Context: an optimization exercise on an open-source flow, tuned for small area and a short achievable clock period. The choices shown serve that exercise and are no tape-out recipe. RTL that was checked went through simulation tests only; none was proved equivalent to the original. Some runs may be left out. An edit can pass the tests and still lose a function that they never use. No functional check of the RTL was part of runs 15 to 18. Power figures rest on the tool's default switching activity, not on a simulated workload.

==> flow/design.v <==
module fpm(
    input [32:1] a,
    input [32:1] b,
    input clk,
    input rst,
    input in_valid,
    output [32:1] c,
    output out_valid
    );
reg [2:0] vld;
always @(posedge clk)
    if (!rst)
        vld <= 0;
    else
        vld <= {vld[1:0], in_valid};
assign out_valid = vld[2];
wire one1;
wire two2;
wire neg3;
wire bp4;
wire bp5;
wire bp6;
wire bp7;
wire bp8;
wire bp9;
wire bp10;
wire bp11;
wire bp12;
wire bp13;
wire bp14;
wire bp15;
wire bp16;
wire bp17;
wire bp18;
wire bp19;
wire bp20;
wire bp21;
wire bp22;
wire bp23;
wire bp24;
wire bp25;
wire bp26;
wire bp27;
wire bp28;
wire nn29;
wire one30;
wire two31;
wire neg32;
wire bp33;
wire bp34;
wire bp35;
wire bp36;
wire bp37;
wire bp38;
wire bp39;
wire bp40;
wire bp41;
wire bp42;
wire bp43;
wire bp44;
wire bp45;
wire bp46;
wire bp47;
wire bp48;
wire bp49;
wire bp50;
wire bp51;
wire bp52;
wire bp53;
wire bp54;
wire bp55;
wire bp56;
wire bp57;
wire nn58;
wire one59;
wire two60;
wire neg61;
wire bp62;
wire bp63;
wire bp64;
wire bp65;
wire bp66;
wire bp67;
wire bp68;
wire bp69;
wire bp70;
wire bp71;
wire bp72;
wire bp73;
wire bp74;
wire bp75;
wire bp76;
wire bp77;
wire bp78;
wire bp79;
wire bp80;
wire bp81;
wire bp82;
wire bp83;
wire bp84;
wire bp85;
wire bp86;
wire nn87;
wire one88;
wire two89;
wire neg90;
wire bp91;
wire bp92;
wire bp93;
wire bp94;
wire bp95;
wire bp96;
wire bp97;
wire bp98;
wire bp99;
wire bp100;
wire bp101;
wire bp102;
wire bp103;
wire bp104;
wire bp105;
wire bp106;
wire bp107;
wire bp108;
wire bp109;
wire bp110;
wire bp111;
wire bp112;
wire bp113;
wire bp114;
wire bp115;
wire nn116;
wire one117;
wire two118;
wire neg119;
wire bp120;
wire bp121;
wire bp122;
wire bp123;
wire bp124;
wire bp125;
wire bp126;
wire bp127;
wire bp128;
wire bp129;
wire bp130;
wire bp131;
wire bp132;
wire bp133;
wire bp134;
wire bp135;
wire bp136;
wire bp137;
wire bp138;
wire bp139;
wire bp140;
wire bp141;
wire bp142;
wire bp143;
wire bp144;
wire nn145;
wire one146;
wire two147;
wire neg148;
wire bp149;
wire bp150;
wire bp151;
wire bp152;
wire bp153;
wire bp154;
wire bp155;
wire bp156;
wire bp157;
wire bp158;
wire bp159;
wire bp160;
wire bp161;
wire bp162;
wire bp163;
wire bp164;
wire bp165;
wire bp166;
wire bp167;
wire bp168;
wire bp169;
wire bp170;
wire bp171;
wire bp172;
wire bp173;
wire nn174;
wire one175;
wire two176;
wire neg177;
wire bp178;
wire bp179;
wire bp180;
wire bp181;
wire bp182;
wire bp183;
wire bp184;
wire bp185;
wire bp186;
wire bp187;
wire bp188;
wire bp189;
wire bp190;
wire bp191;
wire bp192;
wire bp193;
wire bp194;
wire bp195;
wire bp196;
wire bp197;
wire bp198;
wire bp199;
wire bp200;
wire bp201;
wire bp202;
wire nn203;
wire one204;
wire two205;
wire neg206;
wire bp207;
wire bp208;
wire bp209;
wire bp210;
wire bp211;
wire bp212;
wire bp213;
wire bp214;
wire bp215;
wire bp216;
wire bp217;
wire bp218;
wire bp219;
wire bp220;
wire bp221;
wire bp222;
wire bp223;
wire bp224;
wire bp225;
wire bp226;
wire bp227;
wire bp228;
wire bp229;
wire bp230;
wire bp231;
wire nn232;
wire one233;
wire two234;
wire neg235;
wire bp236;
wire bp237;
wire bp238;
wire bp239;
wire bp240;
wire bp241;
wire bp242;
wire bp243;
wire bp244;
wire bp245;
wire bp246;
wire bp247;
wire bp248;
wire bp249;
wire bp250;
wire bp251;
wire bp252;
wire bp253;
wire bp254;
wire bp255;
wire bp256;
wire bp257;
wire bp258;
wire bp259;
wire bp260;
wire nn261;
wire one262;
wire two263;
wire neg264;
wire bp265;
wire bp266;
wire bp267;
wire bp268;
wire bp269;
wire bp270;
wire bp271;
wire bp272;
wire bp273;
wire bp274;
wire bp275;
wire bp276;
wire bp277;
wire bp278;
wire bp279;
wire bp280;
wire bp281;
wire bp282;
wire bp283;
wire bp284;
wire bp285;
wire bp286;
wire bp287;
wire bp288;
wire bp289;
wire nn290;
wire one291;
wire two292;
wire neg293;
wire bp294;
wire bp295;
wire bp296;
wire bp297;
wire bp298;
wire bp299;
wire bp300;
wire bp301;
wire bp302;
wire bp303;
wire bp304;
wire bp305;
wire bp306;
wire bp307;
wire bp308;
wire bp309;
wire bp310;
wire bp311;
wire bp312;
wire bp313;
wire bp314;
wire bp315;
wire bp316;
wire bp317;
wire bp318;
wire nn319;
wire one320;
wire two321;
wire neg322;
wire bp323;
wire bp324;
wire bp325;
wire bp326;
wire bp327;
wire bp328;
wire bp329;
wire bp330;
wire bp331;
wire bp332;
wire bp333;
wire bp334;
wire bp335;
wire bp336;
wire bp337;
wire bp338;
wire bp339;
wire bp340;
wire bp341;
wire bp342;
wire bp343;
wire bp344;
wire bp345;
wire bp346;
wire bp347;
wire nn348;
wire s349;
wire c350;
wire s351;
wire c352;
wire s353;
wire c354;
wire s355;
wire c356;
wire s357;
wire c358;
wire s359;
wire c360;
wire s361;
wire c362;
wire s363;
wire c364;
wire s365;
wire c366;
wire s367;
wire c368;
wire s369;
wire c370;
wire s371;
wire c372;
wire s373;
wire c374;
wire s375;
wire c376;
wire s377;
wire c378;
wire s379;
wire c380;
wire s381;
wire c382;
wire s383;
wire c384;
wire s385;
wire c386;
wire s387;
wire c388;
wire s389;
wire c390;
wire s391;
wire c392;
wire s393;
wire c394;
wire s395;
wire c396;
wire s397;
wire c398;
wire s399;
wire c400;
wire s401;
wire c402;
wire s403;
wire c404;
wire s405;
wire c406;
wire s407;
wire c408;
wire s409;
wire c410;
wire s411;
wire c412;
wire s413;
wire c414;
wire s415;
wire c416;
wire s417;
wire c418;
wire s419;
wire c420;
wire s421;
wire c422;
wire s423;
wire c424;
wire s425;
wire c426;
wire s427;
wire c428;
wire s429;
wire c430;
wire s431;
wire c432;
wire s433;
wire c434;
wire s435;
wire c436;
wire s437;
wire c438;
wire s439;
wire c440;
wire s441;
wire c442;
wire s443;
wire c444;
wire s445;
wire c446;
wire s447;
wire c448;
wire s449;
wire c450;
wire s451;
wire c452;
wire s453;
wire c454;
wire s455;
wire c456;
wire s457;
wire c458;
wire s459;
wire c460;
wire s461;
wire c462;
wire s463;
wire c464;
wire s465;
wire c466;
wire s467;
wire c468;
wire s469;
wire c470;
wire s471;
wire c472;
wire s473;
wire c474;
wire s475;
wire c476;
wire s477;
wire c478;
wire s479;
wire c480;
wire s481;
wire c482;
wire s483;
wire c484;
wire s485;
wire c486;
wire s487;
wire c488;
wire s489;
wire c490;
wire s491;
wire c492;
wire s493;
wire c494;
wire s495;
wire c496;
wire s497;
wire c498;
wire s499;
wire c500;
wire s501;
wire c502;
wire s503;
wire c504;
wire s505;
wire c506;
wire s507;
wire c508;
wire s509;
wire c510;
wire s511;
wire c512;
wire s513;
wire c514;
wire s515;
wire c516;
wire s517;
wire c518;
wire s519;
wire c520;
wire s521;
wire c522;
wire s523;
wire c524;
wire s525;
wire c526;
wire s527;
wire c528;
wire s529;
wire c530;
wire s531;
wire c532;
wire s533;
wire c534;
wire s535;
wire c536;
wire s537;
wire c538;
wire s539;
wire c540;
wire s541;
wire c542;
wire s543;
wire c544;
wire s545;
wire c546;
wire s547;
wire c548;
wire s549;
wire c550;
wire s551;
wire c552;
wire s553;
wire c554;
wire s555;
wire c556;
wire s557;
wire c558;
wire s559;
wire c560;
wire s561;
wire c562;
wire s563;
wire c564;
wire s565;
wire c566;
wire s567;
wire c568;
wire s569;
wire c570;
wire s571;
wire c572;
wire s573;
wire c574;
wire s575;
wire c576;
wire s577;
wire c578;
wire s579;
wire c580;
wire s581;
wire c582;
wire s583;
wire c584;
wire s585;
wire c586;
wire s587;
wire c588;
wire s589;
wire c590;
wire s591;
wire c592;
wire s593;
wire c594;
wire s595;
wire c596;
wire s597;
wire c598;
wire s599;
wire c600;
wire s601;
wire c602;
wire s603;
wire c604;
wire s605;
wire c606;
wire s607;
wire c608;
wire s609;
wire c610;
wire s611;
wire c612;
wire s613;
wire c614;
wire s615;
wire c616;
wire s617;
wire c618;
wire s619;
wire c620;
wire s621;
wire c622;
wire s623;
wire c624;
wire s625;
wire c626;
wire s627;
wire c628;
wire s629;
wire c630;
wire s631;
wire c632;
wire s633;
wire c634;
wire x635;
wire o636;
wire s637;
wire c638;
wire s639;
wire c640;
wire s641;
wire c642;
wire s643;
wire c644;
wire s645;
wire c646;
wire s647;
wire c648;
wire s649;
wire c650;
wire s651;
wire c652;
wire s653;
wire c654;
wire s655;
wire c656;
wire s657;
wire c658;
wire x659;
wire o660;
wire s661;
wire c662;
wire s663;
wire c664;
wire s665;
wire c666;
wire s667;
wire c668;
wire s669;
wire c670;
wire s671;
wire c672;
wire s673;
wire c674;
wire s675;
wire c676;
wire s677;
wire c678;
wire s679;
wire c680;
wire s681;
wire c682;
wire s683;
wire c684;
wire s685;
wire c686;
wire s687;
wire c688;
wire s689;
wire c690;
wire s691;
wire c692;
wire s693;
wire c694;
wire s695;
wire c696;
wire s697;
wire c698;
wire s699;
wire c700;
wire s701;
wire c702;
wire s703;
wire c704;
wire x705;
wire o706;
wire s707;
wire c708;
wire s709;
wire c710;
wire s711;
wire c712;
wire s713;
wire c714;
wire s715;
wire c716;
wire s717;
wire c718;
wire s719;
wire c720;
wire s721;
wire c722;
wire s723;
wire c724;
wire s725;
wire c726;
wire s727;
wire c728;
wire s729;
wire c730;
wire s731;
wire c732;
wire s733;
wire c734;
wire s735;
wire c736;
wire s737;
wire c738;
wire s739;
wire c740;
wire s741;
wire c742;
wire s743;
wire c744;
wire s745;
wire c746;
wire x747;
wire o748;
wire s749;
wire c750;
wire s751;
wire c752;
wire s753;
wire c754;
wire s755;
wire c756;
wire s757;
wire c758;
wire s759;
wire c760;
wire s761;
wire c762;
wire s763;
wire c764;
wire s765;
wire c766;
wire s767;
wire c768;
wire s769;
wire c770;
wire s771;
wire c772;
wire s773;
wire c774;
wire s775;
wire c776;
wire s777;
wire c778;
wire s779;
wire c780;
wire s781;
wire c782;
wire s783;
wire c784;
wire x785;
wire o786;
wire s787;
wire c788;
wire s789;
wire c790;
wire s791;
wire c792;
wire s793;
wire c794;
wire s795;
wire c796;
wire s797;
wire c798;
wire s799;
wire c800;
wire s801;
wire c802;
wire s803;
wire c804;
wire s805;
wire c806;
wire s807;
wire c808;
wire s809;
wire c810;
wire s811;
wire c812;
wire s813;
wire c814;
wire s815;
wire c816;
wire s817;
wire c818;
wire x819;
wire o820;
wire s821;
wire c822;
wire s823;
wire c824;
wire s825;
wire c826;
wire s827;
wire c828;
wire s829;
wire c830;
wire s831;
wire c832;
wire s833;
wire c834;
wire s835;
wire c836;
wire s837;
wire c838;
wire s839;
wire c840;
wire s841;
wire c842;
wire s843;
wire c844;
wire s845;
wire c846;
wire s847;
wire c848;
wire x849;
wire o850;
wire s851;
wire c852;
wire s853;
wire c854;
wire s855;
wire c856;
wire s857;
wire c858;
wire s859;
wire c860;
wire s861;
wire c862;
wire s863;
wire c864;
wire s865;
wire c866;
wire s867;
wire c868;
wire s869;
wire c870;
wire s871;
wire c872;
wire s873;
wire c874;
wire x875;
wire o876;
wire s877;
wire c878;
wire s879;
wire c880;
wire s881;
wire c882;
wire s883;
wire c884;
wire s885;
wire c886;
wire s887;
wire c888;
wire s889;
wire c890;
wire s891;
wire c892;
wire s893;
wire c894;
wire s895;
wire c896;
wire x897;
wire o898;
wire s899;
wire c900;
wire s901;
wire c902;
wire s903;
wire c904;
wire s905;
wire c906;
wire s907;
wire c908;
wire s909;
wire c910;
wire s911;
wire c912;
wire s913;
wire c914;
wire x915;
wire o916;
wire s917;
wire c918;
wire s919;
wire c920;
wire s921;
wire c922;
wire s923;
wire c924;
wire s925;
wire c926;
wire s927;
wire c928;
wire x929;
wire o930;
wire s931;
wire c932;
wire s933;
wire c934;
wire s935;
wire c936;
wire s937;
wire c938;
wire x939;
wire o940;
wire s941;
wire c942;
wire x943;
wire o944;
wire g945;
wire pp946;
wire g947;
wire pp948;
wire g949;
wire pp950;
wire g951;
wire pp952;
wire g953;
wire pp954;
wire g955;
wire pp956;
wire g957;
wire pp958;
wire g959;
wire pp960;
wire g961;
wire pp962;
wire g963;
wire pp964;
wire g965;
wire pp966;
wire g967;
wire pp968;
wire g969;
wire pp970;
wire g971;
wire pp972;
wire g973;
wire pp974;
wire g975;
wire pp976;
wire g977;
wire pp978;
wire g979;
wire pp980;
wire g981;
wire pp982;
wire g983;
wire pp984;
wire g985;
wire pp986;
wire g987;
wire pp988;
wire g989;
wire pp990;
wire g991;
wire pp992;
wire g993;
wire pp994;
wire g995;
wire pp996;
wire g997;
wire pp998;
wire g999;
wire pp1000;
wire g1001;
wire pp1002;
wire g1003;
wire pp1004;
wire g1005;
wire pp1006;
wire g1007;
wire pp1008;
wire g1009;
wire pp1010;
wire g1011;
wire pp1012;
wire g1013;
wire pp1014;
wire g1015;
wire pp1016;
wire g1017;
wire pp1018;
wire g1019;
wire pp1020;
wire g1021;
wire pp1022;
wire g1023;
wire pp1024;
wire g1025;
wire pp1026;
wire g1027;
wire pp1028;
wire g1029;
wire pp1030;
wire g1031;
wire pp1032;
wire g1033;
wire pp1034;
wire g1035;
wire pp1036;
wire g1037;
wire pp1038;
wire G1039;
wire P1040;
wire G1041;
wire P1042;
wire G1043;
wire P1044;
wire G1045;
wire P1046;
wire G1047;
wire P1048;
wire G1049;
wire P1050;
wire G1051;
wire P1052;
wire G1053;
wire P1054;
wire G1055;
wire P1056;
wire G1057;
wire P1058;
wire G1059;
wire P1060;
wire G1061;
wire P1062;
wire G1063;
wire P1064;
wire G1065;
wire P1066;
wire G1067;
wire P1068;
wire G1069;
wire P1070;
wire G1071;
wire P1072;
wire G1073;
wire P1074;
wire G1075;
wire P1076;
wire G1077;
wire P1078;
wire G1079;
wire P1080;
wire G1081;
wire P1082;
wire G1083;
wire P1084;
wire G1085;
wire P1086;
wire G1087;
wire P1088;
wire G1089;
wire P1090;
wire G1091;
wire P1092;
wire G1093;
wire P1094;
wire G1095;
wire P1096;
wire G1097;
wire P1098;
wire G1099;
wire P1100;
wire G1101;
wire P1102;
wire G1103;
wire P1104;
wire G1105;
wire P1106;
wire G1107;
wire P1108;
wire G1109;
wire P1110;
wire G1111;
wire P1112;
wire G1113;
wire P1114;
wire G1115;
wire P1116;
wire G1117;
wire P1118;
wire G1119;
wire P1120;
wire G1121;
wire P1122;
wire G1123;
wire P1124;
wire G1125;
wire P1126;
wire G1127;
wire P1128;
wire G1129;
wire P1130;
wire G1131;
wire P1132;
wire G1133;
wire P1134;
wire G1135;
wire P1136;
wire G1137;
wire P1138;
wire G1139;
wire P1140;
wire G1141;
wire P1142;
wire G1143;
wire P1144;
wire G1145;
wire P1146;
wire G1147;
wire P1148;
wire G1149;
wire P1150;
wire G1151;
wire P1152;
wire G1153;
wire P1154;
wire G1155;
wire P1156;
wire G1157;
wire P1158;
wire G1159;
wire P1160;
wire G1161;
wire P1162;
wire G1163;
wire P1164;
wire G1165;
wire P1166;
wire G1167;
wire P1168;
wire G1169;
wire P1170;
wire G1171;
wire P1172;
wire G1173;
wire P1174;
wire G1175;
wire P1176;
wire G1177;
wire P1178;
wire G1179;
wire P1180;
wire G1181;
wire P1182;
wire G1183;
wire P1184;
wire G1185;
wire P1186;
wire G1187;
wire P1188;
wire G1189;
wire P1190;
wire G1191;
wire P1192;
wire G1193;
wire P1194;
wire G1195;
wire P1196;
wire G1197;
wire P1198;
wire G1199;
wire P1200;
wire G1201;
wire P1202;
wire G1203;
wire P1204;
wire G1205;
wire P1206;
wire G1207;
wire P1208;
wire G1209;
wire P1210;
wire G1211;
wire P1212;
wire G1213;
wire P1214;
wire G1215;
wire P1216;
wire G1217;
wire P1218;
wire G1219;
wire P1220;
wire G1221;
wire P1222;
wire G1223;
wire P1224;
wire G1225;
wire P1226;
wire G1227;
wire P1228;
wire G1229;
wire P1230;
wire G1231;
wire P1232;
wire G1233;
wire P1234;
wire G1235;
wire P1236;
wire G1237;
wire P1238;
wire G1239;
wire P1240;
wire G1241;
wire P1242;
wire G1243;
wire P1244;
wire G1245;
wire P1246;
wire G1247;
wire P1248;
wire G1249;
wire P1250;
wire G1251;
wire P1252;
wire G1253;
wire P1254;
wire G1255;
wire P1256;
wire G1257;
wire P1258;
wire G1259;
wire P1260;
wire G1261;
wire P1262;
wire G1263;
wire P1264;
wire G1265;
wire P1266;
wire G1267;
wire P1268;
wire G1269;
wire P1270;
wire G1271;
wire P1272;
wire G1273;
wire P1274;
wire G1275;
wire P1276;
wire G1277;
wire P1278;
wire G1279;
wire P1280;
wire G1281;
wire P1282;
wire G1283;
wire P1284;
wire G1285;
wire P1286;
wire G1287;
wire P1288;
wire G1289;
wire P1290;
wire G1291;
wire P1292;
wire G1293;
wire P1294;
wire P1295;
wire P1296;
wire P1297;
wire P1298;
wire P1299;
wire P1300;
wire P1301;
wire P1302;
wire P1303;
wire P1304;
wire P1305;
wire P1306;
wire P1307;
wire P1308;
wire P1309;
wire P1310;
wire P1311;
wire P1312;
wire P1313;
wire P1314;
wire P1315;
wire P1316;
wire P1317;
wire P1318;
wire P1319;
wire w_sgn;
wire w_fz;
wire w_e255;
wire [8:0] w_S0;
reg q1_c376;
reg q1_s381;
reg q1_c378;
reg q1_s383;
reg q1_c380;
reg q1_s391;
reg q1_c384;
reg q1_s393;
reg q1_s401;
reg q1_c394;
reg q1_s403;
reg q1_c404;
reg q1_s413;
reg q1_s415;
reg q1_c416;
reg q1_s425;
reg q1_s427;
reg q1_s439;
reg q1_c428;
reg q1_s441;
reg q1_s449;
reg q1_c440;
reg q1_s451;
reg q1_s453;
reg q1_c442;
reg q1_c452;
reg q1_c454;
reg q1_s467;
reg q1_s469;
reg q1_c468;
reg q1_c470;
reg q1_s483;
reg q1_s485;
reg q1_c486;
reg q1_s499;
reg q1_s501;
reg q1_s503;
reg q1_s515;
reg q1_c500;
reg q1_c502;
reg q1_s517;
reg q1_s519;
reg q1_c504;
reg q1_s535;
reg q1_c518;
reg q1_c520;
reg q1_s537;
reg q1_s539;
reg q1_c538;
reg q1_c540;
reg q1_s555;
reg q1_s557;
reg q1_s559;
reg q1_c558;
reg q1_c560;
reg q1_s577;
reg q1_s579;
reg q1_s581;
reg q1_c580;
reg q1_s599;
reg q1_s601;
reg q1_c582;
reg q1_s603;
reg q1_c600;
reg q1_c602;
reg q1_s621;
reg q1_s623;
reg q1_s625;
reg q1_c604;
reg q1_c624;
reg q1_c626;
reg q1_s645;
reg q1_s647;
reg q1_s649;
reg q1_c648;
reg q1_s669;
reg q1_s671;
reg q1_c650;
reg q1_s673;
reg q1_c670;
reg q1_c672;
reg q1_s691;
reg q1_s693;
reg q1_s695;
reg q1_c674;
reg q1_c694;
reg q1_c696;
reg q1_s713;
reg q1_s715;
reg q1_s717;
reg q1_s733;
reg q1_c714;
reg q1_c716;
reg q1_s735;
reg q1_s737;
reg q1_c718;
reg q1_s753;
reg q1_c736;
reg q1_c738;
reg q1_s755;
reg q1_s757;
reg q1_s773;
reg q1_c758;
reg q1_s775;
reg q1_s777;
reg q1_s789;
reg q1_c774;
reg q1_c776;
reg q1_s791;
reg q1_s793;
reg q1_c778;
reg q1_c792;
reg q1_c794;
reg q1_s809;
reg q1_s811;
reg q1_c810;
reg q1_c812;
reg q1_s825;
reg q1_s827;
reg q1_c828;
reg q1_s841;
reg q1_s843;
reg q1_c840;
reg q1_s853;
reg q1_c842;
reg q1_s855;
reg q1_c844;
reg q1_c856;
reg q1_s867;
reg q1_s869;
reg q1_s879;
reg q1_c870;
reg q1_s881;
reg q1_s889;
reg q1_c880;
reg q1_s891;
reg q1_c882;
reg q1_s899;
reg q1_c892;
reg q1_s901;
reg q1_c902;
reg q1_s911;
reg q1_c912;
reg q1_s919;
reg q1_c918;
reg q1_s925;
reg q1_c920;
reg q1_s369;
reg q1_s371;
reg q1_c372;
reg q1_s379;
reg q2_c590;
reg q2_s611;
reg q2_c612;
reg q2_s633;
reg q2_c634;
reg q2_s657;
reg q2_c658;
reg q2_s681;
reg q2_c682;
reg q2_s703;
reg q2_c704;
reg q2_s725;
reg q2_c726;
reg q2_s745;
reg q2_c746;
reg q2_s765;
reg q2_c766;
reg q2_s783;
reg q2_c784;
reg q2_s801;
reg q2_c802;
reg q2_s817;
reg q2_c818;
reg q2_s833;
reg q2_c834;
reg q2_s847;
reg q2_c848;
reg q2_s861;
reg q2_c862;
reg q2_s873;
reg q2_c874;
reg q2_s885;
reg q2_c886;
reg q2_s895;
reg q2_c896;
reg q2_s905;
reg q2_c906;
reg q2_s913;
reg q2_c914;
reg q2_s921;
reg q2_c922;
reg q2_s927;
reg q2_c928;
reg q1_s933;
reg q2_s933;
reg q1_c934;
reg q2_c934;
reg q1_s937;
reg q2_s937;
reg q1_c938;
reg q2_c938;
reg q1_s941;
reg q2_s941;
reg q1_c942;
reg q2_c942;
reg q1_x943;
reg q2_x943;
reg q1_g955;
reg q1_pp956;
reg q2_g985;
reg q2_pp986;
reg q2_g983;
reg q2_pp984;
reg q2_g987;
reg q2_pp988;
reg q1_G1043;
reg q1_P1044;
reg q1_G1089;
reg q1_P1090;
reg q2_G1105;
reg q2_P1106;
reg q2_G1149;
reg q2_P1150;
reg q2_G1141;
reg q2_g975;
reg q2_pp976;
reg q2_P1198;
reg q2_G1055;
reg q2_P1056;
reg q2_G1103;
reg q2_P1104;
reg q2_P1152;
reg q1_w_S0_0;
reg q2_w_S0_0;
reg q1_w_S0_1;
reg q2_w_S0_1;
reg q1_w_S0_2;
reg q2_w_S0_2;
reg q1_w_S0_3;
reg q2_w_S0_3;
reg q1_w_S0_4;
reg q2_w_S0_4;
reg q1_w_S0_5;
reg q2_w_S0_5;
reg q1_w_S0_6;
reg q2_w_S0_6;
reg q1_w_S0_7;
reg q2_w_S0_7;
reg q1_w_S0_8;
reg q2_w_S0_8;
reg q1_w_fz;
reg q2_w_fz;
reg q1_w_e255;
reg q2_w_e255;
reg q1_w_sgn;
reg q2_w_sgn;
reg [31:0] q_c;
assign one1 = b[1] ^ 1'b0;
assign two2 = (b[2] & ~b[1] & ~1'b0) | (~b[2] & b[1] & 1'b0);
assign neg3 = b[2];
assign bp4 = ((one1 & a[1]) | (two2 & 1'b0)) ^ neg3;
bsel u_bp5 (one1, two2, neg3, a[2], a[1], bp5);
bsel u_bp6 (one1, two2, neg3, a[3], a[2], bp6);
bsel u_bp7 (one1, two2, neg3, a[4], a[3], bp7);
bsel u_bp8 (one1, two2, neg3, a[5], a[4], bp8);
bsel u_bp9 (one1, two2, neg3, a[6], a[5], bp9);
bsel u_bp10 (one1, two2, neg3, a[7], a[6], bp10);
bsel u_bp11 (one1, two2, neg3, a[8], a[7], bp11);
bsel u_bp12 (one1, two2, neg3, a[9], a[8], bp12);
bsel u_bp13 (one1, two2, neg3, a[10], a[9], bp13);
bsel u_bp14 (one1, two2, neg3, a[11], a[10], bp14);
bsel u_bp15 (one1, two2, neg3, a[12], a[11], bp15);
bsel u_bp16 (one1, two2, neg3, a[13], a[12], bp16);
bsel u_bp17 (one1, two2, neg3, a[14], a[13], bp17);
bsel u_bp18 (one1, two2, neg3, a[15], a[14], bp18);
bsel u_bp19 (one1, two2, neg3, a[16], a[15], bp19);
bsel u_bp20 (one1, two2, neg3, a[17], a[16], bp20);
bsel u_bp21 (one1, two2, neg3, a[18], a[17], bp21);
bsel u_bp22 (one1, two2, neg3, a[19], a[18], bp22);
bsel u_bp23 (one1, two2, neg3, a[20], a[19], bp23);
bsel u_bp24 (one1, two2, neg3, a[21], a[20], bp24);
bsel u_bp25 (one1, two2, neg3, a[22], a[21], bp25);
bsel u_bp26 (one1, two2, neg3, a[23], a[22], bp26);
assign bp27 = ((one1 & 1'b1) | (two2 & a[23])) ^ neg3;
assign bp28 = ((one1 & 1'b0) | (two2 & 1'b1)) ^ neg3;
assign nn29 = ~neg3;
assign one30 = b[3] ^ b[2];
assign two31 = (b[4] & ~b[3] & ~b[2]) | (~b[4] & b[3] & b[2]);
assign neg32 = b[4];
assign bp33 = ((one30 & a[1]) | (two31 & 1'b0)) ^ neg32;
bsel u_bp34 (one30, two31, neg32, a[2], a[1], bp34);
bsel u_bp35 (one30, two31, neg32, a[3], a[2], bp35);
bsel u_bp36 (one30, two31, neg32, a[4], a[3], bp36);
bsel u_bp37 (one30, two31, neg32, a[5], a[4], bp37);
bsel u_bp38 (one30, two31, neg32, a[6], a[5], bp38);
bsel u_bp39 (one30, two31, neg32, a[7], a[6], bp39);
bsel u_bp40 (one30, two31, neg32, a[8], a[7], bp40);
bsel u_bp41 (one30, two31, neg32, a[9], a[8], bp41);
bsel u_bp42 (one30, two31, neg32, a[10], a[9], bp42);
bsel u_bp43 (one30, two31, neg32, a[11], a[10], bp43);
bsel u_bp44 (one30, two31, neg32, a[12], a[11], bp44);
bsel u_bp45 (one30, two31, neg32, a[13], a[12], bp45);
bsel u_bp46 (one30, two31, neg32, a[14], a[13], bp46);
bsel u_bp47 (one30, two31, neg32, a[15], a[14], bp47);
bsel u_bp48 (one30, two31, neg32, a[16], a[15], bp48);
bsel u_bp49 (one30, two31, neg32, a[17], a[16], bp49);
bsel u_bp50 (one30, two31, neg32, a[18], a[17], bp50);
bsel u_bp51 (one30, two31, neg32, a[19], a[18], bp51);
bsel u_bp52 (one30, two31, neg32, a[20], a[19], bp52);
bsel u_bp53 (one30, two31, neg32, a[21], a[20], bp53);
bsel u_bp54 (one30, two31, neg32, a[22], a[21], bp54);
bsel u_bp55 (one30, two31, neg32, a[23], a[22], bp55);
assign bp56 = ((one30 & 1'b1) | (two31 & a[23])) ^ neg32;
assign bp57 = ((one30 & 1'b0) | (two31 & 1'b1)) ^ neg32;
assign nn58 = ~neg32;
assign one59 = b[5] ^ b[4];
assign two60 = (b[6] & ~b[5] & ~b[4]) | (~b[6] & b[5] & b[4]);
assign neg61 = b[6];
assign bp62 = ((one59 & a[1]) | (two60 & 1'b0)) ^ neg61;
bsel u_bp63 (one59, two60, neg61, a[2], a[1], bp63);
bsel u_bp64 (one59, two60, neg61, a[3], a[2], bp64);
bsel u_bp65 (one59, two60, neg61, a[4], a[3], bp65);
bsel u_bp66 (one59, two60, neg61, a[5], a[4], bp66);
bsel u_bp67 (one59, two60, neg61, a[6], a[5], bp67);
bsel u_bp68 (one59, two60, neg61, a[7], a[6], bp68);
bsel u_bp69 (one59, two60, neg61, a[8], a[7], bp69);
bsel u_bp70 (one59, two60, neg61, a[9], a[8], bp70);
bsel u_bp71 (one59, two60, neg61, a[10], a[9], bp71);
bsel u_bp72 (one59, two60, neg61, a[11], a[10], bp72);
bsel u_bp73 (one59, two60, neg61, a[12], a[11], bp73);
bsel u_bp74 (one59, two60, neg61, a[13], a[12], bp74);
bsel u_bp75 (one59, two60, neg61, a[14], a[13], bp75);
bsel u_bp76 (one59, two60, neg61, a[15], a[14], bp76);
bsel u_bp77 (one59, two60, neg61, a[16], a[15], bp77);
bsel u_bp78 (one59, two60, neg61, a[17], a[16], bp78);
bsel u_bp79 (one59, two60, neg61, a[18], a[17], bp79);
bsel u_bp80 (one59, two60, neg61, a[19], a[18], bp80);
bsel u_bp81 (one59, two60, neg61, a[20], a[19], bp81);
bsel u_bp82 (one59, two60, neg61, a[21], a[20], bp82);
bsel u_bp83 (one59, two60, neg61, a[22], a[21], bp83);
bsel u_bp84 (one59, two60, neg61, a[23], a[22], bp84);
assign bp85 = ((one59 & 1'b1) | (two60 & a[23])) ^ neg61;
assign bp86 = ((one59 & 1'b0) | (two60 & 1'b1)) ^ neg61;
assign nn87 = ~neg61;
assign one88 = b[7] ^ b[6];
assign two89 = (b[8] & ~b[7] & ~b[6]) | (~b[8] & b[7] & b[6]);
assign neg90 = b[8];
assign bp91 = ((one88 & a[1]) | (two89 & 1'b0)) ^ neg90;
bsel u_bp92 (one88, two89, neg90, a[2], a[1], bp92);
bsel u_bp93 (one88, two89, neg90, a[3], a[2], bp93);
bsel u_bp94 (one88, two89, neg90, a[4], a[3], bp94);
bsel u_bp95 (one88, two89, neg90, a[5], a[4], bp95);
bsel u_bp96 (one88, two89, neg90, a[6], a[5], bp96);
bsel u_bp97 (one88, two89, neg90, a[7], a[6], bp97);
bsel u_bp98 (one88, two89, neg90, a[8], a[7], bp98);
bsel u_bp99 (one88, two89, neg90, a[9], a[8], bp99);
bsel u_bp100 (one88, two89, neg90, a[10], a[9], bp100);
bsel u_bp101 (one88, two89, neg90, a[11], a[10], bp101);
bsel u_bp102 (one88, two89, neg90, a[12], a[11], bp102);
bsel u_bp103 (one88, two89, neg90, a[13], a[12], bp103);
bsel u_bp104 (one88, two89, neg90, a[14], a[13], bp104);
bsel u_bp105 (one88, two89, neg90, a[15], a[14], bp105);
bsel u_bp106 (one88, two89, neg90, a[16], a[15], bp106);
bsel u_bp107 (one88, two89, neg90, a[17], a[16], bp107);
bsel u_bp108 (one88, two89, neg90, a[18], a[17], bp108);
bsel u_bp109 (one88, two89, neg90, a[19], a[18], bp109);
bsel u_bp110 (one88, two89, neg90, a[20], a[19], bp110);
bsel u_bp111 (one88, two89, neg90, a[21], a[20], bp111);
bsel u_bp112 (one88, two89, neg90, a[22], a[21], bp112);
bsel u_bp113 (one88, two89, neg90, a[23], a[22], bp113);
assign bp114 = ((one88 & 1'b1) | (two89 & a[23])) ^ neg90;
assign bp115 = ((one88 & 1'b0) | (two89 & 1'b1)) ^ neg90;
assign nn116 = ~neg90;
assign one117 = b[9] ^ b[8];
assign two118 = (b[10] & ~b[9] & ~b[8]) | (~b[10] & b[9] & b[8]);
assign neg119 = b[10];
assign bp120 = ((one117 & a[1]) | (two118 & 1'b0)) ^ neg119;
bsel u_bp121 (one117, two118, neg119, a[2], a[1], bp121);
bsel u_bp122 (one117, two118, neg119, a[3], a[2], bp122);
bsel u_bp123 (one117, two118, neg119, a[4], a[3], bp123);
bsel u_bp124 (one117, two118, neg119, a[5], a[4], bp124);
bsel u_bp125 (one117, two118, neg119, a[6], a[5], bp125);
bsel u_bp126 (one117, two118, neg119, a[7], a[6], bp126);
bsel u_bp127 (one117, two118, neg119, a[8], a[7], bp127);
bsel u_bp128 (one117, two118, neg119, a[9], a[8], bp128);
bsel u_bp129 (one117, two118, neg119, a[10], a[9], bp129);
bsel u_bp130 (one117, two118, neg119, a[11], a[10], bp130);
bsel u_bp131 (one117, two118, neg119, a[12], a[11], bp131);
bsel u_bp132 (one117, two118, neg119, a[13], a[12], bp132);
bsel u_bp133 (one117, two118, neg119, a[14], a[13], bp133);
bsel u_bp134 (one117, two118, neg119, a[15], a[14], bp134);
bsel u_bp135 (one117, two118, neg119, a[16], a[15], bp135);
bsel u_bp136 (one117, two118, neg119, a[17], a[16], bp136);
bsel u_bp137 (one117, two118, neg119, a[18], a[17], bp137);
bsel u_bp138 (one117, two118, neg119, a[19], a[18], bp138);
bsel u_bp139 (one117, two118, neg119, a[20], a[19], bp139);
bsel u_bp140 (one117, two118, neg119, a[21], a[20], bp140);
bsel u_bp141 (one117, two118, neg119, a[22], a[21], bp141);
bsel u_bp142 (one117, two118, neg119, a[23], a[22], bp142);
assign bp143 = ((one117 & 1'b1) | (two118 & a[23])) ^ neg119;
assign bp144 = ((one117 & 1'b0) | (two118 & 1'b1)) ^ neg119;
assign nn145 = ~neg119;
assign one146 = b[11] ^ b[10];
assign two147 = (b[12] & ~b[11] & ~b[10]) | (~b[12] & b[11] & b[10]);
assign neg148 = b[12];
assign bp149 = ((one146 & a[1]) | (two147 & 1'b0)) ^ neg148;
bsel u_bp150 (one146, two147, neg148, a[2], a[1], bp150);
bsel u_bp151 (one146, two147, neg148, a[3], a[2], bp151);
bsel u_bp152 (one146, two147, neg148, a[4], a[3], bp152);
bsel u_bp153 (one146, two147, neg148, a[5], a[4], bp153);
bsel u_bp154 (one146, two147, neg148, a[6], a[5], bp154);
bsel u_bp155 (one146, two147, neg148, a[7], a[6], bp155);
bsel u_bp156 (one146, two147, neg148, a[8], a[7], bp156);
bsel u_bp157 (one146, two147, neg148, a[9], a[8], bp157);
bsel u_bp158 (one146, two147, neg148, a[10], a[9], bp158);
bsel u_bp159 (one146, two147, neg148, a[11], a[10], bp159);
bsel u_bp160 (one146, two147, neg148, a[12], a[11], bp160);
bsel u_bp161 (one146, two147, neg148, a[13], a[12], bp161);
bsel u_bp162 (one146, two147, neg148, a[14], a[13], bp162);
bsel u_bp163 (one146, two147, neg148, a[15], a[14], bp163);
bsel u_bp164 (one146, two147, neg148, a[16], a[15], bp164);
bsel u_bp165 (one146, two147, neg148, a[17], a[16], bp165);
bsel u_bp166 (one146, two147, neg148, a[18], a[17], bp166);
bsel u_bp167 (one146, two147, neg148, a[19], a[18], bp167);
bsel u_bp168 (one146, two147, neg148, a[20], a[19], bp168);
bsel u_bp169 (one146, two147, neg148, a[21], a[20], bp169);
bsel u_bp170 (one146, two147, neg148, a[22], a[21], bp170);
bsel u_bp171 (one146, two147, neg148, a[23], a[22], bp171);
assign bp172 = ((one146 & 1'b1) | (two147 & a[23])) ^ neg148;
assign bp173 = ((one146 & 1'b0) | (two147 & 1'b1)) ^ neg148;
assign nn174 = ~neg148;
assign one175 = b[13] ^ b[12];
assign two176 = (b[14] & ~b[13] & ~b[12]) | (~b[14] & b[13] & b[12]);
assign neg177 = b[14];
assign bp178 = ((one175 & a[1]) | (two176 & 1'b0)) ^ neg177;
bsel u_bp179 (one175, two176, neg177, a[2], a[1], bp179);
bsel u_bp180 (one175, two176, neg177, a[3], a[2], bp180);
bsel u_bp181 (one175, two176, neg177, a[4], a[3], bp181);
bsel u_bp182 (one175, two176, neg177, a[5], a[4], bp182);
bsel u_bp183 (one175, two176, neg177, a[6], a[5], bp183);
bsel u_bp184 (one175, two176, neg177, a[7], a[6], bp184);
bsel u_bp185 (one175, two176, neg177, a[8], a[7], bp185);
bsel u_bp186 (one175, two176, neg177, a[9], a[8], bp186);
bsel u_bp187 (one175, two176, neg177, a[10], a[9], bp187);
bsel u_bp188 (one175, two176, neg177, a[11], a[10], bp188);
bsel u_bp189 (one175, two176, neg177, a[12], a[11], bp189);
bsel u_bp190 (one175, two176, neg177, a[13], a[12], bp190);
bsel u_bp191 (one175, two176, neg177, a[14], a[13], bp191);
bsel u_bp192 (one175, two176, neg177, a[15], a[14], bp192);
bsel u_bp193 (one175, two176, neg177, a[16], a[15], bp193);
bsel u_bp194 (one175, two176, neg177, a[17], a[16], bp194);
bsel u_bp195 (one175, two176, neg177, a[18], a[17], bp195);
bsel u_bp196 (one175, two176, neg177, a[19], a[18], bp196);
bsel u_bp197 (one175, two176, neg177, a[20], a[19], bp197);
bsel u_bp198 (one175, two176, neg177, a[21], a[20], bp198);
bsel u_bp199 (one175, two176, neg177, a[22], a[21], bp199);
bsel u_bp200 (one175, two176, neg177, a[23], a[22], bp200);
assign bp201 = ((one175 & 1'b1) | (two176 & a[23])) ^ neg177;
assign bp202 = ((one175 & 1'b0) | (two176 & 1'b1)) ^ neg177;
assign nn203 = ~neg177;
assign one204 = b[15] ^ b[14];
assign two205 = (b[16] & ~b[15] & ~b[14]) | (~b[16] & b[15] & b[14]);
assign neg206 = b[16];
assign bp207 = ((one204 & a[1]) | (two205 & 1'b0)) ^ neg206;
bsel u_bp208 (one204, two205, neg206, a[2], a[1], bp208);
bsel u_bp209 (one204, two205, neg206, a[3], a[2], bp209);
bsel u_bp210 (one204, two205, neg206, a[4], a[3], bp210);
bsel u_bp211 (one204, two205, neg206, a[5], a[4], bp211);
bsel u_bp212 (one204, two205, neg206, a[6], a[5], bp212);
bsel u_bp213 (one204, two205, neg206, a[7], a[6], bp213);
bsel u_bp214 (one204, two205, neg206, a[8], a[7], bp214);
bsel u_bp215 (one204, two205, neg206, a[9], a[8], bp215);
bsel u_bp216 (one204, two205, neg206, a[10], a[9], bp216);
bsel u_bp217 (one204, two205, neg206, a[11], a[10], bp217);
bsel u_bp218 (one204, two205, neg206, a[12], a[11], bp218);
bsel u_bp219 (one204, two205, neg206, a[13], a[12], bp219);
bsel u_bp220 (one204, two205, neg206, a[14], a[13], bp220);
bsel u_bp221 (one204, two205, neg206, a[15], a[14], bp221);
bsel u_bp222 (one204, two205, neg206, a[16], a[15], bp222);
bsel u_bp223 (one204, two205, neg206, a[17], a[16], bp223);
bsel u_bp224 (one204, two205, neg206, a[18], a[17], bp224);
bsel u_bp225 (one204, two205, neg206, a[19], a[18], bp225);
bsel u_bp226 (one204, two205, neg206, a[20], a[19], bp226);
bsel u_bp227 (one204, two205, neg206, a[21], a[20], bp227);
bsel u_bp228 (one204, two205, neg206, a[22], a[21], bp228);
bsel u_bp229 (one204, two205, neg206, a[23], a[22], bp229);
assign bp230 = ((one204 & 1'b1) | (two205 & a[23])) ^ neg206;
assign bp231 = ((one204 & 1'b0) | (two205 & 1'b1)) ^ neg206;
assign nn232 = ~neg206;
assign one233 = b[17] ^ b[16];
assign two234 = (b[18] & ~b[17] & ~b[16]) | (~b[18] & b[17] & b[16]);
assign neg235 = b[18];
assign bp236 = ((one233 & a[1]) | (two234 & 1'b0)) ^ neg235;
bsel u_bp237 (one233, two234, neg235, a[2], a[1], bp237);
bsel u_bp238 (one233, two234, neg235, a[3], a[2], bp238);
bsel u_bp239 (one233, two234, neg235, a[4], a[3], bp239);
bsel u_bp240 (one233, two234, neg235, a[5], a[4], bp240);
bsel u_bp241 (one233, two234, neg235, a[6], a[5], bp241);
bsel u_bp242 (one233, two234, neg235, a[7], a[6], bp242);
bsel u_bp243 (one233, two234, neg235, a[8], a[7], bp243);
bsel u_bp244 (one233, two234, neg235, a[9], a[8], bp244);
bsel u_bp245 (one233, two234, neg235, a[10], a[9], bp245);
bsel u_bp246 (one233, two234, neg235, a[11], a[10], bp246);
bsel u_bp247 (one233, two234, neg235, a[12], a[11], bp247);
bsel u_bp248 (one233, two234, neg235, a[13], a[12], bp248);
bsel u_bp249 (one233, two234, neg235, a[14], a[13], bp249);
bsel u_bp250 (one233, two234, neg235, a[15], a[14], bp250);
bsel u_bp251 (one233, two234, neg235, a[16], a[15], bp251);
bsel u_bp252 (one233, two234, neg235, a[17], a[16], bp252);
bsel u_bp253 (one233, two234, neg235, a[18], a[17], bp253);
bsel u_bp254 (one233, two234, neg235, a[19], a[18], bp254);
bsel u_bp255 (one233, two234, neg235, a[20], a[19], bp255);
bsel u_bp256 (one233, two234, neg235, a[21], a[20], bp256);
bsel u_bp257 (one233, two234, neg235, a[22], a[21], bp257);
bsel u_bp258 (one233, two234, neg235, a[23], a[22], bp258);
assign bp259 = ((one233 & 1'b1) | (two234 & a[23])) ^ neg235;
assign bp260 = ((one233 & 1'b0) | (two234 & 1'b1)) ^ neg235;
assign nn261 = ~neg235;
assign one262 = b[19] ^ b[18];
assign two263 = (b[20] & ~b[19] & ~b[18]) | (~b[20] & b[19] & b[18]);
assign neg264 = b[20];
assign bp265 = ((one262 & a[1]) | (two263 & 1'b0)) ^ neg264;
bsel u_bp266 (one262, two263, neg264, a[2], a[1], bp266);
bsel u_bp267 (one262, two263, neg264, a[3], a[2], bp267);
bsel u_bp268 (one262, two263, neg264, a[4], a[3], bp268);
bsel u_bp269 (one262, two263, neg264, a[5], a[4], bp269);
bsel u_bp270 (one262, two263, neg264, a[6], a[5], bp270);
bsel u_bp271 (one262, two263, neg264, a[7], a[6], bp271);
bsel u_bp272 (one262, two263, neg264, a[8], a[7], bp272);
bsel u_bp273 (one262, two263, neg264, a[9], a[8], bp273);
bsel u_bp274 (one262, two263, neg264, a[10], a[9], bp274);
bsel u_bp275 (one262, two263, neg264, a[11], a[10], bp275);
bsel u_bp276 (one262, two263, neg264, a[12], a[11], bp276);
bsel u_bp277 (one262, two263, neg264, a[13], a[12], bp277);
bsel u_bp278 (one262, two263, neg264, a[14], a[13], bp278);
bsel u_bp279 (one262, two263, neg264, a[15], a[14], bp279);
bsel u_bp280 (one262, two263, neg264, a[16], a[15], bp280);
bsel u_bp281 (one262, two263, neg264, a[17], a[16], bp281);
bsel u_bp282 (one262, two263, neg264, a[18], a[17], bp282);
bsel u_bp283 (one262, two263, neg264, a[19], a[18], bp283);
bsel u_bp284 (one262, two263, neg264, a[20], a[19], bp284);
bsel u_bp285 (one262, two263, neg264, a[21], a[20], bp285);
bsel u_bp286 (one262, two263, neg264, a[22], a[21], bp286);
bsel u_bp287 (one262, two263, neg264, a[23], a[22], bp287);
assign bp288 = ((one262 & 1'b1) | (two263 & a[23])) ^ neg264;
assign bp289 = ((one262 & 1'b0) | (two263 & 1'b1)) ^ neg264;
assign nn290 = ~neg264;
assign one291 = b[21] ^ b[20];
assign two292 = (b[22] & ~b[21] & ~b[20]) | (~b[22] & b[21] & b[20]);
assign neg293 = b[22];
assign bp294 = ((one291 & a[1]) | (two292 & 1'b0)) ^ neg293;
bsel u_bp295 (one291, two292, neg293, a[2], a[1], bp295);
bsel u_bp296 (one291, two292, neg293, a[3], a[2], bp296);
bsel u_bp297 (one291, two292, neg293, a[4], a[3], bp297);
bsel u_bp298 (one291, two292, neg293, a[5], a[4], bp298);
bsel u_bp299 (one291, two292, neg293, a[6], a[5], bp299);
bsel u_bp300 (one291, two292, neg293, a[7], a[6], bp300);
bsel u_bp301 (one291, two292, neg293, a[8], a[7], bp301);
bsel u_bp302 (one291, two292, neg293, a[9], a[8], bp302);
bsel u_bp303 (one291, two292, neg293, a[10], a[9], bp303);
bsel u_bp304 (one291, two292, neg293, a[11], a[10], bp304);
bsel u_bp305 (one291, two292, neg293, a[12], a[11], bp305);
bsel u_bp306 (one291, two292, neg293, a[13], a[12], bp306);
bsel u_bp307 (one291, two292, neg293, a[14], a[13], bp307);
bsel u_bp308 (one291, two292, neg293, a[15], a[14], bp308);
bsel u_bp309 (one291, two292, neg293, a[16], a[15], bp309);
bsel u_bp310 (one291, two292, neg293, a[17], a[16], bp310);
bsel u_bp311 (one291, two292, neg293, a[18], a[17], bp311);
bsel u_bp312 (one291, two292, neg293, a[19], a[18], bp312);
bsel u_bp313 (one291, two292, neg293, a[20], a[19], bp313);
bsel u_bp314 (one291, two292, neg293, a[21], a[20], bp314);
bsel u_bp315 (one291, two292, neg293, a[22], a[21], bp315);
bsel u_bp316 (one291, two292, neg293, a[23], a[22], bp316);
assign bp317 = ((one291 & 1'b1) | (two292 & a[23])) ^ neg293;
assign bp318 = ((one291 & 1'b0) | (two292 & 1'b1)) ^ neg293;
assign nn319 = ~neg293;
assign one320 = b[23] ^ b[22];
assign two321 = (1'b1 & ~b[23] & ~b[22]) | (~1'b1 & b[23] & b[22]);
assign neg322 = 1'b1;
assign bp323 = ((one320 & a[1]) | (two321 & 1'b0)) ^ neg322;
bsel u_bp324 (one320, two321, neg322, a[2], a[1], bp324);
bsel u_bp325 (one320, two321, neg322, a[3], a[2], bp325);
bsel u_bp326 (one320, two321, neg322, a[4], a[3], bp326);
bsel u_bp327 (one320, two321, neg322, a[5], a[4], bp327);
bsel u_bp328 (one320, two321, neg322, a[6], a[5], bp328);
bsel u_bp329 (one320, two321, neg322, a[7], a[6], bp329);
bsel u_bp330 (one320, two321, neg322, a[8], a[7], bp330);
bsel u_bp331 (one320, two321, neg322, a[9], a[8], bp331);
bsel u_bp332 (one320, two321, neg322, a[10], a[9], bp332);
bsel u_bp333 (one320, two321, neg322, a[11], a[10], bp333);
bsel u_bp334 (one320, two321, neg322, a[12], a[11], bp334);
bsel u_bp335 (one320, two321, neg322, a[13], a[12], bp335);
bsel u_bp336 (one320, two321, neg322, a[14], a[13], bp336);
bsel u_bp337 (one320, two321, neg322, a[15], a[14], bp337);
bsel u_bp338 (one320, two321, neg322, a[16], a[15], bp338);
bsel u_bp339 (one320, two321, neg322, a[17], a[16], bp339);
bsel u_bp340 (one320, two321, neg322, a[18], a[17], bp340);
bsel u_bp341 (one320, two321, neg322, a[19], a[18], bp341);
bsel u_bp342 (one320, two321, neg322, a[20], a[19], bp342);
bsel u_bp343 (one320, two321, neg322, a[21], a[20], bp343);
bsel u_bp344 (one320, two321, neg322, a[22], a[21], bp344);
bsel u_bp345 (one320, two321, neg322, a[23], a[22], bp345);
assign bp346 = ((one320 & 1'b1) | (two321 & a[23])) ^ neg322;
assign bp347 = ((one320 & 1'b0) | (two321 & 1'b1)) ^ neg322;
assign nn348 = ~neg322;
hadd u_s349 (neg32, bp6, s349, c350);
hadd u_s351 (bp7, bp34, s351, c352);
fadd u_s353 (neg61, bp8, bp35, s353, c354);
hadd u_s355 (bp62, c352, s355, c356);
fadd u_s357 (bp9, bp36, bp63, s357, c358);
hadd u_s359 (c354, c356, s359, c360);
fadd u_s361 (neg90, bp10, bp37, s361, c362);
fadd u_s363 (bp64, bp91, c358, s363, c364);
hadd u_s365 (s361, c360, s365, c366);
fadd u_s367 (bp11, bp38, bp65, s367, c368);
fadd u_s369 (bp92, c362, s367, s369, c370);
hadd u_s371 (c364, c366, s371, c372);
fadd u_s373 (neg119, bp12, bp39, s373, c374);
fadd u_s375 (bp66, bp93, bp120, s375, c376);
fadd u_s377 (c368, s373, s375, s377, c378);
hadd u_s379 (c370, s377, s379, c380);
fadd u_s381 (bp13, bp40, bp67, s381, c382);
fadd u_s383 (bp94, bp121, c374, s383, c384);
fadd u_s385 (q1_c376, q1_s381, q1_c378, s385, c386);
hadd u_s387 (q1_s383, q1_c380, s387, c388);
fadd u_s389 (neg148, bp14, bp41, s389, c390);
fadd u_s391 (bp68, bp95, bp122, s391, c392);
fadd u_s393 (bp149, c382, s389, s393, c394);
fadd u_s395 (q1_s391, q1_c384, q1_s393, s395, c396);
hadd u_s397 (c388, c386, s397, c398);
fadd u_s399 (bp15, bp42, bp69, s399, c400);
fadd u_s401 (bp96, bp123, bp150, s401, c402);
fadd u_s403 (c390, c392, s399, s403, c404);
fadd u_s405 (q1_s401, q1_c394, q1_s403, s405, c406);
hadd u_s407 (c396, s405, s407, c408);
fadd u_s409 (neg177, bp16, bp43, s409, c410);
fadd u_s411 (bp70, bp97, bp124, s411, c412);
fadd u_s413 (bp151, bp178, c400, s413, c414);
fadd u_s415 (c402, s409, s411, s415, c416);
fadd u_s417 (q1_c404, q1_s413, q1_s415, s417, c418);
hadd u_s419 (c406, s417, s419, c420);
fadd u_s421 (bp17, bp44, bp71, s421, c422);
fadd u_s423 (bp98, bp125, bp152, s423, c424);
fadd u_s425 (bp179, c410, c412, s425, c426);
fadd u_s427 (s421, s423, c414, s427, c428);
fadd u_s429 (q1_c416, q1_s425, q1_s427, s429, c430);
hadd u_s431 (c418, s429, s431, c432);
fadd u_s433 (neg206, bp18, bp45, s433, c434);
fadd u_s435 (bp72, bp99, bp126, s435, c436);
fadd u_s437 (bp153, bp180, bp207, s437, c438);
fadd u_s439 (c422, c424, s433, s439, c440);
fadd u_s441 (s435, s437, c426, s441, c442);
fadd u_s443 (q1_s439, q1_c428, q1_s441, s443, c444);
hadd u_s445 (c430, s443, s445, c446);
fadd u_s447 (bp19, bp46, bp73, s447, c448);
fadd u_s449 (bp100, bp127, bp154, s449, c450);
fadd u_s451 (bp181, bp208, c434, s451, c452);
fadd u_s453 (c436, c438, s447, s453, c454);
fadd u_s455 (q1_s449, q1_c440, q1_s451, s455, c456);
fadd u_s457 (q1_s453, q1_c442, c444, s457, c458);
hadd u_s459 (s455, c446, s459, c460);
fadd u_s461 (neg235, bp20, bp47, s461, c462);
fadd u_s463 (bp74, bp101, bp128, s463, c464);
fadd u_s465 (bp155, bp182, bp209, s465, c466);
fadd u_s467 (bp236, c448, c450, s467, c468);
fadd u_s469 (s461, s463, s465, s469, c470);
fadd u_s471 (q1_c452, q1_c454, q1_s467, s471, c472);
fadd u_s473 (q1_s469, c456, s471, s473, c474);
hadd u_s475 (c458, c460, s475, c476);
fadd u_s477 (bp21, bp48, bp75, s477, c478);
fadd u_s479 (bp102, bp129, bp156, s479, c480);
fadd u_s481 (bp183, bp210, bp237, s481, c482);
fadd u_s483 (c462, c464, c466, s483, c484);
fadd u_s485 (s477, s479, s481, s485, c486);
fadd u_s487 (q1_c468, q1_c470, q1_s483, s487, c488);
fadd u_s489 (q1_s485, c472, s487, s489, c490);
hadd u_s491 (c474, s489, s491, c492);
fadd u_s493 (neg264, bp22, bp49, s493, c494);
fadd u_s495 (bp76, bp103, bp130, s495, c496);
fadd u_s497 (bp157, bp184, bp211, s497, c498);
fadd u_s499 (bp238, bp265, c478, s499, c500);
fadd u_s501 (c480, c482, s493, s501, c502);
fadd u_s503 (s495, s497, c484, s503, c504);
fadd u_s505 (q1_c486, q1_s499, q1_s501, s505, c506);
fadd u_s507 (q1_s503, c488, s505, s507, c508);
hadd u_s509 (c490, s507, s509, c510);
fadd u_s511 (bp23, bp50, bp77, s511, c512);
fadd u_s513 (bp104, bp131, bp158, s513, c514);
fadd u_s515 (bp185, bp212, bp239, s515, c516);
fadd u_s517 (bp266, c494, c496, s517, c518);
fadd u_s519 (c498, s511, s513, s519, c520);
fadd u_s521 (q1_s515, q1_c500, q1_c502, s521, c522);
fadd u_s523 (q1_s517, q1_s519, q1_c504, s523, c524);
fadd u_s525 (c506, s521, s523, s525, c526);
hadd u_s527 (c508, s525, s527, c528);
fadd u_s529 (neg293, bp24, bp51, s529, c530);
fadd u_s531 (bp78, bp105, bp132, s531, c532);
fadd u_s533 (bp159, bp186, bp213, s533, c534);
fadd u_s535 (bp240, bp267, bp294, s535, c536);
fadd u_s537 (c512, c514, c516, s537, c538);
fadd u_s539 (s529, s531, s533, s539, c540);
fadd u_s541 (q1_s535, q1_c518, q1_c520, s541, c542);
fadd u_s543 (q1_s537, q1_s539, c522, s543, c544);
fadd u_s545 (c524, s541, c526, s545, c546);
hadd u_s547 (s543, c528, s547, c548);
fadd u_s549 (bp25, bp52, bp79, s549, c550);
fadd u_s551 (bp106, bp133, bp160, s551, c552);
fadd u_s553 (bp187, bp214, bp241, s553, c554);
fadd u_s555 (bp268, bp295, c530, s555, c556);
fadd u_s557 (c532, c534, c536, s557, c558);
fadd u_s559 (s549, s551, s553, s559, c560);
fadd u_s561 (q1_c538, q1_c540, q1_s555, s561, c562);
fadd u_s563 (q1_s557, q1_s559, c542, s563, c564);
fadd u_s565 (s561, c544, s563, s565, c566);
hadd u_s567 (c546, s565, s567, c568);
fadd u_s569 (neg322, bp26, bp53, s569, c570);
fadd u_s571 (bp80, bp107, bp134, s571, c572);
fadd u_s573 (bp161, bp188, bp215, s573, c574);
fadd u_s575 (bp242, bp269, bp296, s575, c576);
fadd u_s577 (bp323, c550, c552, s577, c578);
fadd u_s579 (c554, s569, s571, s579, c580);
fadd u_s581 (s573, s575, c556, s581, c582);
fadd u_s583 (q1_c558, q1_c560, q1_s577, s583, c584);
fadd u_s585 (q1_s579, q1_s581, c562, s585, c586);
fadd u_s587 (s583, c564, s585, s587, c588);
hadd u_s589 (c566, s587, s589, c590);
fadd u_s591 (bp27, bp54, bp81, s591, c592);
fadd u_s593 (bp108, bp135, bp162, s593, c594);
fadd u_s595 (bp189, bp216, bp243, s595, c596);
fadd u_s597 (bp270, bp297, bp324, s597, c598);
fadd u_s599 (c570, c572, c574, s599, c600);
fadd u_s601 (c576, s591, s593, s601, c602);
fadd u_s603 (s595, s597, c578, s603, c604);
fadd u_s605 (q1_c580, q1_s599, q1_s601, s605, c606);
fadd u_s607 (q1_c582, q1_s603, c584, s607, c608);
fadd u_s609 (s605, c586, s607, s609, c610);
hadd u_s611 (c588, s609, s611, c612);
fadd u_s613 (a[1], bp28, bp55, s613, c614);
fadd u_s615 (bp82, bp109, bp136, s615, c616);
fadd u_s617 (bp163, bp190, bp217, s617, c618);
fadd u_s619 (bp244, bp271, bp298, s619, c620);
fadd u_s621 (bp325, c592, c594, s621, c622);
fadd u_s623 (c596, c598, s613, s623, c624);
fadd u_s625 (s615, s617, s619, s625, c626);
fadd u_s627 (q1_c600, q1_c602, q1_s621, s627, c628);
fadd u_s629 (q1_s623, q1_s625, q1_c604, s629, c630);
fadd u_s631 (c606, s627, s629, s631, c632);
fadd u_s633 (c608, s631, c610, s633, c634);
assign x635 = ~(a[2] ^ nn29);
assign o636 = a[2] | nn29;
fadd u_s637 (x635, bp56, bp83, s637, c638);
fadd u_s639 (bp110, bp137, bp164, s639, c640);
fadd u_s641 (bp191, bp218, bp245, s641, c642);
fadd u_s643 (bp272, bp299, bp326, s643, c644);
fadd u_s645 (c614, c616, c618, s645, c646);
fadd u_s647 (c620, s637, s639, s647, c648);
fadd u_s649 (s641, s643, c622, s649, c650);
fadd u_s651 (q1_c624, q1_c626, q1_s645, s651, c652);
fadd u_s653 (q1_s647, q1_s649, c628, s653, c654);
fadd u_s655 (c630, s651, c632, s655, c656);
hadd u_s657 (s653, s655, s657, c658);
assign x659 = ~(a[3] ^ o636);
assign o660 = a[3] | o636;
fadd u_s661 (bp57, bp84, bp111, s661, c662);
fadd u_s663 (bp138, bp165, bp192, s663, c664);
fadd u_s665 (bp219, bp246, bp273, s665, c666);
fadd u_s667 (bp300, bp327, x659, s667, c668);
fadd u_s669 (c638, c640, c642, s669, c670);
fadd u_s671 (c644, s661, s663, s671, c672);
fadd u_s673 (s665, s667, c646, s673, c674);
fadd u_s675 (q1_c648, q1_s669, q1_s671, s675, c676);
fadd u_s677 (q1_c650, q1_s673, c652, s677, c678);
fadd u_s679 (s675, c654, s677, s679, c680);
hadd u_s681 (c656, s679, s681, c682);
fadd u_s683 (a[4], nn58, bp85, s683, c684);
fadd u_s685 (bp112, bp139, bp166, s685, c686);
fadd u_s687 (bp193, bp220, bp247, s687, c688);
fadd u_s689 (bp274, bp301, bp328, s689, c690);
fadd u_s691 (o660, c662, c664, s691, c692);
fadd u_s693 (c666, c668, s683, s693, c694);
fadd u_s695 (s685, s687, s689, s695, c696);
fadd u_s697 (q1_c670, q1_c672, q1_s691, s697, c698);
fadd u_s699 (q1_s693, q1_s695, q1_c674, s699, c700);
fadd u_s701 (c676, s697, s699, s701, c702);
fadd u_s703 (c678, s701, c680, s703, c704);
assign x705 = ~(a[5] ^ bp86);
assign o706 = a[5] | bp86;
fadd u_s707 (bp113, bp140, bp167, s707, c708);
fadd u_s709 (bp194, bp221, bp248, s709, c710);
fadd u_s711 (bp275, bp302, bp329, s711, c712);
fadd u_s713 (x705, c684, c686, s713, c714);
fadd u_s715 (c688, c690, s707, s715, c716);
fadd u_s717 (s709, s711, c692, s717, c718);
fadd u_s719 (q1_c694, q1_c696, q1_s713, s719, c720);
fadd u_s721 (q1_s715, q1_s717, c698, s721, c722);
fadd u_s723 (c700, s719, c702, s723, c724);
hadd u_s725 (s721, s723, s725, c726);
fadd u_s727 (a[6], nn87, bp114, s727, c728);
fadd u_s729 (bp141, bp168, bp195, s729, c730);
fadd u_s731 (bp222, bp249, bp276, s731, c732);
fadd u_s733 (bp303, bp330, o706, s733, c734);
fadd u_s735 (c708, c710, c712, s735, c736);
fadd u_s737 (s727, s729, s731, s737, c738);
fadd u_s739 (q1_s733, q1_c714, q1_c716, s739, c740);
fadd u_s741 (q1_s735, q1_s737, q1_c718, s741, c742);
fadd u_s743 (c720, s739, s741, s743, c744);
fadd u_s745 (c722, s743, c724, s745, c746);
assign x747 = ~(a[7] ^ bp115);
assign o748 = a[7] | bp115;
fadd u_s749 (bp142, bp169, bp196, s749, c750);
fadd u_s751 (bp223, bp250, bp277, s751, c752);
fadd u_s753 (bp304, bp331, x747, s753, c754);
fadd u_s755 (c728, c730, c732, s755, c756);
fadd u_s757 (s749, s751, c734, s757, c758);
fadd u_s759 (q1_s753, q1_c736, q1_c738, s759, c760);
fadd u_s761 (q1_s755, q1_s757, c740, s761, c762);
fadd u_s763 (c742, s759, c744, s763, c764);
hadd u_s765 (s761, s763, s765, c766);
fadd u_s767 (a[8], nn116, bp143, s767, c768);
fadd u_s769 (bp170, bp197, bp224, s769, c770);
fadd u_s771 (bp251, bp278, bp305, s771, c772);
fadd u_s773 (bp332, o748, c750, s773, c774);
fadd u_s775 (c752, s767, s769, s775, c776);
fadd u_s777 (s771, c754, c756, s777, c778);
fadd u_s779 (q1_s773, q1_c758, q1_s775, s779, c780);
fadd u_s781 (q1_s777, c760, s779, s781, c782);
fadd u_s783 (c762, s781, c764, s783, c784);
assign x785 = ~(a[9] ^ bp144);
assign o786 = a[9] | bp144;
fadd u_s787 (bp171, bp198, bp225, s787, c788);
fadd u_s789 (bp252, bp279, bp306, s789, c790);
fadd u_s791 (bp333, x785, c768, s791, c792);
fadd u_s793 (c770, c772, s787, s793, c794);
fadd u_s795 (q1_s789, q1_c774, q1_c776, s795, c796);
fadd u_s797 (q1_s791, q1_s793, q1_c778, s797, c798);
fadd u_s799 (c780, s795, s797, s799, c800);
hadd u_s801 (c782, s799, s801, c802);
fadd u_s803 (a[10], nn145, bp172, s803, c804);
fadd u_s805 (bp199, bp226, bp253, s805, c806);
fadd u_s807 (bp280, bp307, bp334, s807, c808);
fadd u_s809 (o786, c788, c790, s809, c810);
fadd u_s811 (s803, s805, s807, s811, c812);
fadd u_s813 (q1_c792, q1_c794, q1_s809, s813, c814);
fadd u_s815 (q1_s811, c796, c798, s815, c816);
fadd u_s817 (s813, c800, s815, s817, c818);
assign x819 = ~(a[11] ^ bp173);
assign o820 = a[11] | bp173;
fadd u_s821 (bp200, bp227, bp254, s821, c822);
fadd u_s823 (bp281, bp308, bp335, s823, c824);
fadd u_s825 (x819, c804, c806, s825, c826);
fadd u_s827 (c808, s821, s823, s827, c828);
fadd u_s829 (q1_c810, q1_c812, q1_s825, s829, c830);
fadd u_s831 (q1_s827, c814, s829, s831, c832);
hadd u_s833 (c816, s831, s833, c834);
fadd u_s835 (a[12], nn174, bp201, s835, c836);
fadd u_s837 (bp228, bp255, bp282, s837, c838);
fadd u_s839 (bp309, bp336, o820, s839, c840);
fadd u_s841 (c822, c824, s835, s841, c842);
fadd u_s843 (s837, s839, c826, s843, c844);
fadd u_s845 (q1_c828, q1_s841, q1_s843, s845, c846);
fadd u_s847 (c830, s845, c832, s847, c848);
assign x849 = ~(a[13] ^ bp202);
assign o850 = a[13] | bp202;
fadd u_s851 (bp229, bp256, bp283, s851, c852);
fadd u_s853 (bp310, bp337, x849, s853, c854);
fadd u_s855 (c836, c838, s851, s855, c856);
fadd u_s857 (q1_c840, q1_s853, q1_c842, s857, c858);
fadd u_s859 (q1_s855, q1_c844, c846, s859, c860);
hadd u_s861 (s857, s859, s861, c862);
fadd u_s863 (a[14], nn203, bp230, s863, c864);
fadd u_s865 (bp257, bp284, bp311, s865, c866);
fadd u_s867 (bp338, o850, c852, s867, c868);
fadd u_s869 (s863, s865, c854, s869, c870);
fadd u_s871 (q1_c856, q1_s867, q1_s869, s871, c872);
fadd u_s873 (c858, s871, c860, s873, c874);
assign x875 = ~(a[15] ^ bp231);
assign o876 = a[15] | bp231;
fadd u_s877 (bp258, bp285, bp312, s877, c878);
fadd u_s879 (bp339, x875, c864, s879, c880);
fadd u_s881 (c866, s877, c868, s881, c882);
fadd u_s883 (q1_s879, q1_c870, q1_s881, s883, c884);
hadd u_s885 (c872, s883, s885, c886);
fadd u_s887 (a[16], nn232, bp259, s887, c888);
fadd u_s889 (bp286, bp313, bp340, s889, c890);
fadd u_s891 (o876, c878, s887, s891, c892);
fadd u_s893 (q1_s889, q1_c880, q1_s891, s893, c894);
fadd u_s895 (q1_c882, c884, s893, s895, c896);
assign x897 = ~(a[17] ^ bp260);
assign o898 = a[17] | bp260;
fadd u_s899 (bp287, bp314, bp341, s899, c900);
fadd u_s901 (x897, c888, c890, s901, c902);
fadd u_s903 (q1_s899, q1_c892, q1_s901, s903, c904);
hadd u_s905 (c894, s903, s905, c906);
fadd u_s907 (a[18], nn261, bp288, s907, c908);
fadd u_s909 (bp315, bp342, o898, s909, c910);
fadd u_s911 (c900, s907, s909, s911, c912);
fadd u_s913 (q1_c902, q1_s911, c904, s913, c914);
assign x915 = ~(a[19] ^ bp289);
assign o916 = a[19] | bp289;
fadd u_s917 (bp316, bp343, x915, s917, c918);
fadd u_s919 (c908, c910, s917, s919, c920);
hadd u_s921 (q1_c912, q1_s919, s921, c922);
fadd u_s923 (a[20], nn290, bp317, s923, c924);
fadd u_s925 (bp344, o916, s923, s925, c926);
fadd u_s927 (q1_c918, q1_s925, q1_c920, s927, c928);
assign x929 = ~(a[21] ^ bp318);
assign o930 = a[21] | bp318;
fadd u_s931 (bp345, x929, c924, s931, c932);
hadd u_s933 (c926, s931, s933, c934);
fadd u_s935 (a[22], nn319, bp346, s935, c936);
fadd u_s937 (o930, s935, c932, s937, c938);
assign x939 = ~(a[23] ^ bp347);
assign o940 = a[23] | bp347;
hadd u_s941 (x939, c936, s941, c942);
assign x943 = ~(nn348 ^ o940);
assign o944 = nn348 | o940;
assign g945 = bp4 & neg3;
assign pp946 = bp4 ^ neg3;
assign g947 = bp33 & s349;
assign pp948 = bp33 ^ s349;
assign g949 = c350 & s351;
assign pp950 = c350 ^ s351;
assign g951 = s353 & s355;
assign pp952 = s353 ^ s355;
assign g953 = s357 & s359;
assign pp954 = s357 ^ s359;
assign g955 = s363 & s365;
assign pp956 = s363 ^ s365;
assign g957 = q1_s369 & q1_s371;
assign pp958 = q1_s369 ^ q1_s371;
assign g959 = q1_c372 & q1_s379;
assign pp960 = q1_c372 ^ q1_s379;
assign g961 = s385 & s387;
assign pp962 = s385 ^ s387;
assign g963 = s395 & s397;
assign pp964 = s395 ^ s397;
assign g965 = c398 & s407;
assign pp966 = c398 ^ s407;
assign g967 = c408 & s419;
assign pp968 = c408 ^ s419;
assign g969 = c420 & s431;
assign pp970 = c420 ^ s431;
assign g971 = c432 & s445;
assign pp972 = c432 ^ s445;
assign g973 = s457 & s459;
assign pp974 = s457 ^ s459;
assign g975 = s473 & s475;
assign pp976 = s473 ^ s475;
assign g977 = c476 & s491;
assign pp978 = c476 ^ s491;
assign g979 = c492 & s509;
assign pp980 = c492 ^ s509;
assign g981 = c510 & s527;
assign pp982 = c510 ^ s527;
assign g983 = s545 & s547;
assign pp984 = s545 ^ s547;
assign g985 = c548 & s567;
assign pp986 = c548 ^ s567;
assign g987 = c568 & s589;
assign pp988 = c568 ^ s589;
assign g989 = q2_c590 & q2_s611;
assign pp990 = q2_c590 ^ q2_s611;
assign g991 = q2_c612 & q2_s633;
assign pp992 = q2_c612 ^ q2_s633;
assign g993 = q2_c634 & q2_s657;
assign pp994 = q2_c634 ^ q2_s657;
assign g995 = q2_c658 & q2_s681;
assign pp996 = q2_c658 ^ q2_s681;
assign g997 = q2_c682 & q2_s703;
assign pp998 = q2_c682 ^ q2_s703;
assign g999 = q2_c704 & q2_s725;
assign pp1000 = q2_c704 ^ q2_s725;
assign g1001 = q2_c726 & q2_s745;
assign pp1002 = q2_c726 ^ q2_s745;
assign g1003 = q2_c746 & q2_s765;
assign pp1004 = q2_c746 ^ q2_s765;
assign g1005 = q2_c766 & q2_s783;
assign pp1006 = q2_c766 ^ q2_s783;
assign g1007 = q2_c784 & q2_s801;
assign pp1008 = q2_c784 ^ q2_s801;
assign g1009 = q2_c802 & q2_s817;
assign pp1010 = q2_c802 ^ q2_s817;
assign g1011 = q2_c818 & q2_s833;
assign pp1012 = q2_c818 ^ q2_s833;
assign g1013 = q2_c834 & q2_s847;
assign pp1014 = q2_c834 ^ q2_s847;
assign g1015 = q2_c848 & q2_s861;
assign pp1016 = q2_c848 ^ q2_s861;
assign g1017 = q2_c862 & q2_s873;
assign pp1018 = q2_c862 ^ q2_s873;
assign g1019 = q2_c874 & q2_s885;
assign pp1020 = q2_c874 ^ q2_s885;
assign g1021 = q2_c886 & q2_s895;
assign pp1022 = q2_c886 ^ q2_s895;
assign g1023 = q2_c896 & q2_s905;
assign pp1024 = q2_c896 ^ q2_s905;
assign g1025 = q2_c906 & q2_s913;
assign pp1026 = q2_c906 ^ q2_s913;
assign g1027 = q2_c914 & q2_s921;
assign pp1028 = q2_c914 ^ q2_s921;
assign g1029 = q2_c922 & q2_s927;
assign pp1030 = q2_c922 ^ q2_s927;
assign g1031 = q2_c928 & q2_s933;
assign pp1032 = q2_c928 ^ q2_s933;
assign g1033 = q2_c934 & q2_s937;
assign pp1034 = q2_c934 ^ q2_s937;
assign g1035 = q2_c938 & q2_s941;
assign pp1036 = q2_c938 ^ q2_s941;
assign g1037 = q2_c942 & q2_x943;
assign pp1038 = q2_c942 ^ q2_x943;
assign G1039 = 1'b0 | (bp5 & g945);
assign P1040 = bp5 & pp946;
assign G1041 = g949 | (pp950 & g947);
assign P1042 = pp950 & pp948;
assign G1043 = g953 | (pp954 & g951);
assign P1044 = pp954 & pp952;
assign G1045 = g957 | (pp958 & q1_g955);
assign P1046 = pp958 & q1_pp956;
assign G1047 = g961 | (pp962 & g959);
assign P1048 = pp962 & pp960;
assign G1049 = g965 | (pp966 & g963);
assign P1050 = pp966 & pp964;
assign G1051 = g969 | (pp970 & g967);
assign P1052 = pp970 & pp968;
assign G1053 = g973 | (pp974 & g971);
assign P1054 = pp974 & pp972;
assign G1055 = g977 | (pp978 & g975);
assign P1056 = pp978 & pp976;
assign G1057 = g981 | (pp982 & g979);
assign P1058 = pp982 & pp980;
assign G1059 = q2_g985 | (q2_pp986 & q2_g983);
assign P1060 = q2_pp986 & q2_pp984;
assign G1061 = g989 | (pp990 & q2_g987);
assign P1062 = pp990 & q2_pp988;
assign G1063 = g993 | (pp994 & g991);
assign P1064 = pp994 & pp992;
assign G1065 = g997 | (pp998 & g995);
assign P1066 = pp998 & pp996;
assign G1067 = g1001 | (pp1002 & g999);
assign P1068 = pp1002 & pp1000;
assign G1069 = g1005 | (pp1006 & g1003);
assign P1070 = pp1006 & pp1004;
assign G1071 = g1009 | (pp1010 & g1007);
assign P1072 = pp1010 & pp1008;
assign G1073 = g1013 | (pp1014 & g1011);
assign P1074 = pp1014 & pp1012;
assign G1075 = g1017 | (pp1018 & g1015);
assign P1076 = pp1018 & pp1016;
assign G1077 = g1021 | (pp1022 & g1019);
assign P1078 = pp1022 & pp1020;
assign G1079 = g1025 | (pp1026 & g1023);
assign P1080 = pp1026 & pp1024;
assign G1081 = g1029 | (pp1030 & g1027);
assign P1082 = pp1030 & pp1028;
assign G1083 = g1033 | (pp1034 & g1031);
assign P1084 = pp1034 & pp1032;
assign G1085 = g1037 | (pp1038 & g1035);
assign P1086 = pp1038 & pp1036;
assign G1087 = g947 | (pp948 & G1039);
assign P1088 = pp948 & P1040;
assign G1089 = G1041 | (P1042 & G1039);
assign P1090 = P1042 & P1040;
assign G1091 = q1_g955 | (q1_pp956 & q1_G1043);
assign P1092 = q1_pp956 & q1_P1044;
assign G1093 = G1045 | (P1046 & q1_G1043);
assign P1094 = P1046 & q1_P1044;
assign G1095 = g963 | (pp964 & G1047);
assign P1096 = pp964 & P1048;
assign G1097 = G1049 | (P1050 & G1047);
assign P1098 = P1050 & P1048;
assign G1099 = g971 | (pp972 & G1051);
assign P1100 = pp972 & P1052;
assign G1101 = G1053 | (P1054 & G1051);
assign P1102 = P1054 & P1052;
assign G1103 = g979 | (pp980 & G1055);
assign P1104 = pp980 & P1056;
assign G1105 = G1057 | (P1058 & G1055);
assign P1106 = P1058 & P1056;
assign G1107 = q2_g987 | (q2_pp988 & G1059);
assign P1108 = q2_pp988 & P1060;
assign G1109 = G1061 | (P1062 & G1059);
assign P1110 = P1062 & P1060;
assign G1111 = g995 | (pp996 & G1063);
assign P1112 = pp996 & P1064;
assign G1113 = G1065 | (P1066 & G1063);
assign P1114 = P1066 & P1064;
assign G1115 = g1003 | (pp1004 & G1067);
assign P1116 = pp1004 & P1068;
assign G1117 = G1069 | (P1070 & G1067);
assign P1118 = P1070 & P1068;
assign G1119 = g1011 | (pp1012 & G1071);
assign P1120 = pp1012 & P1072;
assign G1121 = G1073 | (P1074 & G1071);
assign P1122 = P1074 & P1072;
assign G1123 = g1019 | (pp1020 & G1075);
assign P1124 = pp1020 & P1076;
assign G1125 = G1077 | (P1078 & G1075);
assign P1126 = P1078 & P1076;
assign G1127 = g1027 | (pp1028 & G1079);
assign P1128 = pp1028 & P1080;
assign G1129 = G1081 | (P1082 & G1079);
assign P1130 = P1082 & P1080;
assign G1131 = g1035 | (pp1036 & G1083);
assign P1132 = pp1036 & P1084;
assign G1133 = G1085 | (P1086 & G1083);
assign P1134 = P1086 & P1084;
assign G1135 = g951 | (pp952 & G1089);
assign P1136 = pp952 & P1090;
assign G1137 = q1_G1043 | (q1_P1044 & q1_G1089);
assign P1138 = P1044 & P1090;
assign G1139 = G1091 | (P1092 & q1_G1089);
assign P1140 = P1092 & q1_P1090;
assign G1141 = G1093 | (P1094 & q1_G1089);
assign P1142 = P1094 & q1_P1090;
assign G1143 = g967 | (pp968 & G1097);
assign P1144 = pp968 & P1098;
assign G1145 = G1051 | (P1052 & G1097);
assign P1146 = P1052 & P1098;
assign G1147 = G1099 | (P1100 & G1097);
assign P1148 = P1100 & P1098;
assign G1149 = G1101 | (P1102 & G1097);
assign P1150 = P1102 & P1098;
assign G1151 = q2_g983 | (q2_pp984 & q2_G1105);
assign P1152 = pp984 & P1106;
assign G1153 = G1059 | (P1060 & q2_G1105);
assign P1154 = P1060 & q2_P1106;
assign G1155 = G1107 | (P1108 & q2_G1105);
assign P1156 = P1108 & q2_P1106;
assign G1157 = G1109 | (P1110 & q2_G1105);
assign P1158 = P1110 & q2_P1106;
assign G1159 = g999 | (pp1000 & G1113);
assign P1160 = pp1000 & P1114;
assign G1161 = G1067 | (P1068 & G1113);
assign P1162 = P1068 & P1114;
assign G1163 = G1115 | (P1116 & G1113);
assign P1164 = P1116 & P1114;
assign G1165 = G1117 | (P1118 & G1113);
assign P1166 = P1118 & P1114;
assign G1167 = g1015 | (pp1016 & G1121);
assign P1168 = pp1016 & P1122;
assign G1169 = G1075 | (P1076 & G1121);
assign P1170 = P1076 & P1122;
assign G1171 = G1123 | (P1124 & G1121);
assign P1172 = P1124 & P1122;
assign G1173 = G1125 | (P1126 & G1121);
assign P1174 = P1126 & P1122;
assign G1175 = g1031 | (pp1032 & G1129);
assign P1176 = pp1032 & P1130;
assign G1177 = G1083 | (P1084 & G1129);
assign P1178 = P1084 & P1130;
assign G1179 = G1131 | (P1132 & G1129);
assign P1180 = P1132 & P1130;
assign G1181 = G1133 | (P1134 & G1129);
assign P1182 = P1134 & P1130;
assign G1183 = g959 | (pp960 & G1141);
assign P1184 = pp960 & P1142;
assign G1185 = G1047 | (P1048 & G1141);
assign P1186 = P1048 & P1142;
assign G1187 = G1095 | (P1096 & G1141);
assign P1188 = P1096 & P1142;
assign G1189 = G1097 | (P1098 & G1141);
assign P1190 = P1098 & P1142;
assign G1191 = G1143 | (P1144 & G1141);
assign P1192 = P1144 & P1142;
assign G1193 = G1145 | (P1146 & G1141);
assign P1194 = P1146 & P1142;
assign G1195 = G1147 | (P1148 & G1141);
assign P1196 = P1148 & P1142;
assign G1197 = q2_G1149 | (q2_P1150 & q2_G1141);
assign P1198 = P1150 & P1142;
assign G1199 = g991 | (pp992 & G1157);
assign P1200 = pp992 & P1158;
assign G1201 = G1063 | (P1064 & G1157);
assign P1202 = P1064 & P1158;
assign G1203 = G1111 | (P1112 & G1157);
assign P1204 = P1112 & P1158;
assign G1205 = G1113 | (P1114 & G1157);
assign P1206 = P1114 & P1158;
assign G1207 = G1159 | (P1160 & G1157);
assign P1208 = P1160 & P1158;
assign G1209 = G1161 | (P1162 & G1157);
assign P1210 = P1162 & P1158;
assign G1211 = G1163 | (P1164 & G1157);
assign P1212 = P1164 & P1158;
assign G1213 = G1165 | (P1166 & G1157);
assign P1214 = P1166 & P1158;
assign G1215 = g1023 | (pp1024 & G1173);
assign P1216 = pp1024 & P1174;
assign G1217 = G1079 | (P1080 & G1173);
assign P1218 = P1080 & P1174;
assign G1219 = G1127 | (P1128 & G1173);
assign P1220 = P1128 & P1174;
assign G1221 = G1129 | (P1130 & G1173);
assign P1222 = P1130 & P1174;
assign G1223 = G1175 | (P1176 & G1173);
assign P1224 = P1176 & P1174;
assign G1225 = G1177 | (P1178 & G1173);
assign P1226 = P1178 & P1174;
assign G1227 = G1179 | (P1180 & G1173);
assign P1228 = P1180 & P1174;
assign G1229 = G1181 | (P1182 & G1173);
assign P1230 = P1182 & P1174;
assign G1231 = q2_g975 | (q2_pp976 & G1197);
assign P1232 = q2_pp976 & q2_P1198;
assign G1233 = q2_G1055 | (q2_P1056 & G1197);
assign P1234 = q2_P1056 & q2_P1198;
assign G1235 = q2_G1103 | (q2_P1104 & G1197);
assign P1236 = q2_P1104 & q2_P1198;
assign G1237 = q2_G1105 | (q2_P1106 & G1197);
assign P1238 = q2_P1106 & q2_P1198;
assign G1239 = G1151 | (q2_P1152 & G1197);
assign P1240 = q2_P1152 & q2_P1198;
assign G1241 = G1153 | (P1154 & G1197);
assign P1242 = P1154 & q2_P1198;
assign G1243 = G1155 | (P1156 & G1197);
assign P1244 = P1156 & q2_P1198;
assign G1245 = G1157 | (P1158 & G1197);
assign P1246 = P1158 & q2_P1198;
assign G1247 = G1199 | (P1200 & G1197);
assign P1248 = P1200 & q2_P1198;
assign G1249 = G1201 | (P1202 & G1197);
assign P1250 = P1202 & q2_P1198;
assign G1251 = G1203 | (P1204 & G1197);
assign P1252 = P1204 & q2_P1198;
assign G1253 = G1205 | (P1206 & G1197);
assign P1254 = P1206 & q2_P1198;
assign G1255 = G1207 | (P1208 & G1197);
assign P1256 = P1208 & q2_P1198;
assign G1257 = G1209 | (P1210 & G1197);
assign P1258 = P1210 & q2_P1198;
assign G1259 = G1211 | (P1212 & G1197);
assign P1260 = P1212 & q2_P1198;
assign G1261 = G1213 | (P1214 & G1197);
assign P1262 = P1214 & q2_P1198;
assign G1263 = g1007 | (pp1008 & G1261);
assign P1264 = pp1008 & P1262;
assign G1265 = G1071 | (P1072 & G1261);
assign P1266 = P1072 & P1262;
assign G1267 = G1119 | (P1120 & G1261);
assign P1268 = P1120 & P1262;
assign G1269 = G1121 | (P1122 & G1261);
assign P1270 = P1122 & P1262;
assign G1271 = G1167 | (P1168 & G1261);
assign P1272 = P1168 & P1262;
assign G1273 = G1169 | (P1170 & G1261);
assign P1274 = P1170 & P1262;
assign G1275 = G1171 | (P1172 & G1261);
assign P1276 = P1172 & P1262;
assign G1277 = G1173 | (P1174 & G1261);
assign P1278 = P1174 & P1262;
assign G1279 = G1215 | (P1216 & G1261);
assign P1280 = P1216 & P1262;
assign G1281 = G1217 | (P1218 & G1261);
assign P1282 = P1218 & P1262;
assign G1283 = G1219 | (P1220 & G1261);
assign P1284 = P1220 & P1262;
assign G1285 = G1221 | (P1222 & G1261);
assign P1286 = P1222 & P1262;
assign G1287 = G1223 | (P1224 & G1261);
assign P1288 = P1224 & P1262;
assign G1289 = G1225 | (P1226 & G1261);
assign P1290 = P1226 & P1262;
assign G1291 = G1227 | (P1228 & G1261);
assign P1292 = P1228 & P1262;
assign G1293 = G1229 | (P1230 & G1261);
assign P1294 = P1230 & P1262;
assign P1295 = pp990 ^ G1243;
assign P1296 = pp992 ^ G1245;
assign P1297 = pp994 ^ G1247;
assign P1298 = pp996 ^ G1249;
assign P1299 = pp998 ^ G1251;
assign P1300 = pp1000 ^ G1253;
assign P1301 = pp1002 ^ G1255;
assign P1302 = pp1004 ^ G1257;
assign P1303 = pp1006 ^ G1259;
assign P1304 = pp1008 ^ G1261;
assign P1305 = pp1010 ^ G1263;
assign P1306 = pp1012 ^ G1265;
assign P1307 = pp1014 ^ G1267;
assign P1308 = pp1016 ^ G1269;
assign P1309 = pp1018 ^ G1271;
assign P1310 = pp1020 ^ G1273;
assign P1311 = pp1022 ^ G1275;
assign P1312 = pp1024 ^ G1277;
assign P1313 = pp1026 ^ G1279;
assign P1314 = pp1028 ^ G1281;
assign P1315 = pp1030 ^ G1283;
assign P1316 = pp1032 ^ G1285;
assign P1317 = pp1034 ^ G1287;
assign P1318 = pp1036 ^ G1289;
assign P1319 = pp1038 ^ G1291;
assign w_sgn = a[32] ^ b[32];
assign w_fz = (a[31:1] == 31'd0) | (b[31:1] == 31'd0) | (((a[31:24] == 8'hff) | (b[31:24] == 8'hff)) & (a[23:1] == 23'd0) & (b[23:1] == 23'd0));
assign w_e255 = ((a[31:24] == 8'hff) | (b[31:24] == 8'hff)) & (a[31:1] != 31'd0) & (b[31:1] != 31'd0);
assign w_S0 = {1'b0, a[31:24]} + {1'b0, b[31:24]} + 9'd385;
wire [8:0] o_S0 = {q2_w_S0_8, q2_w_S0_7, q2_w_S0_6, q2_w_S0_5, q2_w_S0_4, q2_w_S0_3, q2_w_S0_2, q2_w_S0_1, q2_w_S0_0};
wire [8:0] o_E1 = o_S0 + 9'd1;
wire [7:0] o_x0 = (q2_w_e255 | o_S0[8]) ? 8'hff : o_S0[7:0];
wire [7:0] o_x1 = (q2_w_e255 | o_E1[8]) ? 8'hff : o_E1[7:0];
wire [22:0] o_F = P1319 ? {P1318, P1317, P1316, P1315, P1314, P1313, P1312, P1311, P1310, P1309, P1308, P1307, P1306, P1305, P1304, P1303, P1302, P1301, P1300, P1299, P1298, P1297, P1296} : {P1317, P1316, P1315, P1314, P1313, P1312, P1311, P1310, P1309, P1308, P1307, P1306, P1305, P1304, P1303, P1302, P1301, P1300, P1299, P1298, P1297, P1296, P1295};
wire [22:0] o_frac = q2_w_fz ? 23'd0 : q2_w_e255 ? (P1319 ? 23'h001000 : 23'h002000) : o_F;
wire [7:0] o_exp = (q2_w_fz & ~q2_w_e255) ? 8'h00 : (P1319 ? o_x1 : o_x0);
wire [31:0] o_c = {q2_w_sgn, o_exp, o_frac};
always @(posedge clk) begin
    q1_c376 <= c376;
    q1_s381 <= s381;
    q1_c378 <= c378;
    q1_s383 <= s383;
    q1_c380 <= c380;
    q1_s391 <= s391;
    q1_c384 <= c384;
    q1_s393 <= s393;
    q1_s401 <= s401;
    q1_c394 <= c394;
    q1_s403 <= s403;
    q1_c404 <= c404;
    q1_s413 <= s413;
    q1_s415 <= s415;
    q1_c416 <= c416;
    q1_s425 <= s425;
    q1_s427 <= s427;
    q1_s439 <= s439;
    q1_c428 <= c428;
    q1_s441 <= s441;
    q1_s449 <= s449;
    q1_c440 <= c440;
    q1_s451 <= s451;
    q1_s453 <= s453;
    q1_c442 <= c442;
    q1_c452 <= c452;
    q1_c454 <= c454;
    q1_s467 <= s467;
    q1_s469 <= s469;
    q1_c468 <= c468;
    q1_c470 <= c470;
    q1_s483 <= s483;
    q1_s485 <= s485;
    q1_c486 <= c486;
    q1_s499 <= s499;
    q1_s501 <= s501;
    q1_s503 <= s503;
    q1_s515 <= s515;
    q1_c500 <= c500;
    q1_c502 <= c502;
    q1_s517 <= s517;
    q1_s519 <= s519;
    q1_c504 <= c504;
    q1_s535 <= s535;
    q1_c518 <= c518;
    q1_c520 <= c520;
    q1_s537 <= s537;
    q1_s539 <= s539;
    q1_c538 <= c538;
    q1_c540 <= c540;
    q1_s555 <= s555;
    q1_s557 <= s557;
    q1_s559 <= s559;
    q1_c558 <= c558;
    q1_c560 <= c560;
    q1_s577 <= s577;
    q1_s579 <= s579;
    q1_s581 <= s581;
    q1_c580 <= c580;
    q1_s599 <= s599;
    q1_s601 <= s601;
    q1_c582 <= c582;
    q1_s603 <= s603;
    q1_c600 <= c600;
    q1_c602 <= c602;
    q1_s621 <= s621;
    q1_s623 <= s623;
    q1_s625 <= s625;
    q1_c604 <= c604;
    q1_c624 <= c624;
    q1_c626 <= c626;
    q1_s645 <= s645;
    q1_s647 <= s647;
    q1_s649 <= s649;
    q1_c648 <= c648;
    q1_s669 <= s669;
    q1_s671 <= s671;
    q1_c650 <= c650;
    q1_s673 <= s673;
    q1_c670 <= c670;
    q1_c672 <= c672;
    q1_s691 <= s691;
    q1_s693 <= s693;
    q1_s695 <= s695;
    q1_c674 <= c674;
    q1_c694 <= c694;
    q1_c696 <= c696;
    q1_s713 <= s713;
    q1_s715 <= s715;
    q1_s717 <= s717;
    q1_s733 <= s733;
    q1_c714 <= c714;
    q1_c716 <= c716;
    q1_s735 <= s735;
    q1_s737 <= s737;
    q1_c718 <= c718;
    q1_s753 <= s753;
    q1_c736 <= c736;
    q1_c738 <= c738;
    q1_s755 <= s755;
    q1_s757 <= s757;
    q1_s773 <= s773;
    q1_c758 <= c758;
    q1_s775 <= s775;
    q1_s777 <= s777;
    q1_s789 <= s789;
    q1_c774 <= c774;
    q1_c776 <= c776;
    q1_s791 <= s791;
    q1_s793 <= s793;
    q1_c778 <= c778;
    q1_c792 <= c792;
    q1_c794 <= c794;
    q1_s809 <= s809;
    q1_s811 <= s811;
    q1_c810 <= c810;
    q1_c812 <= c812;
    q1_s825 <= s825;
    q1_s827 <= s827;
    q1_c828 <= c828;
    q1_s841 <= s841;
    q1_s843 <= s843;
    q1_c840 <= c840;
    q1_s853 <= s853;
    q1_c842 <= c842;
    q1_s855 <= s855;
    q1_c844 <= c844;
    q1_c856 <= c856;
    q1_s867 <= s867;
    q1_s869 <= s869;
    q1_s879 <= s879;
    q1_c870 <= c870;
    q1_s881 <= s881;
    q1_s889 <= s889;
    q1_c880 <= c880;
    q1_s891 <= s891;
    q1_c882 <= c882;
    q1_s899 <= s899;
    q1_c892 <= c892;
    q1_s901 <= s901;
    q1_c902 <= c902;
    q1_s911 <= s911;
    q1_c912 <= c912;
    q1_s919 <= s919;
    q1_c918 <= c918;
    q1_s925 <= s925;
    q1_c920 <= c920;
    q1_s369 <= s369;
    q1_s371 <= s371;
    q1_c372 <= c372;
    q1_s379 <= s379;
    q2_c590 <= c590;
    q2_s611 <= s611;
    q2_c612 <= c612;
    q2_s633 <= s633;
    q2_c634 <= c634;
    q2_s657 <= s657;
    q2_c658 <= c658;
    q2_s681 <= s681;
    q2_c682 <= c682;
    q2_s703 <= s703;
    q2_c704 <= c704;
    q2_s725 <= s725;
    q2_c726 <= c726;
    q2_s745 <= s745;
    q2_c746 <= c746;
    q2_s765 <= s765;
    q2_c766 <= c766;
    q2_s783 <= s783;
    q2_c784 <= c784;
    q2_s801 <= s801;
    q2_c802 <= c802;
    q2_s817 <= s817;
    q2_c818 <= c818;
    q2_s833 <= s833;
    q2_c834 <= c834;
    q2_s847 <= s847;
    q2_c848 <= c848;
    q2_s861 <= s861;
    q2_c862 <= c862;
    q2_s873 <= s873;
    q2_c874 <= c874;
    q2_s885 <= s885;
    q2_c886 <= c886;
    q2_s895 <= s895;
    q2_c896 <= c896;
    q2_s905 <= s905;
    q2_c906 <= c906;
    q2_s913 <= s913;
    q2_c914 <= c914;
    q2_s921 <= s921;
    q2_c922 <= c922;
    q2_s927 <= s927;
    q2_c928 <= c928;
    q1_s933 <= s933;
    q2_s933 <= q1_s933;
    q1_c934 <= c934;
    q2_c934 <= q1_c934;
    q1_s937 <= s937;
    q2_s937 <= q1_s937;
    q1_c938 <= c938;
    q2_c938 <= q1_c938;
    q1_s941 <= s941;
    q2_s941 <= q1_s941;
    q1_c942 <= c942;
    q2_c942 <= q1_c942;
    q1_x943 <= x943;
    q2_x943 <= q1_x943;
    q1_g955 <= g955;
    q1_pp956 <= pp956;
    q2_g985 <= g985;
    q2_pp986 <= pp986;
    q2_g983 <= g983;
    q2_pp984 <= pp984;
    q2_g987 <= g987;
    q2_pp988 <= pp988;
    q1_G1043 <= G1043;
    q1_P1044 <= P1044;
    q1_G1089 <= G1089;
    q1_P1090 <= P1090;
    q2_G1105 <= G1105;
    q2_P1106 <= P1106;
    q2_G1149 <= G1149;
    q2_P1150 <= P1150;
    q2_G1141 <= G1141;
    q2_g975 <= g975;
    q2_pp976 <= pp976;
    q2_P1198 <= P1198;
    q2_G1055 <= G1055;
    q2_P1056 <= P1056;
    q2_G1103 <= G1103;
    q2_P1104 <= P1104;
    q2_P1152 <= P1152;
    q1_w_S0_0 <= w_S0[0];
    q2_w_S0_0 <= q1_w_S0_0;
    q1_w_S0_1 <= w_S0[1];
    q2_w_S0_1 <= q1_w_S0_1;
    q1_w_S0_2 <= w_S0[2];
    q2_w_S0_2 <= q1_w_S0_2;
    q1_w_S0_3 <= w_S0[3];
    q2_w_S0_3 <= q1_w_S0_3;
    q1_w_S0_4 <= w_S0[4];
    q2_w_S0_4 <= q1_w_S0_4;
    q1_w_S0_5 <= w_S0[5];
    q2_w_S0_5 <= q1_w_S0_5;
    q1_w_S0_6 <= w_S0[6];
    q2_w_S0_6 <= q1_w_S0_6;
    q1_w_S0_7 <= w_S0[7];
    q2_w_S0_7 <= q1_w_S0_7;
    q1_w_S0_8 <= w_S0[8];
    q2_w_S0_8 <= q1_w_S0_8;
    q1_w_fz <= w_fz;
    q2_w_fz <= q1_w_fz;
    q1_w_e255 <= w_e255;
    q2_w_e255 <= q1_w_e255;
    q1_w_sgn <= w_sgn;
    q2_w_sgn <= q1_w_sgn;
    q_c <= o_c;
end
assign c = q_c;
endmodule
module fadd(input x, input y, input z, output s, output co);
assign s = x ^ y ^ z;
assign co = (x & y) | (x & z) | (y & z);
endmodule
module bsel(input one, input two, input neg, input x1, input x0, output p);
wire t;
ao22 u_ao(one, x1, two, x0, t);
assign p = t ^ neg;
endmodule
module ao22(input a1, input a2, input b1, input b2, output y);
assign y = (a1 & a2) | (b1 & b2);
endmodule
module hadd(input x, input y, output s, output co);
assign s = x ^ y;
assign co = x & y;
endmodule
==> flow/flow/run.sh <==
#!/bin/bash
set -euo pipefail
export BUFFER_PORTS_ARGS="-buffer_cell sky130_fd_sc_hd__buf_2"
bash standard.sh > standard.log 2>&1
==> flow/standard.sh <==
#!/bin/bash
# synth_recipe.tcl (not shown) runs the flow's synth.tcl, then flattens the netlist and writes it again
# the make line also repeats each setting of config.mk as NAME=value (left out here)
make -C /OpenROAD-flow-scripts/flow DESIGN_CONFIG=/design/flow/config.mk WORK_HOME=/design/flow/orfs CLKGATE_MAP_FILE= SYNTH_SCRIPT=/design/flow/synth_recipe.tcl "${@:-finish}"
==> flow/config.mk <==
export PLATFORM = sky130hd
export DESIGN_NAME = fpm
export DESIGN_NICKNAME = fpm
export VERILOG_FILES = /design/flow/design.v
export SDC_FILE = /design/flow/constraint.sdc
export NUM_CORES = 4
export LEC_CHECK = 0
export CAP_MARGIN = 50
export CORE_MARGIN = 2
export CORE_UTILIZATION = 60
export SETUP_SLACK_MARGIN = 2.7
export SLEW_MARGIN = 70
export SYNTH_HIERARCHICAL = 1
export SYNTH_MINIMUM_KEEP_SIZE = 0
export TNS_END_PERCENT = 0
==> flow/constraint.sdc <==
create_clock -name core_clock -period 5.0 [get_ports {clk}]
set_input_delay 1.0000 -clock core_clock [delete_from_list [all_inputs] [get_ports {clk}]]
set_output_delay 1.0000 -clock core_clock [all_outputs]
set_load 0.01 [all_outputs]
Run 1, PDN straps and rails:
Drawn at 2 px/µm. Pins as bars on the die edge. Tap cells in grey.
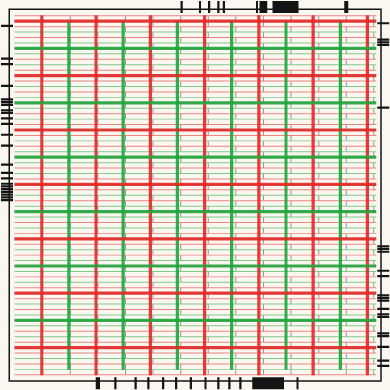
[green] VDD
[red] VSS
tap cells: 442
signal pins: 100
met1 rails: 67

Run 1, placement by cell class:
Drawn at 2 px/µm.
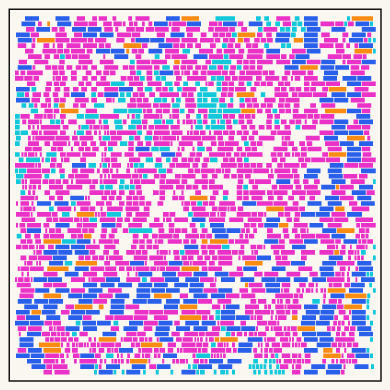
[magenta] all other logic | cells: 1413
[blue] flip-flops | cells: 283
[orange] clock drivers and dummy loads | cells: 58
[cyan] other buffers and delay cells | cells: 237

Run 1, signal wires by layer:
Drawn at 2 px/µm. Two of the layers only.
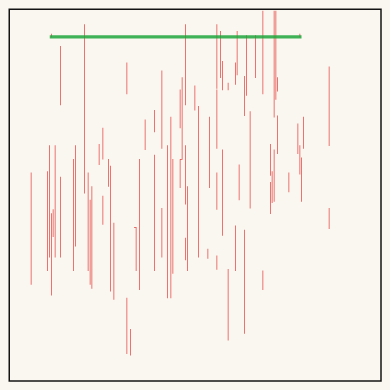
[green] met5 | wire length: 124 µm
[red] met4 | wire length: 2490 µm

==> impl_metrics.ini, run 1 <==
[logic_synthesis]
synth_top_cell_by_area = dfxtp_1
synth.distinct_cells = 57
synth_ff_type = dfxtp_1
yosysTopAreaCellShare_pct = 28.78
ys_seq_area_share_pct = 28.78
ys.warnings.count = 7
synth.avg_cell_area_um2 = 11.62
synth_area_leaders = dfxtp_1, fa_1, xor2_1
synth_cells = 1694
synth_edf_count = 0
netlist_area_um2 = 19680
async_reset_ff_share_pct = 0
synth-seq-cells = 283

[worst_hold_path]
hold-path-cell-count = 0
hp-class = flop to flop

[grt]
gr-total-overflow = 0
grt_max_degree = 28
grt_first_pass_wirelength_um = 89540
first_global_vias = 15170
antenna_found_initial = 0
grt.total_usage_pct = 34.88

[finish]
largest_reg_flops = 32
drive_gt1_share_pct = 22.45
final_common_cell = dfxtp_1
top_register = q_c
nFillCells = 2248
layoutNonFillerInstCount = 2433
multi_input_area_um2 = 14690
finalNetCount = 2395
largestRegisters = q_c x32, vld x3
final_cell_mix = dfxtp_1, xor2_1, a22o_1
seqCellArea_um2 = 5670
antennaDiodeCount = 0
area_delta_synth_final_pct = 24.10

[timing]
hold_viol_final = 0
rsz0062_at_grt = yes
setup_violations = 0
tns_ns = 0
fin_crit_sh_pct = 55.59
finalCriticalPeriod_ns = 2.780
fin_skew_ns = 0.01539
layout_setup_ws_ns = 2.220
slew_viol_final = 0
timing.fmax_ghz = 0.3598

[route]
drc = 0
wl_per_cell_um = 24.33
viasPerCell = 6.219
dr.pass1.iters = 8
vias = 15130
drt-total-wl_um = 59190
ant_nets = 0
drt_iter0_drc = 1609

[status]
status = finished clean

[setup_path]
cp-end-kind = flop
start_kind = primary input
critical_path_class = primary input to flop
path_delay_family = adder cells
path_cells = buf_6 -> nand2b_4 -> o21ai_4 -> buf_4 -> buf_2 -> buf_4 -> a22o_1 -> xor2_2 -> fa_1 -> fa_1
cpPeakStageDelay_ns = 0.53
cp.arrival_ns = 3.22
reg2regPathDepth = 10
cp_num_buf_inv = 4
critical_path.slowest_cell = fa_1
path_max_fanout = 7
cp.required_ns = 5.44
path_depth = 10

[pwr]
power_leakage_nw = 10.65
powerDensity_nw_per_um2 = 627.5
irDropWorstVdd_mv = 0.4856

[die]
die_h_um = 185.1
core_um2 = 32450
io_pins = 100
start_util_pct = 60.65
dieArea_um2 = 34270
num_rows = 66
fp.dieW_um = 185.1

[place]
hpwl_um = 39830
pre_cts_slack_ns = 1.179
gp_congestion = 0.9327
portBuffers = 99
dp.cells = 2291

[cts]
cts-root-buf = clkbuf_16
clock_latency_ns = 0.60
holdBufCountCts = 0
cts_tree = yes
cts_buffers = 31
path_clk_slew_ns = 0.06
cts_max_level = 1
clkSinkCount = 283
cts.path.max_buffers = 3

[flow_run]
maxCapViolCount = 0
-- run 1: Yosys stat by module, one instance, submodules excluded --
| module | area (µm²) | flops+latches | cells |
|---|---|---|---|
| fpm | 9609 | 283 | 881 |
| bsel | 8.758 | 0 | 1 |
| fadd | 20.02 | 0 | 1 |
| ao22 | 8.758 | 0 | 1 |
| hadd | 12.51 | 0 | 1 |
-- run 1: power breakdown --
| group | internal (mW) | leakage, nW | switching, mW |
|---|---|---|---|
| logic | 4.02 | 7.68 | 4.70 |
| registers | 3.46 | 2.38 | 0.504 |
| clock network | 1.64 | 0.585 | 1.01 |
| total | 9.11 | 10.7 | 6.22 |
-- run 1: what timing repair did --
action	in CTS	in global routing
setup buffers	65	11
resized for setup	152	32
gates cloned	7	1
pin swaps	54	36
endpoints found under the setup margin	201	189
-- run 1: metrics by stage --
step                      hold slack, ns  power (mW)  utilization (%)  area (µm²)
after floorplan                   0.3096       9.330                -       20350
after CTS                         0.3269       15.28            74.33       24120
final                             0.3268       15.33            75.27       24430
after global routing              0.3308       16.68            75.27       24430
after detailed placement          0.3121       11.89            66.89       21710
after global placement            0.3111       11.51            66.01       21420
-- run 1: cells by family after synthesis --
| family | after synthesis | share of synthesized area, % |
|---|---|---|
| buf+inv | 86 | 1.697 |
| simple gates | 229 | 5.816 |
| compound gates | 417 | 16.95 |
| xor+xnor | 313 | 13.93 |
| fa+ha+maj | 362 | 32.66 |
| flops | 283 | 28.78 |
| other cells | 1 | 0.01905 |
| mux | 3 | 0.1526 |
-- run 1: metal layers --
layer / up-vias / track usage [%] / wire [µm]
li1: 6546 / - / -
met1: 7533 / 46.77 / 23360
met2: 885 / 54.31 / 27360
met3: 165 / 8.219 / 5848
met4: 2 / 14.48 / 2492
met5: - / 2.815 / 124
-- run 1: area by class of cell --
cell class                 instances  share of cell area, %
inverter                          62                 0.9834
multi-input combinational       1351                  60.12
clock inverter                    22                  1.465
clock buffer                      36                  3.457
timing repair buffer             237                  8.502
sequential                       283                  23.21
tap                              442                  2.264
-- run 1: cells in the mapped netlist, drive strengths merged (2+ instances only) --
| master | instances |
|---|---|
| a221oi | 2 |
| or2 | 4 |
| buf | 5 |
| a31o | 2 |
| o31ai | 2 |
| and2 | 7 |
| a32o | 9 |
| o21ai | 42 |
| a21o | 10 |
| nor2b | 12 |
| clkbuf | 19 |
| nand3 | 32 |
| dfxtp | 283 |
| nand2b | 19 |
| and3 | 10 |
| nand4 | 9 |
| nor2 | 50 |
| and4 | 4 |
| a31oi | 2 |
| xor2 | 285 |
| nor3 | 8 |
| ha | 109 |
| o21bai | 5 |
| o22ai | 2 |
| mux2i | 3 |
| fa | 253 |
| nand2 | 53 |
| o311a | 3 |
| o21a | 2 |
| nand3b | 2 |
| a21oi | 48 |
| a22o | 264 |
| a211oi | 9 |
| inv | 62 |
| xnor2 | 28 |
| nor4 | 11 |
| o41ai | 2 |
| or3 | 7 |
| a311oi | 6 |
| a2111oi | 2 |
-- run 1: worst reg2reg max path, cell delays in order (launching register included) --
cell and delay (ns):
dfxtp_2 0.33, ha_4 0.25, a21oi_2 0.14, nor2b_1 0.06, a41o_4 0.28, a31oi_4 0.32
o22ai_4 0.17, o311a_4 0.44, and2_4 0.24, buf_4 0.16, a211oi_4 0.28
-- run 1: worst paths after layout --
| check | startpoint | end | slack (ns) |
|---|---|---|---|
| worst max-delay path | b[3] | q1_c454$_DFF_P_ | 2.22 |
| worst min-delay path | q1_w_S0_3$_DFF_P_ | q2_w_S0_3$_DFF_P_ | 0.33 |
| worst max register to register | q2_s611$_DFF_P_ | q_c[8]$_SDFF_PP0_ | 2.23 |
| worst min register to register | q1_w_S0_3$_DFF_P_ | q2_w_S0_3$_DFF_P_ | 0.33 |
==> inputs of run 2 (changes only) <==
--- a/flow/config.mk
+++ b/flow/config.mk
@@ -10,3 +10,3 @@
 export CORE_UTILIZATION = 60
-export SETUP_SLACK_MARGIN = 2.7
+export SETUP_SLACK_MARGIN = 3.0
 export SLEW_MARGIN = 70
Run 2, the metal 4 layer:
Drawn at 2 px/µm. Supply wires on this layer in grey. Cells faint in the background.
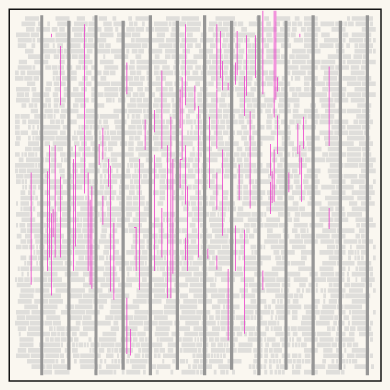
wire length on this layer: 2490 µm
nets with wire on the layer: 65
main direction: vertical
share of all routed wire: 4.2%

Run 2, clock routing:
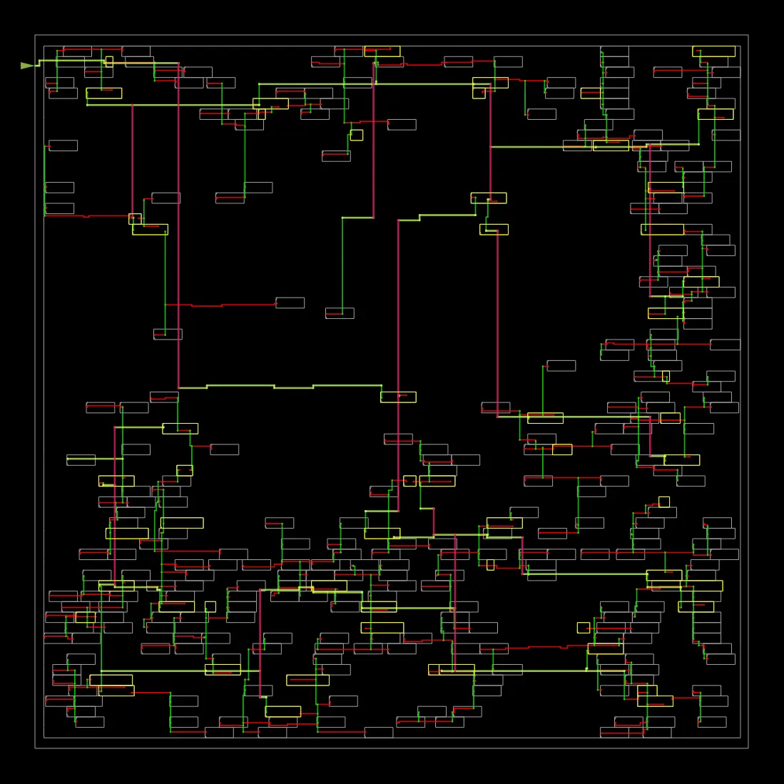
flip-flop and latch count: 283
CTS Sinks: 283
Worst-Skew Late Latency: 0.60 ns
clock buffer count: 36

==> run 2 against run 1 <==
Against the previous run:
- sequential power hardly changed
- highest routed layer unchanged
- largest cell class unchanged
- final cell count stayed put
- sequential share of layout area stayed put
- sequential cell count stayed put
- global-route usage stayed put
- non-clock buffer count stayed put
- critical path depth stayed put
- maximum frequency stayed put
- synthesized cell count stayed put
==> impl_metrics.ini, run 2 <==
[status]
status = finished clean

[grt]
gr-total-overflow = 0
grt_max_degree = 28
met3_usage_pct = 8.219
antenna_found_initial = 0
use_met1_pct = 46.77
grt.total_usage_pct = 34.88
grt_first_pass_wirelength_um = 89540
first_global_vias = 15170

[logic_synthesis]
synth_xor_area_share_pct = 13.93
synthMuxAreaShare_pct = 0.1526
ys_top_cells_by_count = xor2_1, dfxtp_1, a22o_1, fa_1, ha_1
async_reset_ff_share_pct = 0
synth-seq-cells = 283
yosysMostFrequentCell = xor2_1
synth-simple-area-share_pct = 5.816
synth.distinct_cells = 57
synth_compound_area_share_pct = 16.95
ys_seq_area_share_pct = 28.78
synthAdderAreaFrac_pct = 32.66
synth.avg_cell_area_um2 = 11.62
synth_top_family_by_area = adder cells
synth_cells = 1694
yosysTopAreaCellShare_pct = 28.78
synth_area_leaders = dfxtp_1, fa_1, xor2_1
ys.warnings.count = 7
synth_edf_count = 0
netlist_area_um2 = 19680
synth_ff_type = dfxtp_1
synth_top_cell_by_area = dfxtp_1

[finish]
area_delta_synth_final_pct = 24.10
final_cell_mix = dfxtp_1, xor2_1, a22o_1
largest_reg_flops = 32
final_common_cell = dfxtp_1
finalNetCount = 2395
largestRegisters = q_c x32, vld x3
top_register = q_c
antennaDiodeCount = 0
drive_gt1_share_pct = 22.45

[pwr]
switching_share_pct = 40.56
pwr-share-seq_pct = 25.8
intPower_mw = 9.111
clkPwrFrac_pct = 17.3
irDropWorstVdd_mv = 0.4856
powerDensity_nw_per_um2 = 627.5
power_leakage_nw = 10.65
p_sw_mw = 6.217
comb_power_share_pct = 56.9

[timing]
fin_crit_sh_pct = 55.59
layout_setup_ws_ns = 2.220
timing.fmax_ghz = 0.3598
slew_viol_final = 0
finalCriticalPeriod_ns = 2.780
fin_skew_ns = 0.01539
rsz0062_at_grt = yes
tns_ns = 0
setup_violations = 0
hold_viol_final = 0

[cts]
cts-root-buf = clkbuf_16
path_clk_slew_ns = 0.06
cts.path.max_buffers = 3
cts_max_level = 1
cts_buffers = 31
holdBufCountCts = 0
cts_tree = yes

[die]
num_rows = 66
core_um2 = 32450
start_util_pct = 60.65
die_h_um = 185.1
io_pins = 100
fp.dieW_um = 185.1
dieArea_um2 = 34270

[setup_path]
path_max_fanout = 7
cp.required_ns = 5.44
reg2reg_slack_ns = 2.23
cp.arrival_ns = 3.22
critical_path_class = primary input to flop
start_kind = primary input
cp-end-kind = flop

[route]
ant_nets = 0
drc = 0
viasPerCell = 6.219
vias = 15130
drt-total-wl_um = 59190
drt_iter0_drc = 1609
dr.pass1.iters = 8

[worst_hold_path]
hp-class = flop to flop

[place]
portBuffers = 99
gp_congestion = 0.9327
pre_cts_slack_ns = 1.179
hpwl_um = 39830

[flow_run]
maxCapViolCount = 0
Run 2, routing congestion map:
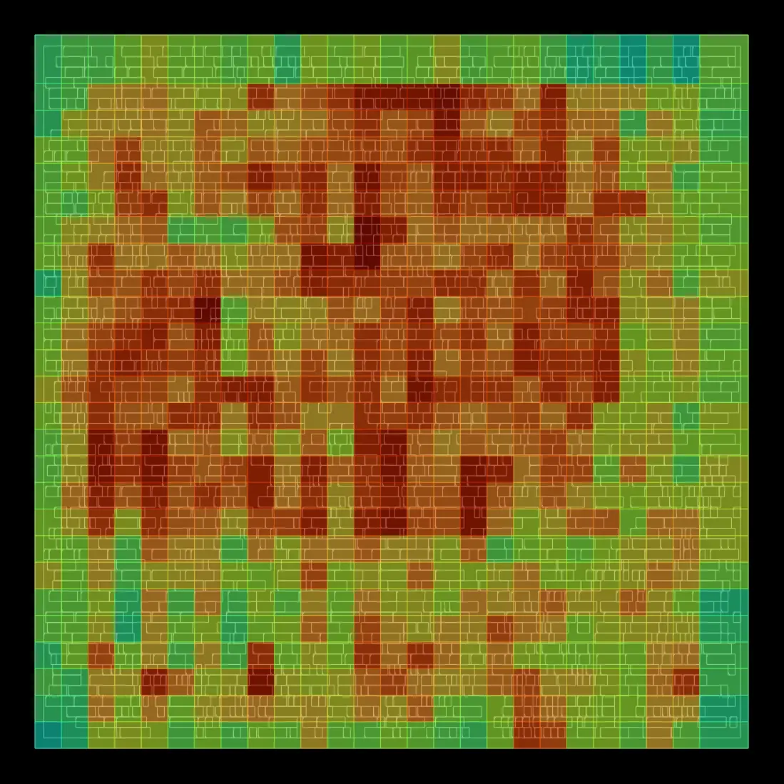
GRT busiest layer: met2
Routed wire per std cell: 24.33 µm
fin util: 75.27%
M2 GR Usage: 54.31%

run 2: cell counts in the layout (fill, tap and decap cells not counted):
No cell type changed its count.
run 2: metrics by stage:
stage	instance area [µm²]	hold slack, ns	utilization [%]	power [mW]	cells
floorplan	20350	0.3096	-	9.330	1716
finish	24430	0.3268	75.27	15.33	2433
CTS	24120	0.3269	74.33	15.28	2421
global route	24430	0.3308	75.27	16.68	2433
detailed placement	21710	0.3121	66.89	11.89	2291
global placement	21420	0.3111	66.01	11.51	2268
run 2: cell type report:
type / count / area, µm²
Clock buffer: 36 / 844.6
Clock inverter: 22 / 357.8
Fill cell: 2248 / 8025
Inverter: 62 / 240.2
Multi-Input combinational cell: 1351 / 14690
Sequential cell: 283 / 5670
Tap cell: 442 / 553.0
Timing Repair Buffer: 237 / 2077
run 2: critical path: stages:
cell	delay [ns]
buf_6	0.12
nand2b_4	0.15
o21ai_4	0.22
buf_4	0.16
buf_2	0.15
buf_4	0.13
a22o_1	0.17
xor2_2	0.08
fa_1	0.53
fa_1	0.49
run 2: Yosys stat by module, one instance, submodules excluded:
module  cells  times used  flip-flops and latches
bsel        1         264                       0
fpm       881           1                     283
ao22        1         264                       0
fadd        1         251                       0
hadd        1          34                       0
run 2: path summary, 6_finish.rpt:
check | to | startpoint | depth (start not counted)
max | q1_c454$_DFF_P_ | b[3] | 10
min | q2_w_S0_3$_DFF_P_ | q1_w_S0_3$_DFF_P_ | 0
max reg2reg | q_c[8]$_SDFF_PP0_ | q2_s611$_DFF_P_ | 10
min reg2reg | q2_w_S0_3$_DFF_P_ | q1_w_S0_3$_DFF_P_ | 0
run 2: cell families after synthesis:
| logic type | count (synthesis) |
|---|---|
| other cells | 1 |
| simple gates | 229 |
| fa+ha+maj | 362 |
| buf+inv | 86 |
| compound gates | 417 |
| flops | 283 |
| mux | 3 |
| xor+xnor | 313 |
run 2: power groups by stage:
stage,Sequential (mW),Clock [mW],Combinational [mW]
2_1_floorplan,3.91,0,5.42
4_1_cts,3.97,2.69,8.63
3_3_place_gp,3.95,0,7.56
3_5_place_dp,3.98,0,7.91
6_report,3.96,2.65,8.72
5_1_grt,4.06,2.78,9.84
run 2: metal layers:
metal  vias up  wire, µm  share of wire [%]
met5         -       124               0.21
met4         2      2492                4.2
met3       165      5848                9.9
met2       885     27360                 46
met1      7533     23360                 39
li1       6546         -                  -
run 2: repair_timing:
action,4_1_cts,5_1_grt
endpoints found under the hold margin,0,0
setup endpoints to repair,260,259
pin swaps,54,36
gates cloned,7,1
gates resized for setup,152,32
setup buffers,65,11
==> inputs of run 3 (changes only) <==
--- a/flow/config.mk
+++ b/flow/config.mk
@@ -10,3 +10,6 @@
 export CORE_UTILIZATION = 60
-export SETUP_SLACK_MARGIN = 3.0
+export CTS_BUF_LIST = sky130_fd_sc_hd__clkbuf_16
+export CTS_CLUSTER_DIAMETER = 80
+export CTS_CLUSTER_SIZE = 40
+export SETUP_SLACK_MARGIN = 2.7
 export SLEW_MARGIN = 70
Run 3, routing congestion map:
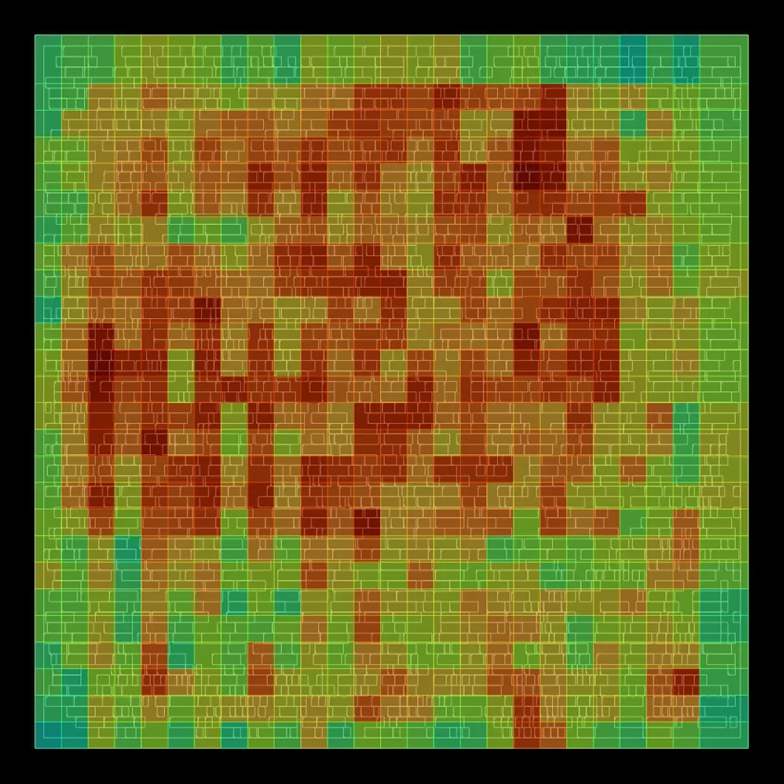
Overall Global Routing Usage: 33.59%
GR Layer Usage met3: 7.019%
M2 GR Usage: 53.12%
met1 Use GR: 45.37%

Run 3, the metal 4 layer:
Drawn at 2 px/µm. Supply wires on this layer in grey. Cells faint in the background.
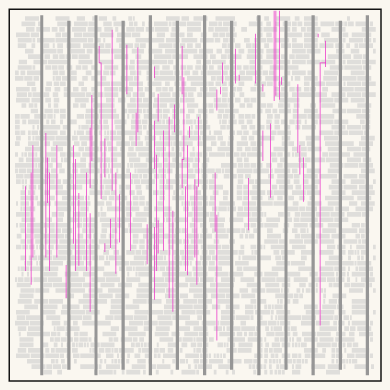
share of all routed wire: 4.1%
nets with wire on the layer: 57
wire length on this layer: 2350 µm
Vias: 14700
WL final: 56980 µm

Run 3, signal wires by layer:
Drawn at 2 px/µm. Two of the layers only.
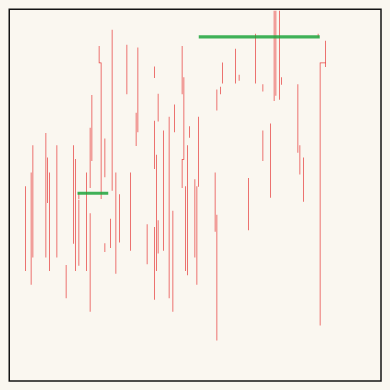
Routed wire per std cell: 23.86 µm

==> run 3 against run 2 <==
Against the previous run:
- synthesized cell count stayed put
- core utilization is 2.8 points lower
- sequential power hardly changed
- worst setup slack worse by 0.072 ns
- maximum frequency is 2.5% lower
- first-iteration DRC count is 9.8% lower
- highest routed layer unchanged
==> impl_metrics.ini, run 3 <==
[finish]
layoutNonFillerInstCount = 2388
final_area_um2 = 23510
area_delta_synth_final_pct = 19.44
antennaDiodeCount = 0
largest_reg_flops = 32
top_register = q_c
finalNetCount = 2364
final_common_cell = dfxtp_1
largestRegisters = q_c x32, vld x3
drive_gt1_share_pct = 19.53
utilization_pct = 72.44
final_cell_mix = dfxtp_1, xor2_1, a22o_1

[timing]
fin_skew_ns = 0.04042
fin_crit_sh_pct = 57.03
finalCriticalPeriod_ns = 2.852
slew_viol_final = 0
timing.fmax_ghz = 0.3507
hold_viol_final = 0
rsz0062_at_grt = yes
setup_violations = 0
tns_ns = 0

[logic_synthesis]
netlist_area_um2 = 19680
synth.avg_cell_area_um2 = 11.62
yosysMostFrequentCell = xor2_1
async_reset_ff_share_pct = 0
synth.distinct_cells = 57
synth_edf_count = 0
synth_area_leaders = dfxtp_1, fa_1, xor2_1
synth-seq-cells = 283
synth_top_cell_by_area = dfxtp_1
yosysTopAreaCellShare_pct = 28.78
ys.warnings.count = 7
synth_ff_type = dfxtp_1
ys_seq_area_share_pct = 28.78
ys_top_cells_by_count = xor2_1, dfxtp_1, a22o_1, fa_1, ha_1
synth_cells = 1694

[die]
num_rows = 66
dieArea_um2 = 34270
io_pins = 100
core_um2 = 32450
die_h_um = 185.1
start_util_pct = 60.65
fp.dieW_um = 185.1

[pwr]
irDropWorstVdd_mv = 0.4651
finalPower_mw = 13.98
power_leakage_nw = 10.25
powerDensity_nw_per_um2 = 594.5

[setup_path]
cp.arrival_ns = 3.25
start_kind = primary input
cp.required_ns = 5.40
critical_path_class = primary input to flop
rr_startpoint = q2_c726$_DFF_P_
setup.worst_path.start = b[7]
path_max_fanout = 8
cp-end-kind = flop

[route]
drc = 0
viasPerCell = 6.157
ant_nets = 0
drt_iter0_drc = 1452
dr.pass1.iters = 5

[place]
dp.cells = 2291
place_area_um2 = 21710
gp_congestion = 0.9327
hpwl_um = 39830
portBuffers = 99

[grt]
busiest_layer = met2
first_global_vias = 14930
gr-total-overflow = 0
grt_max_degree = 40
antenna_found_initial = 1
grt_first_pass_wirelength_um = 86600

[cts]
cts_max_level = 1
clock_latency_ns = 0.55
cts.path.max_buffers = 3
cts_tree = yes
clkSinkCount = 283
cts_buffers = 17
path_clk_slew_ns = 0.11
holdBufCountCts = 0
cts-root-buf = clkbuf_16

[worst_hold_path]
hp-start = q1_w_S0_1$_DFF_P_
hp-class = flop to flop

[flow_run]
maxCapViolCount = 0

[status]
status = finished clean
[run 3: critical path: stages]
cell,delay (ns)
buf_8,0.11
nand2b_4,0.15
o21ai_4,0.08
buf_8,0.14
buf_4,0.12
a22o_1,0.20
xor2_1,0.16
fa_2,0.41
fa_2,0.41
fa_1,0.45
[run 3: per-module statistics from Yosys, one instance, submodules excluded]
module  flip-flops and latches  times used  cells inside  area, µm²
fpm                        283           1           881       9609
fadd                         0         251             1      20.02
hadd                         0          34             1      12.51
ao22                         0         264             1      8.758
bsel                         0         264             1      8.758
[run 3: area by class of cell]
type	instances	area [µm²]
clock inverters	13	250.2
flip-flops and latches	283	5668
clock buffers	17	425.4
well taps	442	553.0
fillers	2379	8944
inverters	62	242.7
repair buffers	221	1852
multi-input cells	1350	14520
[run 3: logic make-up after synthesis]
family / count (synthesis) / synth area share [%]
buffers and inverters: 86 / 1.697
XOR/XNOR: 313 / 13.93
flip-flops: 283 / 28.78
AND/OR/NAND/NOR: 229 / 5.816
other: 1 / 0.01905
AO/OA/AOI/OAI: 417 / 16.95
multiplexers: 3 / 0.1526
adder cells (fa/ha/maj): 362 / 32.66
[run 3: per-layer routing]
| layer | up-vias | share of wire, % |
|---|---|---|
| met1 | 7315 | 40 |
| met2 | 776 | 46 |
| met5 | - | 0.13 |
| met3 | 146 | 9.3 |
| li1 | 6462 | - |
| met4 | 4 | 4.1 |
[run 3: worst paths after layout]
path / endpoint / slack (ns) / depth (start not counted)
max: q1_s603$_DFF_P_ / 2.15 / 10
min: q2_w_S0_1$_DFF_P_ / 0.34 / 0
max reg2reg: q_c[25]$_SDFF_PP0_ / 2.17 / 10
min reg2reg: q2_w_S0_1$_DFF_P_ / 0.34 / 0
[run 3: repair_timing]
item / in CTS / in global routing
buffers inserted: 55 / 6
pin swaps: 44 / 16
gates resized for setup: 126 / 20
gates cloned: 3 / 3
endpoints found under the setup margin: 205 / 193
[run 3: metrics by stage]
stage	hold WS [ns]	worst slack, ns
2_1_floorplan	0.3096	1.755
3_3_place_gp	0.3111	1.126
3_5_place_dp	0.3121	1.179
4_1_cts	0.3387	2.231
5_1_grt	0.3447	2.108
6_report	0.3389	2.148
[run 3: where the power goes]
| part | switching [mW] | internal (mW) |
|---|---|---|
| combinational | 4.53 | 3.82 |
| clock | 0.965 | 0.729 |
| sequential | 0.484 | 3.45 |
Run 3, placement by cell class:
Drawn at 2 px/µm.
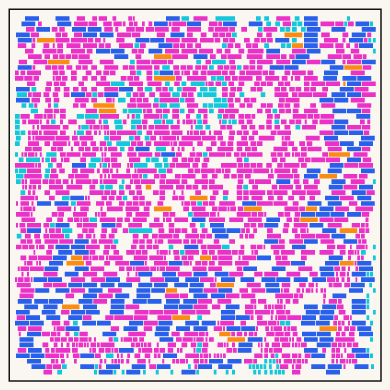

==> inputs of run 4 (changes only) <==
--- a/flow/config.mk
+++ b/flow/config.mk
@@ -10,5 +10,5 @@
 export CORE_UTILIZATION = 60
-export CTS_BUF_LIST = sky130_fd_sc_hd__clkbuf_16
-export CTS_CLUSTER_DIAMETER = 80
-export CTS_CLUSTER_SIZE = 40
+export CTS_BUF_LIST = sky130_fd_sc_hd__clkbuf_8 sky130_fd_sc_hd__clkbuf_16
+export CTS_CLUSTER_DIAMETER = 60
+export CTS_CLUSTER_SIZE = 25
 export SETUP_SLACK_MARGIN = 2.7
Run 4, placement by cell class:
Drawn at 2 px/µm.
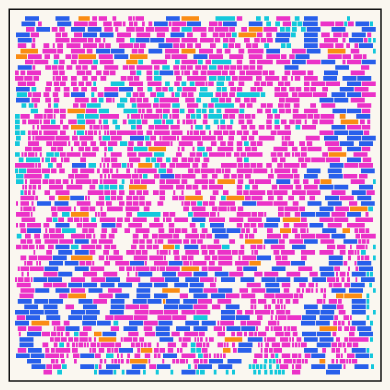
[blue] flip-flops | cells: 283
[orange] clock drivers and dummy loads | cells: 48
[magenta] all other logic | cells: 1412
[cyan] other buffers and delay cells | cells: 228
CORE AREA: 32450 µm²
fin util: 73.73%
sequential fraction of total cell area: 23.69%
Finished Cell Area: 23930 µm²
placement row count: 66

Run 4, the metal 4 layer:
Drawn at 2 px/µm. Supply wires on this layer in grey. Cells faint in the background.
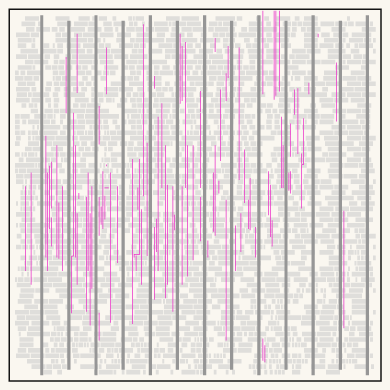
nets with wire on the layer: 77
wire length on this layer: 3140 µm
longest straight run: 85.7 µm
main direction: vertical
share of all routed wire: 5.4%
Vias: 14900
WL final: 57860 µm

==> run 4 against run 3 <==
Against the previous run:
- wire length increased by 1.5%
- via count increased by 1.3%
- critical path depth increased by 1
- highest routed layer unchanged
- cell area increased by 1.8%
- register-to-register slack improved by 0.03 ns
- first-iteration DRC count decreased by 8.2%
- clock skew decreased by 0.023 ns
- non-clock buffer count increased by 7
==> impl_metrics.ini, run 4 <==
[logic_synthesis]
ys.warnings.count = 7
synth_ff_type = dfxtp_1
synth_top_cell_by_area = dfxtp_1
ys_top_cells_by_count = xor2_1, dfxtp_1, a22o_1, fa_1, ha_1
synth_area_leaders = dfxtp_1, fa_1, xor2_1
synth.avg_cell_area_um2 = 11.62
ys_seq_area_share_pct = 28.78
synth_cells = 1694
async_reset_ff_share_pct = 0
netlist_area_um2 = 19680
synth.distinct_cells = 57
yosysMostFrequentCell = xor2_1
synth-seq-cells = 283
yosysTopAreaCellShare_pct = 28.78
synth_edf_count = 0

[finish]
top_register = q_c
largestRegisters = q_c x32, vld x3
nFillCells = 2325
area_delta_synth_final_pct = 21.57
drive_gt1_share_pct = 20.35
layoutNonFillerInstCount = 2413
final_common_cell = dfxtp_1
largest_reg_flops = 32
finalNetCount = 2380
antennaDiodeCount = 0
final_cell_mix = dfxtp_1, xor2_1, a22o_1

[die]
dieArea_um2 = 34270
io_pins = 100
fp.dieW_um = 185.1
die_h_um = 185.1
start_util_pct = 60.65

[cts]
cts-root-buf = clkbuf_16
cts.path.max_buffers = 3
clkSinkCount = 283
clock_latency_ns = 0.58
cts_tree = yes
cts_buffers = 26
path_clk_slew_ns = 0.08
cts_max_level = 1

[pwr]
powerDensity_nw_per_um2 = 613.8
intPower_mw = 8.496
comb_power_share_pct = 57.7
switching_share_pct = 42.16
finalPower_mw = 14.69
clkPwrFrac_pct = 15.5
p_sw_mw = 6.192
pwr-share-seq_pct = 26.8
power_leakage_nw = 10.48
irDropWorstVdd_mv = 0.4094

[setup_path]
critical_path_class = flop to flop
cp.arrival_ns = 3.24
cp-end-kind = flop
start_kind = flop
path_max_fanout = 7
cp.required_ns = 5.44

[route]
drt_iter0_drc = 1333
drc = 0
dr.pass1.iters = 5
viasPerCell = 6.174
ant_nets = 0

[flow_run]
maxCapViolCount = 0

[place]
hpwl_um = 39830
pre_cts_slack_ns = 1.179
place_area_um2 = 21710
gp_congestion = 0.9327
portBuffers = 99
dp.cells = 2291

[timing]
fin_skew_ns = 0.01716
layout_setup_ws_ns = 2.198
tns_ns = 0
rsz0062_at_grt = yes
fin_crit_sh_pct = 56.03
setup_violations = 0
finalCriticalPeriod_ns = 2.802
whs_ns = 0.3301
timing.fmax_ghz = 0.3569
hold_viol_final = 0
slew_viol_final = 0

[grt]
grt_max_degree = 28
gr-total-overflow = 0
grt_first_pass_wirelength_um = 88330
first_global_vias = 15230
antenna_found_initial = 2

[worst_hold_path]
hp-class = flop to flop

[status]
status = finished clean
Run 4, routing congestion map:
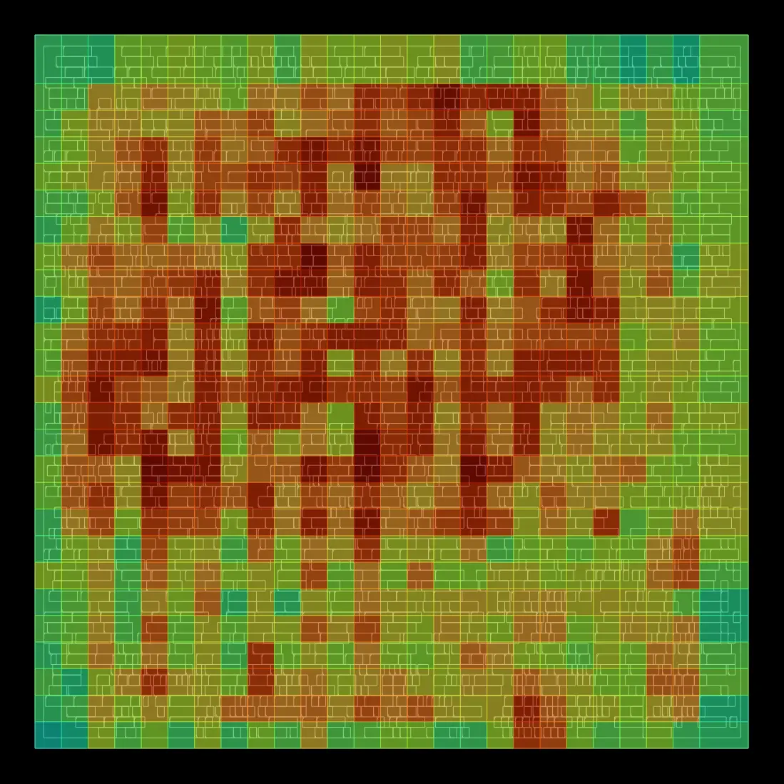
Overall Global Routing Usage: 34.35%
M2 GR Usage: 52.94%
met1 Use GR: 45.11%
GR Layer Usage met3: 9.044%
Routed wire per std cell: 23.98 µm

[run 4: cell counts after synthesis]
No cell type changed its count.
[run 4: area by class of cell]
class                      instances  area, µm²  share of cell area (%)
clock buffer                      27      675.6                   2.824
clock inverter                    21      322.8                   1.349
inverter                          62      237.7                  0.9935
multi-input combinational       1350      14520                   60.66
sequential                       283       5668                   23.69
tap                              442      553.0                   2.311
timing repair buffer             228       1957                   8.178
[run 4: kinds of logic (layout without fill, tap and decap cells)]
kind of cell	Yosys count	after routing	synth area share [%]
buffers and inverters	86	338	1.697
AND/OR/NAND/NOR	229	232	5.816
adder cells (fa/ha/maj)	362	362	32.66
multiplexers	3	3	0.1526
other	1	23	0.01905
XOR/XNOR	313	313	13.93
AO/OA/AOI/OAI	417	417	16.95
flip-flops	283	283	28.78
[run 4: worst max-delay path: stages (launching register included)]
cell	delay (ns)
dfxtp_1	0.37
ha_4	0.23
a21o_1	0.18
a211oi_2	0.24
o2bb2ai_2	0.11
a31oi_4	0.29
o22ai_4	0.16
o311a_4	0.43
and2_4	0.23
buf_4	0.15
nor2_1	0.21
a211oi_4	0.07
[run 4: worst paths after layout]
path / from / endpoint / slack, ns / cells past startpoint
worst min-delay path: q1_s941$_DFF_P_ / q2_s941$_DFF_P_ / 0.33 / 0
worst min register to register: q1_s941$_DFF_P_ / q2_s941$_DFF_P_ / 0.33 / 0
worst max register to register: q2_c726$_DFF_P_ / q_c[8]$_SDFF_PP0_ / 2.20 / 11
worst max-delay path: q2_c726$_DFF_P_ / q_c[8]$_SDFF_PP0_ / 2.20 / 11
[run 4: per-module statistics from Yosys (local to each module, per instance)]
module	area (µm²)	cells inside
ao22	8.758	1
hadd	12.51	1
fpm	9609	881
bsel	8.758	1
fadd	20.02	1
[run 4: power by group through the flow]
stage | clock, mW | sequential, mW | combinational, mW
global placement | 0 | 3.95 | 7.56
CTS | 2.31 | 3.95 | 8.53
detailed placement | 0 | 3.98 | 7.91
finish | 2.28 | 3.94 | 8.47
global route | 2.41 | 4.04 | 9.63
floorplan | 0 | 3.91 | 5.42
[run 4: routing by layer]
layer  track usage, %  wire (µm)  up-vias
met2            52.94      26220      803
met5            1.333         87        -
met1            45.11      22730     7360
met3            9.044       5688      203
met4            16.57       3135        6
li1                 -          -     6525
[run 4: what timing repair did]
action / 4_1_cts / 5_1_grt
endpoints found under the setup margin: 203 / 191
cloned: 8 / 0
pin swaps: 55 / 2
hold buffers: 0 / 0
setup buffers: 64 / 2
gates resized for setup: 142 / 2
Run 4, signal wires by layer:
Drawn at 2 px/µm. Two of the layers only.
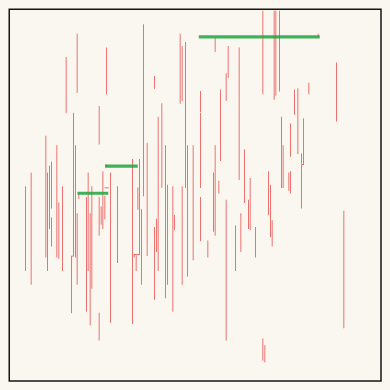

==> inputs of run 5 (changes only) <==
--- a/flow/config.mk
+++ b/flow/config.mk
@@ -10,5 +10,5 @@
 export CORE_UTILIZATION = 60
-export CTS_BUF_LIST = sky130_fd_sc_hd__clkbuf_8 sky130_fd_sc_hd__clkbuf_16
-export CTS_CLUSTER_DIAMETER = 60
-export CTS_CLUSTER_SIZE = 25
+export CTS_BUF_LIST = sky130_fd_sc_hd__clkbuf_8
+export CTS_CLUSTER_DIAMETER = 50
+export CTS_CLUSTER_SIZE = 18
 export SETUP_SLACK_MARGIN = 2.7
Run 5, signal wires by layer:
Drawn at 2 px/µm. Two of the layers only.
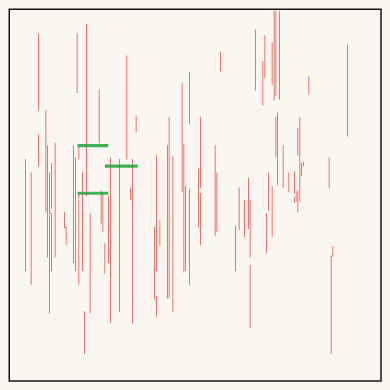
[green] met5 | wire length: 42.3 µm
[red] met4 | wire length: 2790 µm

Run 5, routing congestion map:
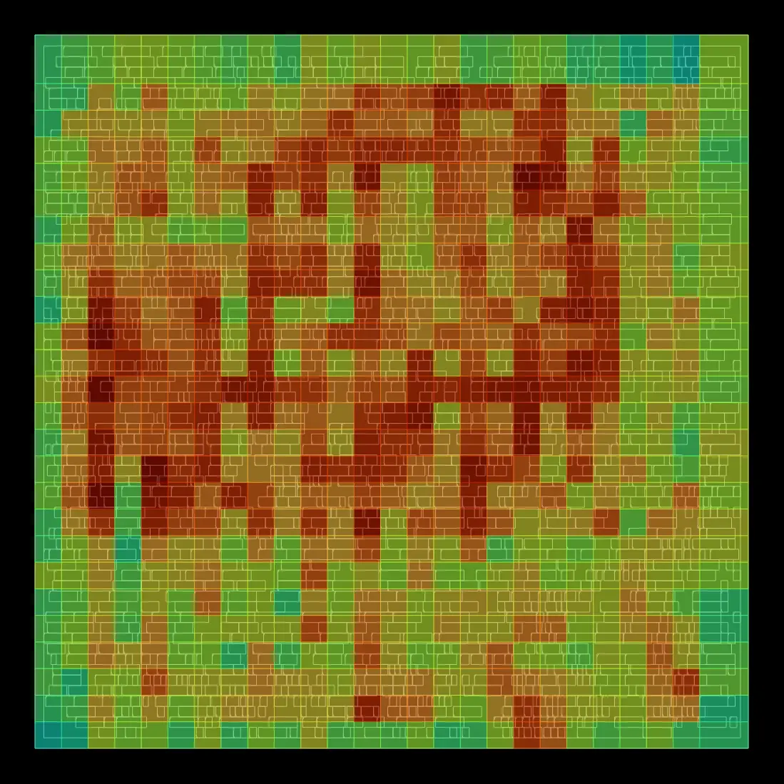
Overall Global Routing Usage: 33.18%
M2 GR Usage: 51.09%

==> run 5 against run 4 <==
Against the previous run:
- cell area fell by 2.5%
- critical path type is now primary input to flop
- still clean on timing, DRC and antenna
- largest power group unchanged
- non-clock buffer count decreased by 39
- wire length decreased by 2.9%
==> impl_metrics.ini, run 5 <==
[pwr]
switching_share_pct = 42.47
powerDensity_nw_per_um2 = 613.9
clkPwrFrac_pct = 13.5
comb_power_share_pct = 59.1
p_sw_mw = 6.081
power_leakage_nw = 10.14
intPower_mw = 8.236
irDropWorstVdd_mv = 0.4311
pwr-share-seq_pct = 27.5

[finish]
antennaDiodeCount = 0
utilization_pct = 71.86
area_delta_synth_final_pct = 18.48
top_register = q_c
drive_gt1_share_pct = 19.30
final_cell_mix = dfxtp_1, xor2_1, a22o_1
largestRegisters = q_c x32, vld x3
finalNetCount = 2347
largest_reg_flops = 32
final_common_cell = dfxtp_1

[die]
fp.dieW_um = 185.1
core_um2 = 32450
dieArea_um2 = 34270
io_pins = 100
start_util_pct = 60.65
die_h_um = 185.1
num_rows = 66

[setup_path]
cp-end-kind = flop
cp.arrival_ns = 3.30
cp.required_ns = 5.50
path_max_fanout = 7
critical_path_class = primary input to flop
start_kind = primary input

[timing]
layout_setup_ws_ns = 2.200
slew_viol_final = 0
fin_skew_ns = 0.04388
hold_viol_final = 0
timing.fmax_ghz = 0.3571
setup_violations = 0
fin_crit_sh_pct = 56.00
tns_ns = 0
finalCriticalPeriod_ns = 2.800
rsz0062_at_grt = yes

[grt]
antenna_found_initial = 3
grt_first_pass_wirelength_um = 85610
grt_max_degree = 28
gr-total-overflow = 0
first_global_vias = 14920

[flow_run]
maxCapViolCount = 0

[logic_synthesis]
synth_ff_type = dfxtp_1
synth_area_leaders = dfxtp_1, fa_1, xor2_1
synth_top_cell_by_area = dfxtp_1
synth_edf_count = 0
yosysTopAreaCellShare_pct = 28.78
synth.avg_cell_area_um2 = 11.62
ys_top_cells_by_count = xor2_1, dfxtp_1, a22o_1, fa_1, ha_1
ys_seq_area_share_pct = 28.78
synth.distinct_cells = 57
synth-seq-cells = 283
synth_cells = 1694
ys.warnings.count = 7
netlist_area_um2 = 19680
yosysMostFrequentCell = xor2_1
async_reset_ff_share_pct = 0

[place]
portBuffers = 99
hpwl_um = 39830
gp_congestion = 0.9327
pre_cts_slack_ns = 1.179

[cts]
clkSinkCount = 283
cts-root-buf = clkbuf_8
clock_latency_ns = 0.66
cts_max_level = 1
path_clk_slew_ns = 0.10
cts_buffers = 31
cts.path.max_buffers = 3
holdBufCountCts = 0
cts_tree = yes

[worst_hold_path]
hp-class = flop to flop

[route]
drc = 0
drt_iter0_drc = 1417
ant_nets = 0
dr.pass1.iters = 5
viasPerCell = 6.149
wl_per_cell_um = 23.56

[status]
status = finished clean
Run 5, the metal 4 layer:
Drawn at 2 px/µm. Supply wires on this layer in grey. Cells faint in the background.
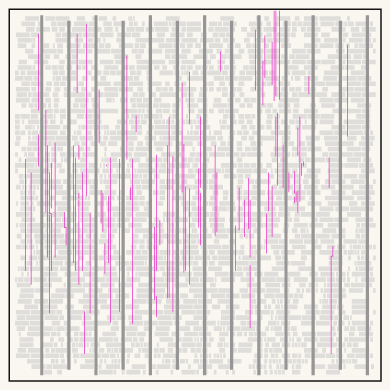
Vias: 14670
WL final: 56180 µm

## run 5: repair_timing
item | CTS | global route
resized for setup | 94 | 16
cloned | 3 | 2
pin swaps | 31 | 6
buffers inserted | 27 | 4
endpoints found under the setup margin | 193 | 192
## run 5: through the flow
stage	hold WS, ns	instance area, µm²	power (mW)	instances
4_1_cts	0.3198	23160	14.39	2379
3_3_place_gp	0.3111	21420	11.51	2268
2_1_floorplan	0.3096	20350	9.330	1716
3_5_place_dp	0.3121	21710	11.89	2291
5_1_grt	0.3116	23320	15.71	2385
6_report	0.3191	23320	14.32	2385
## run 5: path summary, 6_finish.rpt
check	depth (start not counted)	slack (ns)	startpoint	end
worst min register to register	0	0.32	q1_w_S0_3$_DFF_P_	q2_w_S0_3$_DFF_P_
worst max register to register	11	2.26	q2_c802$_DFF_P_	q_c[8]$_SDFF_PP0_
worst max-delay path	9	2.20	b[11]	q1_s503$_DFF_P_
worst min-delay path	0	0.32	q1_w_S0_3$_DFF_P_	q2_w_S0_3$_DFF_P_
## run 5: power groups by stage
stage	clock [mW]	combinational, mW	sequential (mW)
3_5_place_dp	0	7.91	3.98
5_1_grt	2.06	9.61	4.04
4_1_cts	1.98	8.46	3.95
3_3_place_gp	0	7.56	3.95
6_report	1.93	8.46	3.93
2_1_floorplan	0	5.42	3.91
## run 5: logic make-up after synthesis
logic type / after synthesis / share of synthesized area [%]
mux: 3 / 0.1526
buf+inv: 86 / 1.697
flops: 283 / 28.78
compound gates: 417 / 16.95
fa+ha+maj: 362 / 32.66
other cells: 1 / 0.01905
simple gates: 229 / 5.816
xor+xnor: 313 / 13.93
## run 5: metal layers
metal | global-route usage (%) | wire length, µm
met1 | 44.32 | 22530
met2 | 51.09 | 25410
met3 | 8.553 | 5400
met4 | 14.79 | 2794
met5 | 0 | 42
## run 5: final cells by class
cell class	instances	area, µm²
Timing Repair Buffer	189	1493
Clock inverter	26	386.6
Sequential cell	283	5670
Inverter	62	236.5
Tap cell	442	553.0
Multi-Input combinational cell	1351	14540
Clock buffer	32	440.4
Fill cell	2396	9131
## run 5: modules after synthesis (local to each module, per instance)
module | copies in the design | flops+latches
bsel | 264 | 0
fadd | 251 | 0
fpm | 1 | 283
ao22 | 264 | 0
hadd | 34 | 0
## run 5: critical path, stage by stage
cell      delay (ns)
buf_4           0.16
nand2b_4        0.16
o21ai_4         0.22
buf_4           0.22
a22o_1          0.15
xor2_1          0.09
fa_2            0.39
fa_2            0.41
fa_1            0.48
Run 5, clock routing:
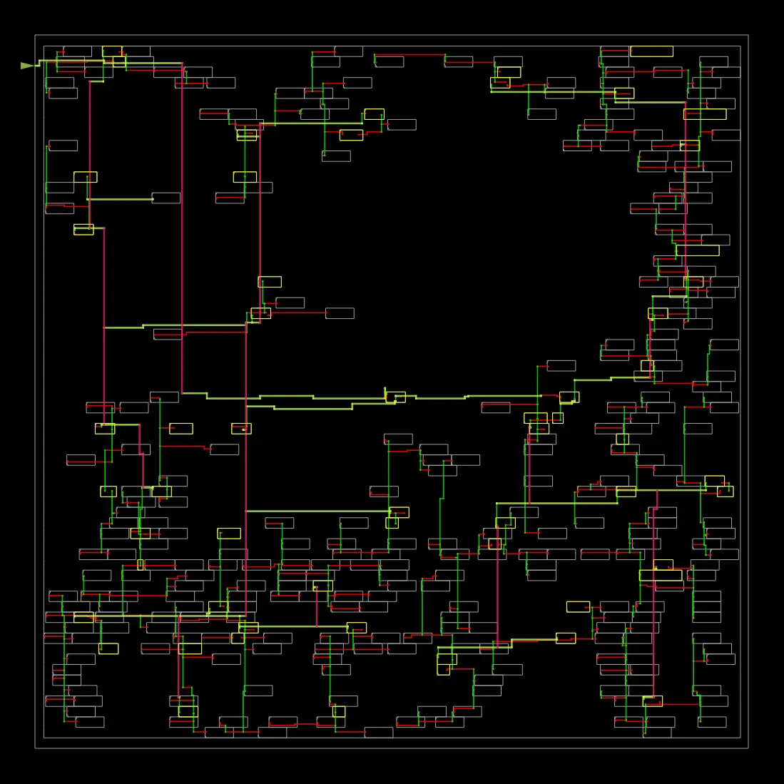

==> inputs of run 6 (changes only) <==
--- a/flow/config.mk
+++ b/flow/config.mk
@@ -13,2 +13,3 @@
 export CTS_CLUSTER_SIZE = 18
+export GPL_ROUTABILITY_DRIVEN = 0
 export SETUP_SLACK_MARGIN = 2.7
Run 6, clock routing:
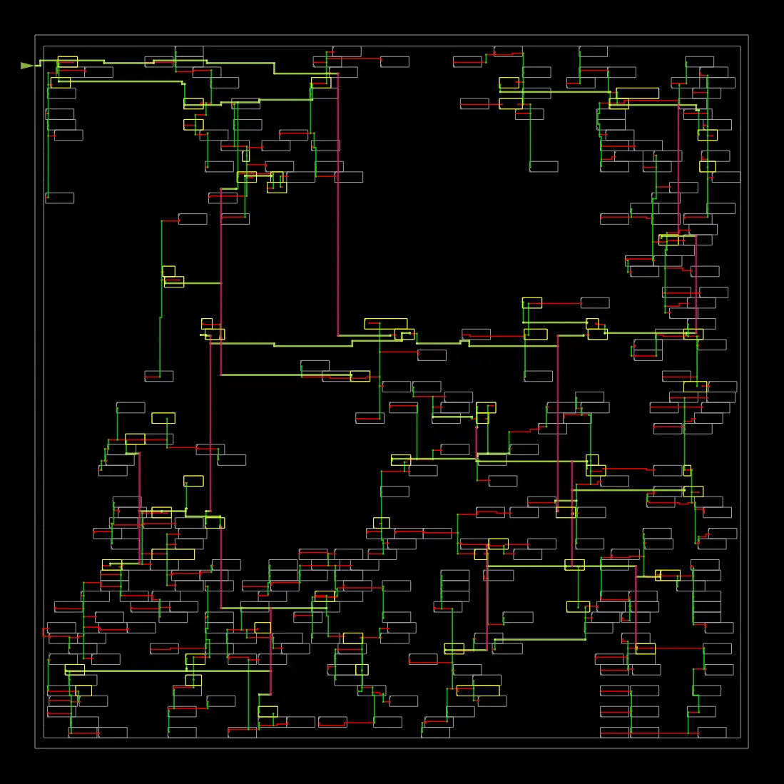
clock buffer count: 38
Num CTS Buffers: 35
Fin Clk Skew: 0.02306 ns

Run 6, routing congestion map:
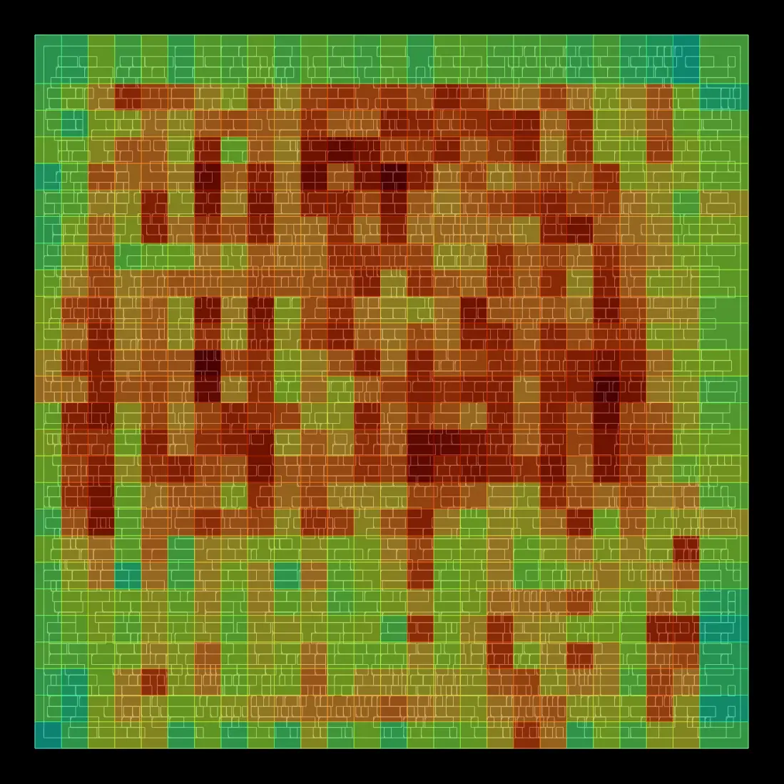
met1 Use GR: 45.08%
GR Layer Usage met3: 8.219%
M2 GR Usage: 56.49%

==> run 6 against run 5 <==
Against the previous run:
- still clean on timing, DRC and antenna
- worst setup slack improved by 0.0081 ns
- area after synthesis is the same
- final cell count grew 1.0%
- maximum frequency rose by 0.29%
- register-to-register slack lost 0.05 ns
- wire length rose by 5.7%
- count of clock-buffer cells in the layout is 6 higher
- sequential cell count unchanged
- core utilization rose by 1.7 points
- clock power is 5% higher
- critical endpoint is now q_c[25]$_SDFF_PP0_
- largest power group unchanged
==> impl_metrics.ini, run 6 <==
[timing]
timing.fmax_ghz = 0.3582
hold_viol_final = 0
layout_setup_ws_ns = 2.208
setup_violations = 0
finalCriticalPeriod_ns = 2.792
rsz0062_at_grt = yes
whs_ns = 0.3235
fin_crit_sh_pct = 55.84
tns_ns = 0

[worst_hold_path]
hp-class = flop to flop
hp-start = q1_w_S0_2$_DFF_P_

[route]
wl_per_cell_um = 24.65
vias = 15280
dr.pass1.iters = 5
drt_iter0_drc = 1465
viasPerCell = 6.343
ant_nets = 0
drt-total-wl_um = 59390

[pwr]
clkPwrFrac_pct = 13.9
finalPower_mw = 14.51
comb_power_share_pct = 58.9
switching_share_pct = 42.26
intPower_mw = 8.381
power_leakage_nw = 10.38
pwr-share-seq_pct = 27.2
irDropWorstVdd_mv = 0.4792

[logic_synthesis]
ys.warnings.count = 7
ys_top_cells_by_count = xor2_1, dfxtp_1, a22o_1, fa_1, ha_1
synth.distinct_cells = 57
ys_seq_area_share_pct = 28.78
synth_cells = 1694
synth_edf_count = 0
synth.avg_cell_area_um2 = 11.62
synth_area_leaders = dfxtp_1, fa_1, xor2_1
netlist_area_um2 = 19680
synth_ff_type = dfxtp_1
yosysMostFrequentCell = xor2_1
synth-seq-cells = 283
async_reset_ff_share_pct = 0
yosysTopAreaCellShare_pct = 28.78
synth_top_cell_by_area = dfxtp_1

[finish]
utilization_pct = 73.60
seqCellArea_um2 = 5672
largest_reg_flops = 32
multi_input_area_um2 = 14660
antennaDiodeCount = 0
final_common_cell = dfxtp_1
area_delta_synth_final_pct = 21.35
final_area_um2 = 23890
largestRegisters = q_c x32, vld x3
final_cell_mix = dfxtp_1, xor2_1, a22o_1
nFillCells = 2368
top_register = q_c
finalNetCount = 2370

[die]
dieArea_um2 = 34270
core_um2 = 32450
start_util_pct = 60.65
fp.dieW_um = 185.1
io_pins = 100
die_h_um = 185.1
num_rows = 66

[setup_path]
path_max_fanout = 7
cp.arrival_ns = 3.25
cp_num_buf_inv = 0
setup.worst_path.start = q2_c612$_DFF_P_
cpPeakStageDelay_ns = 0.45
cp-end-kind = flop
critical_path.slowest_cell = o311a_4
cp.required_ns = 5.46
critical_path_class = flop to flop
start_kind = flop
path_delay_family = compound AO/OA/AOI/OAI gates
path_cells = ha_1 -> nor2b_1 -> a41o_4 -> a31oi_4 -> o22ai_4 -> o311a_4 -> and2_4 -> a2111oi_4 -> a311oi_1

[grt]
grt_first_pass_wirelength_um = 89130
antenna_found_initial = 0
first_global_vias = 15390
grt.total_usage_pct = 34.84
grt_max_degree = 28
gr-total-overflow = 0

[cts]
cts_tree = yes
clkSinkCount = 283
cts-root-buf = clkbuf_8
cts.path.max_buffers = 3
path_clk_slew_ns = 0.09
clock_latency_ns = 0.58
cts_max_level = 2
holdBufCountCts = 0

[status]
status = finished clean

[place]
portBuffers = 99
pre_cts_slack_ns = 1.175
hpwl_um = 40360
place_area_um2 = 21690
dp.cells = 2286

[flow_run]
maxCapViolCount = 0
Run 6, placement by cell class:
Drawn at 2 px/µm.
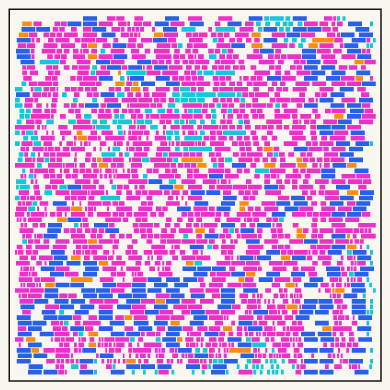
[magenta] all other logic | cells: 1413
[blue] flip-flops | cells: 283
[cyan] other buffers and delay cells | cells: 208
[orange] clock drivers and dummy loads | cells: 63

run 6: cell counts after synthesis:
Identical to the previous run, type by type.
run 6: cells by family after synthesis:
group,synth area share [%]
simple gates,5.816
compound gates,16.95
mux,0.1526
buf+inv,1.697
other cells,0.01905
xor+xnor,13.93
flops,28.78
fa+ha+maj,32.66
run 6: modules after synthesis (local to each module, per instance):
module / times used / flops+latches / cells inside
hadd: 34 / 0 / 1
ao22: 264 / 0 / 1
fadd: 251 / 0 / 1
bsel: 264 / 0 / 1
fpm: 1 / 283 / 881
run 6: area by class of cell:
class	instances	area share [%]
timing repair buffer	208	7.899
tap	442	2.315
sequential	283	23.74
inverter	62	1.042
multi-input combinational	1351	61.38
clock inverter	25	1.425
clock buffer	38	2.190
run 6: routing by layer:
layer | GRT usage (%) | share of wire (%) | vias to the layer above
li1 | - | - | 6501
met1 | 45.08 | 39 | 7648
met2 | 56.49 | 47 | 920
met3 | 8.219 | 10 | 211
met4 | 14.41 | 4.7 | 0
met5 | 0 | 0 | -
run 6: power by group through the flow:
stage | combinational (mW) | clock, mW | sequential (mW)
2_1_floorplan | 5.42 | 0 | 3.91
5_1_grt | 9.69 | 2.14 | 4.05
4_1_cts | 8.37 | 2.05 | 3.96
6_report | 8.54 | 2.02 | 3.95
3_5_place_dp | 7.85 | 0 | 3.99
3_3_place_gp | 7.54 | 0 | 3.96
run 6: repair_timing:
item	in CTS	in global routing
gates resized for setup	130	34
setup endpoints to repair	202	193
buffers inserted	38	13
gates cloned	5	3
pin swaps	47	19
run 6: path summary, 6_finish.rpt:
path	slack, ns	depth (start not counted)	end
max	2.21	9	q_c[25]$_SDFF_PP0_
min	0.32	0	q2_w_S0_2$_DFF_P_
min reg2reg	0.32	0	q2_w_S0_2$_DFF_P_
max reg2reg	2.21	9	q_c[25]$_SDFF_PP0_
Run 6, signal wires by layer:
Drawn at 2 px/µm. Two of the layers only.
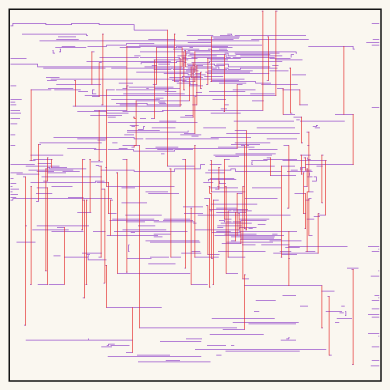

==> inputs of run 7 (changes only) <==
--- a/flow/config.mk
+++ b/flow/config.mk
@@ -13,3 +13,3 @@
 export CTS_CLUSTER_SIZE = 18
-export GPL_ROUTABILITY_DRIVEN = 0
+export PLACE_DENSITY_LB_ADDON = 0.2
 export SETUP_SLACK_MARGIN = 2.7
Run 7, signal wires by layer:
Drawn at 2 px/µm. Two of the layers only.
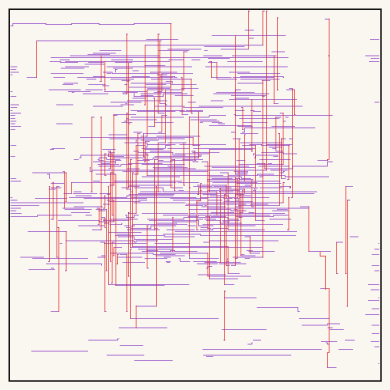
[purple] met3 | wire length: 7020 µm
[red] met4 | wire length: 3130 µm
WL final: 58310 µm
Overall Global Routing Usage: 34.40%
Routed wire per std cell: 24.19 µm
Vias: 15420

Run 7, placement by cell class:
Drawn at 2 px/µm.
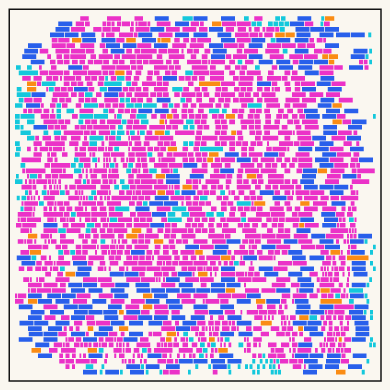
[blue] flip-flops | cells: 283
[cyan] other buffers and delay cells | cells: 205
[magenta] all other logic | cells: 1413
[orange] clock drivers and dummy loads | cells: 65

Run 7, the metal 4 layer:
Drawn at 2 px/µm. Supply wires on this layer in grey. Cells faint in the background.
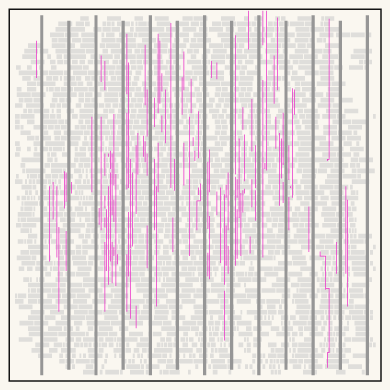
wire length on this layer: 3130 µm
nets with wire on the layer: 83

==> run 7 against run 6 <==
Against the previous run:
- still clean on timing, DRC and antenna
- area after synthesis stayed put
- cell area is 1.0% lower
- via count is 0.94% higher
- combinational power is 0.8% lower
- clock power is 2% lower
- maximum frequency is 3.7% lower
- critical path depth stayed put
- clock skew is 0.026 ns higher
==> impl_metrics.ini, run 7 <==
[status]
status = finished clean

[logic_synthesis]
yosysTopAreaCellShare_pct = 28.78
synth_ff_type = dfxtp_1
async_reset_ff_share_pct = 0
synth_edf_count = 0
synth-seq-cells = 283
netlist_area_um2 = 19680
ys_top_cells_by_count = xor2_1, dfxtp_1, a22o_1, fa_1, ha_1
ys.warnings.count = 7
synth_top_cell_by_area = dfxtp_1
synth_cells = 1694
yosysMostFrequentCell = xor2_1
ys_seq_area_share_pct = 28.78
synth.distinct_cells = 57
synth_area_leaders = dfxtp_1, fa_1, xor2_1
synth.avg_cell_area_um2 = 11.62

[grt]
gr-usage-met2_pct = 53.39
first_global_vias = 15910
antenna_found_initial = 2
use_met1_pct = 44.26
gr-total-overflow = 0
grt_first_pass_wirelength_um = 88980
busiest_layer = met2
met3_usage_pct = 10.01
grt_max_degree = 29

[setup_path]
path_cells = buf_4 -> nand2b_1 -> o21ai_4 -> buf_4 -> a22o_1 -> xor2_1 -> fa_2 -> fa_2 -> fa_1
critical_path.slowest_cell = fa_1
critical_path_class = primary input to flop
start_kind = primary input
reg2regPathDepth = 11
rr_startpoint = q2_c726$_DFF_P_
cp.required_ns = 5.44
path_max_fanout = 7
reg2reg_slack_ns = 2.20
path_delay_family = adder cells
cp_num_buf_inv = 2
cpPeakStageDelay_ns = 0.46
cp-end-kind = flop
r2r_end = q_c[29]$_SDFF_PP0_
cp.arrival_ns = 3.34

[route]
drc = 0
dr.pass1.iters = 8
ant_nets = 0
drt_iter0_drc = 1925
viasPerCell = 6.400

[timing]
setup_violations = 0
tns_ns = 0
hold_viol_final = 0
finalCriticalPeriod_ns = 2.899
fin_skew_ns = 0.04901
fin_crit_sh_pct = 57.99
timing.fmax_ghz = 0.3449
rsz0062_at_grt = yes
slew_viol_final = 0

[flow_run]
maxCapViolCount = 0

[worst_hold_path]
hp-start = q1_w_S0_8$_DFF_P_
hp-class = flop to flop
hold_path_end = q2_w_S0_8$_DFF_P_
hold-path-cell-count = 0

[die]
die_h_um = 185.1
io_pins = 100
core_um2 = 32450
fp.dieW_um = 185.1
num_rows = 66
dieArea_um2 = 34270
start_util_pct = 60.65

[cts]
cts-root-buf = clkbuf_8
clkSinkCount = 283
cts.path.max_buffers = 3
clock_latency_ns = 0.57
path_clk_slew_ns = 0.09
holdBufCountCts = 0
cts_buffers = 36
cts_max_level = 2
cts_tree = yes

[place]
portBuffers = 99
hpwl_um = 39290
gp_congestion = 0.9006

[pwr]
comb_power_share_pct = 58.9
finalPower_mw = 14.38
irDropWorstVdd_mv = 0.4117
intPower_mw = 8.337
powerDensity_nw_per_um2 = 608.1
clkPwrFrac_pct = 13.7
pwr-share-seq_pct = 27.4
p_sw_mw = 6.041
power_leakage_nw = 10.28
switching_share_pct = 42.01

[finish]
final_common_cell = dfxtp_1
top_register = q_c
area_delta_synth_final_pct = 20.11
drive_gt1_share_pct = 20.30
largest_reg_flops = 32
finalNetCount = 2368
largestRegisters = q_c x32, vld x3
final_cell_mix = dfxtp_1, xor2_1, a22o_1
[run 7: worst max-delay path by stage]
stage | cells after the start | slack (ns) | start | end
after floorplan | 8 | 1.76 | b[6] | q1_s379$_DFF_P_
after global placement | 10 | 1.05 | b[10] | q1_s673$_DFF_P_
after detailed placement | 11 | 1.09 | b[8] | q1_s673$_DFF_P_
after CTS | 9 | 2.15 | b[6] | q1_s649$_DFF_P_
after global routing | 9 | 2.10 | b[15] | q1_s777$_DFF_P_
final | 9 | 2.10 | b[15] | q1_s777$_DFF_P_
[run 7: cell type report]
cell class | count | area (µm²)
repair buffers | 205 | 1777
diodes | 2 | 5.005
flip-flops and latches | 283 | 5670
clock buffers | 42 | 578.1
well taps | 442 | 553.0
clock inverters | 23 | 286.5
multi-input cells | 1351 | 14530
inverters | 62 | 242.7
fillers | 2318 | 8811
[run 7: logic make-up (layout without fill, tap and decap cells)]
| family | count (synthesis) | after routing | synth area share, % |
|---|---|---|---|
| adder cells (fa/ha/maj) | 362 | 362 | 32.66 |
| flip-flops | 283 | 283 | 28.78 |
| buffers and inverters | 86 | 332 | 1.697 |
| XOR/XNOR | 313 | 313 | 13.93 |
| other | 1 | 25 | 0.01905 |
| AO/OA/AOI/OAI | 417 | 417 | 16.95 |
| AND/OR/NAND/NOR | 229 | 233 | 5.816 |
| multiplexers | 3 | 3 | 0.1526 |
[run 7: what timing repair did]
action / 4_1_cts / 5_1_grt
pin swaps: 28 / 23
gates resized for setup: 84 / 49
setup endpoints to repair: 201 / 200
gates cloned: 5 / 2
buffers inserted: 33 / 16
[run 7: through the flow]
stage          std cells  setup WS, ns  hold WS (ns)  utilization, %  instance area, µm²
6_report            2410         2.101        0.3288           72.85               23640
3_3_place_gp        2262         1.048        0.3108           65.87               21380
5_1_grt             2409         2.101        0.3345           72.84               23640
3_5_place_dp        2285         1.095        0.3121           66.78               21670
2_1_floorplan       1716         1.755        0.3096               -               20350
4_1_cts             2388         2.150        0.3254           71.51               23210
[run 7: layer usage]
metal / share of wire, % / wire [µm]
met5: 0 / 0
met1: 37 / 21610
met4: 5.4 / 3128
met3: 12 / 7016
met2: 46 / 26560
[run 7: power groups by stage]
stage	combinational, mW	sequential (mW)	clock (mW)
after CTS	8.19	3.93	2.01
after global placement	7.40	3.94	0
after floorplan	5.42	3.91	0
after global routing	9.64	4.04	2.10
final	8.47	3.94	1.98
after detailed placement	7.79	3.97	0
[run 7: per-module statistics from Yosys, one instance, submodules excluded]
| module | area (µm²) | flops+latches |
|---|---|---|
| fpm | 9609 | 283 |
| ao22 | 8.758 | 0 |
| hadd | 12.51 | 0 |
| fadd | 20.02 | 0 |
| bsel | 8.758 | 0 |
[run 7: worst register-to-register path: cells and delay by family (launching register included)]
| family | cells | cell delay [ns] |
|---|---|---|
| compound gates | 7 | 1.72 |
| flops | 1 | 0.34 |
| fa+ha+maj | 1 | 0.25 |
| simple gates | 2 | 0.21 |
| buf+inv | 1 | 0.18 |
Run 7, clock routing:
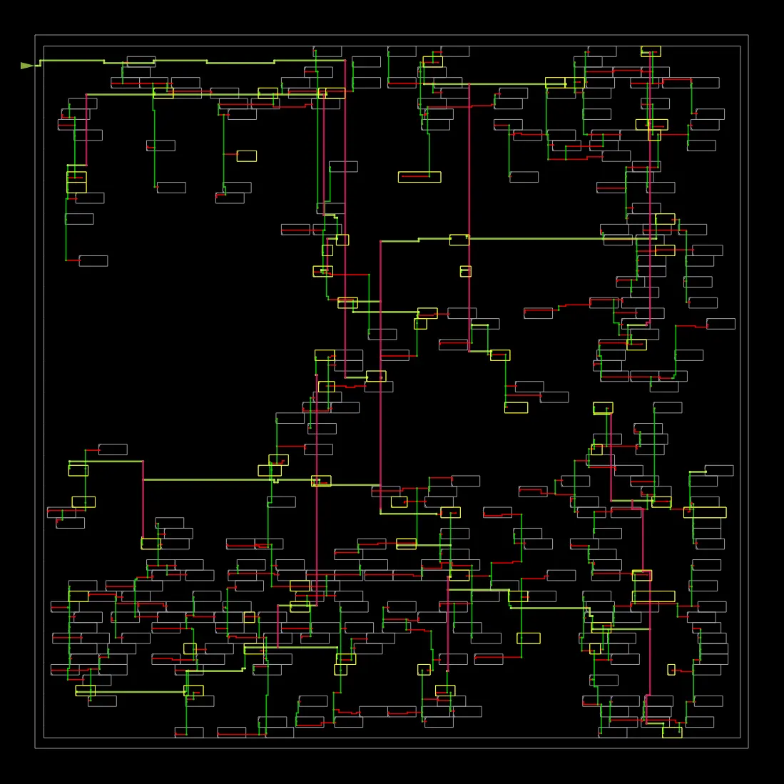

==> inputs of run 8 (changes only) <==
--- a/flow/config.mk
+++ b/flow/config.mk
@@ -9,3 +9,3 @@
 export CORE_MARGIN = 2
-export CORE_UTILIZATION = 60
+export CORE_UTILIZATION = 45
 export CTS_BUF_LIST = sky130_fd_sc_hd__clkbuf_8
@@ -13,3 +13,2 @@
 export CTS_CLUSTER_SIZE = 18
-export PLACE_DENSITY_LB_ADDON = 0.2
 export SETUP_SLACK_MARGIN = 2.7
Run 8, clock routing:
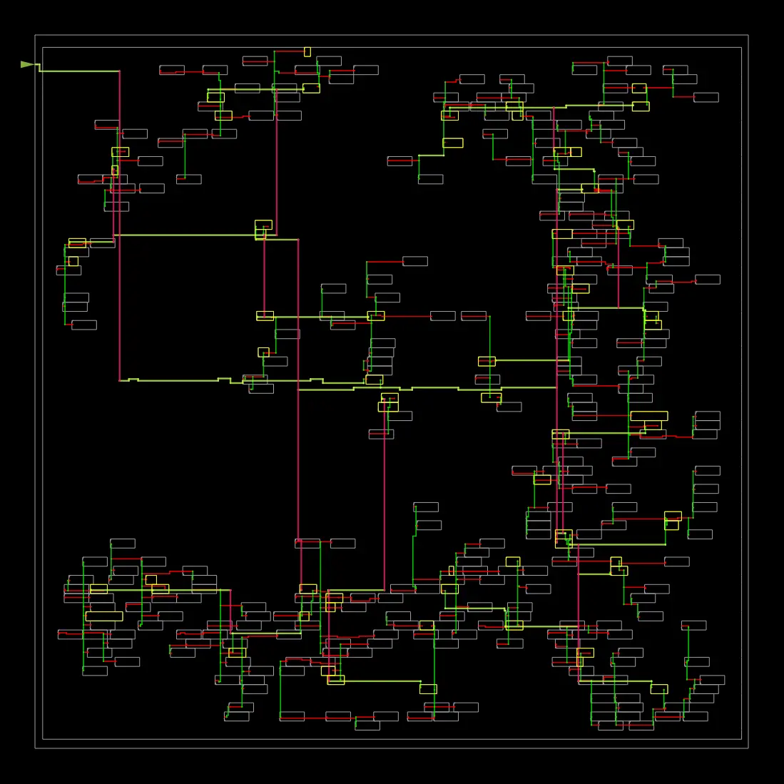
clock network power: 1.94 mW
Fin Clk Skew: 0.02734 ns
Worst-Skew Late Latency: 0.62 ns

Run 8, the metal 4 layer:
Drawn at 2 px/µm. Supply wires on this layer in grey. Cells faint in the background.
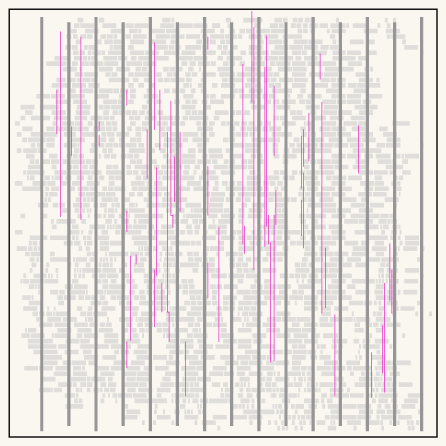
nets with wire on the layer: 40
main direction: vertical
longest straight run: 121 µm
share of all routed wire: 3.3%
wire length on this layer: 2010 µm

==> run 8 against run 7 <==
Against the previous run:
- cell area is 0.87% higher
- combinational power hardly changed
- still clean on timing, DRC and antenna
- largest power group unchanged
- first-iteration DRC count is 23% lower
- core utilization is 18 points lower
- critical path depth is 1 higher
- register-to-register slack hardly changed
- synthesized cell count stayed put
- global-route usage is 7.3 points lower
- critical endpoint is now q1_s539$_DFF_P_
- worst setup slack better by 0.065 ns
- clock power is 2% lower
==> impl_metrics.ini, run 8 <==
[status]
status = finished clean

[finish]
final_cell_mix = dfxtp_1, xor2_1, a22o_1
drive_gt1_share_pct = 21.26
antennaDiodeCount = 0
finalNetCount = 2382
top_register = q_c
largest_reg_flops = 32
final_common_cell = dfxtp_1
largestRegisters = q_c x32, vld x3
area_delta_synth_final_pct = 21.16
nFillCells = 3797

[pwr]
pwr-share-seq_pct = 27.4
irDropWorstVdd_mv = 0.2753
switching_share_pct = 42.79
p_sw_mw = 6.154
clkPwrFrac_pct = 13.5
comb_power_share_pct = 59.1
finalPower_mw = 14.38
intPower_mw = 8.226
power_leakage_nw = 10.31
powerDensity_nw_per_um2 = 602.9

[logic_synthesis]
ys_seq_area_share_pct = 28.78
synthMuxAreaShare_pct = 0.1526
synth.avg_cell_area_um2 = 11.62
netlist_area_um2 = 19680
ys_top_cells_by_count = xor2_1, dfxtp_1, a22o_1, fa_1, ha_1
synth_xor_area_share_pct = 13.93
ys.warnings.count = 7
synth_edf_count = 0
synth_cells = 1694
async_reset_ff_share_pct = 0
synth_ff_type = dfxtp_1
synth.distinct_cells = 57
synth-seq-cells = 283
yosysTopAreaCellShare_pct = 28.78
synth_area_leaders = dfxtp_1, fa_1, xor2_1
synth_top_cell_by_area = dfxtp_1
synthAdderAreaFrac_pct = 32.66
synth_top_family_by_area = adder cells
synth-simple-area-share_pct = 5.816
yosysMostFrequentCell = xor2_1
synth_compound_area_share_pct = 16.95

[cts]
clkSinkCount = 283
cts_buffers = 35
cts_tree = yes
cts-root-buf = clkbuf_8
path_clk_slew_ns = 0.09
cts.path.max_buffers = 3
cts_max_level = 2

[timing]
fin_crit_sh_pct = 56.70
finalCriticalPeriod_ns = 2.835
rsz0062_at_grt = yes
hold_viol_final = 0
setup_violations = 0
tns_ns = 0
slew_viol_final = 0
timing.fmax_ghz = 0.3528

[die]
dieArea_um2 = 45430
io_pins = 100
core_um2 = 43170
fp.dieW_um = 213.1
start_util_pct = 45.59
die_h_um = 213.1
num_rows = 76

[flow_run]
maxCapViolCount = 0

[grt]
grt_first_pass_wirelength_um = 91710
first_global_vias = 15380
antenna_found_initial = 0
gr-total-overflow = 0
grt.total_usage_pct = 27.10
grt_max_degree = 28

[setup_path]
cp.arrival_ns = 3.31
cp.required_ns = 5.48
cp-end-kind = flop
critical_path_class = primary input to flop
path_max_fanout = 20
start_kind = primary input

[route]
drt_iter0_drc = 1474
ant_nets = 0
viasPerCell = 5.805
dr.pass1.iters = 5
wl_per_cell_um = 23.49
drt-total-wl_um = 60260
drc = 0
vias = 14890

[place]
gp_congestion = 0.8698
portBuffers = 99
hpwl_um = 42150

[worst_hold_path]
hp-class = flop to flop
Run 8, placement by cell class:
Drawn at 2 px/µm.
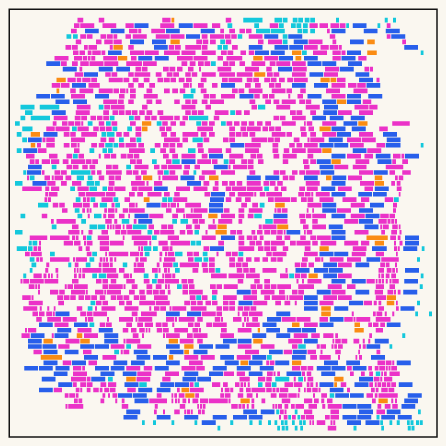
[magenta] all other logic | cells: 1413
[orange] clock drivers and dummy loads | cells: 64
[cyan] other buffers and delay cells | cells: 220
[blue] flip-flops | cells: 283
fin util: 55.24%
Finished Cell Area: 23850 µm²

run 8: cell counts after synthesis:
No cell type changed its count.
run 8: cells by family after synthesis:
kind of cell | after synthesis
AND/OR/NAND/NOR | 229
multiplexers | 3
buffers and inverters | 86
adder cells (fa/ha/maj) | 362
AO/OA/AOI/OAI | 417
XOR/XNOR | 313
other | 1
flip-flops | 283
run 8: power by group through the flow:
| stage | Combinational, mW | Sequential, mW | Clock (mW) |
|---|---|---|---|
| 6_report | 8.50 | 3.94 | 1.94 |
| 5_1_grt | 9.75 | 4.04 | 2.07 |
| 4_1_cts | 8.51 | 3.95 | 2.00 |
| 3_5_place_dp | 7.92 | 3.99 | 0 |
| 3_3_place_gp | 7.67 | 3.96 | 0 |
| 2_1_floorplan | 5.42 | 3.91 | 0 |
run 8: what timing repair did:
action / CTS / global route
endpoints found under the setup margin: 200 / 195
pin swaps: 49 / 4
hold buffers: 0 / 0
resized for setup: 117 / 10
buffers inserted: 52 / 1
gates cloned: 5 / 0
run 8: routing by layer:
metal	wire [µm]	GRT usage, %	share of wire, %	up-vias
met5	0	0	0	-
met4	2006	10.34	3.3	0
met3	5414	4.795	9.0	116
met2	26820	41.45	45	721
met1	26020	38.39	43	7524
li1	-	-	-	6529
run 8: area by class of cell:
type                            count  area [µm²]  area share (%)
Tap cell                          585       732.0           3.069
Timing Repair Buffer              220        1799           7.544
Sequential cell                   283        5670           23.78
Clock inverter                     26       295.3           1.238
Clock buffer                       38       523.0           2.193
Multi-Input combinational cell   1351       14580           61.14
Inverter                           62       247.7           1.039
run 8: worst paths after layout:
path | startpoint | end | slack, ns | cells after the start
hold / removal | q1_w_S0_2$_DFF_P_ | q2_w_S0_2$_DFF_P_ | 0.33 | 0
setup / recovery | b[6] | q1_s539$_DFF_P_ | 2.17 | 10
setup reg to reg | q2_c590$_DFF_P_ | q_c[25]$_SDFF_PP0_ | 2.20 | 10
hold reg to reg | q1_w_S0_2$_DFF_P_ | q2_w_S0_2$_DFF_P_ | 0.33 | 0
run 8: Yosys stat by module, one instance, submodules excluded:
module / times used / area [µm²] / cells
ao22: 264 / 8.758 / 1
bsel: 264 / 8.758 / 1
fadd: 251 / 20.02 / 1
fpm: 1 / 9609 / 881
hadd: 34 / 12.51 / 1
run 8: worst max-delay path: stages:
cell and delay, ns:
buf_16 0.16, clkinvlp_4 0.13, nand3_2 0.10, o21ai_4 0.09, buf_4 0.15, buf_4 0.14, a22o_1 0.20, xor2_1 0.31
fa_1 0.52, fa_1 0.49
run 8: stage by stage:
step / hold WS [ns] / utilization [%] / setup slack, ns / cells / area [µm²]
3_5_place_dp: 0.3121 / 50.97 / 0.9100 / 2442 / 22000
6_report: 0.3277 / 55.24 / 2.165 / 2565 / 23850
5_1_grt: 0.3358 / 55.24 / 2.115 / 2565 / 23850
4_1_cts: 0.3234 / 55.05 / 2.246 / 2563 / 23760
3_3_place_gp: 0.3095 / 50.09 / 1.045 / 2414 / 21620
2_1_floorplan: 0.3096 / - / 1.755 / 1716 / 20350
==> inputs of run 9 (changes only) <==
--- a/flow/config.mk
+++ b/flow/config.mk
@@ -9,3 +9,3 @@
 export CORE_MARGIN = 2
-export CORE_UTILIZATION = 45
+export CORE_UTILIZATION = 60
 export CTS_BUF_LIST = sky130_fd_sc_hd__clkbuf_8
@@ -13,3 +13,3 @@
 export CTS_CLUSTER_SIZE = 18
-export SETUP_SLACK_MARGIN = 2.7
+export SETUP_SLACK_MARGIN = 2.4
 export SLEW_MARGIN = 70
Run 9, placement by cell class:
Drawn at 2 px/µm.
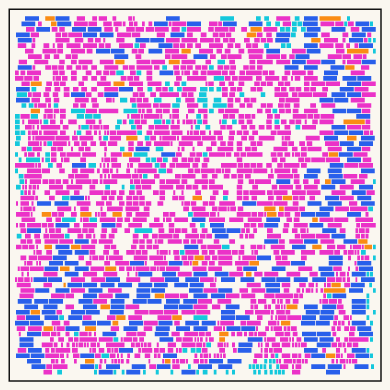
[magenta] all other logic | cells: 1413
[cyan] other buffers and delay cells | cells: 189
[orange] clock drivers and dummy loads | cells: 58
[blue] flip-flops | cells: 283
sequential fraction of total cell area: 24.31%
fin util: 71.86%
Finished Cell Area: 23320 µm²

==> run 9 against run 8 <==
Against the previous run:
- still clean
- critical path depth is 1 lower
- total power is 0.44% lower
- area after synthesis stayed put
- combinational power is 0.5% lower
- worst setup slack better by 0.035 ns
- wire length is 6.8% lower
- sequential share of layout area is 0.54 points higher
==> impl_metrics.ini, run 9 <==
[status]
status = finished clean

[timing]
fin_skew_ns = 0.04388
slew_viol_final = 0
hold_viol_final = 0
tns_ns = 0
fin_crit_sh_pct = 56.00
rsz0062_at_grt = yes
whs_ns = 0.3191
finalCriticalPeriod_ns = 2.800
setup_violations = 0

[logic_synthesis]
netlist_area_um2 = 19680
yosysMostFrequentCell = xor2_1
ys_seq_area_share_pct = 28.78
synth_ff_type = dfxtp_1
synth-seq-cells = 283
synth_top_family_by_area = adder cells
ys_top_cells_by_count = xor2_1, dfxtp_1, a22o_1, fa_1, ha_1
synth_edf_count = 0
synth.distinct_cells = 57
synthMuxAreaShare_pct = 0.1526
synth_xor_area_share_pct = 13.93
synth_area_leaders = dfxtp_1, fa_1, xor2_1
async_reset_ff_share_pct = 0
synth_compound_area_share_pct = 16.95
synthAdderAreaFrac_pct = 32.66
synth-simple-area-share_pct = 5.816
synth_cells = 1694
yosysTopAreaCellShare_pct = 28.78

[finish]
final_cell_mix = dfxtp_1, xor2_1, a22o_1
nFillCells = 2396
seqCellArea_um2 = 5670
multi_input_area_um2 = 14540
area_delta_synth_final_pct = 18.48
finalNetCount = 2347
largestRegisters = q_c x32, vld x3
top_register = q_c
largest_reg_flops = 32
antennaDiodeCount = 0
drive_gt1_share_pct = 19.30
final_common_cell = dfxtp_1

[setup_path]
reg2reg_slack_ns = 2.26
reg2regPathDepth = 11
start_kind = primary input
critical_path_class = primary input to flop
cp.arrival_ns = 3.30
path_max_fanout = 7
r2r_end = q_c[8]$_SDFF_PP0_
rr_startpoint = q2_c802$_DFF_P_
cp.required_ns = 5.50

[pwr]
irDropWorstVdd_mv = 0.4311
powerDensity_nw_per_um2 = 613.9
power_leakage_nw = 10.14

[place]
dp.cells = 2291
gp_congestion = 0.9327
hpwl_um = 39830
portBuffers = 99

[die]
fp.dieW_um = 185.1
start_util_pct = 60.65
num_rows = 66
core_um2 = 32450
die_h_um = 185.1
dieArea_um2 = 34270

[route]
drt_iter0_drc = 1417
ant_nets = 0
vias = 14670
drc = 0
viasPerCell = 6.149
drt-total-wl_um = 56180
dr.pass1.iters = 5

[worst_hold_path]
hold_path_end = q2_w_S0_3$_DFF_P_
hold-path-cell-count = 0
hp-class = flop to flop
hp-start = q1_w_S0_3$_DFF_P_

[grt]
first_global_vias = 14920
grt_max_degree = 28
grt.total_usage_pct = 33.18
antenna_found_initial = 3
grt_first_pass_wirelength_um = 85610

[cts]
clkSinkCount = 283
cts_max_level = 1
path_clk_slew_ns = 0.10
clock_latency_ns = 0.66
cts-root-buf = clkbuf_8
cts.path.max_buffers = 3

[flow_run]
maxCapViolCount = 0
-- run 9: cell counts after synthesis --
Identical to the previous run, type by type.
-- run 9: what timing repair did --
item	4_1_cts	5_1_grt
resized for setup	94	16
gates cloned	3	2
endpoints found under the setup margin	161	113
buffers inserted	27	4
hold buffers	0	0
pin swaps	31	6
-- run 9: cells by family (layout without fill, tap and decap cells) --
group                      count (synthesis)  after routing
adders and majority gates                362            362
buffers and inverters                     86            309
AOI/OAI and AO/OA                        417            417
other                                      1             23
xor gates and xnor gates                 313            313
muxes                                      3              3
DFF                                      283            283
and+or+nand+nor                          229            233
-- run 9: per-layer routing --
metal  part of all wire, %  routed length [µm]  vias up  GRT usage, %
li1                      -                   -     6453             -
met1                    40               22530     7207         44.32
met2                    45               25410      819         51.09
met3                   9.6                5400      180         8.553
met4                   5.0                2794        6         14.79
met5                 0.075                  42        -             0
-- run 9: layout make-up --
class / count / area share, %
Clock inverter: 26 / 1.658
Timing Repair Buffer: 189 / 6.400
Clock buffer: 32 / 1.888
Multi-Input combinational cell: 1351 / 62.36
Sequential cell: 283 / 24.31
Tap cell: 442 / 2.371
Inverter: 62 / 1.014
-- run 9: worst max path at each step --
stage	depth (start not counted)	to	start	slack (ns)
CTS	11	q_c[8]$_SDFF_PP0_	q2_G1141$_DFF_P_	2.28
global placement	7	q1_c650$_DFF_P_	b[2]	1.13
detailed placement	8	q1_s503$_DFF_P_	b[6]	1.18
global route	11	q_c[8]$_SDFF_PP0_	q2_c802$_DFF_P_	2.14
finish	9	q1_s503$_DFF_P_	b[11]	2.20
floorplan	8	q1_s379$_DFF_P_	b[6]	1.76
-- run 9: stage by stage --
step / setup WS (ns) / power, mW / utilization, % / cell area [µm²]
2_1_floorplan: 1.755 / 9.330 / - / 20350
3_3_place_gp: 1.126 / 11.51 / 66.01 / 21420
3_5_place_dp: 1.179 / 11.89 / 66.89 / 21710
4_1_cts: 2.282 / 14.39 / 71.36 / 23160
5_1_grt: 2.142 / 15.71 / 71.86 / 23320
6_report: 2.200 / 14.32 / 71.86 / 23320
-- run 9: where the power goes --
part	switching (mW)	internal, mW
clock network	1.03	0.901
logic	4.57	3.89
registers	0.484	3.45
total	6.08	8.24
-- run 9: worst max-delay path: stages --
cell and delay [ns]:
buf_4 0.16, nand2b_4 0.16, o21ai_4 0.22, buf_4 0.22, a22o_1 0.15, xor2_1 0.09, fa_2 0.39, fa_2 0.41
fa_1 0.48
-- run 9: modules after synthesis (local to each module, per instance) --
module	flops+latches	copies in the design
bsel	0	264
fpm	283	1
fadd	0	251
ao22	0	264
hadd	0	34
==> inputs of run 10 (changes only) <==
--- a/flow/config.mk
+++ b/flow/config.mk
@@ -17,2 +17,2 @@
 export SYNTH_MINIMUM_KEEP_SIZE = 0
-export TNS_END_PERCENT = 0
+export TNS_END_PERCENT = 15
Run 10, signal wires by layer:
Drawn at 2 px/µm. Two of the layers only.
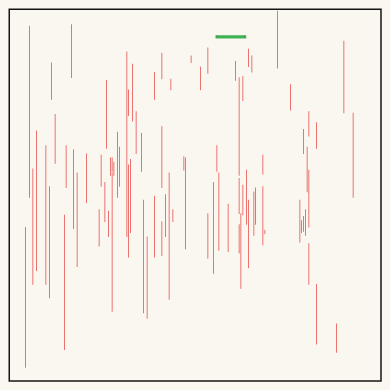
[green] met5 | wire length: 13.8 µm
[red] met4 | wire length: 2340 µm
Vias: 15490
Overall Global Routing Usage: 34.97%
Routed wire per std cell: 24.45 µm
WL final: 60310 µm

Run 10, placement by cell class:
Drawn at 2 px/µm.
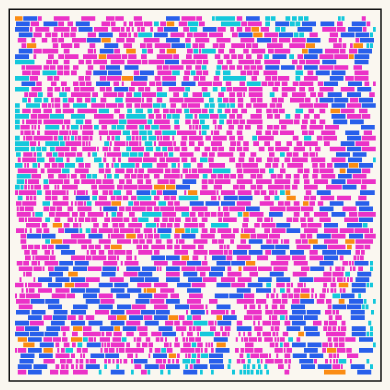
fin util: 76.12%
Finished Cell Area: 24700 µm²

==> run 10 against run 9 <==
Against the previous run:
- combinational power increased by 6.0%
- final cell count increased by 3.4%
- core utilization increased by 4.3 points
- clock power decreased by 9.8%
- via count increased by 5.6%
- critical path depth decreased by 2
==> impl_metrics.ini, run 10 <==
[finish]
final_cell_mix = dfxtp_1, a22o_1, xor2_1
finalNetCount = 2428
largestRegisters = q_c x32, vld x3
nFillCells = 2254
largest_reg_flops = 32
area_delta_synth_final_pct = 25.50
seqCellArea_um2 = 5677
drive_gt1_share_pct = 25.84
multi_input_area_um2 = 14910
top_register = q_c
final_common_cell = dfxtp_1

[setup_path]
cpPeakStageDelay_ns = 0.52
cp.required_ns = 5.59
path_cells = buf_4 -> inv_4 -> nand3_1 -> a32o_1 -> fa_1 -> fa_2 -> fa_2
cp-end-kind = flop
cp.arrival_ns = 3.34
critical_path.slowest_cell = fa_2
start_kind = primary input
crit_path_frequent_cell = fa_2
cp_num_buf_inv = 2
critical_path_class = primary input to flop
path_delay_family = adder cells
path_max_fanout = 24

[cts]
cts-root-buf = clkbuf_8
cts_max_level = 1
cts_tree = yes
clkSinkCount = 283
clock_latency_ns = 0.64
path_clk_slew_ns = 0.10
holdBufCountCts = 0
cts.path.max_buffers = 3
cts_buffers = 31

[pwr]
pwr-share-seq_pct = 27.0
clkPwrFrac_pct = 11.9
p_sw_mw = 6.272
finalPower_mw = 14.66
switching_share_pct = 42.79
powerDensity_nw_per_um2 = 593.4
power_leakage_nw = 10.71
intPower_mw = 8.387
comb_power_share_pct = 61.2

[timing]
slew_viol_final = 0
tns_ns = 0
fin_crit_sh_pct = 54.91
rsz0062_at_grt = yes
finalCriticalPeriod_ns = 2.746
hold_viol_final = 0
timing.fmax_ghz = 0.3642
setup_violations = 0
fin_skew_ns = 0.02102

[die]
num_rows = 66
io_pins = 100
start_util_pct = 60.65
dieArea_um2 = 34270
core_um2 = 32450

[logic_synthesis]
synth.avg_cell_area_um2 = 11.62
netlist_area_um2 = 19680
synth_top_cell_by_area = dfxtp_1
async_reset_ff_share_pct = 0
synth_area_leaders = dfxtp_1, fa_1, xor2_1
synth_ff_type = dfxtp_1
yosysMostFrequentCell = xor2_1
ys_top_cells_by_count = xor2_1, dfxtp_1, a22o_1, fa_1, ha_1
synth-seq-cells = 283
synth_edf_count = 0
synth.distinct_cells = 57
yosysTopAreaCellShare_pct = 28.78
ys.warnings.count = 7
ys_seq_area_share_pct = 28.78
synth_cells = 1694

[flow_run]
maxCapViolCount = 0

[grt]
gr-total-overflow = 0
grt_first_pass_wirelength_um = 90180
grt_max_degree = 28
first_global_vias = 15850
antenna_found_initial = 1

[place]
gp_congestion = 0.8593
hpwl_um = 39990
portBuffers = 99

[route]
dr.pass1.iters = 8
drt_iter0_drc = 1542
viasPerCell = 6.277
drc = 0
ant_nets = 0

[worst_hold_path]
hp-class = flop to flop

[status]
status = finished clean
Run 10, PDN straps and rails:
Drawn at 2 px/µm. Pins as bars on the die edge. Tap cells in grey.
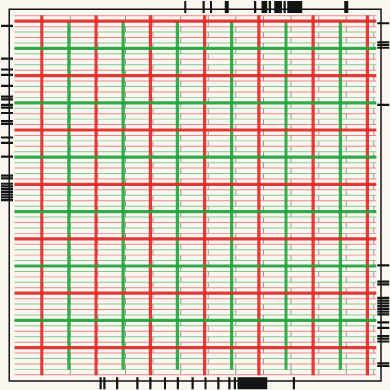
[green] VDD
[red] VSS
signal pins: 100
met4 straps: 13
met1 rails: 67
met5 straps: 13
rows: 66
worst vdd ir: 0.5548 mV
Die Y: 185.1 µm
Die X: 185.1 µm

-- run 10: cell counts after synthesis --
No cell type changed its count.
-- run 10: final cells by class --
| class | count | share of cell area [%] |
|---|---|---|
| repair buffers | 269 | 10.41 |
| clock inverters | 26 | 1.200 |
| well taps | 442 | 2.239 |
| diodes | 1 | 0.01013 |
| multi-input cells | 1352 | 60.34 |
| clock buffers | 32 | 1.783 |
| inverters | 62 | 1.033 |
| flip-flops and latches | 283 | 22.98 |
-- run 10: power by group through the flow --
| stage | clock network (mW) | logic [mW] | registers (mW) |
|---|---|---|---|
| floorplan | 0 | 5.44 | 3.91 |
| global placement | 0 | 7.53 | 3.95 |
| detailed placement | 0 | 7.86 | 3.98 |
| CTS | 1.78 | 8.61 | 3.95 |
| global route | 1.86 | 10.1 | 4.05 |
| finish | 1.74 | 8.97 | 3.95 |
-- run 10: cells by family (layout without fill, tap and decap cells) --
| kind of cell | after synthesis | after routing | synth area share [%] |
|---|---|---|---|
| muxes | 3 | 3 | 0.1526 |
| other | 1 | 24 | 0.01905 |
| DFF | 283 | 283 | 28.78 |
| and+or+nand+nor | 229 | 234 | 5.816 |
| xor gates and xnor gates | 313 | 313 | 13.93 |
| buffers and inverters | 86 | 389 | 1.697 |
| adders and majority gates | 362 | 362 | 32.66 |
| AOI/OAI and AO/OA | 417 | 417 | 16.95 |
-- run 10: path summary, 6_finish.rpt --
path                   start  cells after the start                end  slack [ns]
max                    a[23]                      7    q1_s843$_DFF_P_        2.25
min          q1_s933$_DFF_P_                      0    q2_s933$_DFF_P_        0.32
max reg2reg  q2_s611$_DFF_P_                     12  q_c[8]$_SDFF_PP0_        2.28
min reg2reg  q1_s933$_DFF_P_                      0    q2_s933$_DFF_P_        0.32
-- run 10: layer usage --
layer	wire length (µm)	vias up	track usage, %
met4	2336	2	14.19
met5	13	-	0
met2	28400	915	56.45
met1	23150	7775	45.17
li1	-	6605	-
met3	6407	189	8.828
-- run 10: worst register-to-register path: cells and delay by family, from the launching register on --
family,cells,cell delay [ns]
compound gates,6,1.36
fa+ha+maj,1,0.25
buf+inv,2,0.35
flops,1,0.34
simple gates,3,0.35
-- run 10: modules after synthesis (local to each module, per instance) --
module | cell area [µm²] | copies in the design | flops+latches | cells inside
fpm | 9609 | 1 | 283 | 881
fadd | 20.02 | 251 | 0 | 1
hadd | 12.51 | 34 | 0 | 1
ao22 | 8.758 | 264 | 0 | 1
bsel | 8.758 | 264 | 0 | 1
-- run 10: repair_timing --
action,in CTS,in global routing
gates resized for setup,187,74
cloned,8,3
buffers inserted,75,22
setup endpoints to repair,167,102
pin swaps,73,46
-- run 10: metrics by stage --
stage | instances | utilization, % | cell area [µm²] | setup slack [ns] | hold WS [ns]
floorplan | 1716 | - | 20470 | 1.755 | 0.3096
global placement | 2266 | 66.13 | 21460 | 1.068 | 0.3108
detailed placement | 2299 | 67.31 | 21840 | 1.147 | 0.3121
CTS | 2440 | 74.14 | 24060 | 2.289 | 0.3191
global route | 2466 | 76.11 | 24700 | 2.216 | 0.3216
finish | 2467 | 76.12 | 24700 | 2.254 | 0.3201
Run 10, routing congestion map:
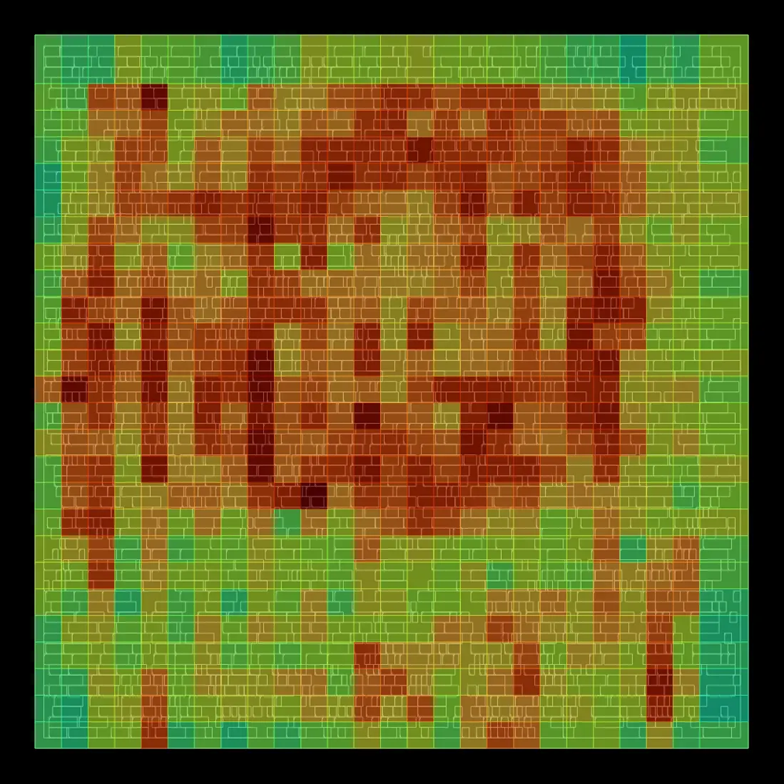

==> inputs of run 11 (changes only) <==
--- a/flow/config.mk
+++ b/flow/config.mk
@@ -13,3 +13,3 @@
 export CTS_CLUSTER_SIZE = 18
-export SETUP_SLACK_MARGIN = 2.4
+export SETUP_SLACK_MARGIN = 2.25
 export SLEW_MARGIN = 70
@@ -17,2 +17,2 @@
 export SYNTH_MINIMUM_KEEP_SIZE = 0
-export TNS_END_PERCENT = 15
+export TNS_END_PERCENT = 0
Run 11, routing congestion map:
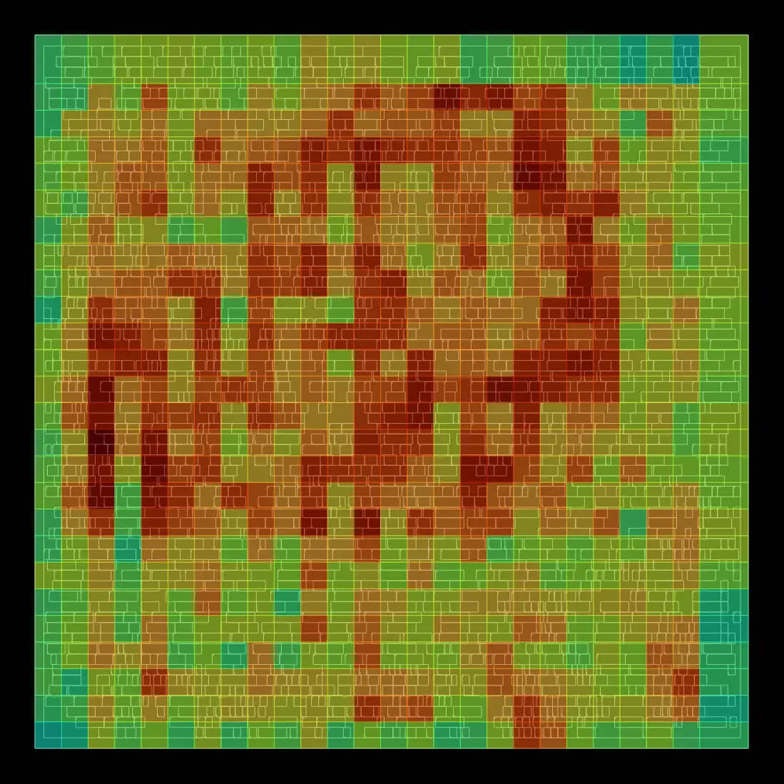
M2 GR Usage: 50.58%
Overall Global Routing Usage: 32.93%
GR Layer Usage met3: 8.179%

Run 11, placement by cell class:
Drawn at 2 px/µm.
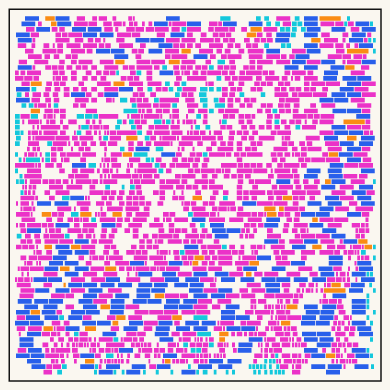
[blue] flip-flops | cells: 283
[orange] clock drivers and dummy loads | cells: 58
[cyan] other buffers and delay cells | cells: 179
[magenta] all other logic | cells: 1412
Finished Cell Area: 23030 µm²
sequential fraction of total cell area: 24.60%
fin util: 70.97%

==> run 11 against run 10 <==
Against the previous run:
- still clean
- synthesized cell count unchanged
- clock skew is 0.028 ns higher
- area after synthesis is the same
- sequential power hardly changed
- count of clock-buffer cells in the layout did not move
- total power decreased by 3.2%
- wire length is 7.8% lower
- largest cell class unchanged
==> impl_metrics.ini, run 11 <==
[grt]
gr-total-overflow = 0
antenna_found_initial = 4
grt_max_degree = 28
grt_first_pass_wirelength_um = 84970
first_global_vias = 14720

[setup_path]
cp.required_ns = 5.51
cp.arrival_ns = 3.38
critical_path.slowest_cell = fa_1
cpPeakStageDelay_ns = 0.48
path_delay_family = adder cells
cp_num_buf_inv = 3
path_max_fanout = 9
cp-end-kind = flop
start_kind = primary input
crit_path_frequent_cell = fa_2
critical_path_class = primary input to flop
path_cells = buf_2 -> buf_12 -> xor2_4 -> buf_6 -> a22o_1 -> xor2_1 -> fa_2 -> fa_2 -> fa_1

[cts]
holdBufCountCts = 0
cts_buffers = 31
clock_latency_ns = 0.67
cts-root-buf = clkbuf_8
path_clk_slew_ns = 0.10
clkSinkCount = 283
cts_max_level = 1
cts.path.max_buffers = 3
cts_tree = yes

[logic_synthesis]
synth_cells = 1694
ys_top_cells_by_count = xor2_1, dfxtp_1, a22o_1, fa_1, ha_1
synth_edf_count = 0
yosysTopAreaCellShare_pct = 28.78
ys.warnings.count = 7
synth_area_leaders = dfxtp_1, fa_1, xor2_1
synth.distinct_cells = 57
synth-seq-cells = 283
yosysMostFrequentCell = xor2_1
synth.avg_cell_area_um2 = 11.62
synth_top_cell_by_area = dfxtp_1
synth_ff_type = dfxtp_1
netlist_area_um2 = 19680
async_reset_ff_share_pct = 0
ys_seq_area_share_pct = 28.78

[die]
fp.dieW_um = 185.1
die_h_um = 185.1
start_util_pct = 60.65
io_pins = 100
num_rows = 66
dieArea_um2 = 34270
core_um2 = 32450

[timing]
rsz0062_at_grt = yes
fin_skew_ns = 0.04865
setup_violations = 0
fin_crit_sh_pct = 57.35
tns_ns = 0
hold_viol_final = 0
timing.fmax_ghz = 0.3487
whs_ns = 0.3204
slew_viol_final = 0
layout_setup_ws_ns = 2.132
finalCriticalPeriod_ns = 2.868

[route]
drc = 0
drt_iter0_drc = 1364
viasPerCell = 6.171
dr.pass1.iters = 5
ant_nets = 0

[finish]
area_delta_synth_final_pct = 17.00
finalNetCount = 2336
drive_gt1_share_pct = 17.70
antennaDiodeCount = 0
multi_input_area_um2 = 14430
seqCellArea_um2 = 5667
nFillCells = 2446
final_cell_mix = dfxtp_1, xor2_1, a22o_1
top_register = q_c
final_common_cell = dfxtp_1
largest_reg_flops = 32
largestRegisters = q_c x32, vld x3

[pwr]
powerDensity_nw_per_um2 = 616.3
finalPower_mw = 14.19
power_leakage_nw = 10.05
irDropWorstVdd_mv = 0.4250

[place]
portBuffers = 99
hpwl_um = 39830
gp_congestion = 0.9327
pre_cts_slack_ns = 1.179

[status]
status = finished clean

[worst_hold_path]
hp-class = flop to flop

[flow_run]
maxCapViolCount = 0
Run 11, signal wires by layer:
Drawn at 2 px/µm. Two of the layers only.
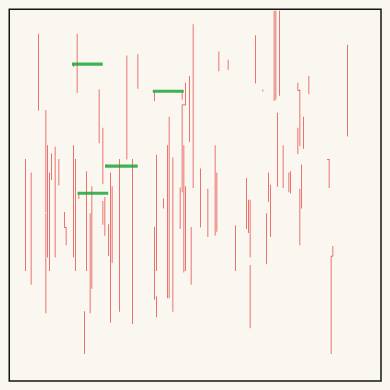
[red] met4 | wire length: 2700 µm
[green] met5 | wire length: 56.1 µm
Routed wire per std cell: 23.43 µm
WL final: 55620 µm
Vias: 14650

## run 11: cell counts after synthesis
No cell type changed its count.
## run 11: cells by family after synthesis
logic type,Yosys count,share of synthesized area [%]
flip-flops,283,28.78
adder cells (fa/ha/maj),362,32.66
other,1,0.01905
buffers and inverters,86,1.697
multiplexers,3,0.1526
XOR/XNOR,313,13.93
AO/OA/AOI/OAI,417,16.95
AND/OR/NAND/NOR,229,5.816
## run 11: power breakdown
group | internal, mW | switching [mW] | total, mW
sequential | 3.45 | 0.474 | 3.92
combinational | 3.82 | 4.52 | 8.34
clock | 0.900 | 1.03 | 1.93
total | 8.17 | 6.02 | 14.2
## run 11: modules after synthesis (local to each module, per instance)
module	area, µm²	times used	cells	flip-flops and latches
fadd	20.02	251	1	0
bsel	8.758	264	1	0
ao22	8.758	264	1	0
fpm	9609	1	881	283
hadd	12.51	34	1	0
## run 11: per-layer routing
metal / part of all wire, % / wire length, µm / vias up / track usage (%)
met5: 0.10 / 56 / - / 0
li1: - / - / 6425 / -
met1: 40 / 22490 / 7291 / 44.35
met4: 4.8 / 2695 / 8 / 14.57
met3: 9.2 / 5104 / 169 / 8.179
met2: 45 / 25270 / 757 / 50.58
## run 11: layout make-up
cell class                 instances  area share (%)
multi-input combinational       1350           62.66
sequential                       283           24.60
timing repair buffer             179           5.732
tap                              442           2.401
clock buffer                      32           1.912
clock inverter                    26           1.679
inverter                          62           1.010
## run 11: metrics by stage
stage          instance area [µm²]  std cells  util (%)
6_report                     23030       2374     70.97
3_3_place_gp                 21420       2268     66.01
5_1_grt                      23030       2374     70.97
2_1_floorplan                20350       1716         -
3_5_place_dp                 21710       2291     66.89
4_1_cts                      22920       2369     70.63
## run 11: what timing repair did
item / in CTS / in global routing
buffers inserted: 18 / 4
endpoints found under the setup margin: 119 / 72
cloned: 2 / 1
pin swaps: 14 / 6
gates resized for setup: 55 / 9
## run 11: path summary, 6_finish.rpt
check | start | cells past startpoint | end | slack (ns)
min reg2reg | q1_w_S0_3$_DFF_P_ | 0 | q2_w_S0_3$_DFF_P_ | 0.32
min | q1_w_S0_3$_DFF_P_ | 0 | q2_w_S0_3$_DFF_P_ | 0.32
max reg2reg | q2_c612$_DFF_P_ | 9 | q_c[25]$_SDFF_PP0_ | 2.15
max | b[8] | 9 | q1_s503$_DFF_P_ | 2.13
## run 11: worst register-to-register path, cell delays in order, from the launching register on
cell and delay [ns]:
dfxtp_1 0.32, ha_1 0.34, nor2b_1 0.15, a41o_2 0.30, a31oi_4 0.32, o22ai_4 0.17, o311a_4 0.46, and2_4 0.22
a2111oi_2 0.37, a311oi_1 0.08
Run 11, the metal 4 layer:
Drawn at 2 px/µm. Supply wires on this layer in grey. Cells faint in the background.
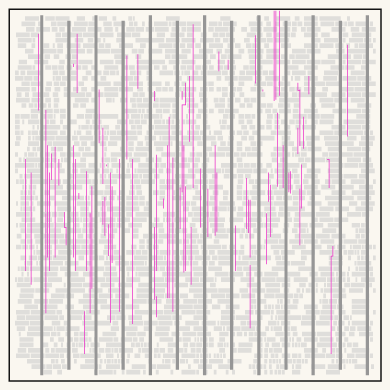

==> inputs of run 12 (changes only) <==
--- a/flow/config.mk
+++ b/flow/config.mk
@@ -13,3 +13,3 @@
 export CTS_CLUSTER_SIZE = 18
-export SETUP_SLACK_MARGIN = 2.25
+export SETUP_SLACK_MARGIN = 2.5
 export SLEW_MARGIN = 70
@@ -17,2 +17,2 @@
 export SYNTH_MINIMUM_KEEP_SIZE = 0
-export TNS_END_PERCENT = 0
+export TNS_END_PERCENT = 40
Run 12, the metal 4 layer:
Drawn at 2 px/µm. Supply wires on this layer in grey. Cells faint in the background.
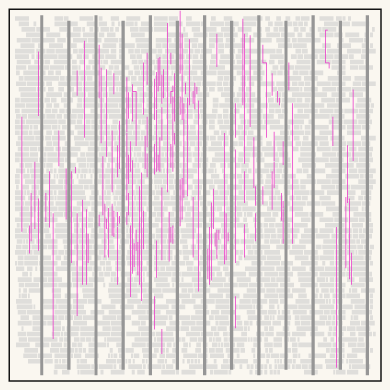
longest straight run: 95.2 µm
nets with wire on the layer: 115
main direction: vertical
share of all routed wire: 5.4%
wire length on this layer: 3410 µm
Vias: 15880
WL final: 63620 µm

Run 12, placement by cell class:
Drawn at 2 px/µm.
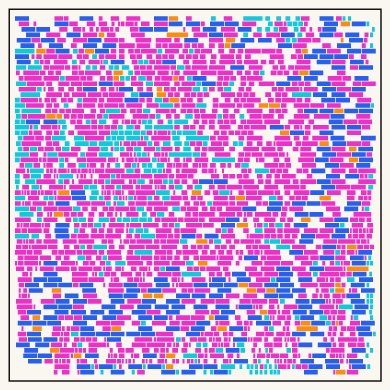
sequential fraction of total cell area: 21.86%
Finished Cell Area: 25960 µm²
fin util: 79.99%

Run 12, routing congestion map:
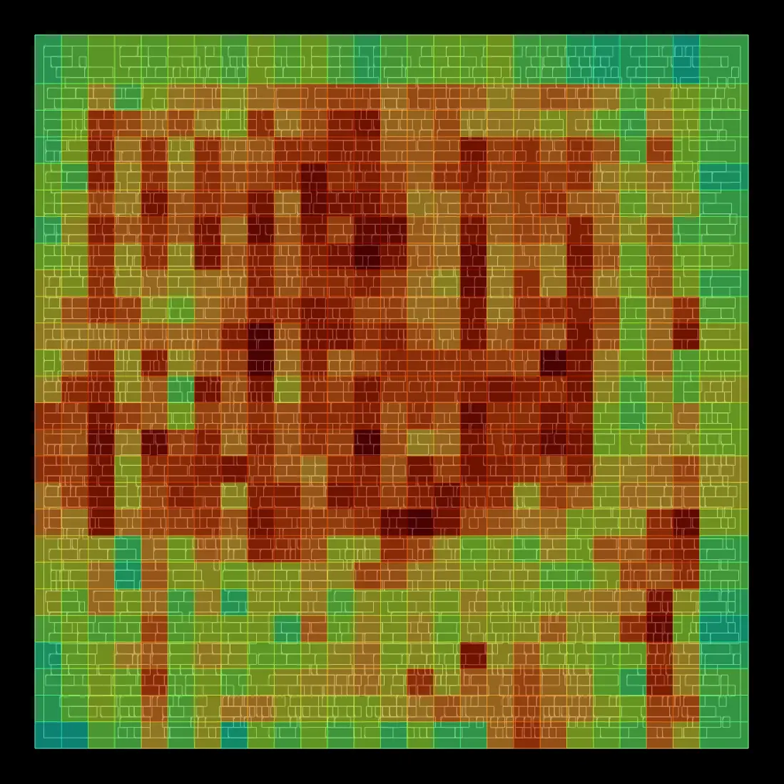
Routed wire per std cell: 25.25 µm
Overall Global Routing Usage: 36.39%
met1 Use GR: 47.05%
M2 GR Usage: 57.26%

==> run 12 against run 11 <==
Against the previous run:
- still clean on timing, DRC and antenna
- maximum frequency increased by 1.8%
- area after synthesis unchanged
- core utilization up 9.0 points
- clock power decreased by 2%
- highest routed layer unchanged
==> impl_metrics.ini, run 12 <==
[setup_path]
cp.required_ns = 5.49
critical_path_class = primary input to flop
cpPeakStageDelay_ns = 0.53
cp-end-kind = flop
path_max_fanout = 5
start_kind = primary input
critical_path.slowest_cell = fa_2
cp.arrival_ns = 3.30
path_delay_family = adder cells
path_cells = buf_12 -> inv_4 -> nand3_2 -> o21ai_4 -> buf_6 -> buf_6 -> a22o_4 -> xor2_2 -> fa_2 -> fa_2 -> fa_2
crit_path_frequent_cell = fa_2
cp_num_buf_inv = 4

[cts]
clkSinkCount = 283
path_clk_slew_ns = 0.09
cts_tree = yes
cts_max_level = 2
clock_latency_ns = 0.58
cts_buffers = 35
cts.path.max_buffers = 3
cts-root-buf = clkbuf_8

[die]
dieArea_um2 = 34270
fp.dieW_um = 185.1
start_util_pct = 60.65
core_um2 = 32450
num_rows = 66
die_h_um = 185.1
io_pins = 100

[timing]
timing.fmax_ghz = 0.3550
finalCriticalPeriod_ns = 2.817
rsz0062_at_grt = yes
fin_crit_sh_pct = 56.34
hold_viol_final = 0
fin_skew_ns = 0.03927
tns_ns = 0
slew_viol_final = 0
setup_violations = 0

[logic_synthesis]
ys_seq_area_share_pct = 28.78
yosysMostFrequentCell = xor2_1
synth_ff_type = dfxtp_1
ys.warnings.count = 7
async_reset_ff_share_pct = 0
synth_cells = 1694
synth_area_leaders = dfxtp_1, fa_1, xor2_1
synth_edf_count = 0
yosysTopAreaCellShare_pct = 28.78
synth_top_cell_by_area = dfxtp_1
ys_top_cells_by_count = xor2_1, dfxtp_1, a22o_1, fa_1, ha_1
synth.distinct_cells = 57
synth-seq-cells = 283
synth.avg_cell_area_um2 = 11.62
netlist_area_um2 = 19680

[flow_run]
maxCapViolCount = 0

[worst_hold_path]
hp-class = flop to flop

[grt]
grt_max_degree = 29
first_global_vias = 16280
busiest_layer = met2
antenna_found_initial = 1
grt_first_pass_wirelength_um = 93390
gr-total-overflow = 0
met3_usage_pct = 9.949

[pwr]
powerDensity_nw_per_um2 = 596.0
power_leakage_nw = 11.15
irDropWorstVdd_mv = 0.4279
finalPower_mw = 15.47

[finish]
top_register = q_c
drive_gt1_share_pct = 32.95
largestRegisters = q_c x32, vld x3
area_delta_synth_final_pct = 31.88
final_cell_mix = dfxtp_1, a22o_1, xor2_1
final_common_cell = dfxtp_1
layoutNonFillerInstCount = 2519
largest_reg_flops = 32
finalNetCount = 2483

[status]
status = finished clean

[route]
drc = 0
viasPerCell = 6.302
drt_iter0_drc = 1467
dr.pass1.iters = 9
ant_nets = 0

[place]
gp_congestion = 0.8775
dp.cells = 2296
hpwl_um = 39950
portBuffers = 99
==> run 12: cell count changes in the layout (fill, tap and decap cells not counted), sizes merged <==
cell      before  now
clkinv         9    6
bufbuf         0    3
diode          0    1
clkbuf        33   36
clkinvlp       1    4
buf          178  317
bufinv         4    3
inv           74   73
and2           9   10
==> run 12: metal layers <==
metal,routed length [µm],up-vias
li1,-,6705
met1,24150,7814
met4,3410,2
met3,6954,308
met2,29050,1046
met5,56,-
==> run 12: report_power, final <==
part | switching [mW] | total (mW) | internal (mW) | leakage (nW)
sequential | 0.520 | 3.97 | 3.45 | 2.38
clock | 1.00 | 1.89 | 0.891 | 0.400
combinational | 5.04 | 9.60 | 4.56 | 8.36
==> run 12: cells by family (layout without fill, tap and decap cells) <==
group | Yosys count | after routing | share of synthesized area, %
other | 1 | 24 | 0.01905
multiplexers | 3 | 3 | 0.1526
adder cells (fa/ha/maj) | 362 | 362 | 32.66
AND/OR/NAND/NOR | 229 | 233 | 5.816
buffers and inverters | 86 | 442 | 1.697
AO/OA/AOI/OAI | 417 | 417 | 16.95
flip-flops | 283 | 283 | 28.78
XOR/XNOR | 313 | 313 | 13.93
==> run 12: final cells by class <==
type                            instances  area (µm²)
Timing Repair Buffer                  321        3169
Clock inverter                         24       312.8
Fill cell                            1946        6495
Antenna cell                            1       2.502
Clock buffer                           35       481.7
Tap cell                              442       553.0
Multi-Input combinational cell       1351       15500
Inverter                               62       265.3
Sequential cell                       283        5675
==> run 12: worst reg2reg max path, delay by kind of cell (launching register included) <==
family                     cells  cell delay (ns)
and+or+nand+nor                1             0.28
AOI/OAI and AO/OA              8             1.66
buffers and inverters          1             0.19
DFF                            1             0.34
adders and majority gates      1             0.24
==> run 12: per-stage QoR <==
step / hold slack (ns) / cell area (µm²) / setup WS (ns)
after detailed placement: 0.3121 / 21930 / 1.080
after global placement: 0.3109 / 21520 / 0.9701
final: 0.3252 / 25960 / 2.183
after floorplan: 0.3096 / 20600 / 1.755
after CTS: 0.3258 / 24970 / 2.234
after global routing: 0.3305 / 25960 / 2.146
==> run 12: per-module statistics from Yosys, one instance, submodules excluded <==
module	area, µm²	flops+latches	cells inside	copies in the design
fpm	9609	283	881	1
fadd	20.02	0	1	251
hadd	12.51	0	1	34
ao22	8.758	0	1	264
bsel	8.758	0	1	264
==> run 12: path summary, 6_finish.rpt <==
path | cells after the start | slack (ns) | end | from
min | 0 | 0.33 | q2_w_S0_5$_DFF_P_ | q1_w_S0_5$_DFF_P_
max | 11 | 2.18 | q1_s441$_DFF_P_ | b[4]
min reg2reg | 0 | 0.33 | q2_w_S0_5$_DFF_P_ | q1_w_S0_5$_DFF_P_
max reg2reg | 11 | 2.23 | q_c[0]$_SDFF_PP0_ | q2_c726$_DFF_P_
==> run 12: timing repair <==
action / 4_1_cts / 5_1_grt
resized for setup: 254 / 124
setup buffers: 109 / 41
setup endpoints to repair: 178 / 153
hold buffers: 0 / 0
pin swaps: 122 / 69
gates cloned: 11 / 2
Run 12, signal wires by layer:
Drawn at 2 px/µm. Two of the layers only.
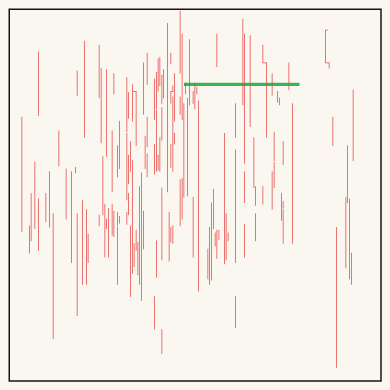

==> inputs of run 13 (changes only) <==
--- a/flow/config.mk
+++ b/flow/config.mk
@@ -7,3 +7,3 @@
 export LEC_CHECK = 0
-export CAP_MARGIN = 50
+export CAP_MARGIN = 20
 export CORE_MARGIN = 2
@@ -13,6 +13,6 @@
 export CTS_CLUSTER_SIZE = 18
-export SETUP_SLACK_MARGIN = 2.5
-export SLEW_MARGIN = 70
+export SETUP_SLACK_MARGIN = 2.7
+export SLEW_MARGIN = 30
 export SYNTH_HIERARCHICAL = 1
 export SYNTH_MINIMUM_KEEP_SIZE = 0
-export TNS_END_PERCENT = 40
+export TNS_END_PERCENT = 0
Run 13, signal wires by layer:
Drawn at 2 px/µm. Two of the layers only.
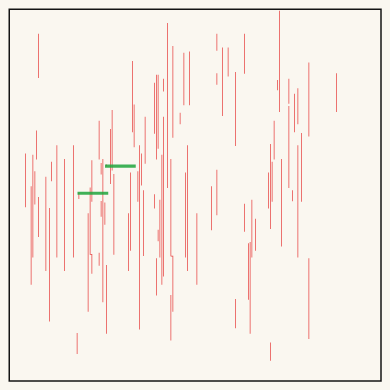
Routed wire per std cell: 24.64 µm
WL final: 59530 µm
Vias: 15060

Run 13, routing congestion map:
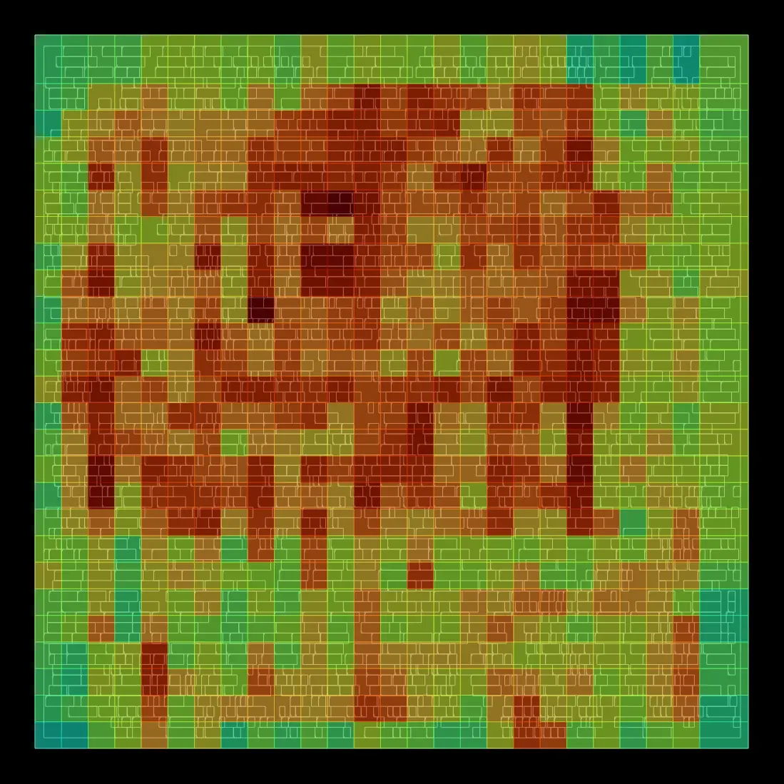
M2 GR Usage: 54.95%
fin util: 73.13%

==> run 13 against run 12 <==
Against the previous run:
- wire length decreased by 6.4%
- sequential power about the same
- area after synthesis did not move
- cell area down 8.6%
- count of clock-buffer cells in the layout up 2
- clock power decreased by 3%
- critical path type unchanged
- critical endpoint is now q1_s777$_DFF_P_
- largest cell class unchanged
==> impl_metrics.ini, run 13 <==
[status]
status = finished clean

[logic_synthesis]
ys_top_cells_by_count = xor2_1, dfxtp_1, a22o_1, fa_1, ha_1
yosysTopAreaCellShare_pct = 28.78
synth_area_leaders = dfxtp_1, fa_1, xor2_1
ys.warnings.count = 7
synth_cells = 1694
synth-simple-area-share_pct = 5.816
synth_ff_type = dfxtp_1
synth_top_family_by_area = adder cells
synthAdderAreaFrac_pct = 32.66
yosysMostFrequentCell = xor2_1
ys_seq_area_share_pct = 28.78
async_reset_ff_share_pct = 0
synth.distinct_cells = 57
synth_edf_count = 0
synth_compound_area_share_pct = 16.95

[cts]
clkSinkCount = 283
path_clk_slew_ns = 0.09
cts_max_level = 2
clock_latency_ns = 0.59
cts-root-buf = clkbuf_8
cts_buffers = 35
cts_tree = yes

[setup_path]
start_kind = primary input
cp-end-kind = flop
critical_path_class = primary input to flop
cp.required_ns = 5.46
cp.arrival_ns = 3.28

[finish]
antennaDiodeCount = 0
finalNetCount = 2377
largest_reg_flops = 32
final_common_cell = dfxtp_1
largestRegisters = q_c x32, vld x3
area_delta_synth_final_pct = 20.58
top_register = q_c
drive_gt1_share_pct = 20.62
final_cell_mix = dfxtp_1, xor2_1, a22o_1

[timing]
setup_violations = 0
fin_crit_sh_pct = 56.55
whs_ns = 0.3216
timing.fmax_ghz = 0.3537
hold_viol_final = 0
tns_ns = 0
fin_skew_ns = 0.02719
rsz0062_at_grt = yes
finalCriticalPeriod_ns = 2.827

[flow_run]
maxCapViolCount = 0

[pwr]
p_sw_mw = 6.136
clkPwrFrac_pct = 12.8
irDropWorstVdd_mv = 0.4355
pwr-share-seq_pct = 27.6

[place]
pre_cts_slack_ns = 1.091
hpwl_um = 38940
portBuffers = 99

[grt]
antenna_found_initial = 2
first_global_vias = 15350
grt_first_pass_wirelength_um = 90780
grt_max_degree = 29

[worst_hold_path]
hp-class = flop to flop

[die]
start_util_pct = 60.65
io_pins = 100
num_rows = 66

[route]
dr.pass1.iters = 6
ant_nets = 0
Run 13, placement by cell class:
Drawn at 2 px/µm.
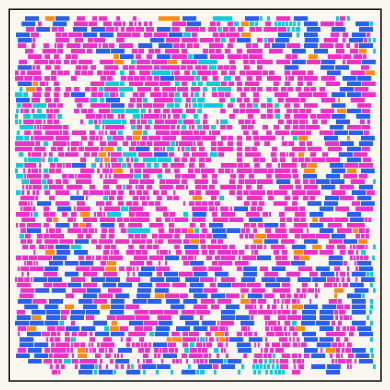
sequential fraction of total cell area: 23.88%
Finished Cell Area: 23730 µm²

[run 13: cell counts after synthesis]
No cell type changed its count.
[run 13: layer usage]
metal	wire (µm)	share of wire, %	GRT usage, %	vias to the layer above
met5	27	0.045	0	-
met4	2692	4.5	15.21	4
met3	6405	11	9.556	198
met2	27150	46	54.95	861
met1	23250	39	47.25	7458
li1	-	-	-	6536
[run 13: cell type report]
type	count	area, µm²	share of cell area (%)
well taps	442	553.0	2.330
flip-flops and latches	283	5668	23.88
inverters	62	247.7	1.044
clock inverters	26	272.8	1.149
repair buffers	208	1754	7.391
clock buffers	37	509.2	2.146
multi-input cells	1358	14730	62.06
[run 13: stage by stage]
stage                     instances  instance area [µm²]  total power [mW]
after floorplan                1716                20350             9.330
after global placement         2268                21420             11.51
after detailed placement       2268                21420             11.84
after CTS                      2415                23710             14.35
after global routing           2416                23730             15.63
final                          2416                23730             14.28
[run 13: timing repair]
action	in CTS	in global routing
pin swaps	56	2
buffers inserted	71	1
gates cloned	13	0
hold buffers	0	0
resized for setup	155	1
setup endpoints to repair	204	191
[run 13: path summary, 6_finish.rpt]
check,startpoint,end,slack [ns],depth (start not counted)
worst max-delay path,b[19],q1_s777$_DFF_P_,2.17,7
worst min-delay path,q1_w_S0_3$_DFF_P_,q2_w_S0_3$_DFF_P_,0.32,0
worst max register to register,q2_c590$_DFF_P_,q_c[25]$_SDFF_PP0_,2.19,10
worst min register to register,q1_w_S0_3$_DFF_P_,q2_w_S0_3$_DFF_P_,0.32,0
[run 13: cells by family (layout without fill, tap and decap cells)]
group,Yosys count,count (layout)
AO/OA/AOI/OAI,417,421
adder cells (fa/ha/maj),362,362
XOR/XNOR,313,315
flip-flops,283,283
AND/OR/NAND/NOR,229,234
buffers and inverters,86,333
multiplexers,3,3
other,1,23
[run 13: power by group through the flow]
stage	clock network (mW)	registers (mW)	logic, mW
floorplan	0	3.91	5.42
global placement	0	3.95	7.56
detailed placement	0	3.98	7.86
CTS	1.88	3.95	8.51
global route	1.97	4.05	9.61
finish	1.83	3.94	8.50
[run 13: per-module statistics from Yosys, one instance, submodules excluded]
module  flip-flops and latches  cells  cell area (µm²)  copies in the design
hadd                         0      1            12.51                    34
ao22                         0      1            8.758                   264
fpm                        283    881             9609                     1
fadd                         0      1            20.02                   251
bsel                         0      1            8.758                   264
[run 13: worst max-delay path: stages]
cell and delay, ns:
buf_2 0.18, nand2b_4 0.22, o21ai_4 0.48, a22o_1 0.22, xor2_1 0.23, fa_1 0.50
fa_1 0.46
Run 13, clock routing:
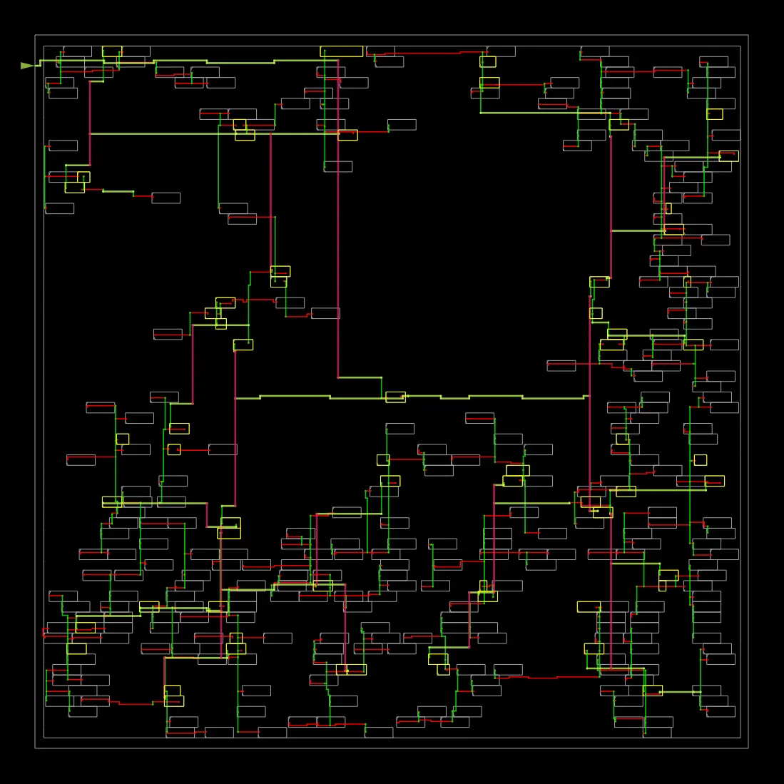

==> inputs of run 14 (changes only) <==
==> flow/flow/run.sh (replaced) <==
#!/bin/bash
set -euo pipefail
export BUFFER_PORTS_ARGS="-buffer_cell sky130_fd_sc_hd__buf_2"
export CTS_ARGS="-sink_clustering_enable -repair_clock_nets -buf_list sky130_fd_sc_hd__clkbuf_8 -sink_clustering_size 18 -sink_clustering_max_diameter 50 -dont_use_dummy_load"
bash standard.sh > standard.log 2>&1
--- a/flow/config.mk
+++ b/flow/config.mk
@@ -7,3 +7,3 @@
 export LEC_CHECK = 0
-export CAP_MARGIN = 20
+export CAP_MARGIN = 50
 export CORE_MARGIN = 2
@@ -14,3 +14,3 @@
 export SETUP_SLACK_MARGIN = 2.7
-export SLEW_MARGIN = 30
+export SLEW_MARGIN = 70
 export SYNTH_HIERARCHICAL = 1
Run 14, clock routing:
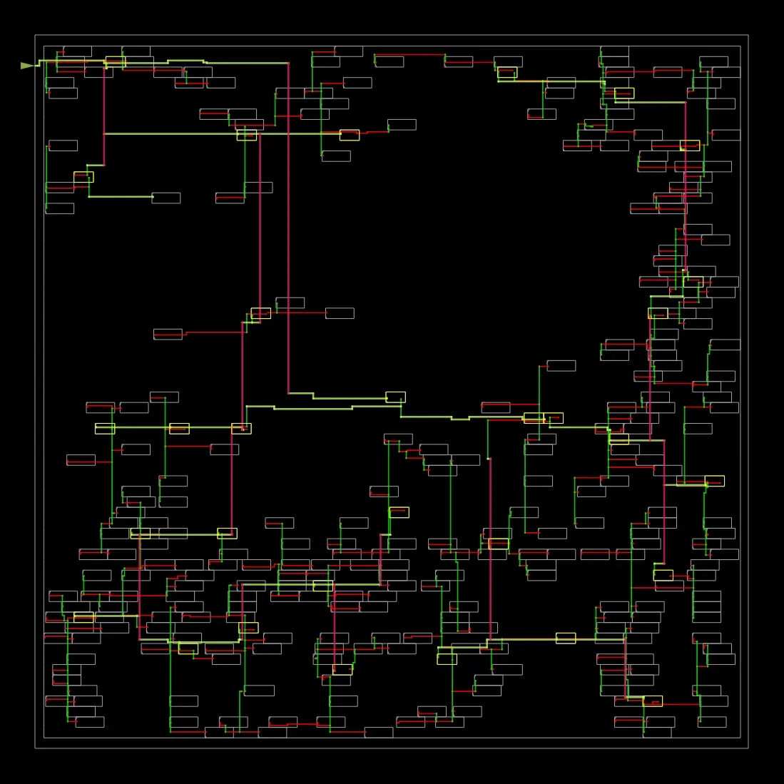
clock network power: 1.28 mW
clock buffer count: 31
Worst-Skew Late Latency: 0.63 ns

Run 14, signal wires by layer:
Drawn at 2 px/µm. Two of the layers only.
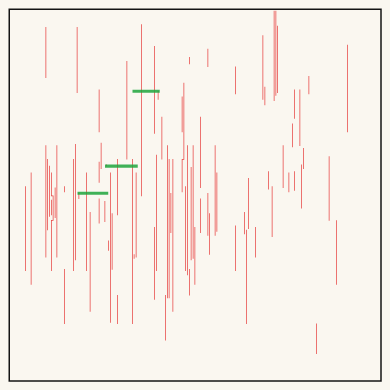
Routed wire per std cell: 23.98 µm
Overall Global Routing Usage: 33.64%

Run 14, placement by cell class:
Drawn at 2 px/µm.
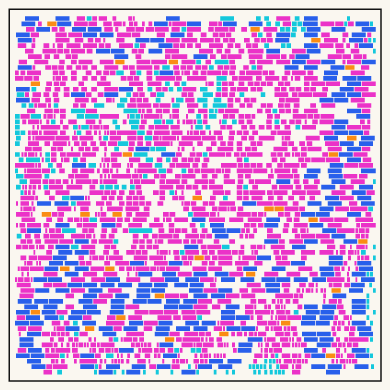
Finished Cell Area: 23310 µm²
fin util: 71.81%
sequential fraction of total cell area: 24.35%

==> run 14 against run 13 <==
Against the previous run:
- still clean on timing, DRC and antenna
- total power decreased by 3.7%
- global-route usage decreased by 1.9 points
- via count down 2.5%
- first-iteration DRC count decreased by 32%
- maximum frequency increased by 0.59%
- worst setup slack better by 0.017 ns
- cell area fell by 1.8%
- die area stayed put
- synthesized cell count unchanged
- critical endpoint is now q_c[8]$_SDFF_PP0_
==> impl_metrics.ini, run 14 <==
[pwr]
finalPower_mw = 13.75
irDropWorstVdd_mv = 0.4217
powerDensity_nw_per_um2 = 590.1
power_leakage_nw = 10.12

[logic_synthesis]
synth-seq-cells = 283
yosysMostFrequentCell = xor2_1
synthAdderAreaFrac_pct = 32.66
netlist_area_um2 = 19680
synth_top_family_by_area = adder cells
ys_seq_area_share_pct = 28.78
synth_ff_type = dfxtp_1
synth-simple-area-share_pct = 5.816
synth_top_cell_by_area = dfxtp_1
yosysTopAreaCellShare_pct = 28.78
synthMuxAreaShare_pct = 0.1526
synth_cells = 1694
ys_top_cells_by_count = xor2_1, dfxtp_1, a22o_1, fa_1, ha_1

[worst_hold_path]
hp-class = flop to flop
hold-path-cell-count = 0

[setup_path]
path_cells = ha_4 -> a21o_1 -> a211oi_2 -> o2bb2ai_2 -> a31oi_4 -> o22ai_4 -> o311a_4 -> and2_2 -> a211oi_2
start_kind = flop
cp.arrival_ns = 3.29
cpPeakStageDelay_ns = 0.47
path_max_fanout = 7
critical_path.slowest_cell = o311a_4
cp-end-kind = flop

[die]
core_um2 = 32450
start_util_pct = 60.65
fp.dieW_um = 185.1
die_h_um = 185.1
io_pins = 100
num_rows = 66

[timing]
rsz0062_at_grt = yes
whs_ns = 0.2785
fin_skew_ns = 0.06271
timing.fmax_ghz = 0.3558
layout_setup_ws_ns = 2.189
tns_ns = 0

[grt]
met3_usage_pct = 9.497
busiest_layer = met2
first_global_vias = 15000
antenna_found_initial = 3
grt_max_degree = 28
grt_first_pass_wirelength_um = 86390

[finish]
nFillCells = 2402
finalNetCount = 2370
area_delta_synth_final_pct = 18.40
largest_reg_flops = 32
final_common_cell = dfxtp_1
largestRegisters = q_c x32, vld x3
final_cell_mix = dfxtp_1, xor2_1, a22o_1

[route]
drc = 0
viasPerCell = 6.162
drt-total-wl_um = 57110
dr.pass1.iters = 5
ant_nets = 0
drt_iter0_drc = 1294

[status]
status = finished clean

[cts]
cts.path.max_buffers = 3
cts_tree = yes
cts_max_level = 1
path_clk_slew_ns = 0.10
holdBufCountCts = 0
clkSinkCount = 283

[flow_run]
maxCapViolCount = 0

[place]
portBuffers = 99
gp_congestion = 0.9327
place_area_um2 = 21710
==> run 14: cell counts after synthesis <==
Identical to the previous run, type by type.
==> run 14: final cells by class <==
cell class                 instances  area (µm²)  area share [%]
antenna                            1       2.502         0.01074
clock buffer                      31       426.7           1.831
inverter                          62       235.2           1.009
multi-input combinational       1351       14650           62.85
sequential                       283        5674           24.35
tap                              442       553.0           2.373
timing repair buffer             212        1765           7.575
==> run 14: path summary, 6_finish.rpt <==
kind                     start                 to  slack [ns]
max            q2_c726$_DFF_P_  q_c[8]$_SDFF_PP0_        2.19
min          q1_w_S0_3$_DFF_P_  q2_w_S0_3$_DFF_P_        0.28
max reg2reg    q2_c726$_DFF_P_  q_c[8]$_SDFF_PP0_        2.19
min reg2reg  q1_w_S0_3$_DFF_P_  q2_w_S0_3$_DFF_P_        0.28
==> run 14: routing by layer <==
layer | wire [µm] | part of all wire [%]
met5 | 40 | 0.070
met4 | 2640 | 4.6
met3 | 5708 | 10
met2 | 26060 | 46
met1 | 22670 | 40
==> run 14: kinds of logic after synthesis <==
group           count (synthesis)
compound gates                417
xor+xnor                      313
other cells                     1
fa+ha+maj                     362
flops                         283
buf+inv                        86
simple gates                  229
mux                             3
==> run 14: critical path: cells and delay by family, from the launching register on <==
kind	cells	cell delay, ns
adder cells (fa/ha/maj)	1	0.25
AND/OR/NAND/NOR	1	0.29
flip-flops	1	0.33
AO/OA/AOI/OAI	7	1.80
==> run 14: power breakdown <==
part,leakage [nW],switching (mW),internal (mW)
logic,7.51,4.60,3.92
clock network,0.223,0.735,0.545
registers,2.38,0.503,3.46
==> run 14: per-module statistics from Yosys (local to each module, per instance) <==
module  times used  flops+latches  area [µm²]  cells
ao22           264              0       8.758      1
hadd            34              0       12.51      1
fpm              1            283        9609    881
bsel           264              0       8.758      1
fadd           251              0       20.02      1
==> run 14: repair_timing <==
item	in CTS	in global routing
pin swaps	34	33
setup endpoints to repair	197	189
gates cloned	4	1
resized for setup	112	44
setup buffers	39	15
Run 14, routing congestion map:
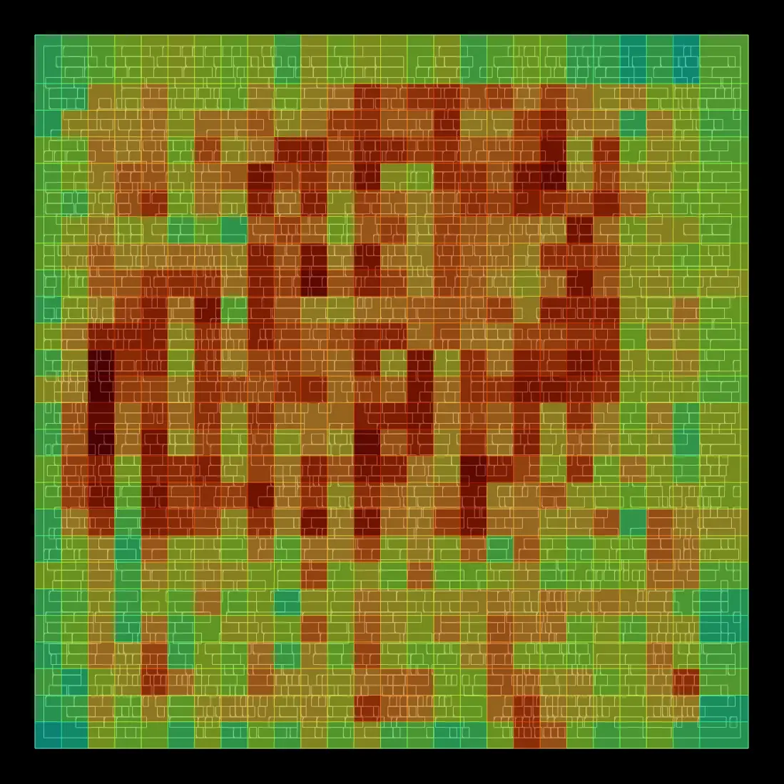

--- run 15: outline of the changes from run 14 ---
flow/design.v: 2921 -> 2875 lines; modules unchanged: 4
  fpm: edited, 2905 -> 2859 lines
==> flow/run.sh (new file) <==
#!/bin/bash
# synth_recipe.tcl (not shown) runs the flow's synth.tcl, then flattens the netlist and writes it again
# the make line also repeats each setting of config.mk as NAME=value (left out here)
make -C /OpenROAD-flow-scripts/flow DESIGN_CONFIG=/design/flow/config.mk WORK_HOME=/design/flow/orfs CLKGATE_MAP_FILE= SYNTH_SCRIPT=/design/flow/synth_recipe.tcl finish
==> flow/config.mk (replaced) <==
export PLATFORM = sky130hd
export DESIGN_NAME = fpm
export DESIGN_NICKNAME = fpm
export VERILOG_FILES = /design/flow/design.v
export SDC_FILE = /design/flow/constraint.sdc
export NUM_CORES = 4
export LEC_CHECK = 0
export CAP_MARGIN = 20
export CORE_MARGIN = 2
export CORE_UTILIZATION = 35
export CTS_BUF_LIST = sky130_fd_sc_hd__clkbuf_4 sky130_fd_sc_hd__clkbuf_8
export SETUP_SLACK_MARGIN = 2.5
export SLEW_MARGIN = 20
export SYNTH_HIERARCHICAL = 1
export SYNTH_MINIMUM_KEEP_SIZE = 0
export TNS_END_PERCENT = 0
removed: flow/flow/run.sh
removed: flow/standard.sh
Run 15, routing congestion map:
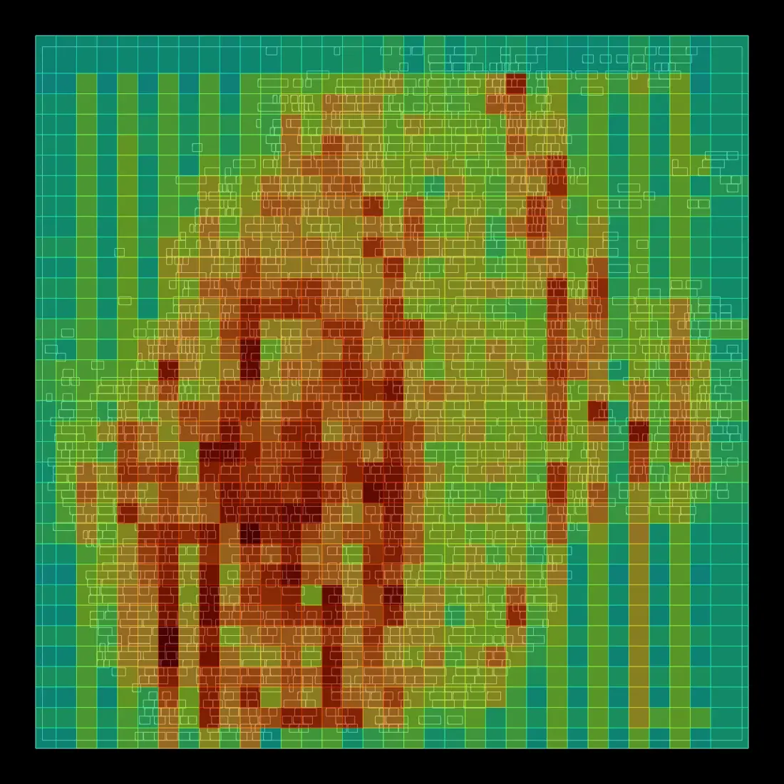
fin util: 43.49%
met1 Use GR: 28.64%
Overall Global Routing Usage: 22.02%
Routed wire per std cell: 23.06 µm

Run 15, PDN straps and rails:
Drawn at 1.5 px/µm. Pins as bars on the die edge. Tap cells in grey.
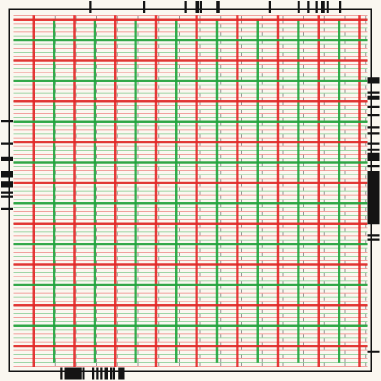
[red] VSS
[green] VDD
met4 straps: 17
rows: 86
CORE AREA: 55200 µm²
Die X: 240.4 µm

==> run 15 against run 14 <==
Against the previous run:
- still clean on timing, DRC and antenna
- maximum frequency fell by 19%
- register-to-register slack got worse by 0.52 ns
- sequential power fell by 6.6%
- cell area up 3.0%
- critical endpoint is now q1_s795$_DFF_P_
==> impl_metrics.ini, run 15 <==
[die]
io_pins = 100
start_util_pct = 35.43

[pwr]
irDropWorstVdd_mv = 0.2567
powerDensity_nw_per_um2 = 597.1
finalPower_mw = 14.33
power_leakage_nw = 10.13

[setup_path]
reg2reg_slack_ns = 1.67
critical_path.slowest_cell = dlygate4sd2_1
path_cells = dlygate4sd2_1 -> buf_4 -> a22o_1 -> xor2_1 -> fa_1 -> fa_1 -> fa_1
cp.arrival_ns = 3.94
crit_path_frequent_cell = fa_1
path_max_fanout = 13
path_delay_family = adder cells
cpPeakStageDelay_ns = 0.85
start_kind = primary input
cp.required_ns = 5.49
cp-end-kind = flop
cp_num_buf_inv = 2

[timing]
finalCriticalPeriod_ns = 3.452
timing.fmax_ghz = 0.2897
rsz0062_at_grt = yes
fin_skew_ns = 0.02207
layout_setup_ws_ns = 1.548
hold_viol_final = 0
fin_crit_sh_pct = 69.04
setup_violations = 0
slew_viol_final = 0
whs_ns = 0.3194
tns_ns = 0

[finish]
final_cell_mix = xor2_1, a22o_1, dfxtp_1
final_common_cell = xor2_1
seqCellArea_um2 = 5249
area_delta_synth_final_pct = 22.73
finalNetCount = 2386
drive_gt1_share_pct = 14.48
largest_reg_flops = 32
final_area_um2 = 24010
largestRegisters = q_c x32, vld x3
multi_input_area_um2 = 14750
nFillCells = 5154
top_register = q_c

[cts]
cts.path.max_buffers = 3
cts_max_level = 2
path_clk_slew_ns = 0.07
cts_buffers = 47
cts-root-buf = clkbuf_8
holdBufCountCts = 0
cts_tree = yes
clkSinkCount = 262

[route]
drc = 0
viasPerCell = 5.533
drt-total-wl_um = 63260
ant_nets = 0
vias = 15180
drt_iter0_drc = 1344
dr.pass1.iters = 5

[place]
pre_cts_slack_ns = 0.4947
hpwl_um = 41090
place_area_um2 = 22380
portBuffers = 99
gp_congestion = 0.8907

[logic_synthesis]
synth-seq-cells = 262
synth_area_leaders = dfxtp_1, fa_1, xor2_1
netlist_area_um2 = 19560
yosysMostFrequentCell = xor2_1
ys.warnings.count = 7
ys_top_cells_by_count = xor2_1, a22o_1, dfxtp_1, fa_1, ha_1
synth_cells = 1721
synth_top_cell_by_area = dfxtp_1
yosysTopAreaCellShare_pct = 26.82
synth_ff_type = dfxtp_1
synth.avg_cell_area_um2 = 11.37
synth_edf_count = 0
synth.distinct_cells = 67

[grt]
gr-total-overflow = 0
antenna_found_initial = 7
grt_max_degree = 30
first_global_vias = 15860

[flow_run]
maxCapViolCount = 0

[worst_hold_path]
hp-class = flop to flop

[status]
status = finished clean
Run 15, placement by cell class:
Drawn at 2 px/µm.
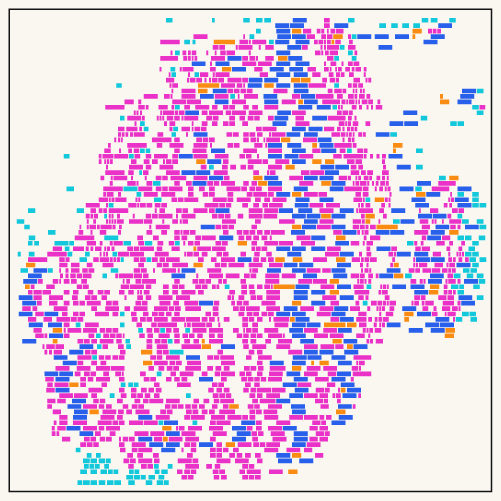
[magenta] all other logic | cells: 1457
[orange] clock drivers and dummy loads | cells: 82
[blue] flip-flops | cells: 262
[cyan] other buffers and delay cells | cells: 188

## run 15: changes by cell type in the layout (fill, tap and decap cells not counted), moves of 8 or more
cell | previous run | this run
clkdlybuf4s50_1 | 0 | 76
buf_2 | 55 | 6
clkbuf_8 | 31 | 58
buf_6 | 31 | 7
buf_4 | 105 | 83
fa_1 | 224 | 243
fa_2 | 29 | 10
dfxtp_1 | 276 | 259
inv_1 | 51 | 68
a21oi_1 | 42 | 55
buf_8 | 8 | 0
nand2_1 | 52 | 44
## run 15: modules after synthesis (local to each module, per instance)
module  flops+latches  cells  area [µm²]  times used
fpm               262    908        9485           1
fadd                0      1       20.02         251
bsel                0      1       8.758         264
hadd                0      1       12.51          34
ao22                0      1       8.758         264
## run 15: cell type report
cell class	instances	share of cell area (%)
multi-input combinational	1385	61.45
sequential	262	21.86
timing repair buffer	188	7.052
tap	748	3.898
clock buffer	66	3.575
inverter	71	1.141
clock inverter	16	0.9381
antenna	6	0.06254
timing repair inverter	1	0.01564
## run 15: path summary, 6_finish.rpt
| path | to | cells after the start | from |
|---|---|---|---|
| max | q1_s795$_DFF_P_ | 7 | a[19] |
| min | q2_s933$_DFF_P_ | 0 | q1_s933$_DFF_P_ |
| max reg2reg | q_c[27]$_SDFF_PP0_ | 17 | q2_s681$_DFF_P_ |
| min reg2reg | q2_s933$_DFF_P_ | 0 | q1_s933$_DFF_P_ |
## run 15: through the flow
step,std cells,util (%)
floorplan,1743,-
global placement,2628,40.53
detailed placement,2628,40.53
CTS,2735,43.41
global route,2741,43.48
finish,2743,43.49
## run 15: what timing repair did
action / in CTS / in global routing
setup buffers: 18 / 2
pin swaps: 24 / 5
setup endpoints to repair: 209 / 207
cloned: 7 / 0
resized for setup: 76 / 5
## run 15: report_power, final
part / switching [mW] / internal [mW]
Clock: 0.924 / 1.37
Combinational: 4.45 / 3.90
Sequential: 0.475 / 3.22
## run 15: metal layers
layer | global-route usage (%) | vias to the layer above | wire length (µm)
met1 | 28.64 | 7503 | 26450
met5 | 0 | - | 0
met3 | 5.752 | 221 | 6345
li1 | - | 6619 | -
met4 | 11.18 | 0 | 3152
met2 | 33.76 | 834 | 27310
## run 15: logic make-up (layout without fill, tap and decap cells)
family | Yosys count | in the layout | synth area share [%]
buf+inv | 102 | 342 | 2.079
fa+ha+maj | 364 | 364 | 32.98
simple gates | 222 | 222 | 5.629
mux | 5 | 5 | 0.2559
xor+xnor | 309 | 312 | 13.84
flops | 262 | 262 | 26.82
compound gates | 456 | 459 | 18.38
other cells | 1 | 29 | 0.01917
Run 15, clock routing:
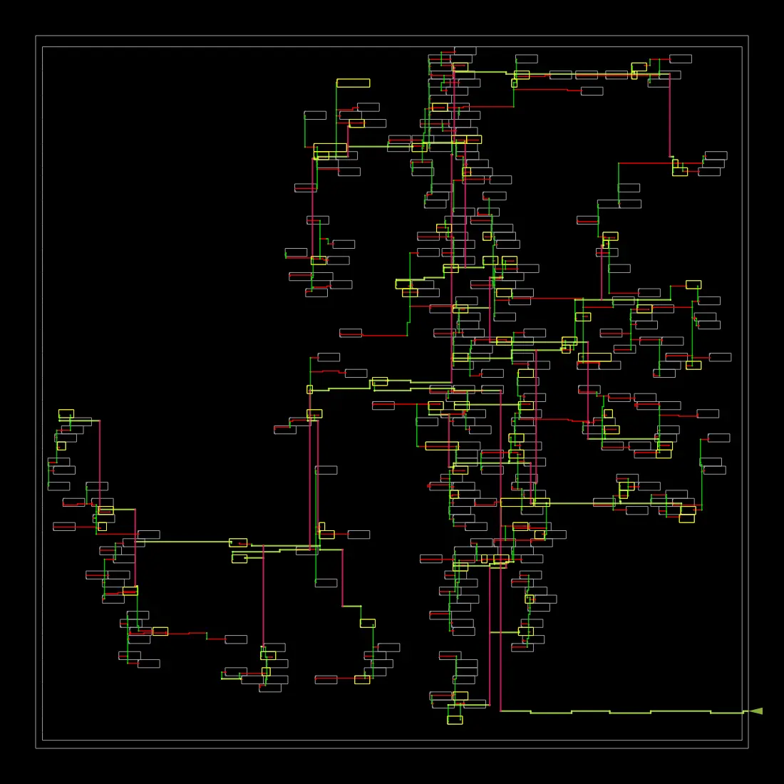

--- run 16: outline of the changes from run 15 ---
flow/design.v: 2875 -> 2919 lines; modules unchanged: 4
  fpm: edited, 2859 -> 2903 lines
--- a/flow/config.mk
+++ b/flow/config.mk
@@ -9,5 +9,4 @@
 export CORE_MARGIN = 2
 export CORE_UTILIZATION = 35
-export CTS_BUF_LIST = sky130_fd_sc_hd__clkbuf_4 sky130_fd_sc_hd__clkbuf_8
 export SETUP_SLACK_MARGIN = 2.5
 export SLEW_MARGIN = 20
Run 16, clock routing:
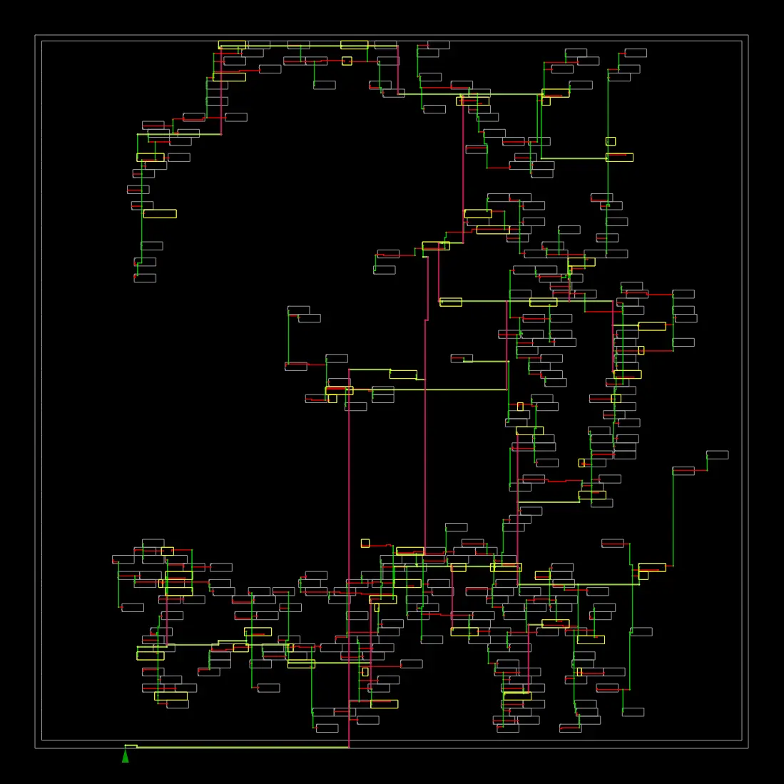
Worst-Skew Late Latency: 0.61 ns
Num CTS Buffers: 31

Run 16, placement by cell class:
Drawn at 2 px/µm.
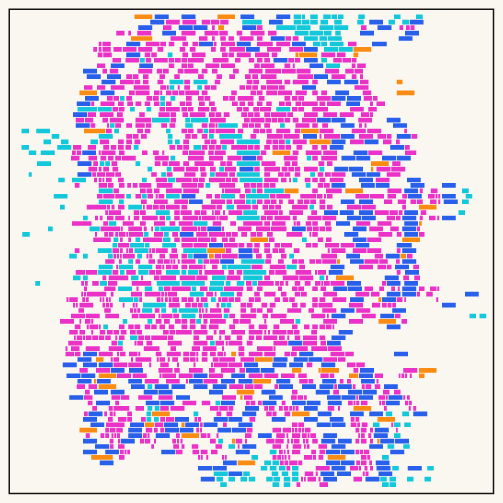
fin util: 46.84%
CORE AREA: 56060 µm²
sequential fraction of total cell area: 21.43%
Finished Cell Area: 26260 µm²

==> run 16 against run 15 <==
Against the previous run:
- largest power group unchanged
- still clean on timing, DRC and antenna
- total power increased by 11%
- critical path depth up 2
- die area is 0.81% higher
- area after synthesis grew 0.83%
- global-route usage increased by 1.6 points
==> impl_metrics.ini, run 16 <==
[cts]
path_clk_slew_ns = 0.06
cts-root-buf = clkbuf_16
cts.path.max_buffers = 3
clkSinkCount = 281
cts_tree = yes
cts_max_level = 1

[worst_hold_path]
hold-path-cell-count = 0
hp-class = flop to flop

[logic_synthesis]
ys.warnings.count = 7
ys_top_cells_by_count = dfxtp_1, xor2_1, a22o_1, fa_1, ha_1
ys_seq_area_share_pct = 28.52
yosysTopAreaCellShare_pct = 28.52
synth_edf_count = 0
synth-seq-cells = 281
synth.avg_cell_area_um2 = 11.72
synth.distinct_cells = 47
netlist_area_um2 = 19720
synth_area_leaders = dfxtp_1, fa_1, xor2_1
synth_top_cell_by_area = dfxtp_1
synth_cells = 1683
synth_ff_type = dfxtp_1
async_reset_ff_share_pct = 0
yosysMostFrequentCell = dfxtp_1

[die]
io_pins = 100
num_rows = 87
fp.dieW_um = 241.4
dieArea_um2 = 58260
start_util_pct = 35.18
die_h_um = 241.4

[pwr]
powerDensity_nw_per_um2 = 608.4
comb_power_share_pct = 60.0
switching_share_pct = 40.82
clkPwrFrac_pct = 14.9
irDropWorstVdd_mv = 0.3883
intPower_mw = 9.454
power_leakage_nw = 11.26
p_sw_mw = 6.521
pwr-share-seq_pct = 25.1

[timing]
fin_crit_sh_pct = 60.84
finalCriticalPeriod_ns = 3.042
whs_ns = 0.3248
rsz0062_at_grt = yes
setup_violations = 0
timing.fmax_ghz = 0.3287
tns_ns = 0
hold_viol_final = 0
tightest_slew_ns = 0.6572
slew_viol_final = 0
slew_headroom_pct = 55.89
fin_skew_ns = 0.03416

[setup_path]
cp.arrival_ns = 3.52
start_kind = primary input
reg2regPathDepth = 7
cp-end-kind = flop
path_max_fanout = 6
cp.required_ns = 5.48
critical_path_class = primary input to flop

[finish]
largest_reg_flops = 32
top_register = q_c
nFillCells = 4951
final_common_cell = dfxtp_1
drive_gt1_share_pct = 21.32
area_delta_synth_final_pct = 33.14
final_cell_mix = dfxtp_1, a22o_1, xor2_1
largestRegisters = q_c x32, vld x3
finalNetCount = 2422

[grt]
grt_max_degree = 29
first_global_vias = 15970
grt_first_pass_wirelength_um = 101600
antenna_found_initial = 1
gr-total-overflow = 0
grt.total_usage_pct = 23.60

[route]
drt_iter0_drc = 1731
wl_per_cell_um = 24.81
dr.pass1.iters = 5
viasPerCell = 5.566
drc = 0
ant_nets = 0

[place]
portBuffers = 99
hpwl_um = 40600
gp_congestion = 0.9009

[status]
status = finished clean

[flow_run]
maxCapViolCount = 0
Run 16, the metal 4 layer:
Drawn at 1.5 px/µm. Supply wires on this layer in grey. Cells faint in the background.
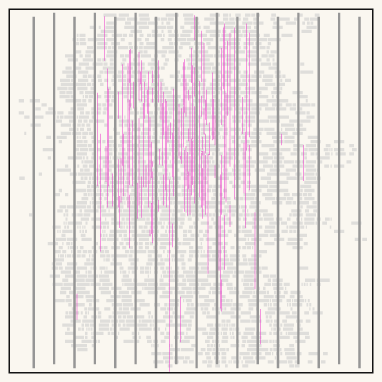
share of all routed wire: 6.5%
nets with wire on the layer: 78
longest straight run: 128 µm
main direction: vertical
WL final: 68830 µm
Vias: 15440

## run 16: path summary, 6_finish.rpt
kind | start | slack [ns] | to
setup reg to reg | q1_c740$_DFF_P_ | 2.09 | q2_P1174$_DFF_P_
hold reg to reg | q1_w_S0_0$_DFF_P_ | 0.32 | q2_w_S0_0$_DFF_P_
hold / removal | q1_w_S0_0$_DFF_P_ | 0.32 | q2_w_S0_0$_DFF_P_
setup / recovery | b[11] | 1.96 | q1_s739$_DFF_P_
## run 16: kinds of logic after synthesis
family	count (synthesis)	synth area share, %
compound gates	398	16.31
other cells	1	0.01901
mux	19	0.9833
buf+inv	84	1.719
simple gates	220	5.742
flops	281	28.52
xor+xnor	316	14.03
fa+ha+maj	364	32.67
## run 16: power groups by stage
stage	registers (mW)	clock network [mW]	logic (mW)
final	4.02	2.38	9.58
after CTS	4.02	2.45	9.64
after detailed placement	4.07	0	9.15
after floorplan	3.98	0	6.22
after global placement	4.04	0	8.91
after global routing	4.13	2.54	10.9
## run 16: per-stage QoR
stage	power, mW	cells	area, µm²	setup slack, ns	util [%]
floorplan	10.20	1705	20340	1.536	-
global placement	12.94	2606	22530	0.4842	40.18
detailed placement	13.22	2606	22530	0.5014	40.18
CTS	16.11	2760	25890	2.074	46.18
global route	17.56	2773	26260	1.960	46.83
finish	15.97	2774	26260	1.958	46.84
## run 16: cell type report
type                    count  area [µm²]  share of cell area, %
multi-input cells        1350       14870                  56.64
clock inverters            19       239.0                 0.9101
repair buffers            270        3492                  13.30
well taps                 756       945.9                  3.602
flip-flops and latches    281        5628                  21.43
diodes                      1       2.502               0.009530
inverters                  58       242.7                 0.9244
clock buffers              39       835.8                  3.183
## run 16: worst max-delay path, cell delays in order
cell	delay (ns)
buf_12	0.12
nand2b_4	0.16
o21ai_4	0.26
buf_12	0.17
a22o_1	0.22
xor2_2	0.23
fa_2	0.50
fa_2	0.38
fa_1	0.47
## run 16: what timing repair did
item / CTS / global route
resized for setup: 338 / 42
hold endpoints to repair: 0 / 0
setup endpoints to repair: 176 / 173
pin swaps: 55 / 21
cloned: 29 / 2
buffers inserted: 67 / 11
hold buffers: 0 / 0
## run 16: routing by layer
| metal | vias to the layer above | GRT usage, % | wire [µm] |
|---|---|---|---|
| li1 | 6578 | - | - |
| met1 | 7658 | 29.64 | 26370 |
| met2 | 935 | 36.27 | 30110 |
| met3 | 269 | 7.304 | 7901 |
| met4 | 0 | 12.85 | 4447 |
| met5 | - | 0 | 0 |
## run 16: modules after synthesis (local to each module, per instance)
module | times used | cells inside | flops+latches
ao22 | 264 | 1 | 0
bsel | 264 | 1 | 0
fadd | 251 | 1 | 0
fpm | 1 | 870 | 281
hadd | 34 | 1 | 0
Run 16, signal wires by layer:
Drawn at 1.5 px/µm. Two of the layers only.
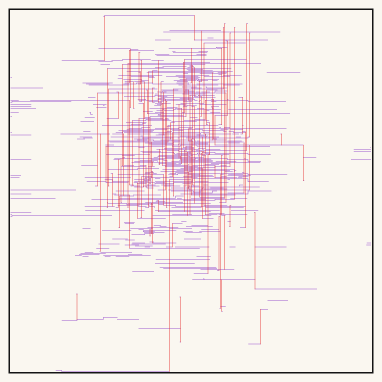

--- run 17: outline of the changes from run 16 ---
flow/design.v: 2919 -> 3133 lines; modules unchanged: 4
  fpm: edited, 2903 -> 3117 lines
==> flow/flow/run.sh (new file) <==
#!/bin/bash
set -euo pipefail
export BUFFER_PORTS_ARGS="-buffer_cell sky130_fd_sc_hd__buf_2"
bash standard.sh > standard.log 2>&1
==> flow/standard.sh (new file) <==
#!/bin/bash
# synth_recipe.tcl (not shown) runs the flow's synth.tcl, then flattens the netlist and writes it again
# the make line also repeats each setting of config.mk as NAME=value (left out here)
make -C /OpenROAD-flow-scripts/flow DESIGN_CONFIG=/design/flow/config.mk WORK_HOME=/design/flow/orfs CLKGATE_MAP_FILE= SYNTH_SCRIPT=/design/flow/synth_recipe.tcl "${@:-finish}"
--- a/flow/config.mk
+++ b/flow/config.mk
@@ -6,9 +6,12 @@
 export NUM_CORES = 4
 export LEC_CHECK = 0
-export CAP_MARGIN = 20
+export CAP_MARGIN = 50
 export CORE_MARGIN = 2
-export CORE_UTILIZATION = 35
-export SETUP_SLACK_MARGIN = 2.5
-export SLEW_MARGIN = 20
+export CORE_UTILIZATION = 60
+export CTS_BUF_LIST = sky130_fd_sc_hd__clkbuf_8
+export CTS_CLUSTER_DIAMETER = 50
+export CTS_CLUSTER_SIZE = 18
+export SETUP_SLACK_MARGIN = 2.7
+export SLEW_MARGIN = 70
 export SYNTH_HIERARCHICAL = 1
 export SYNTH_MINIMUM_KEEP_SIZE = 0
removed: flow/run.sh
Run 17, signal wires by layer:
Drawn at 2 px/µm. Two of the layers only.
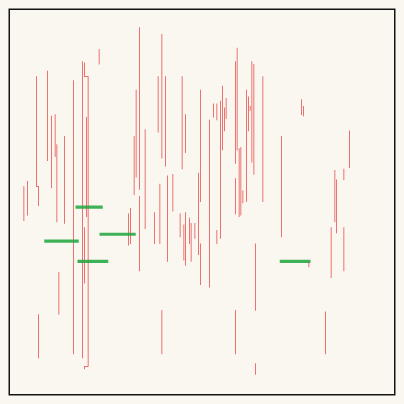
[red] met4 | wire length: 2600 µm
[green] met5 | wire length: 71.8 µm
Routed wire per std cell: 23.61 µm
Vias: 14970
Overall Global Routing Usage: 32.80%

Run 17, placement by cell class:
Drawn at 2 px/µm.
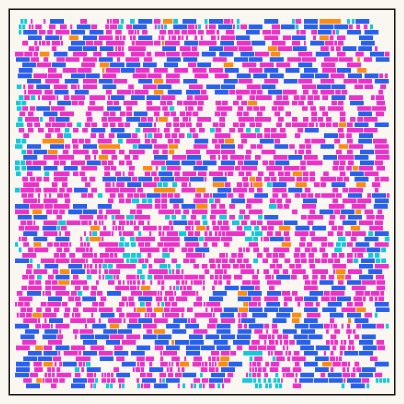
Finished Cell Area: 24590 µm²
sequential fraction of total cell area: 28.93%
CORE AREA: 34710 µm²
placement row count: 68
fin util: 70.85%

==> run 17 against run 16 <==
Against the previous run:
- cell area down 6.3%
- highest routed layer is now met5
- synthesized cell count up 5.4%
- largest cell class unchanged
- wire length down 15%
- final cell count down 11%
- combinational power down 11%
==> impl_metrics.ini, run 17 <==
[status]
status = finished clean

[setup_path]
critical_path_class = flop to flop
r2r_end = q3_P1318$_DFF_P_
rr_startpoint = q2_c722$_DFF_P_
cp.required_ns = 5.51
start_kind = flop
reg2reg_slack_ns = 2.09
cp-end-kind = flop
reg2regPathDepth = 10
path_max_fanout = 4
cp.arrival_ns = 3.42

[timing]
finalCriticalPeriod_ns = 2.913
hold_viol_final = 0
rsz0062_at_grt = yes
fin_skew_ns = 0.03365
fin_crit_sh_pct = 58.26
whs_ns = 0.3230
slew_viol_final = 0
timing.fmax_ghz = 0.3433
setup_violations = 0
tns_ns = 0

[logic_synthesis]
yosysMostFrequentCell = dfxtp_1
ys_seq_area_share_pct = 33.50
async_reset_ff_share_pct = 0
synth.distinct_cells = 54
synth_cells = 1774
synth-seq-cells = 355
ys_top_cells_by_count = dfxtp_1, xor2_1, a22o_1, fa_1, ha_1
synth.avg_cell_area_um2 = 11.96
synth_ff_type = dfxtp_1
synth_edf_count = 0
yosysTopAreaCellShare_pct = 33.50
synth_area_leaders = dfxtp_1, fa_1, xor2_1
synth_top_cell_by_area = dfxtp_1
netlist_area_um2 = 21210
ys.warnings.count = 7

[cts]
holdBufCountCts = 0
cts_tree = yes
cts-root-buf = clkbuf_8
cts.path.max_buffers = 3
cts_buffers = 40
cts_max_level = 2
path_clk_slew_ns = 0.10
clock_latency_ns = 0.59
clkSinkCount = 355

[finish]
final_common_cell = dfxtp_1
final_cell_mix = dfxtp_1, xor2_1, a22o_1
finalNetCount = 2409
area_delta_synth_final_pct = 15.94
top_register = vld
nFillCells = 2573
drive_gt1_share_pct = 17.82
largest_reg_flops = 3

[place]
portBuffers = 99
gp_congestion = 0.8537
hpwl_um = 41200

[grt]
busiest_layer = met2
grt_max_degree = 35
antenna_found_initial = 7
use_met1_pct = 43.35
gr-total-overflow = 0
grt_first_pass_wirelength_um = 90220
met3_usage_pct = 7.162
first_global_vias = 15680
gr-usage-met2_pct = 52.15

[flow_run]
maxCapViolCount = 0

[worst_hold_path]
hp-class = flop to flop
hp-start = q1_w_S0_5$_DFF_P_
hold_path_end = q2_w_S0_5$_DFF_P_
hold-path-cell-count = 0

[route]
drt_iter0_drc = 1343
dr.pass1.iters = 5
viasPerCell = 6.071
ant_nets = 0
drc = 0

[die]
io_pins = 100
die_h_um = 192.0
start_util_pct = 61.11
fp.dieW_um = 192.0
dieArea_um2 = 36880

[pwr]
power_leakage_nw = 10.67
irDropWorstVdd_mv = 0.7903
powerDensity_nw_per_um2 = 633.9
Run 17, the metal 4 layer:
Drawn at 2 px/µm. Supply wires on this layer in grey. Cells faint in the background.
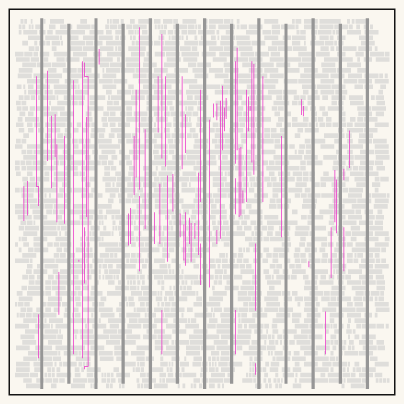
main direction: vertical
share of all routed wire: 4.5%
nets with wire on the layer: 58
longest straight run: 148 µm
wire length on this layer: 2600 µm
WL final: 58210 µm

==> run 17: worst max-delay path, stage by stage (launching register included) <==
cell and delay [ns]:
dfxtp_2 0.33, fa_1 0.51, ha_4 0.31, and4_4 0.25
nand4_4 0.11, nor3_2 0.18, o21a_4 0.23, nor4_4 0.07
or4_4 0.48, a311o_1 0.29, o311ai_1 0.08
==> run 17: how the worst max path moves through the flow <==
stage	from	endpoint	slack (ns)
after floorplan	b[17]	q1_s557$_DFF_P_	2.10
after global placement	b[2]	q1_G1089$_DFF_P_	1.16
after detailed placement	b[14]	q1_s537$_DFF_P_	1.40
after CTS	q2_s701$_DFF_P_	q3_P1311$_DFF_P_	2.09
after global routing	q2_s701$_DFF_P_	q3_P1318$_DFF_P_	2.02
final	q2_c722$_DFF_P_	q3_P1318$_DFF_P_	2.09
==> run 17: cells by family (layout without fill, tap and decap cells) <==
logic type	Yosys count	after routing	synth area share, %
compound gates	403	403	15.01
flops	355	355	33.50
other cells	1	24	0.01768
fa+ha+maj	363	363	30.35
buf+inv	103	316	1.840
xor+xnor	317	317	13.09
mux	29	29	1.416
simple gates	203	203	4.772
==> run 17: cell type report <==
type,count,area (µm²),share of cell area (%)
multi-input cells,1338,14440,58.71
diodes,1,2.502,0.01017
well taps,455,569.3,2.315
flip-flops and latches,355,7114,28.93
inverters,72,270.3,1.099
clock buffers,44,605.6,2.462
clock inverters,27,364.1,1.480
repair buffers,173,1229,4.996
==> run 17: Yosys stat by module, one instance, submodules excluded <==
module | copies in the design | cells | area (µm²) | flip-flops and latches
fpm | 1 | 961 | 11140 | 355
fadd | 251 | 1 | 20.02 | 0
hadd | 34 | 1 | 12.51 | 0
bsel | 264 | 1 | 8.758 | 0
ao22 | 264 | 1 | 8.758 | 0
==> run 17: report_power, final <==
part | leakage [nW] | internal (mW) | switching (mW)
clock network | 0.497 | 1.11 | 1.23
logic | 7.19 | 4.03 | 4.47
registers | 2.99 | 4.13 | 0.615
==> run 17: routing by layer <==
metal  share of wire (%)  vias to the layer above
met5                0.12                        -
met4                 4.5                       10
met3                 9.0                      174
met2                  46                      783
met1                  41                     7379
li1                    -                     6620
==> run 17: timing repair <==
| action | in CTS | in global routing |
|---|---|---|
| pin swaps | 10 | 1 |
| setup endpoints to repair | 251 | 280 |
| setup buffers | 5 | 0 |
| resized for setup | 16 | 4 |
==> run 17: through the flow <==
| stage | instance area (µm²) | util, % | std cells | setup WS [ns] | total power, mW |
|---|---|---|---|---|---|
| after global placement | 22870 | 65.88 | 2340 | 1.156 | 12.69 |
| final | 24590 | 70.85 | 2465 | 2.087 | 15.59 |
| after global routing | 24590 | 70.84 | 2464 | 2.021 | 17.19 |
| after CTS | 24540 | 70.71 | 2464 | 2.092 | 15.80 |
| after floorplan | 21910 | - | 1796 | 2.102 | 10.34 |
| after detailed placement | 23430 | 67.48 | 2388 | 1.396 | 13.10 |
Run 17, clock routing:
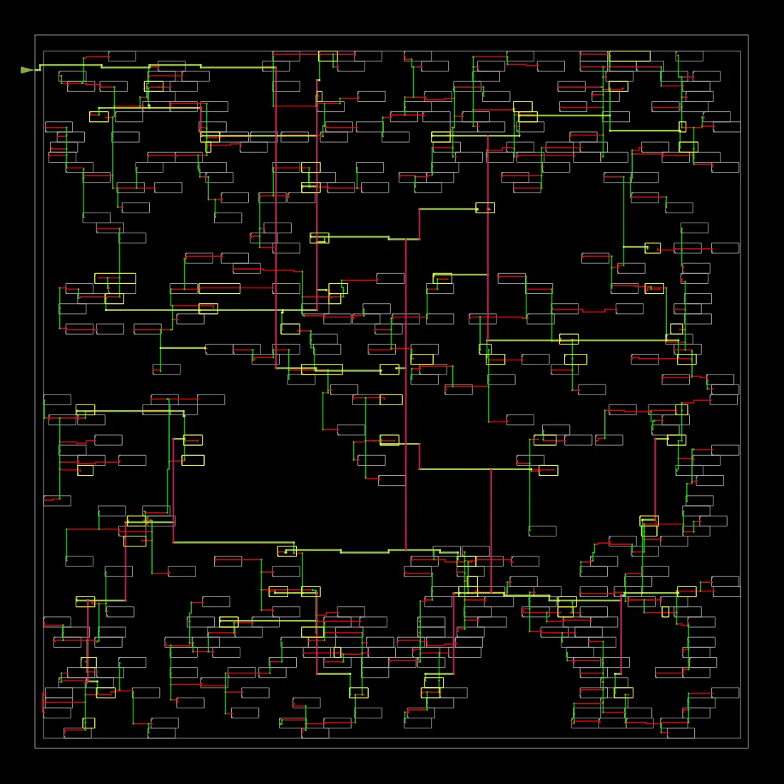

--- run 18: outline of the changes from run 17 ---
flow/design.v: 3133 -> 2945 lines; modules unchanged: 4
  fpm: edited, 3117 -> 2925 lines
  benc: new, 4 lines
==> module benc as of run 18 <==
module benc(input y2, input y1, input y0, output one, output two);
assign one = y1 ^ y0;
assign two = (y2 & ~y1 & ~y0) | (~y2 & y1 & y0);
endmodule
Run 18, clock routing:
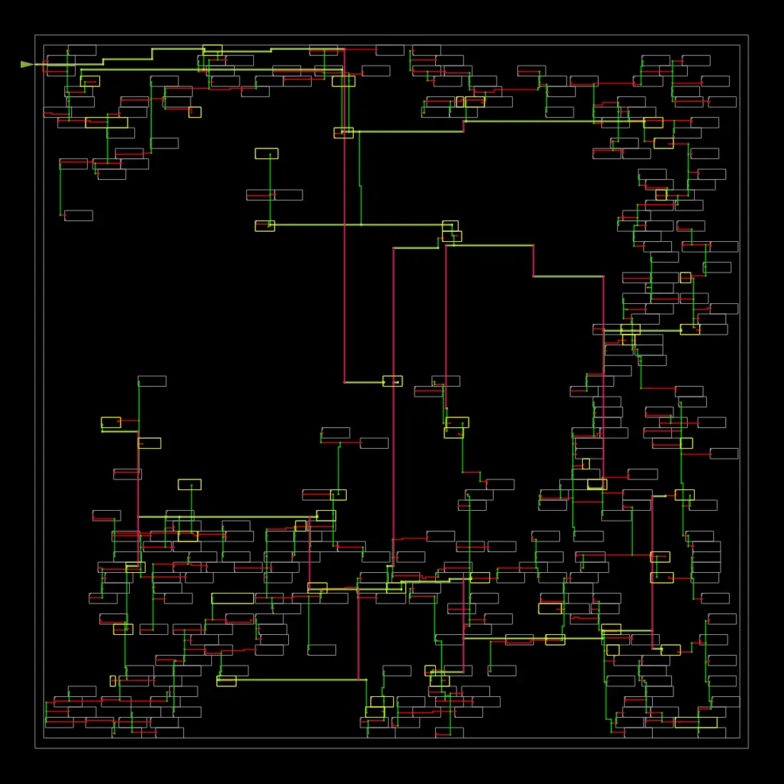
clock buffer count: 29
Num CTS Buffers: 29
Worst-Skew Late Latency: 0.67 ns
Fin Clk Skew: 0.05785 ns
clock network power: 1.75 mW

Run 18, the metal 4 layer:
Drawn at 2 px/µm. Supply wires on this layer in grey. Cells faint in the background.
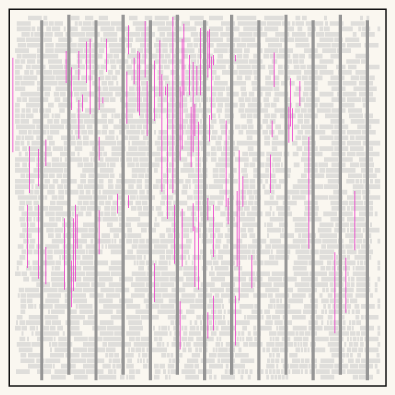
main direction: vertical
longest straight run: 87.7 µm
share of all routed wire: 3.6%
WL final: 60720 µm
Vias: 15660

==> run 18 against run 17 <==
Against the previous run:
- worst setup slack gained 0.23 ns
- clock power down 25%
- die area fell by 4.6%
- core utilization is 4.1 points higher
- final cell count rose by 1.1%
- sequential share of layout area down 6.2 points
- clock skew up 0.024 ns
- count of clock-buffer cells in the layout shrank 15
- area after synthesis decreased by 4.6%
- maximum frequency up 8.4%
- global-route usage grew 2.0 points
- combinational power increased by 7.5%
- largest power group unchanged
- highest routed layer unchanged
==> impl_metrics.ini, run 18 <==
[status]
status = finished clean

[grt]
grt.total_usage_pct = 34.80
grt_max_degree = 29
gr-total-overflow = 0
first_global_vias = 16140
antenna_found_initial = 1

[route]
viasPerCell = 6.288

[logic_synthesis]
synth-seq-cells = 283
ys_seq_area_share_pct = 28.01
ys.warnings.count = 7
netlist_area_um2 = 20230
synth_area_leaders = dfxtp_1, fa_1, xor2_1
synth.avg_cell_area_um2 = 11.56
async_reset_ff_share_pct = 0
yosysMostFrequentCell = xor2_1
yosysTopAreaCellShare_pct = 28.01
synth_cells = 1750
synth_edf_count = 0
synth_ff_type = dfxtp_1

[timing]
rsz0062_at_grt = yes
tns_ns = 0
slew_viol_final = 0
hold_viol_final = 0
layout_setup_ws_ns = 2.313
timing.fmax_ghz = 0.3722
whs_ns = 0.3264

[setup_path]
critical_path_class = primary input to flop
cp.required_ns = 5.51
cp-end-kind = flop
r2r_end = q_c[2]$_SDFF_PP0_
cpPeakStageDelay_ns = 0.51
cp.arrival_ns = 3.20
critical_path.slowest_cell = fa_1
reg2regPathDepth = 11
rr_startpoint = q2_c766$_DFF_P_
start_kind = primary input
path_cells = buf_4 -> nand2b_4 -> o22ai_4 -> buf_4 -> a22o_1 -> xor2_1 -> fa_1 -> fa_1

[finish]
antennaDiodeCount = 0
final_cell_mix = xor2_1, dfxtp_1, a22o_1
largestRegisters = q_c x32, vld x3
largest_reg_flops = 32
final_common_cell = xor2_1
layoutNonFillerInstCount = 2491
finalNetCount = 2450
top_register = q_c
final_area_um2 = 25020
drive_gt1_share_pct = 23.35

[pwr]
irDropWorstVdd_mv = 0.5792
powerDensity_nw_per_um2 = 596.4
power_leakage_nw = 10.69
finalPower_mw = 14.92

[cts]
path_clk_slew_ns = 0.10
holdBufCountCts = 0
cts-root-buf = clkbuf_8
cts.path.max_buffers = 3
cts_tree = yes
cts_max_level = 1

[worst_hold_path]
hp-start = q1_w_S0_7$_DFF_P_
hold_path_end = q2_w_S0_7$_DFF_P_
hold-path-cell-count = 0

[die]
io_pins = 100
dieArea_um2 = 35200
core_um2 = 33360
num_rows = 67
start_util_pct = 60.63

[flow_run]
maxCapViolCount = 0

[place]
pre_cts_slack_ns = 1.156
gp_congestion = 0.9096
Run 18, routing congestion map:
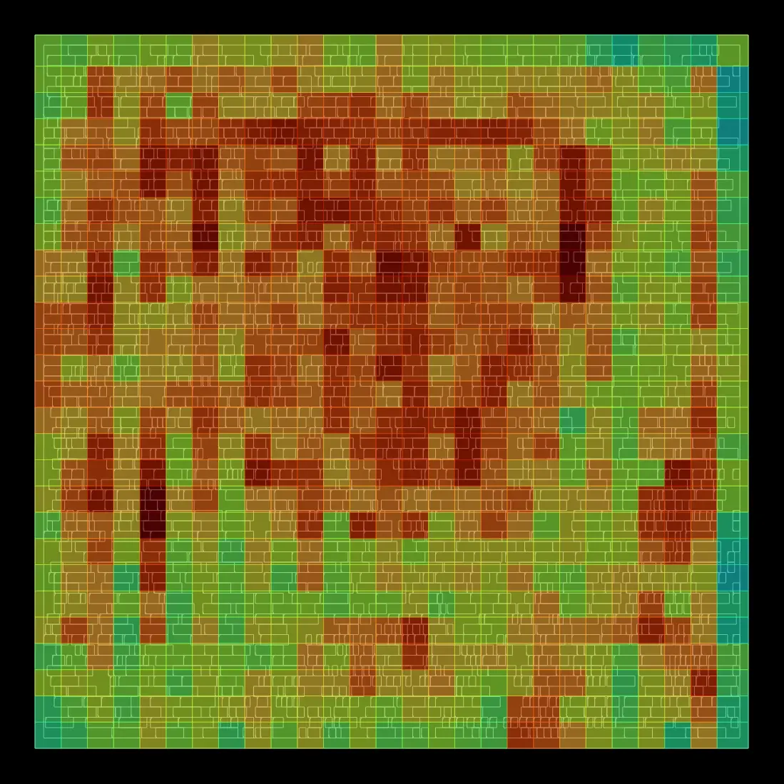
Routed wire per std cell: 24.38 µm
met1 Use GR: 48.49%
GR Layer Usage met3: 6.644%
fin util: 75.00%
M2 GR Usage: 54.56%

==> run 18: cell types whose count changed after synthesis, sizes merged, moves of 13 or more <==
cell and change:
a211oi +15, dfxtp -72, mux2i -18, nand2 +46, nand3 -13, nor2 -42
o22ai +23
==> run 18: repair_timing <==
action                                  4_1_cts  5_1_grt
endpoints found under the setup margin      196      188
cloned                                        6        0
pin swaps                                    71       17
gates resized for setup                     165       22
buffers inserted                            100        1
==> run 18: cell families (layout without fill, tap and decap cells) <==
group	Yosys count	after routing	synth area share, %
adders and majority gates	362	362	31.78
AOI/OAI and AO/OA	431	432	17.45
muxes	3	3	0.1485
other	1	23	0.01854
buffers and inverters	93	363	1.899
and+or+nand+nor	237	237	5.975
xor gates and xnor gates	340	340	14.72
DFF	283	283	28.01
==> run 18: report_power, final <==
| group | internal [mW] | switching [mW] | total [mW] |
|---|---|---|---|
| clock network | 0.778 | 0.974 | 1.75 |
| registers | 3.47 | 0.561 | 4.03 |
| logic | 4.33 | 4.81 | 9.14 |
| total | 8.58 | 6.35 | 14.9 |
==> run 18: layer usage <==
layer	vias up	track usage (%)	wire [µm]
met5	-	0	7
met3	189	6.644	6146
met2	921	54.56	27670
met1	7806	48.49	24740
li1	6746	-	-
met4	2	12.48	2165
==> run 18: worst max path at each step <==
stage	start	endpoint	slack, ns	cells after the start
global placement	b[4]	q1_s399$_DFF_P_	0.96	7
finish	b[17]	q1_s777$_DFF_P_	2.31	8
global route	q2_c766$_DFF_P_	q_c[2]$_SDFF_PP0_	2.27	11
floorplan	b[5]	q1_s399$_DFF_P_	1.94	7
detailed placement	b[16]	q1_s523$_DFF_P_	1.16	9
CTS	q2_s745$_DFF_P_	q_c[0]$_SDFF_PP0_	2.40	12
==> run 18: final cells by class <==
| type | count | area [µm²] |
|---|---|---|
| multi-input cells | 1397 | 15510 |
| fillers | 2319 | 8342 |
| flip-flops and latches | 283 | 5684 |
| repair buffers | 242 | 2288 |
| well taps | 448 | 560.5 |
| clock buffers | 29 | 399.1 |
| clock inverters | 24 | 321.6 |
| inverters | 68 | 259.0 |
==> run 18: per-module statistics from Yosys (local to each module, per instance) <==
module | times used | flip-flops and latches | area [µm²]
fpm | 1 | 283 | 9528
benc | 20 | 0 | 31.28
fadd | 251 | 0 | 20.02
hadd | 34 | 0 | 12.51
ao22 | 264 | 0 | 8.758
bsel | 264 | 0 | 8.758
==> run 18: critical path, delay by kind of cell <==
family,cells,cell delay [ns]
buffers and inverters,2,0.36
adder cells (fa/ha/maj),2,1.01
AO/OA/AOI/OAI,2,0.43
XOR/XNOR,1,0.23
AND/OR/NAND/NOR,1,0.16

Check on run 18: ideal ports give 2.313 ns setup slack; a clkbuf_16 on the clock port and buf_2 on the inputs give 2.283 ns; moving port delays by the midpoint clock arrival (0.689 ns) as well gives 1.594 ns.
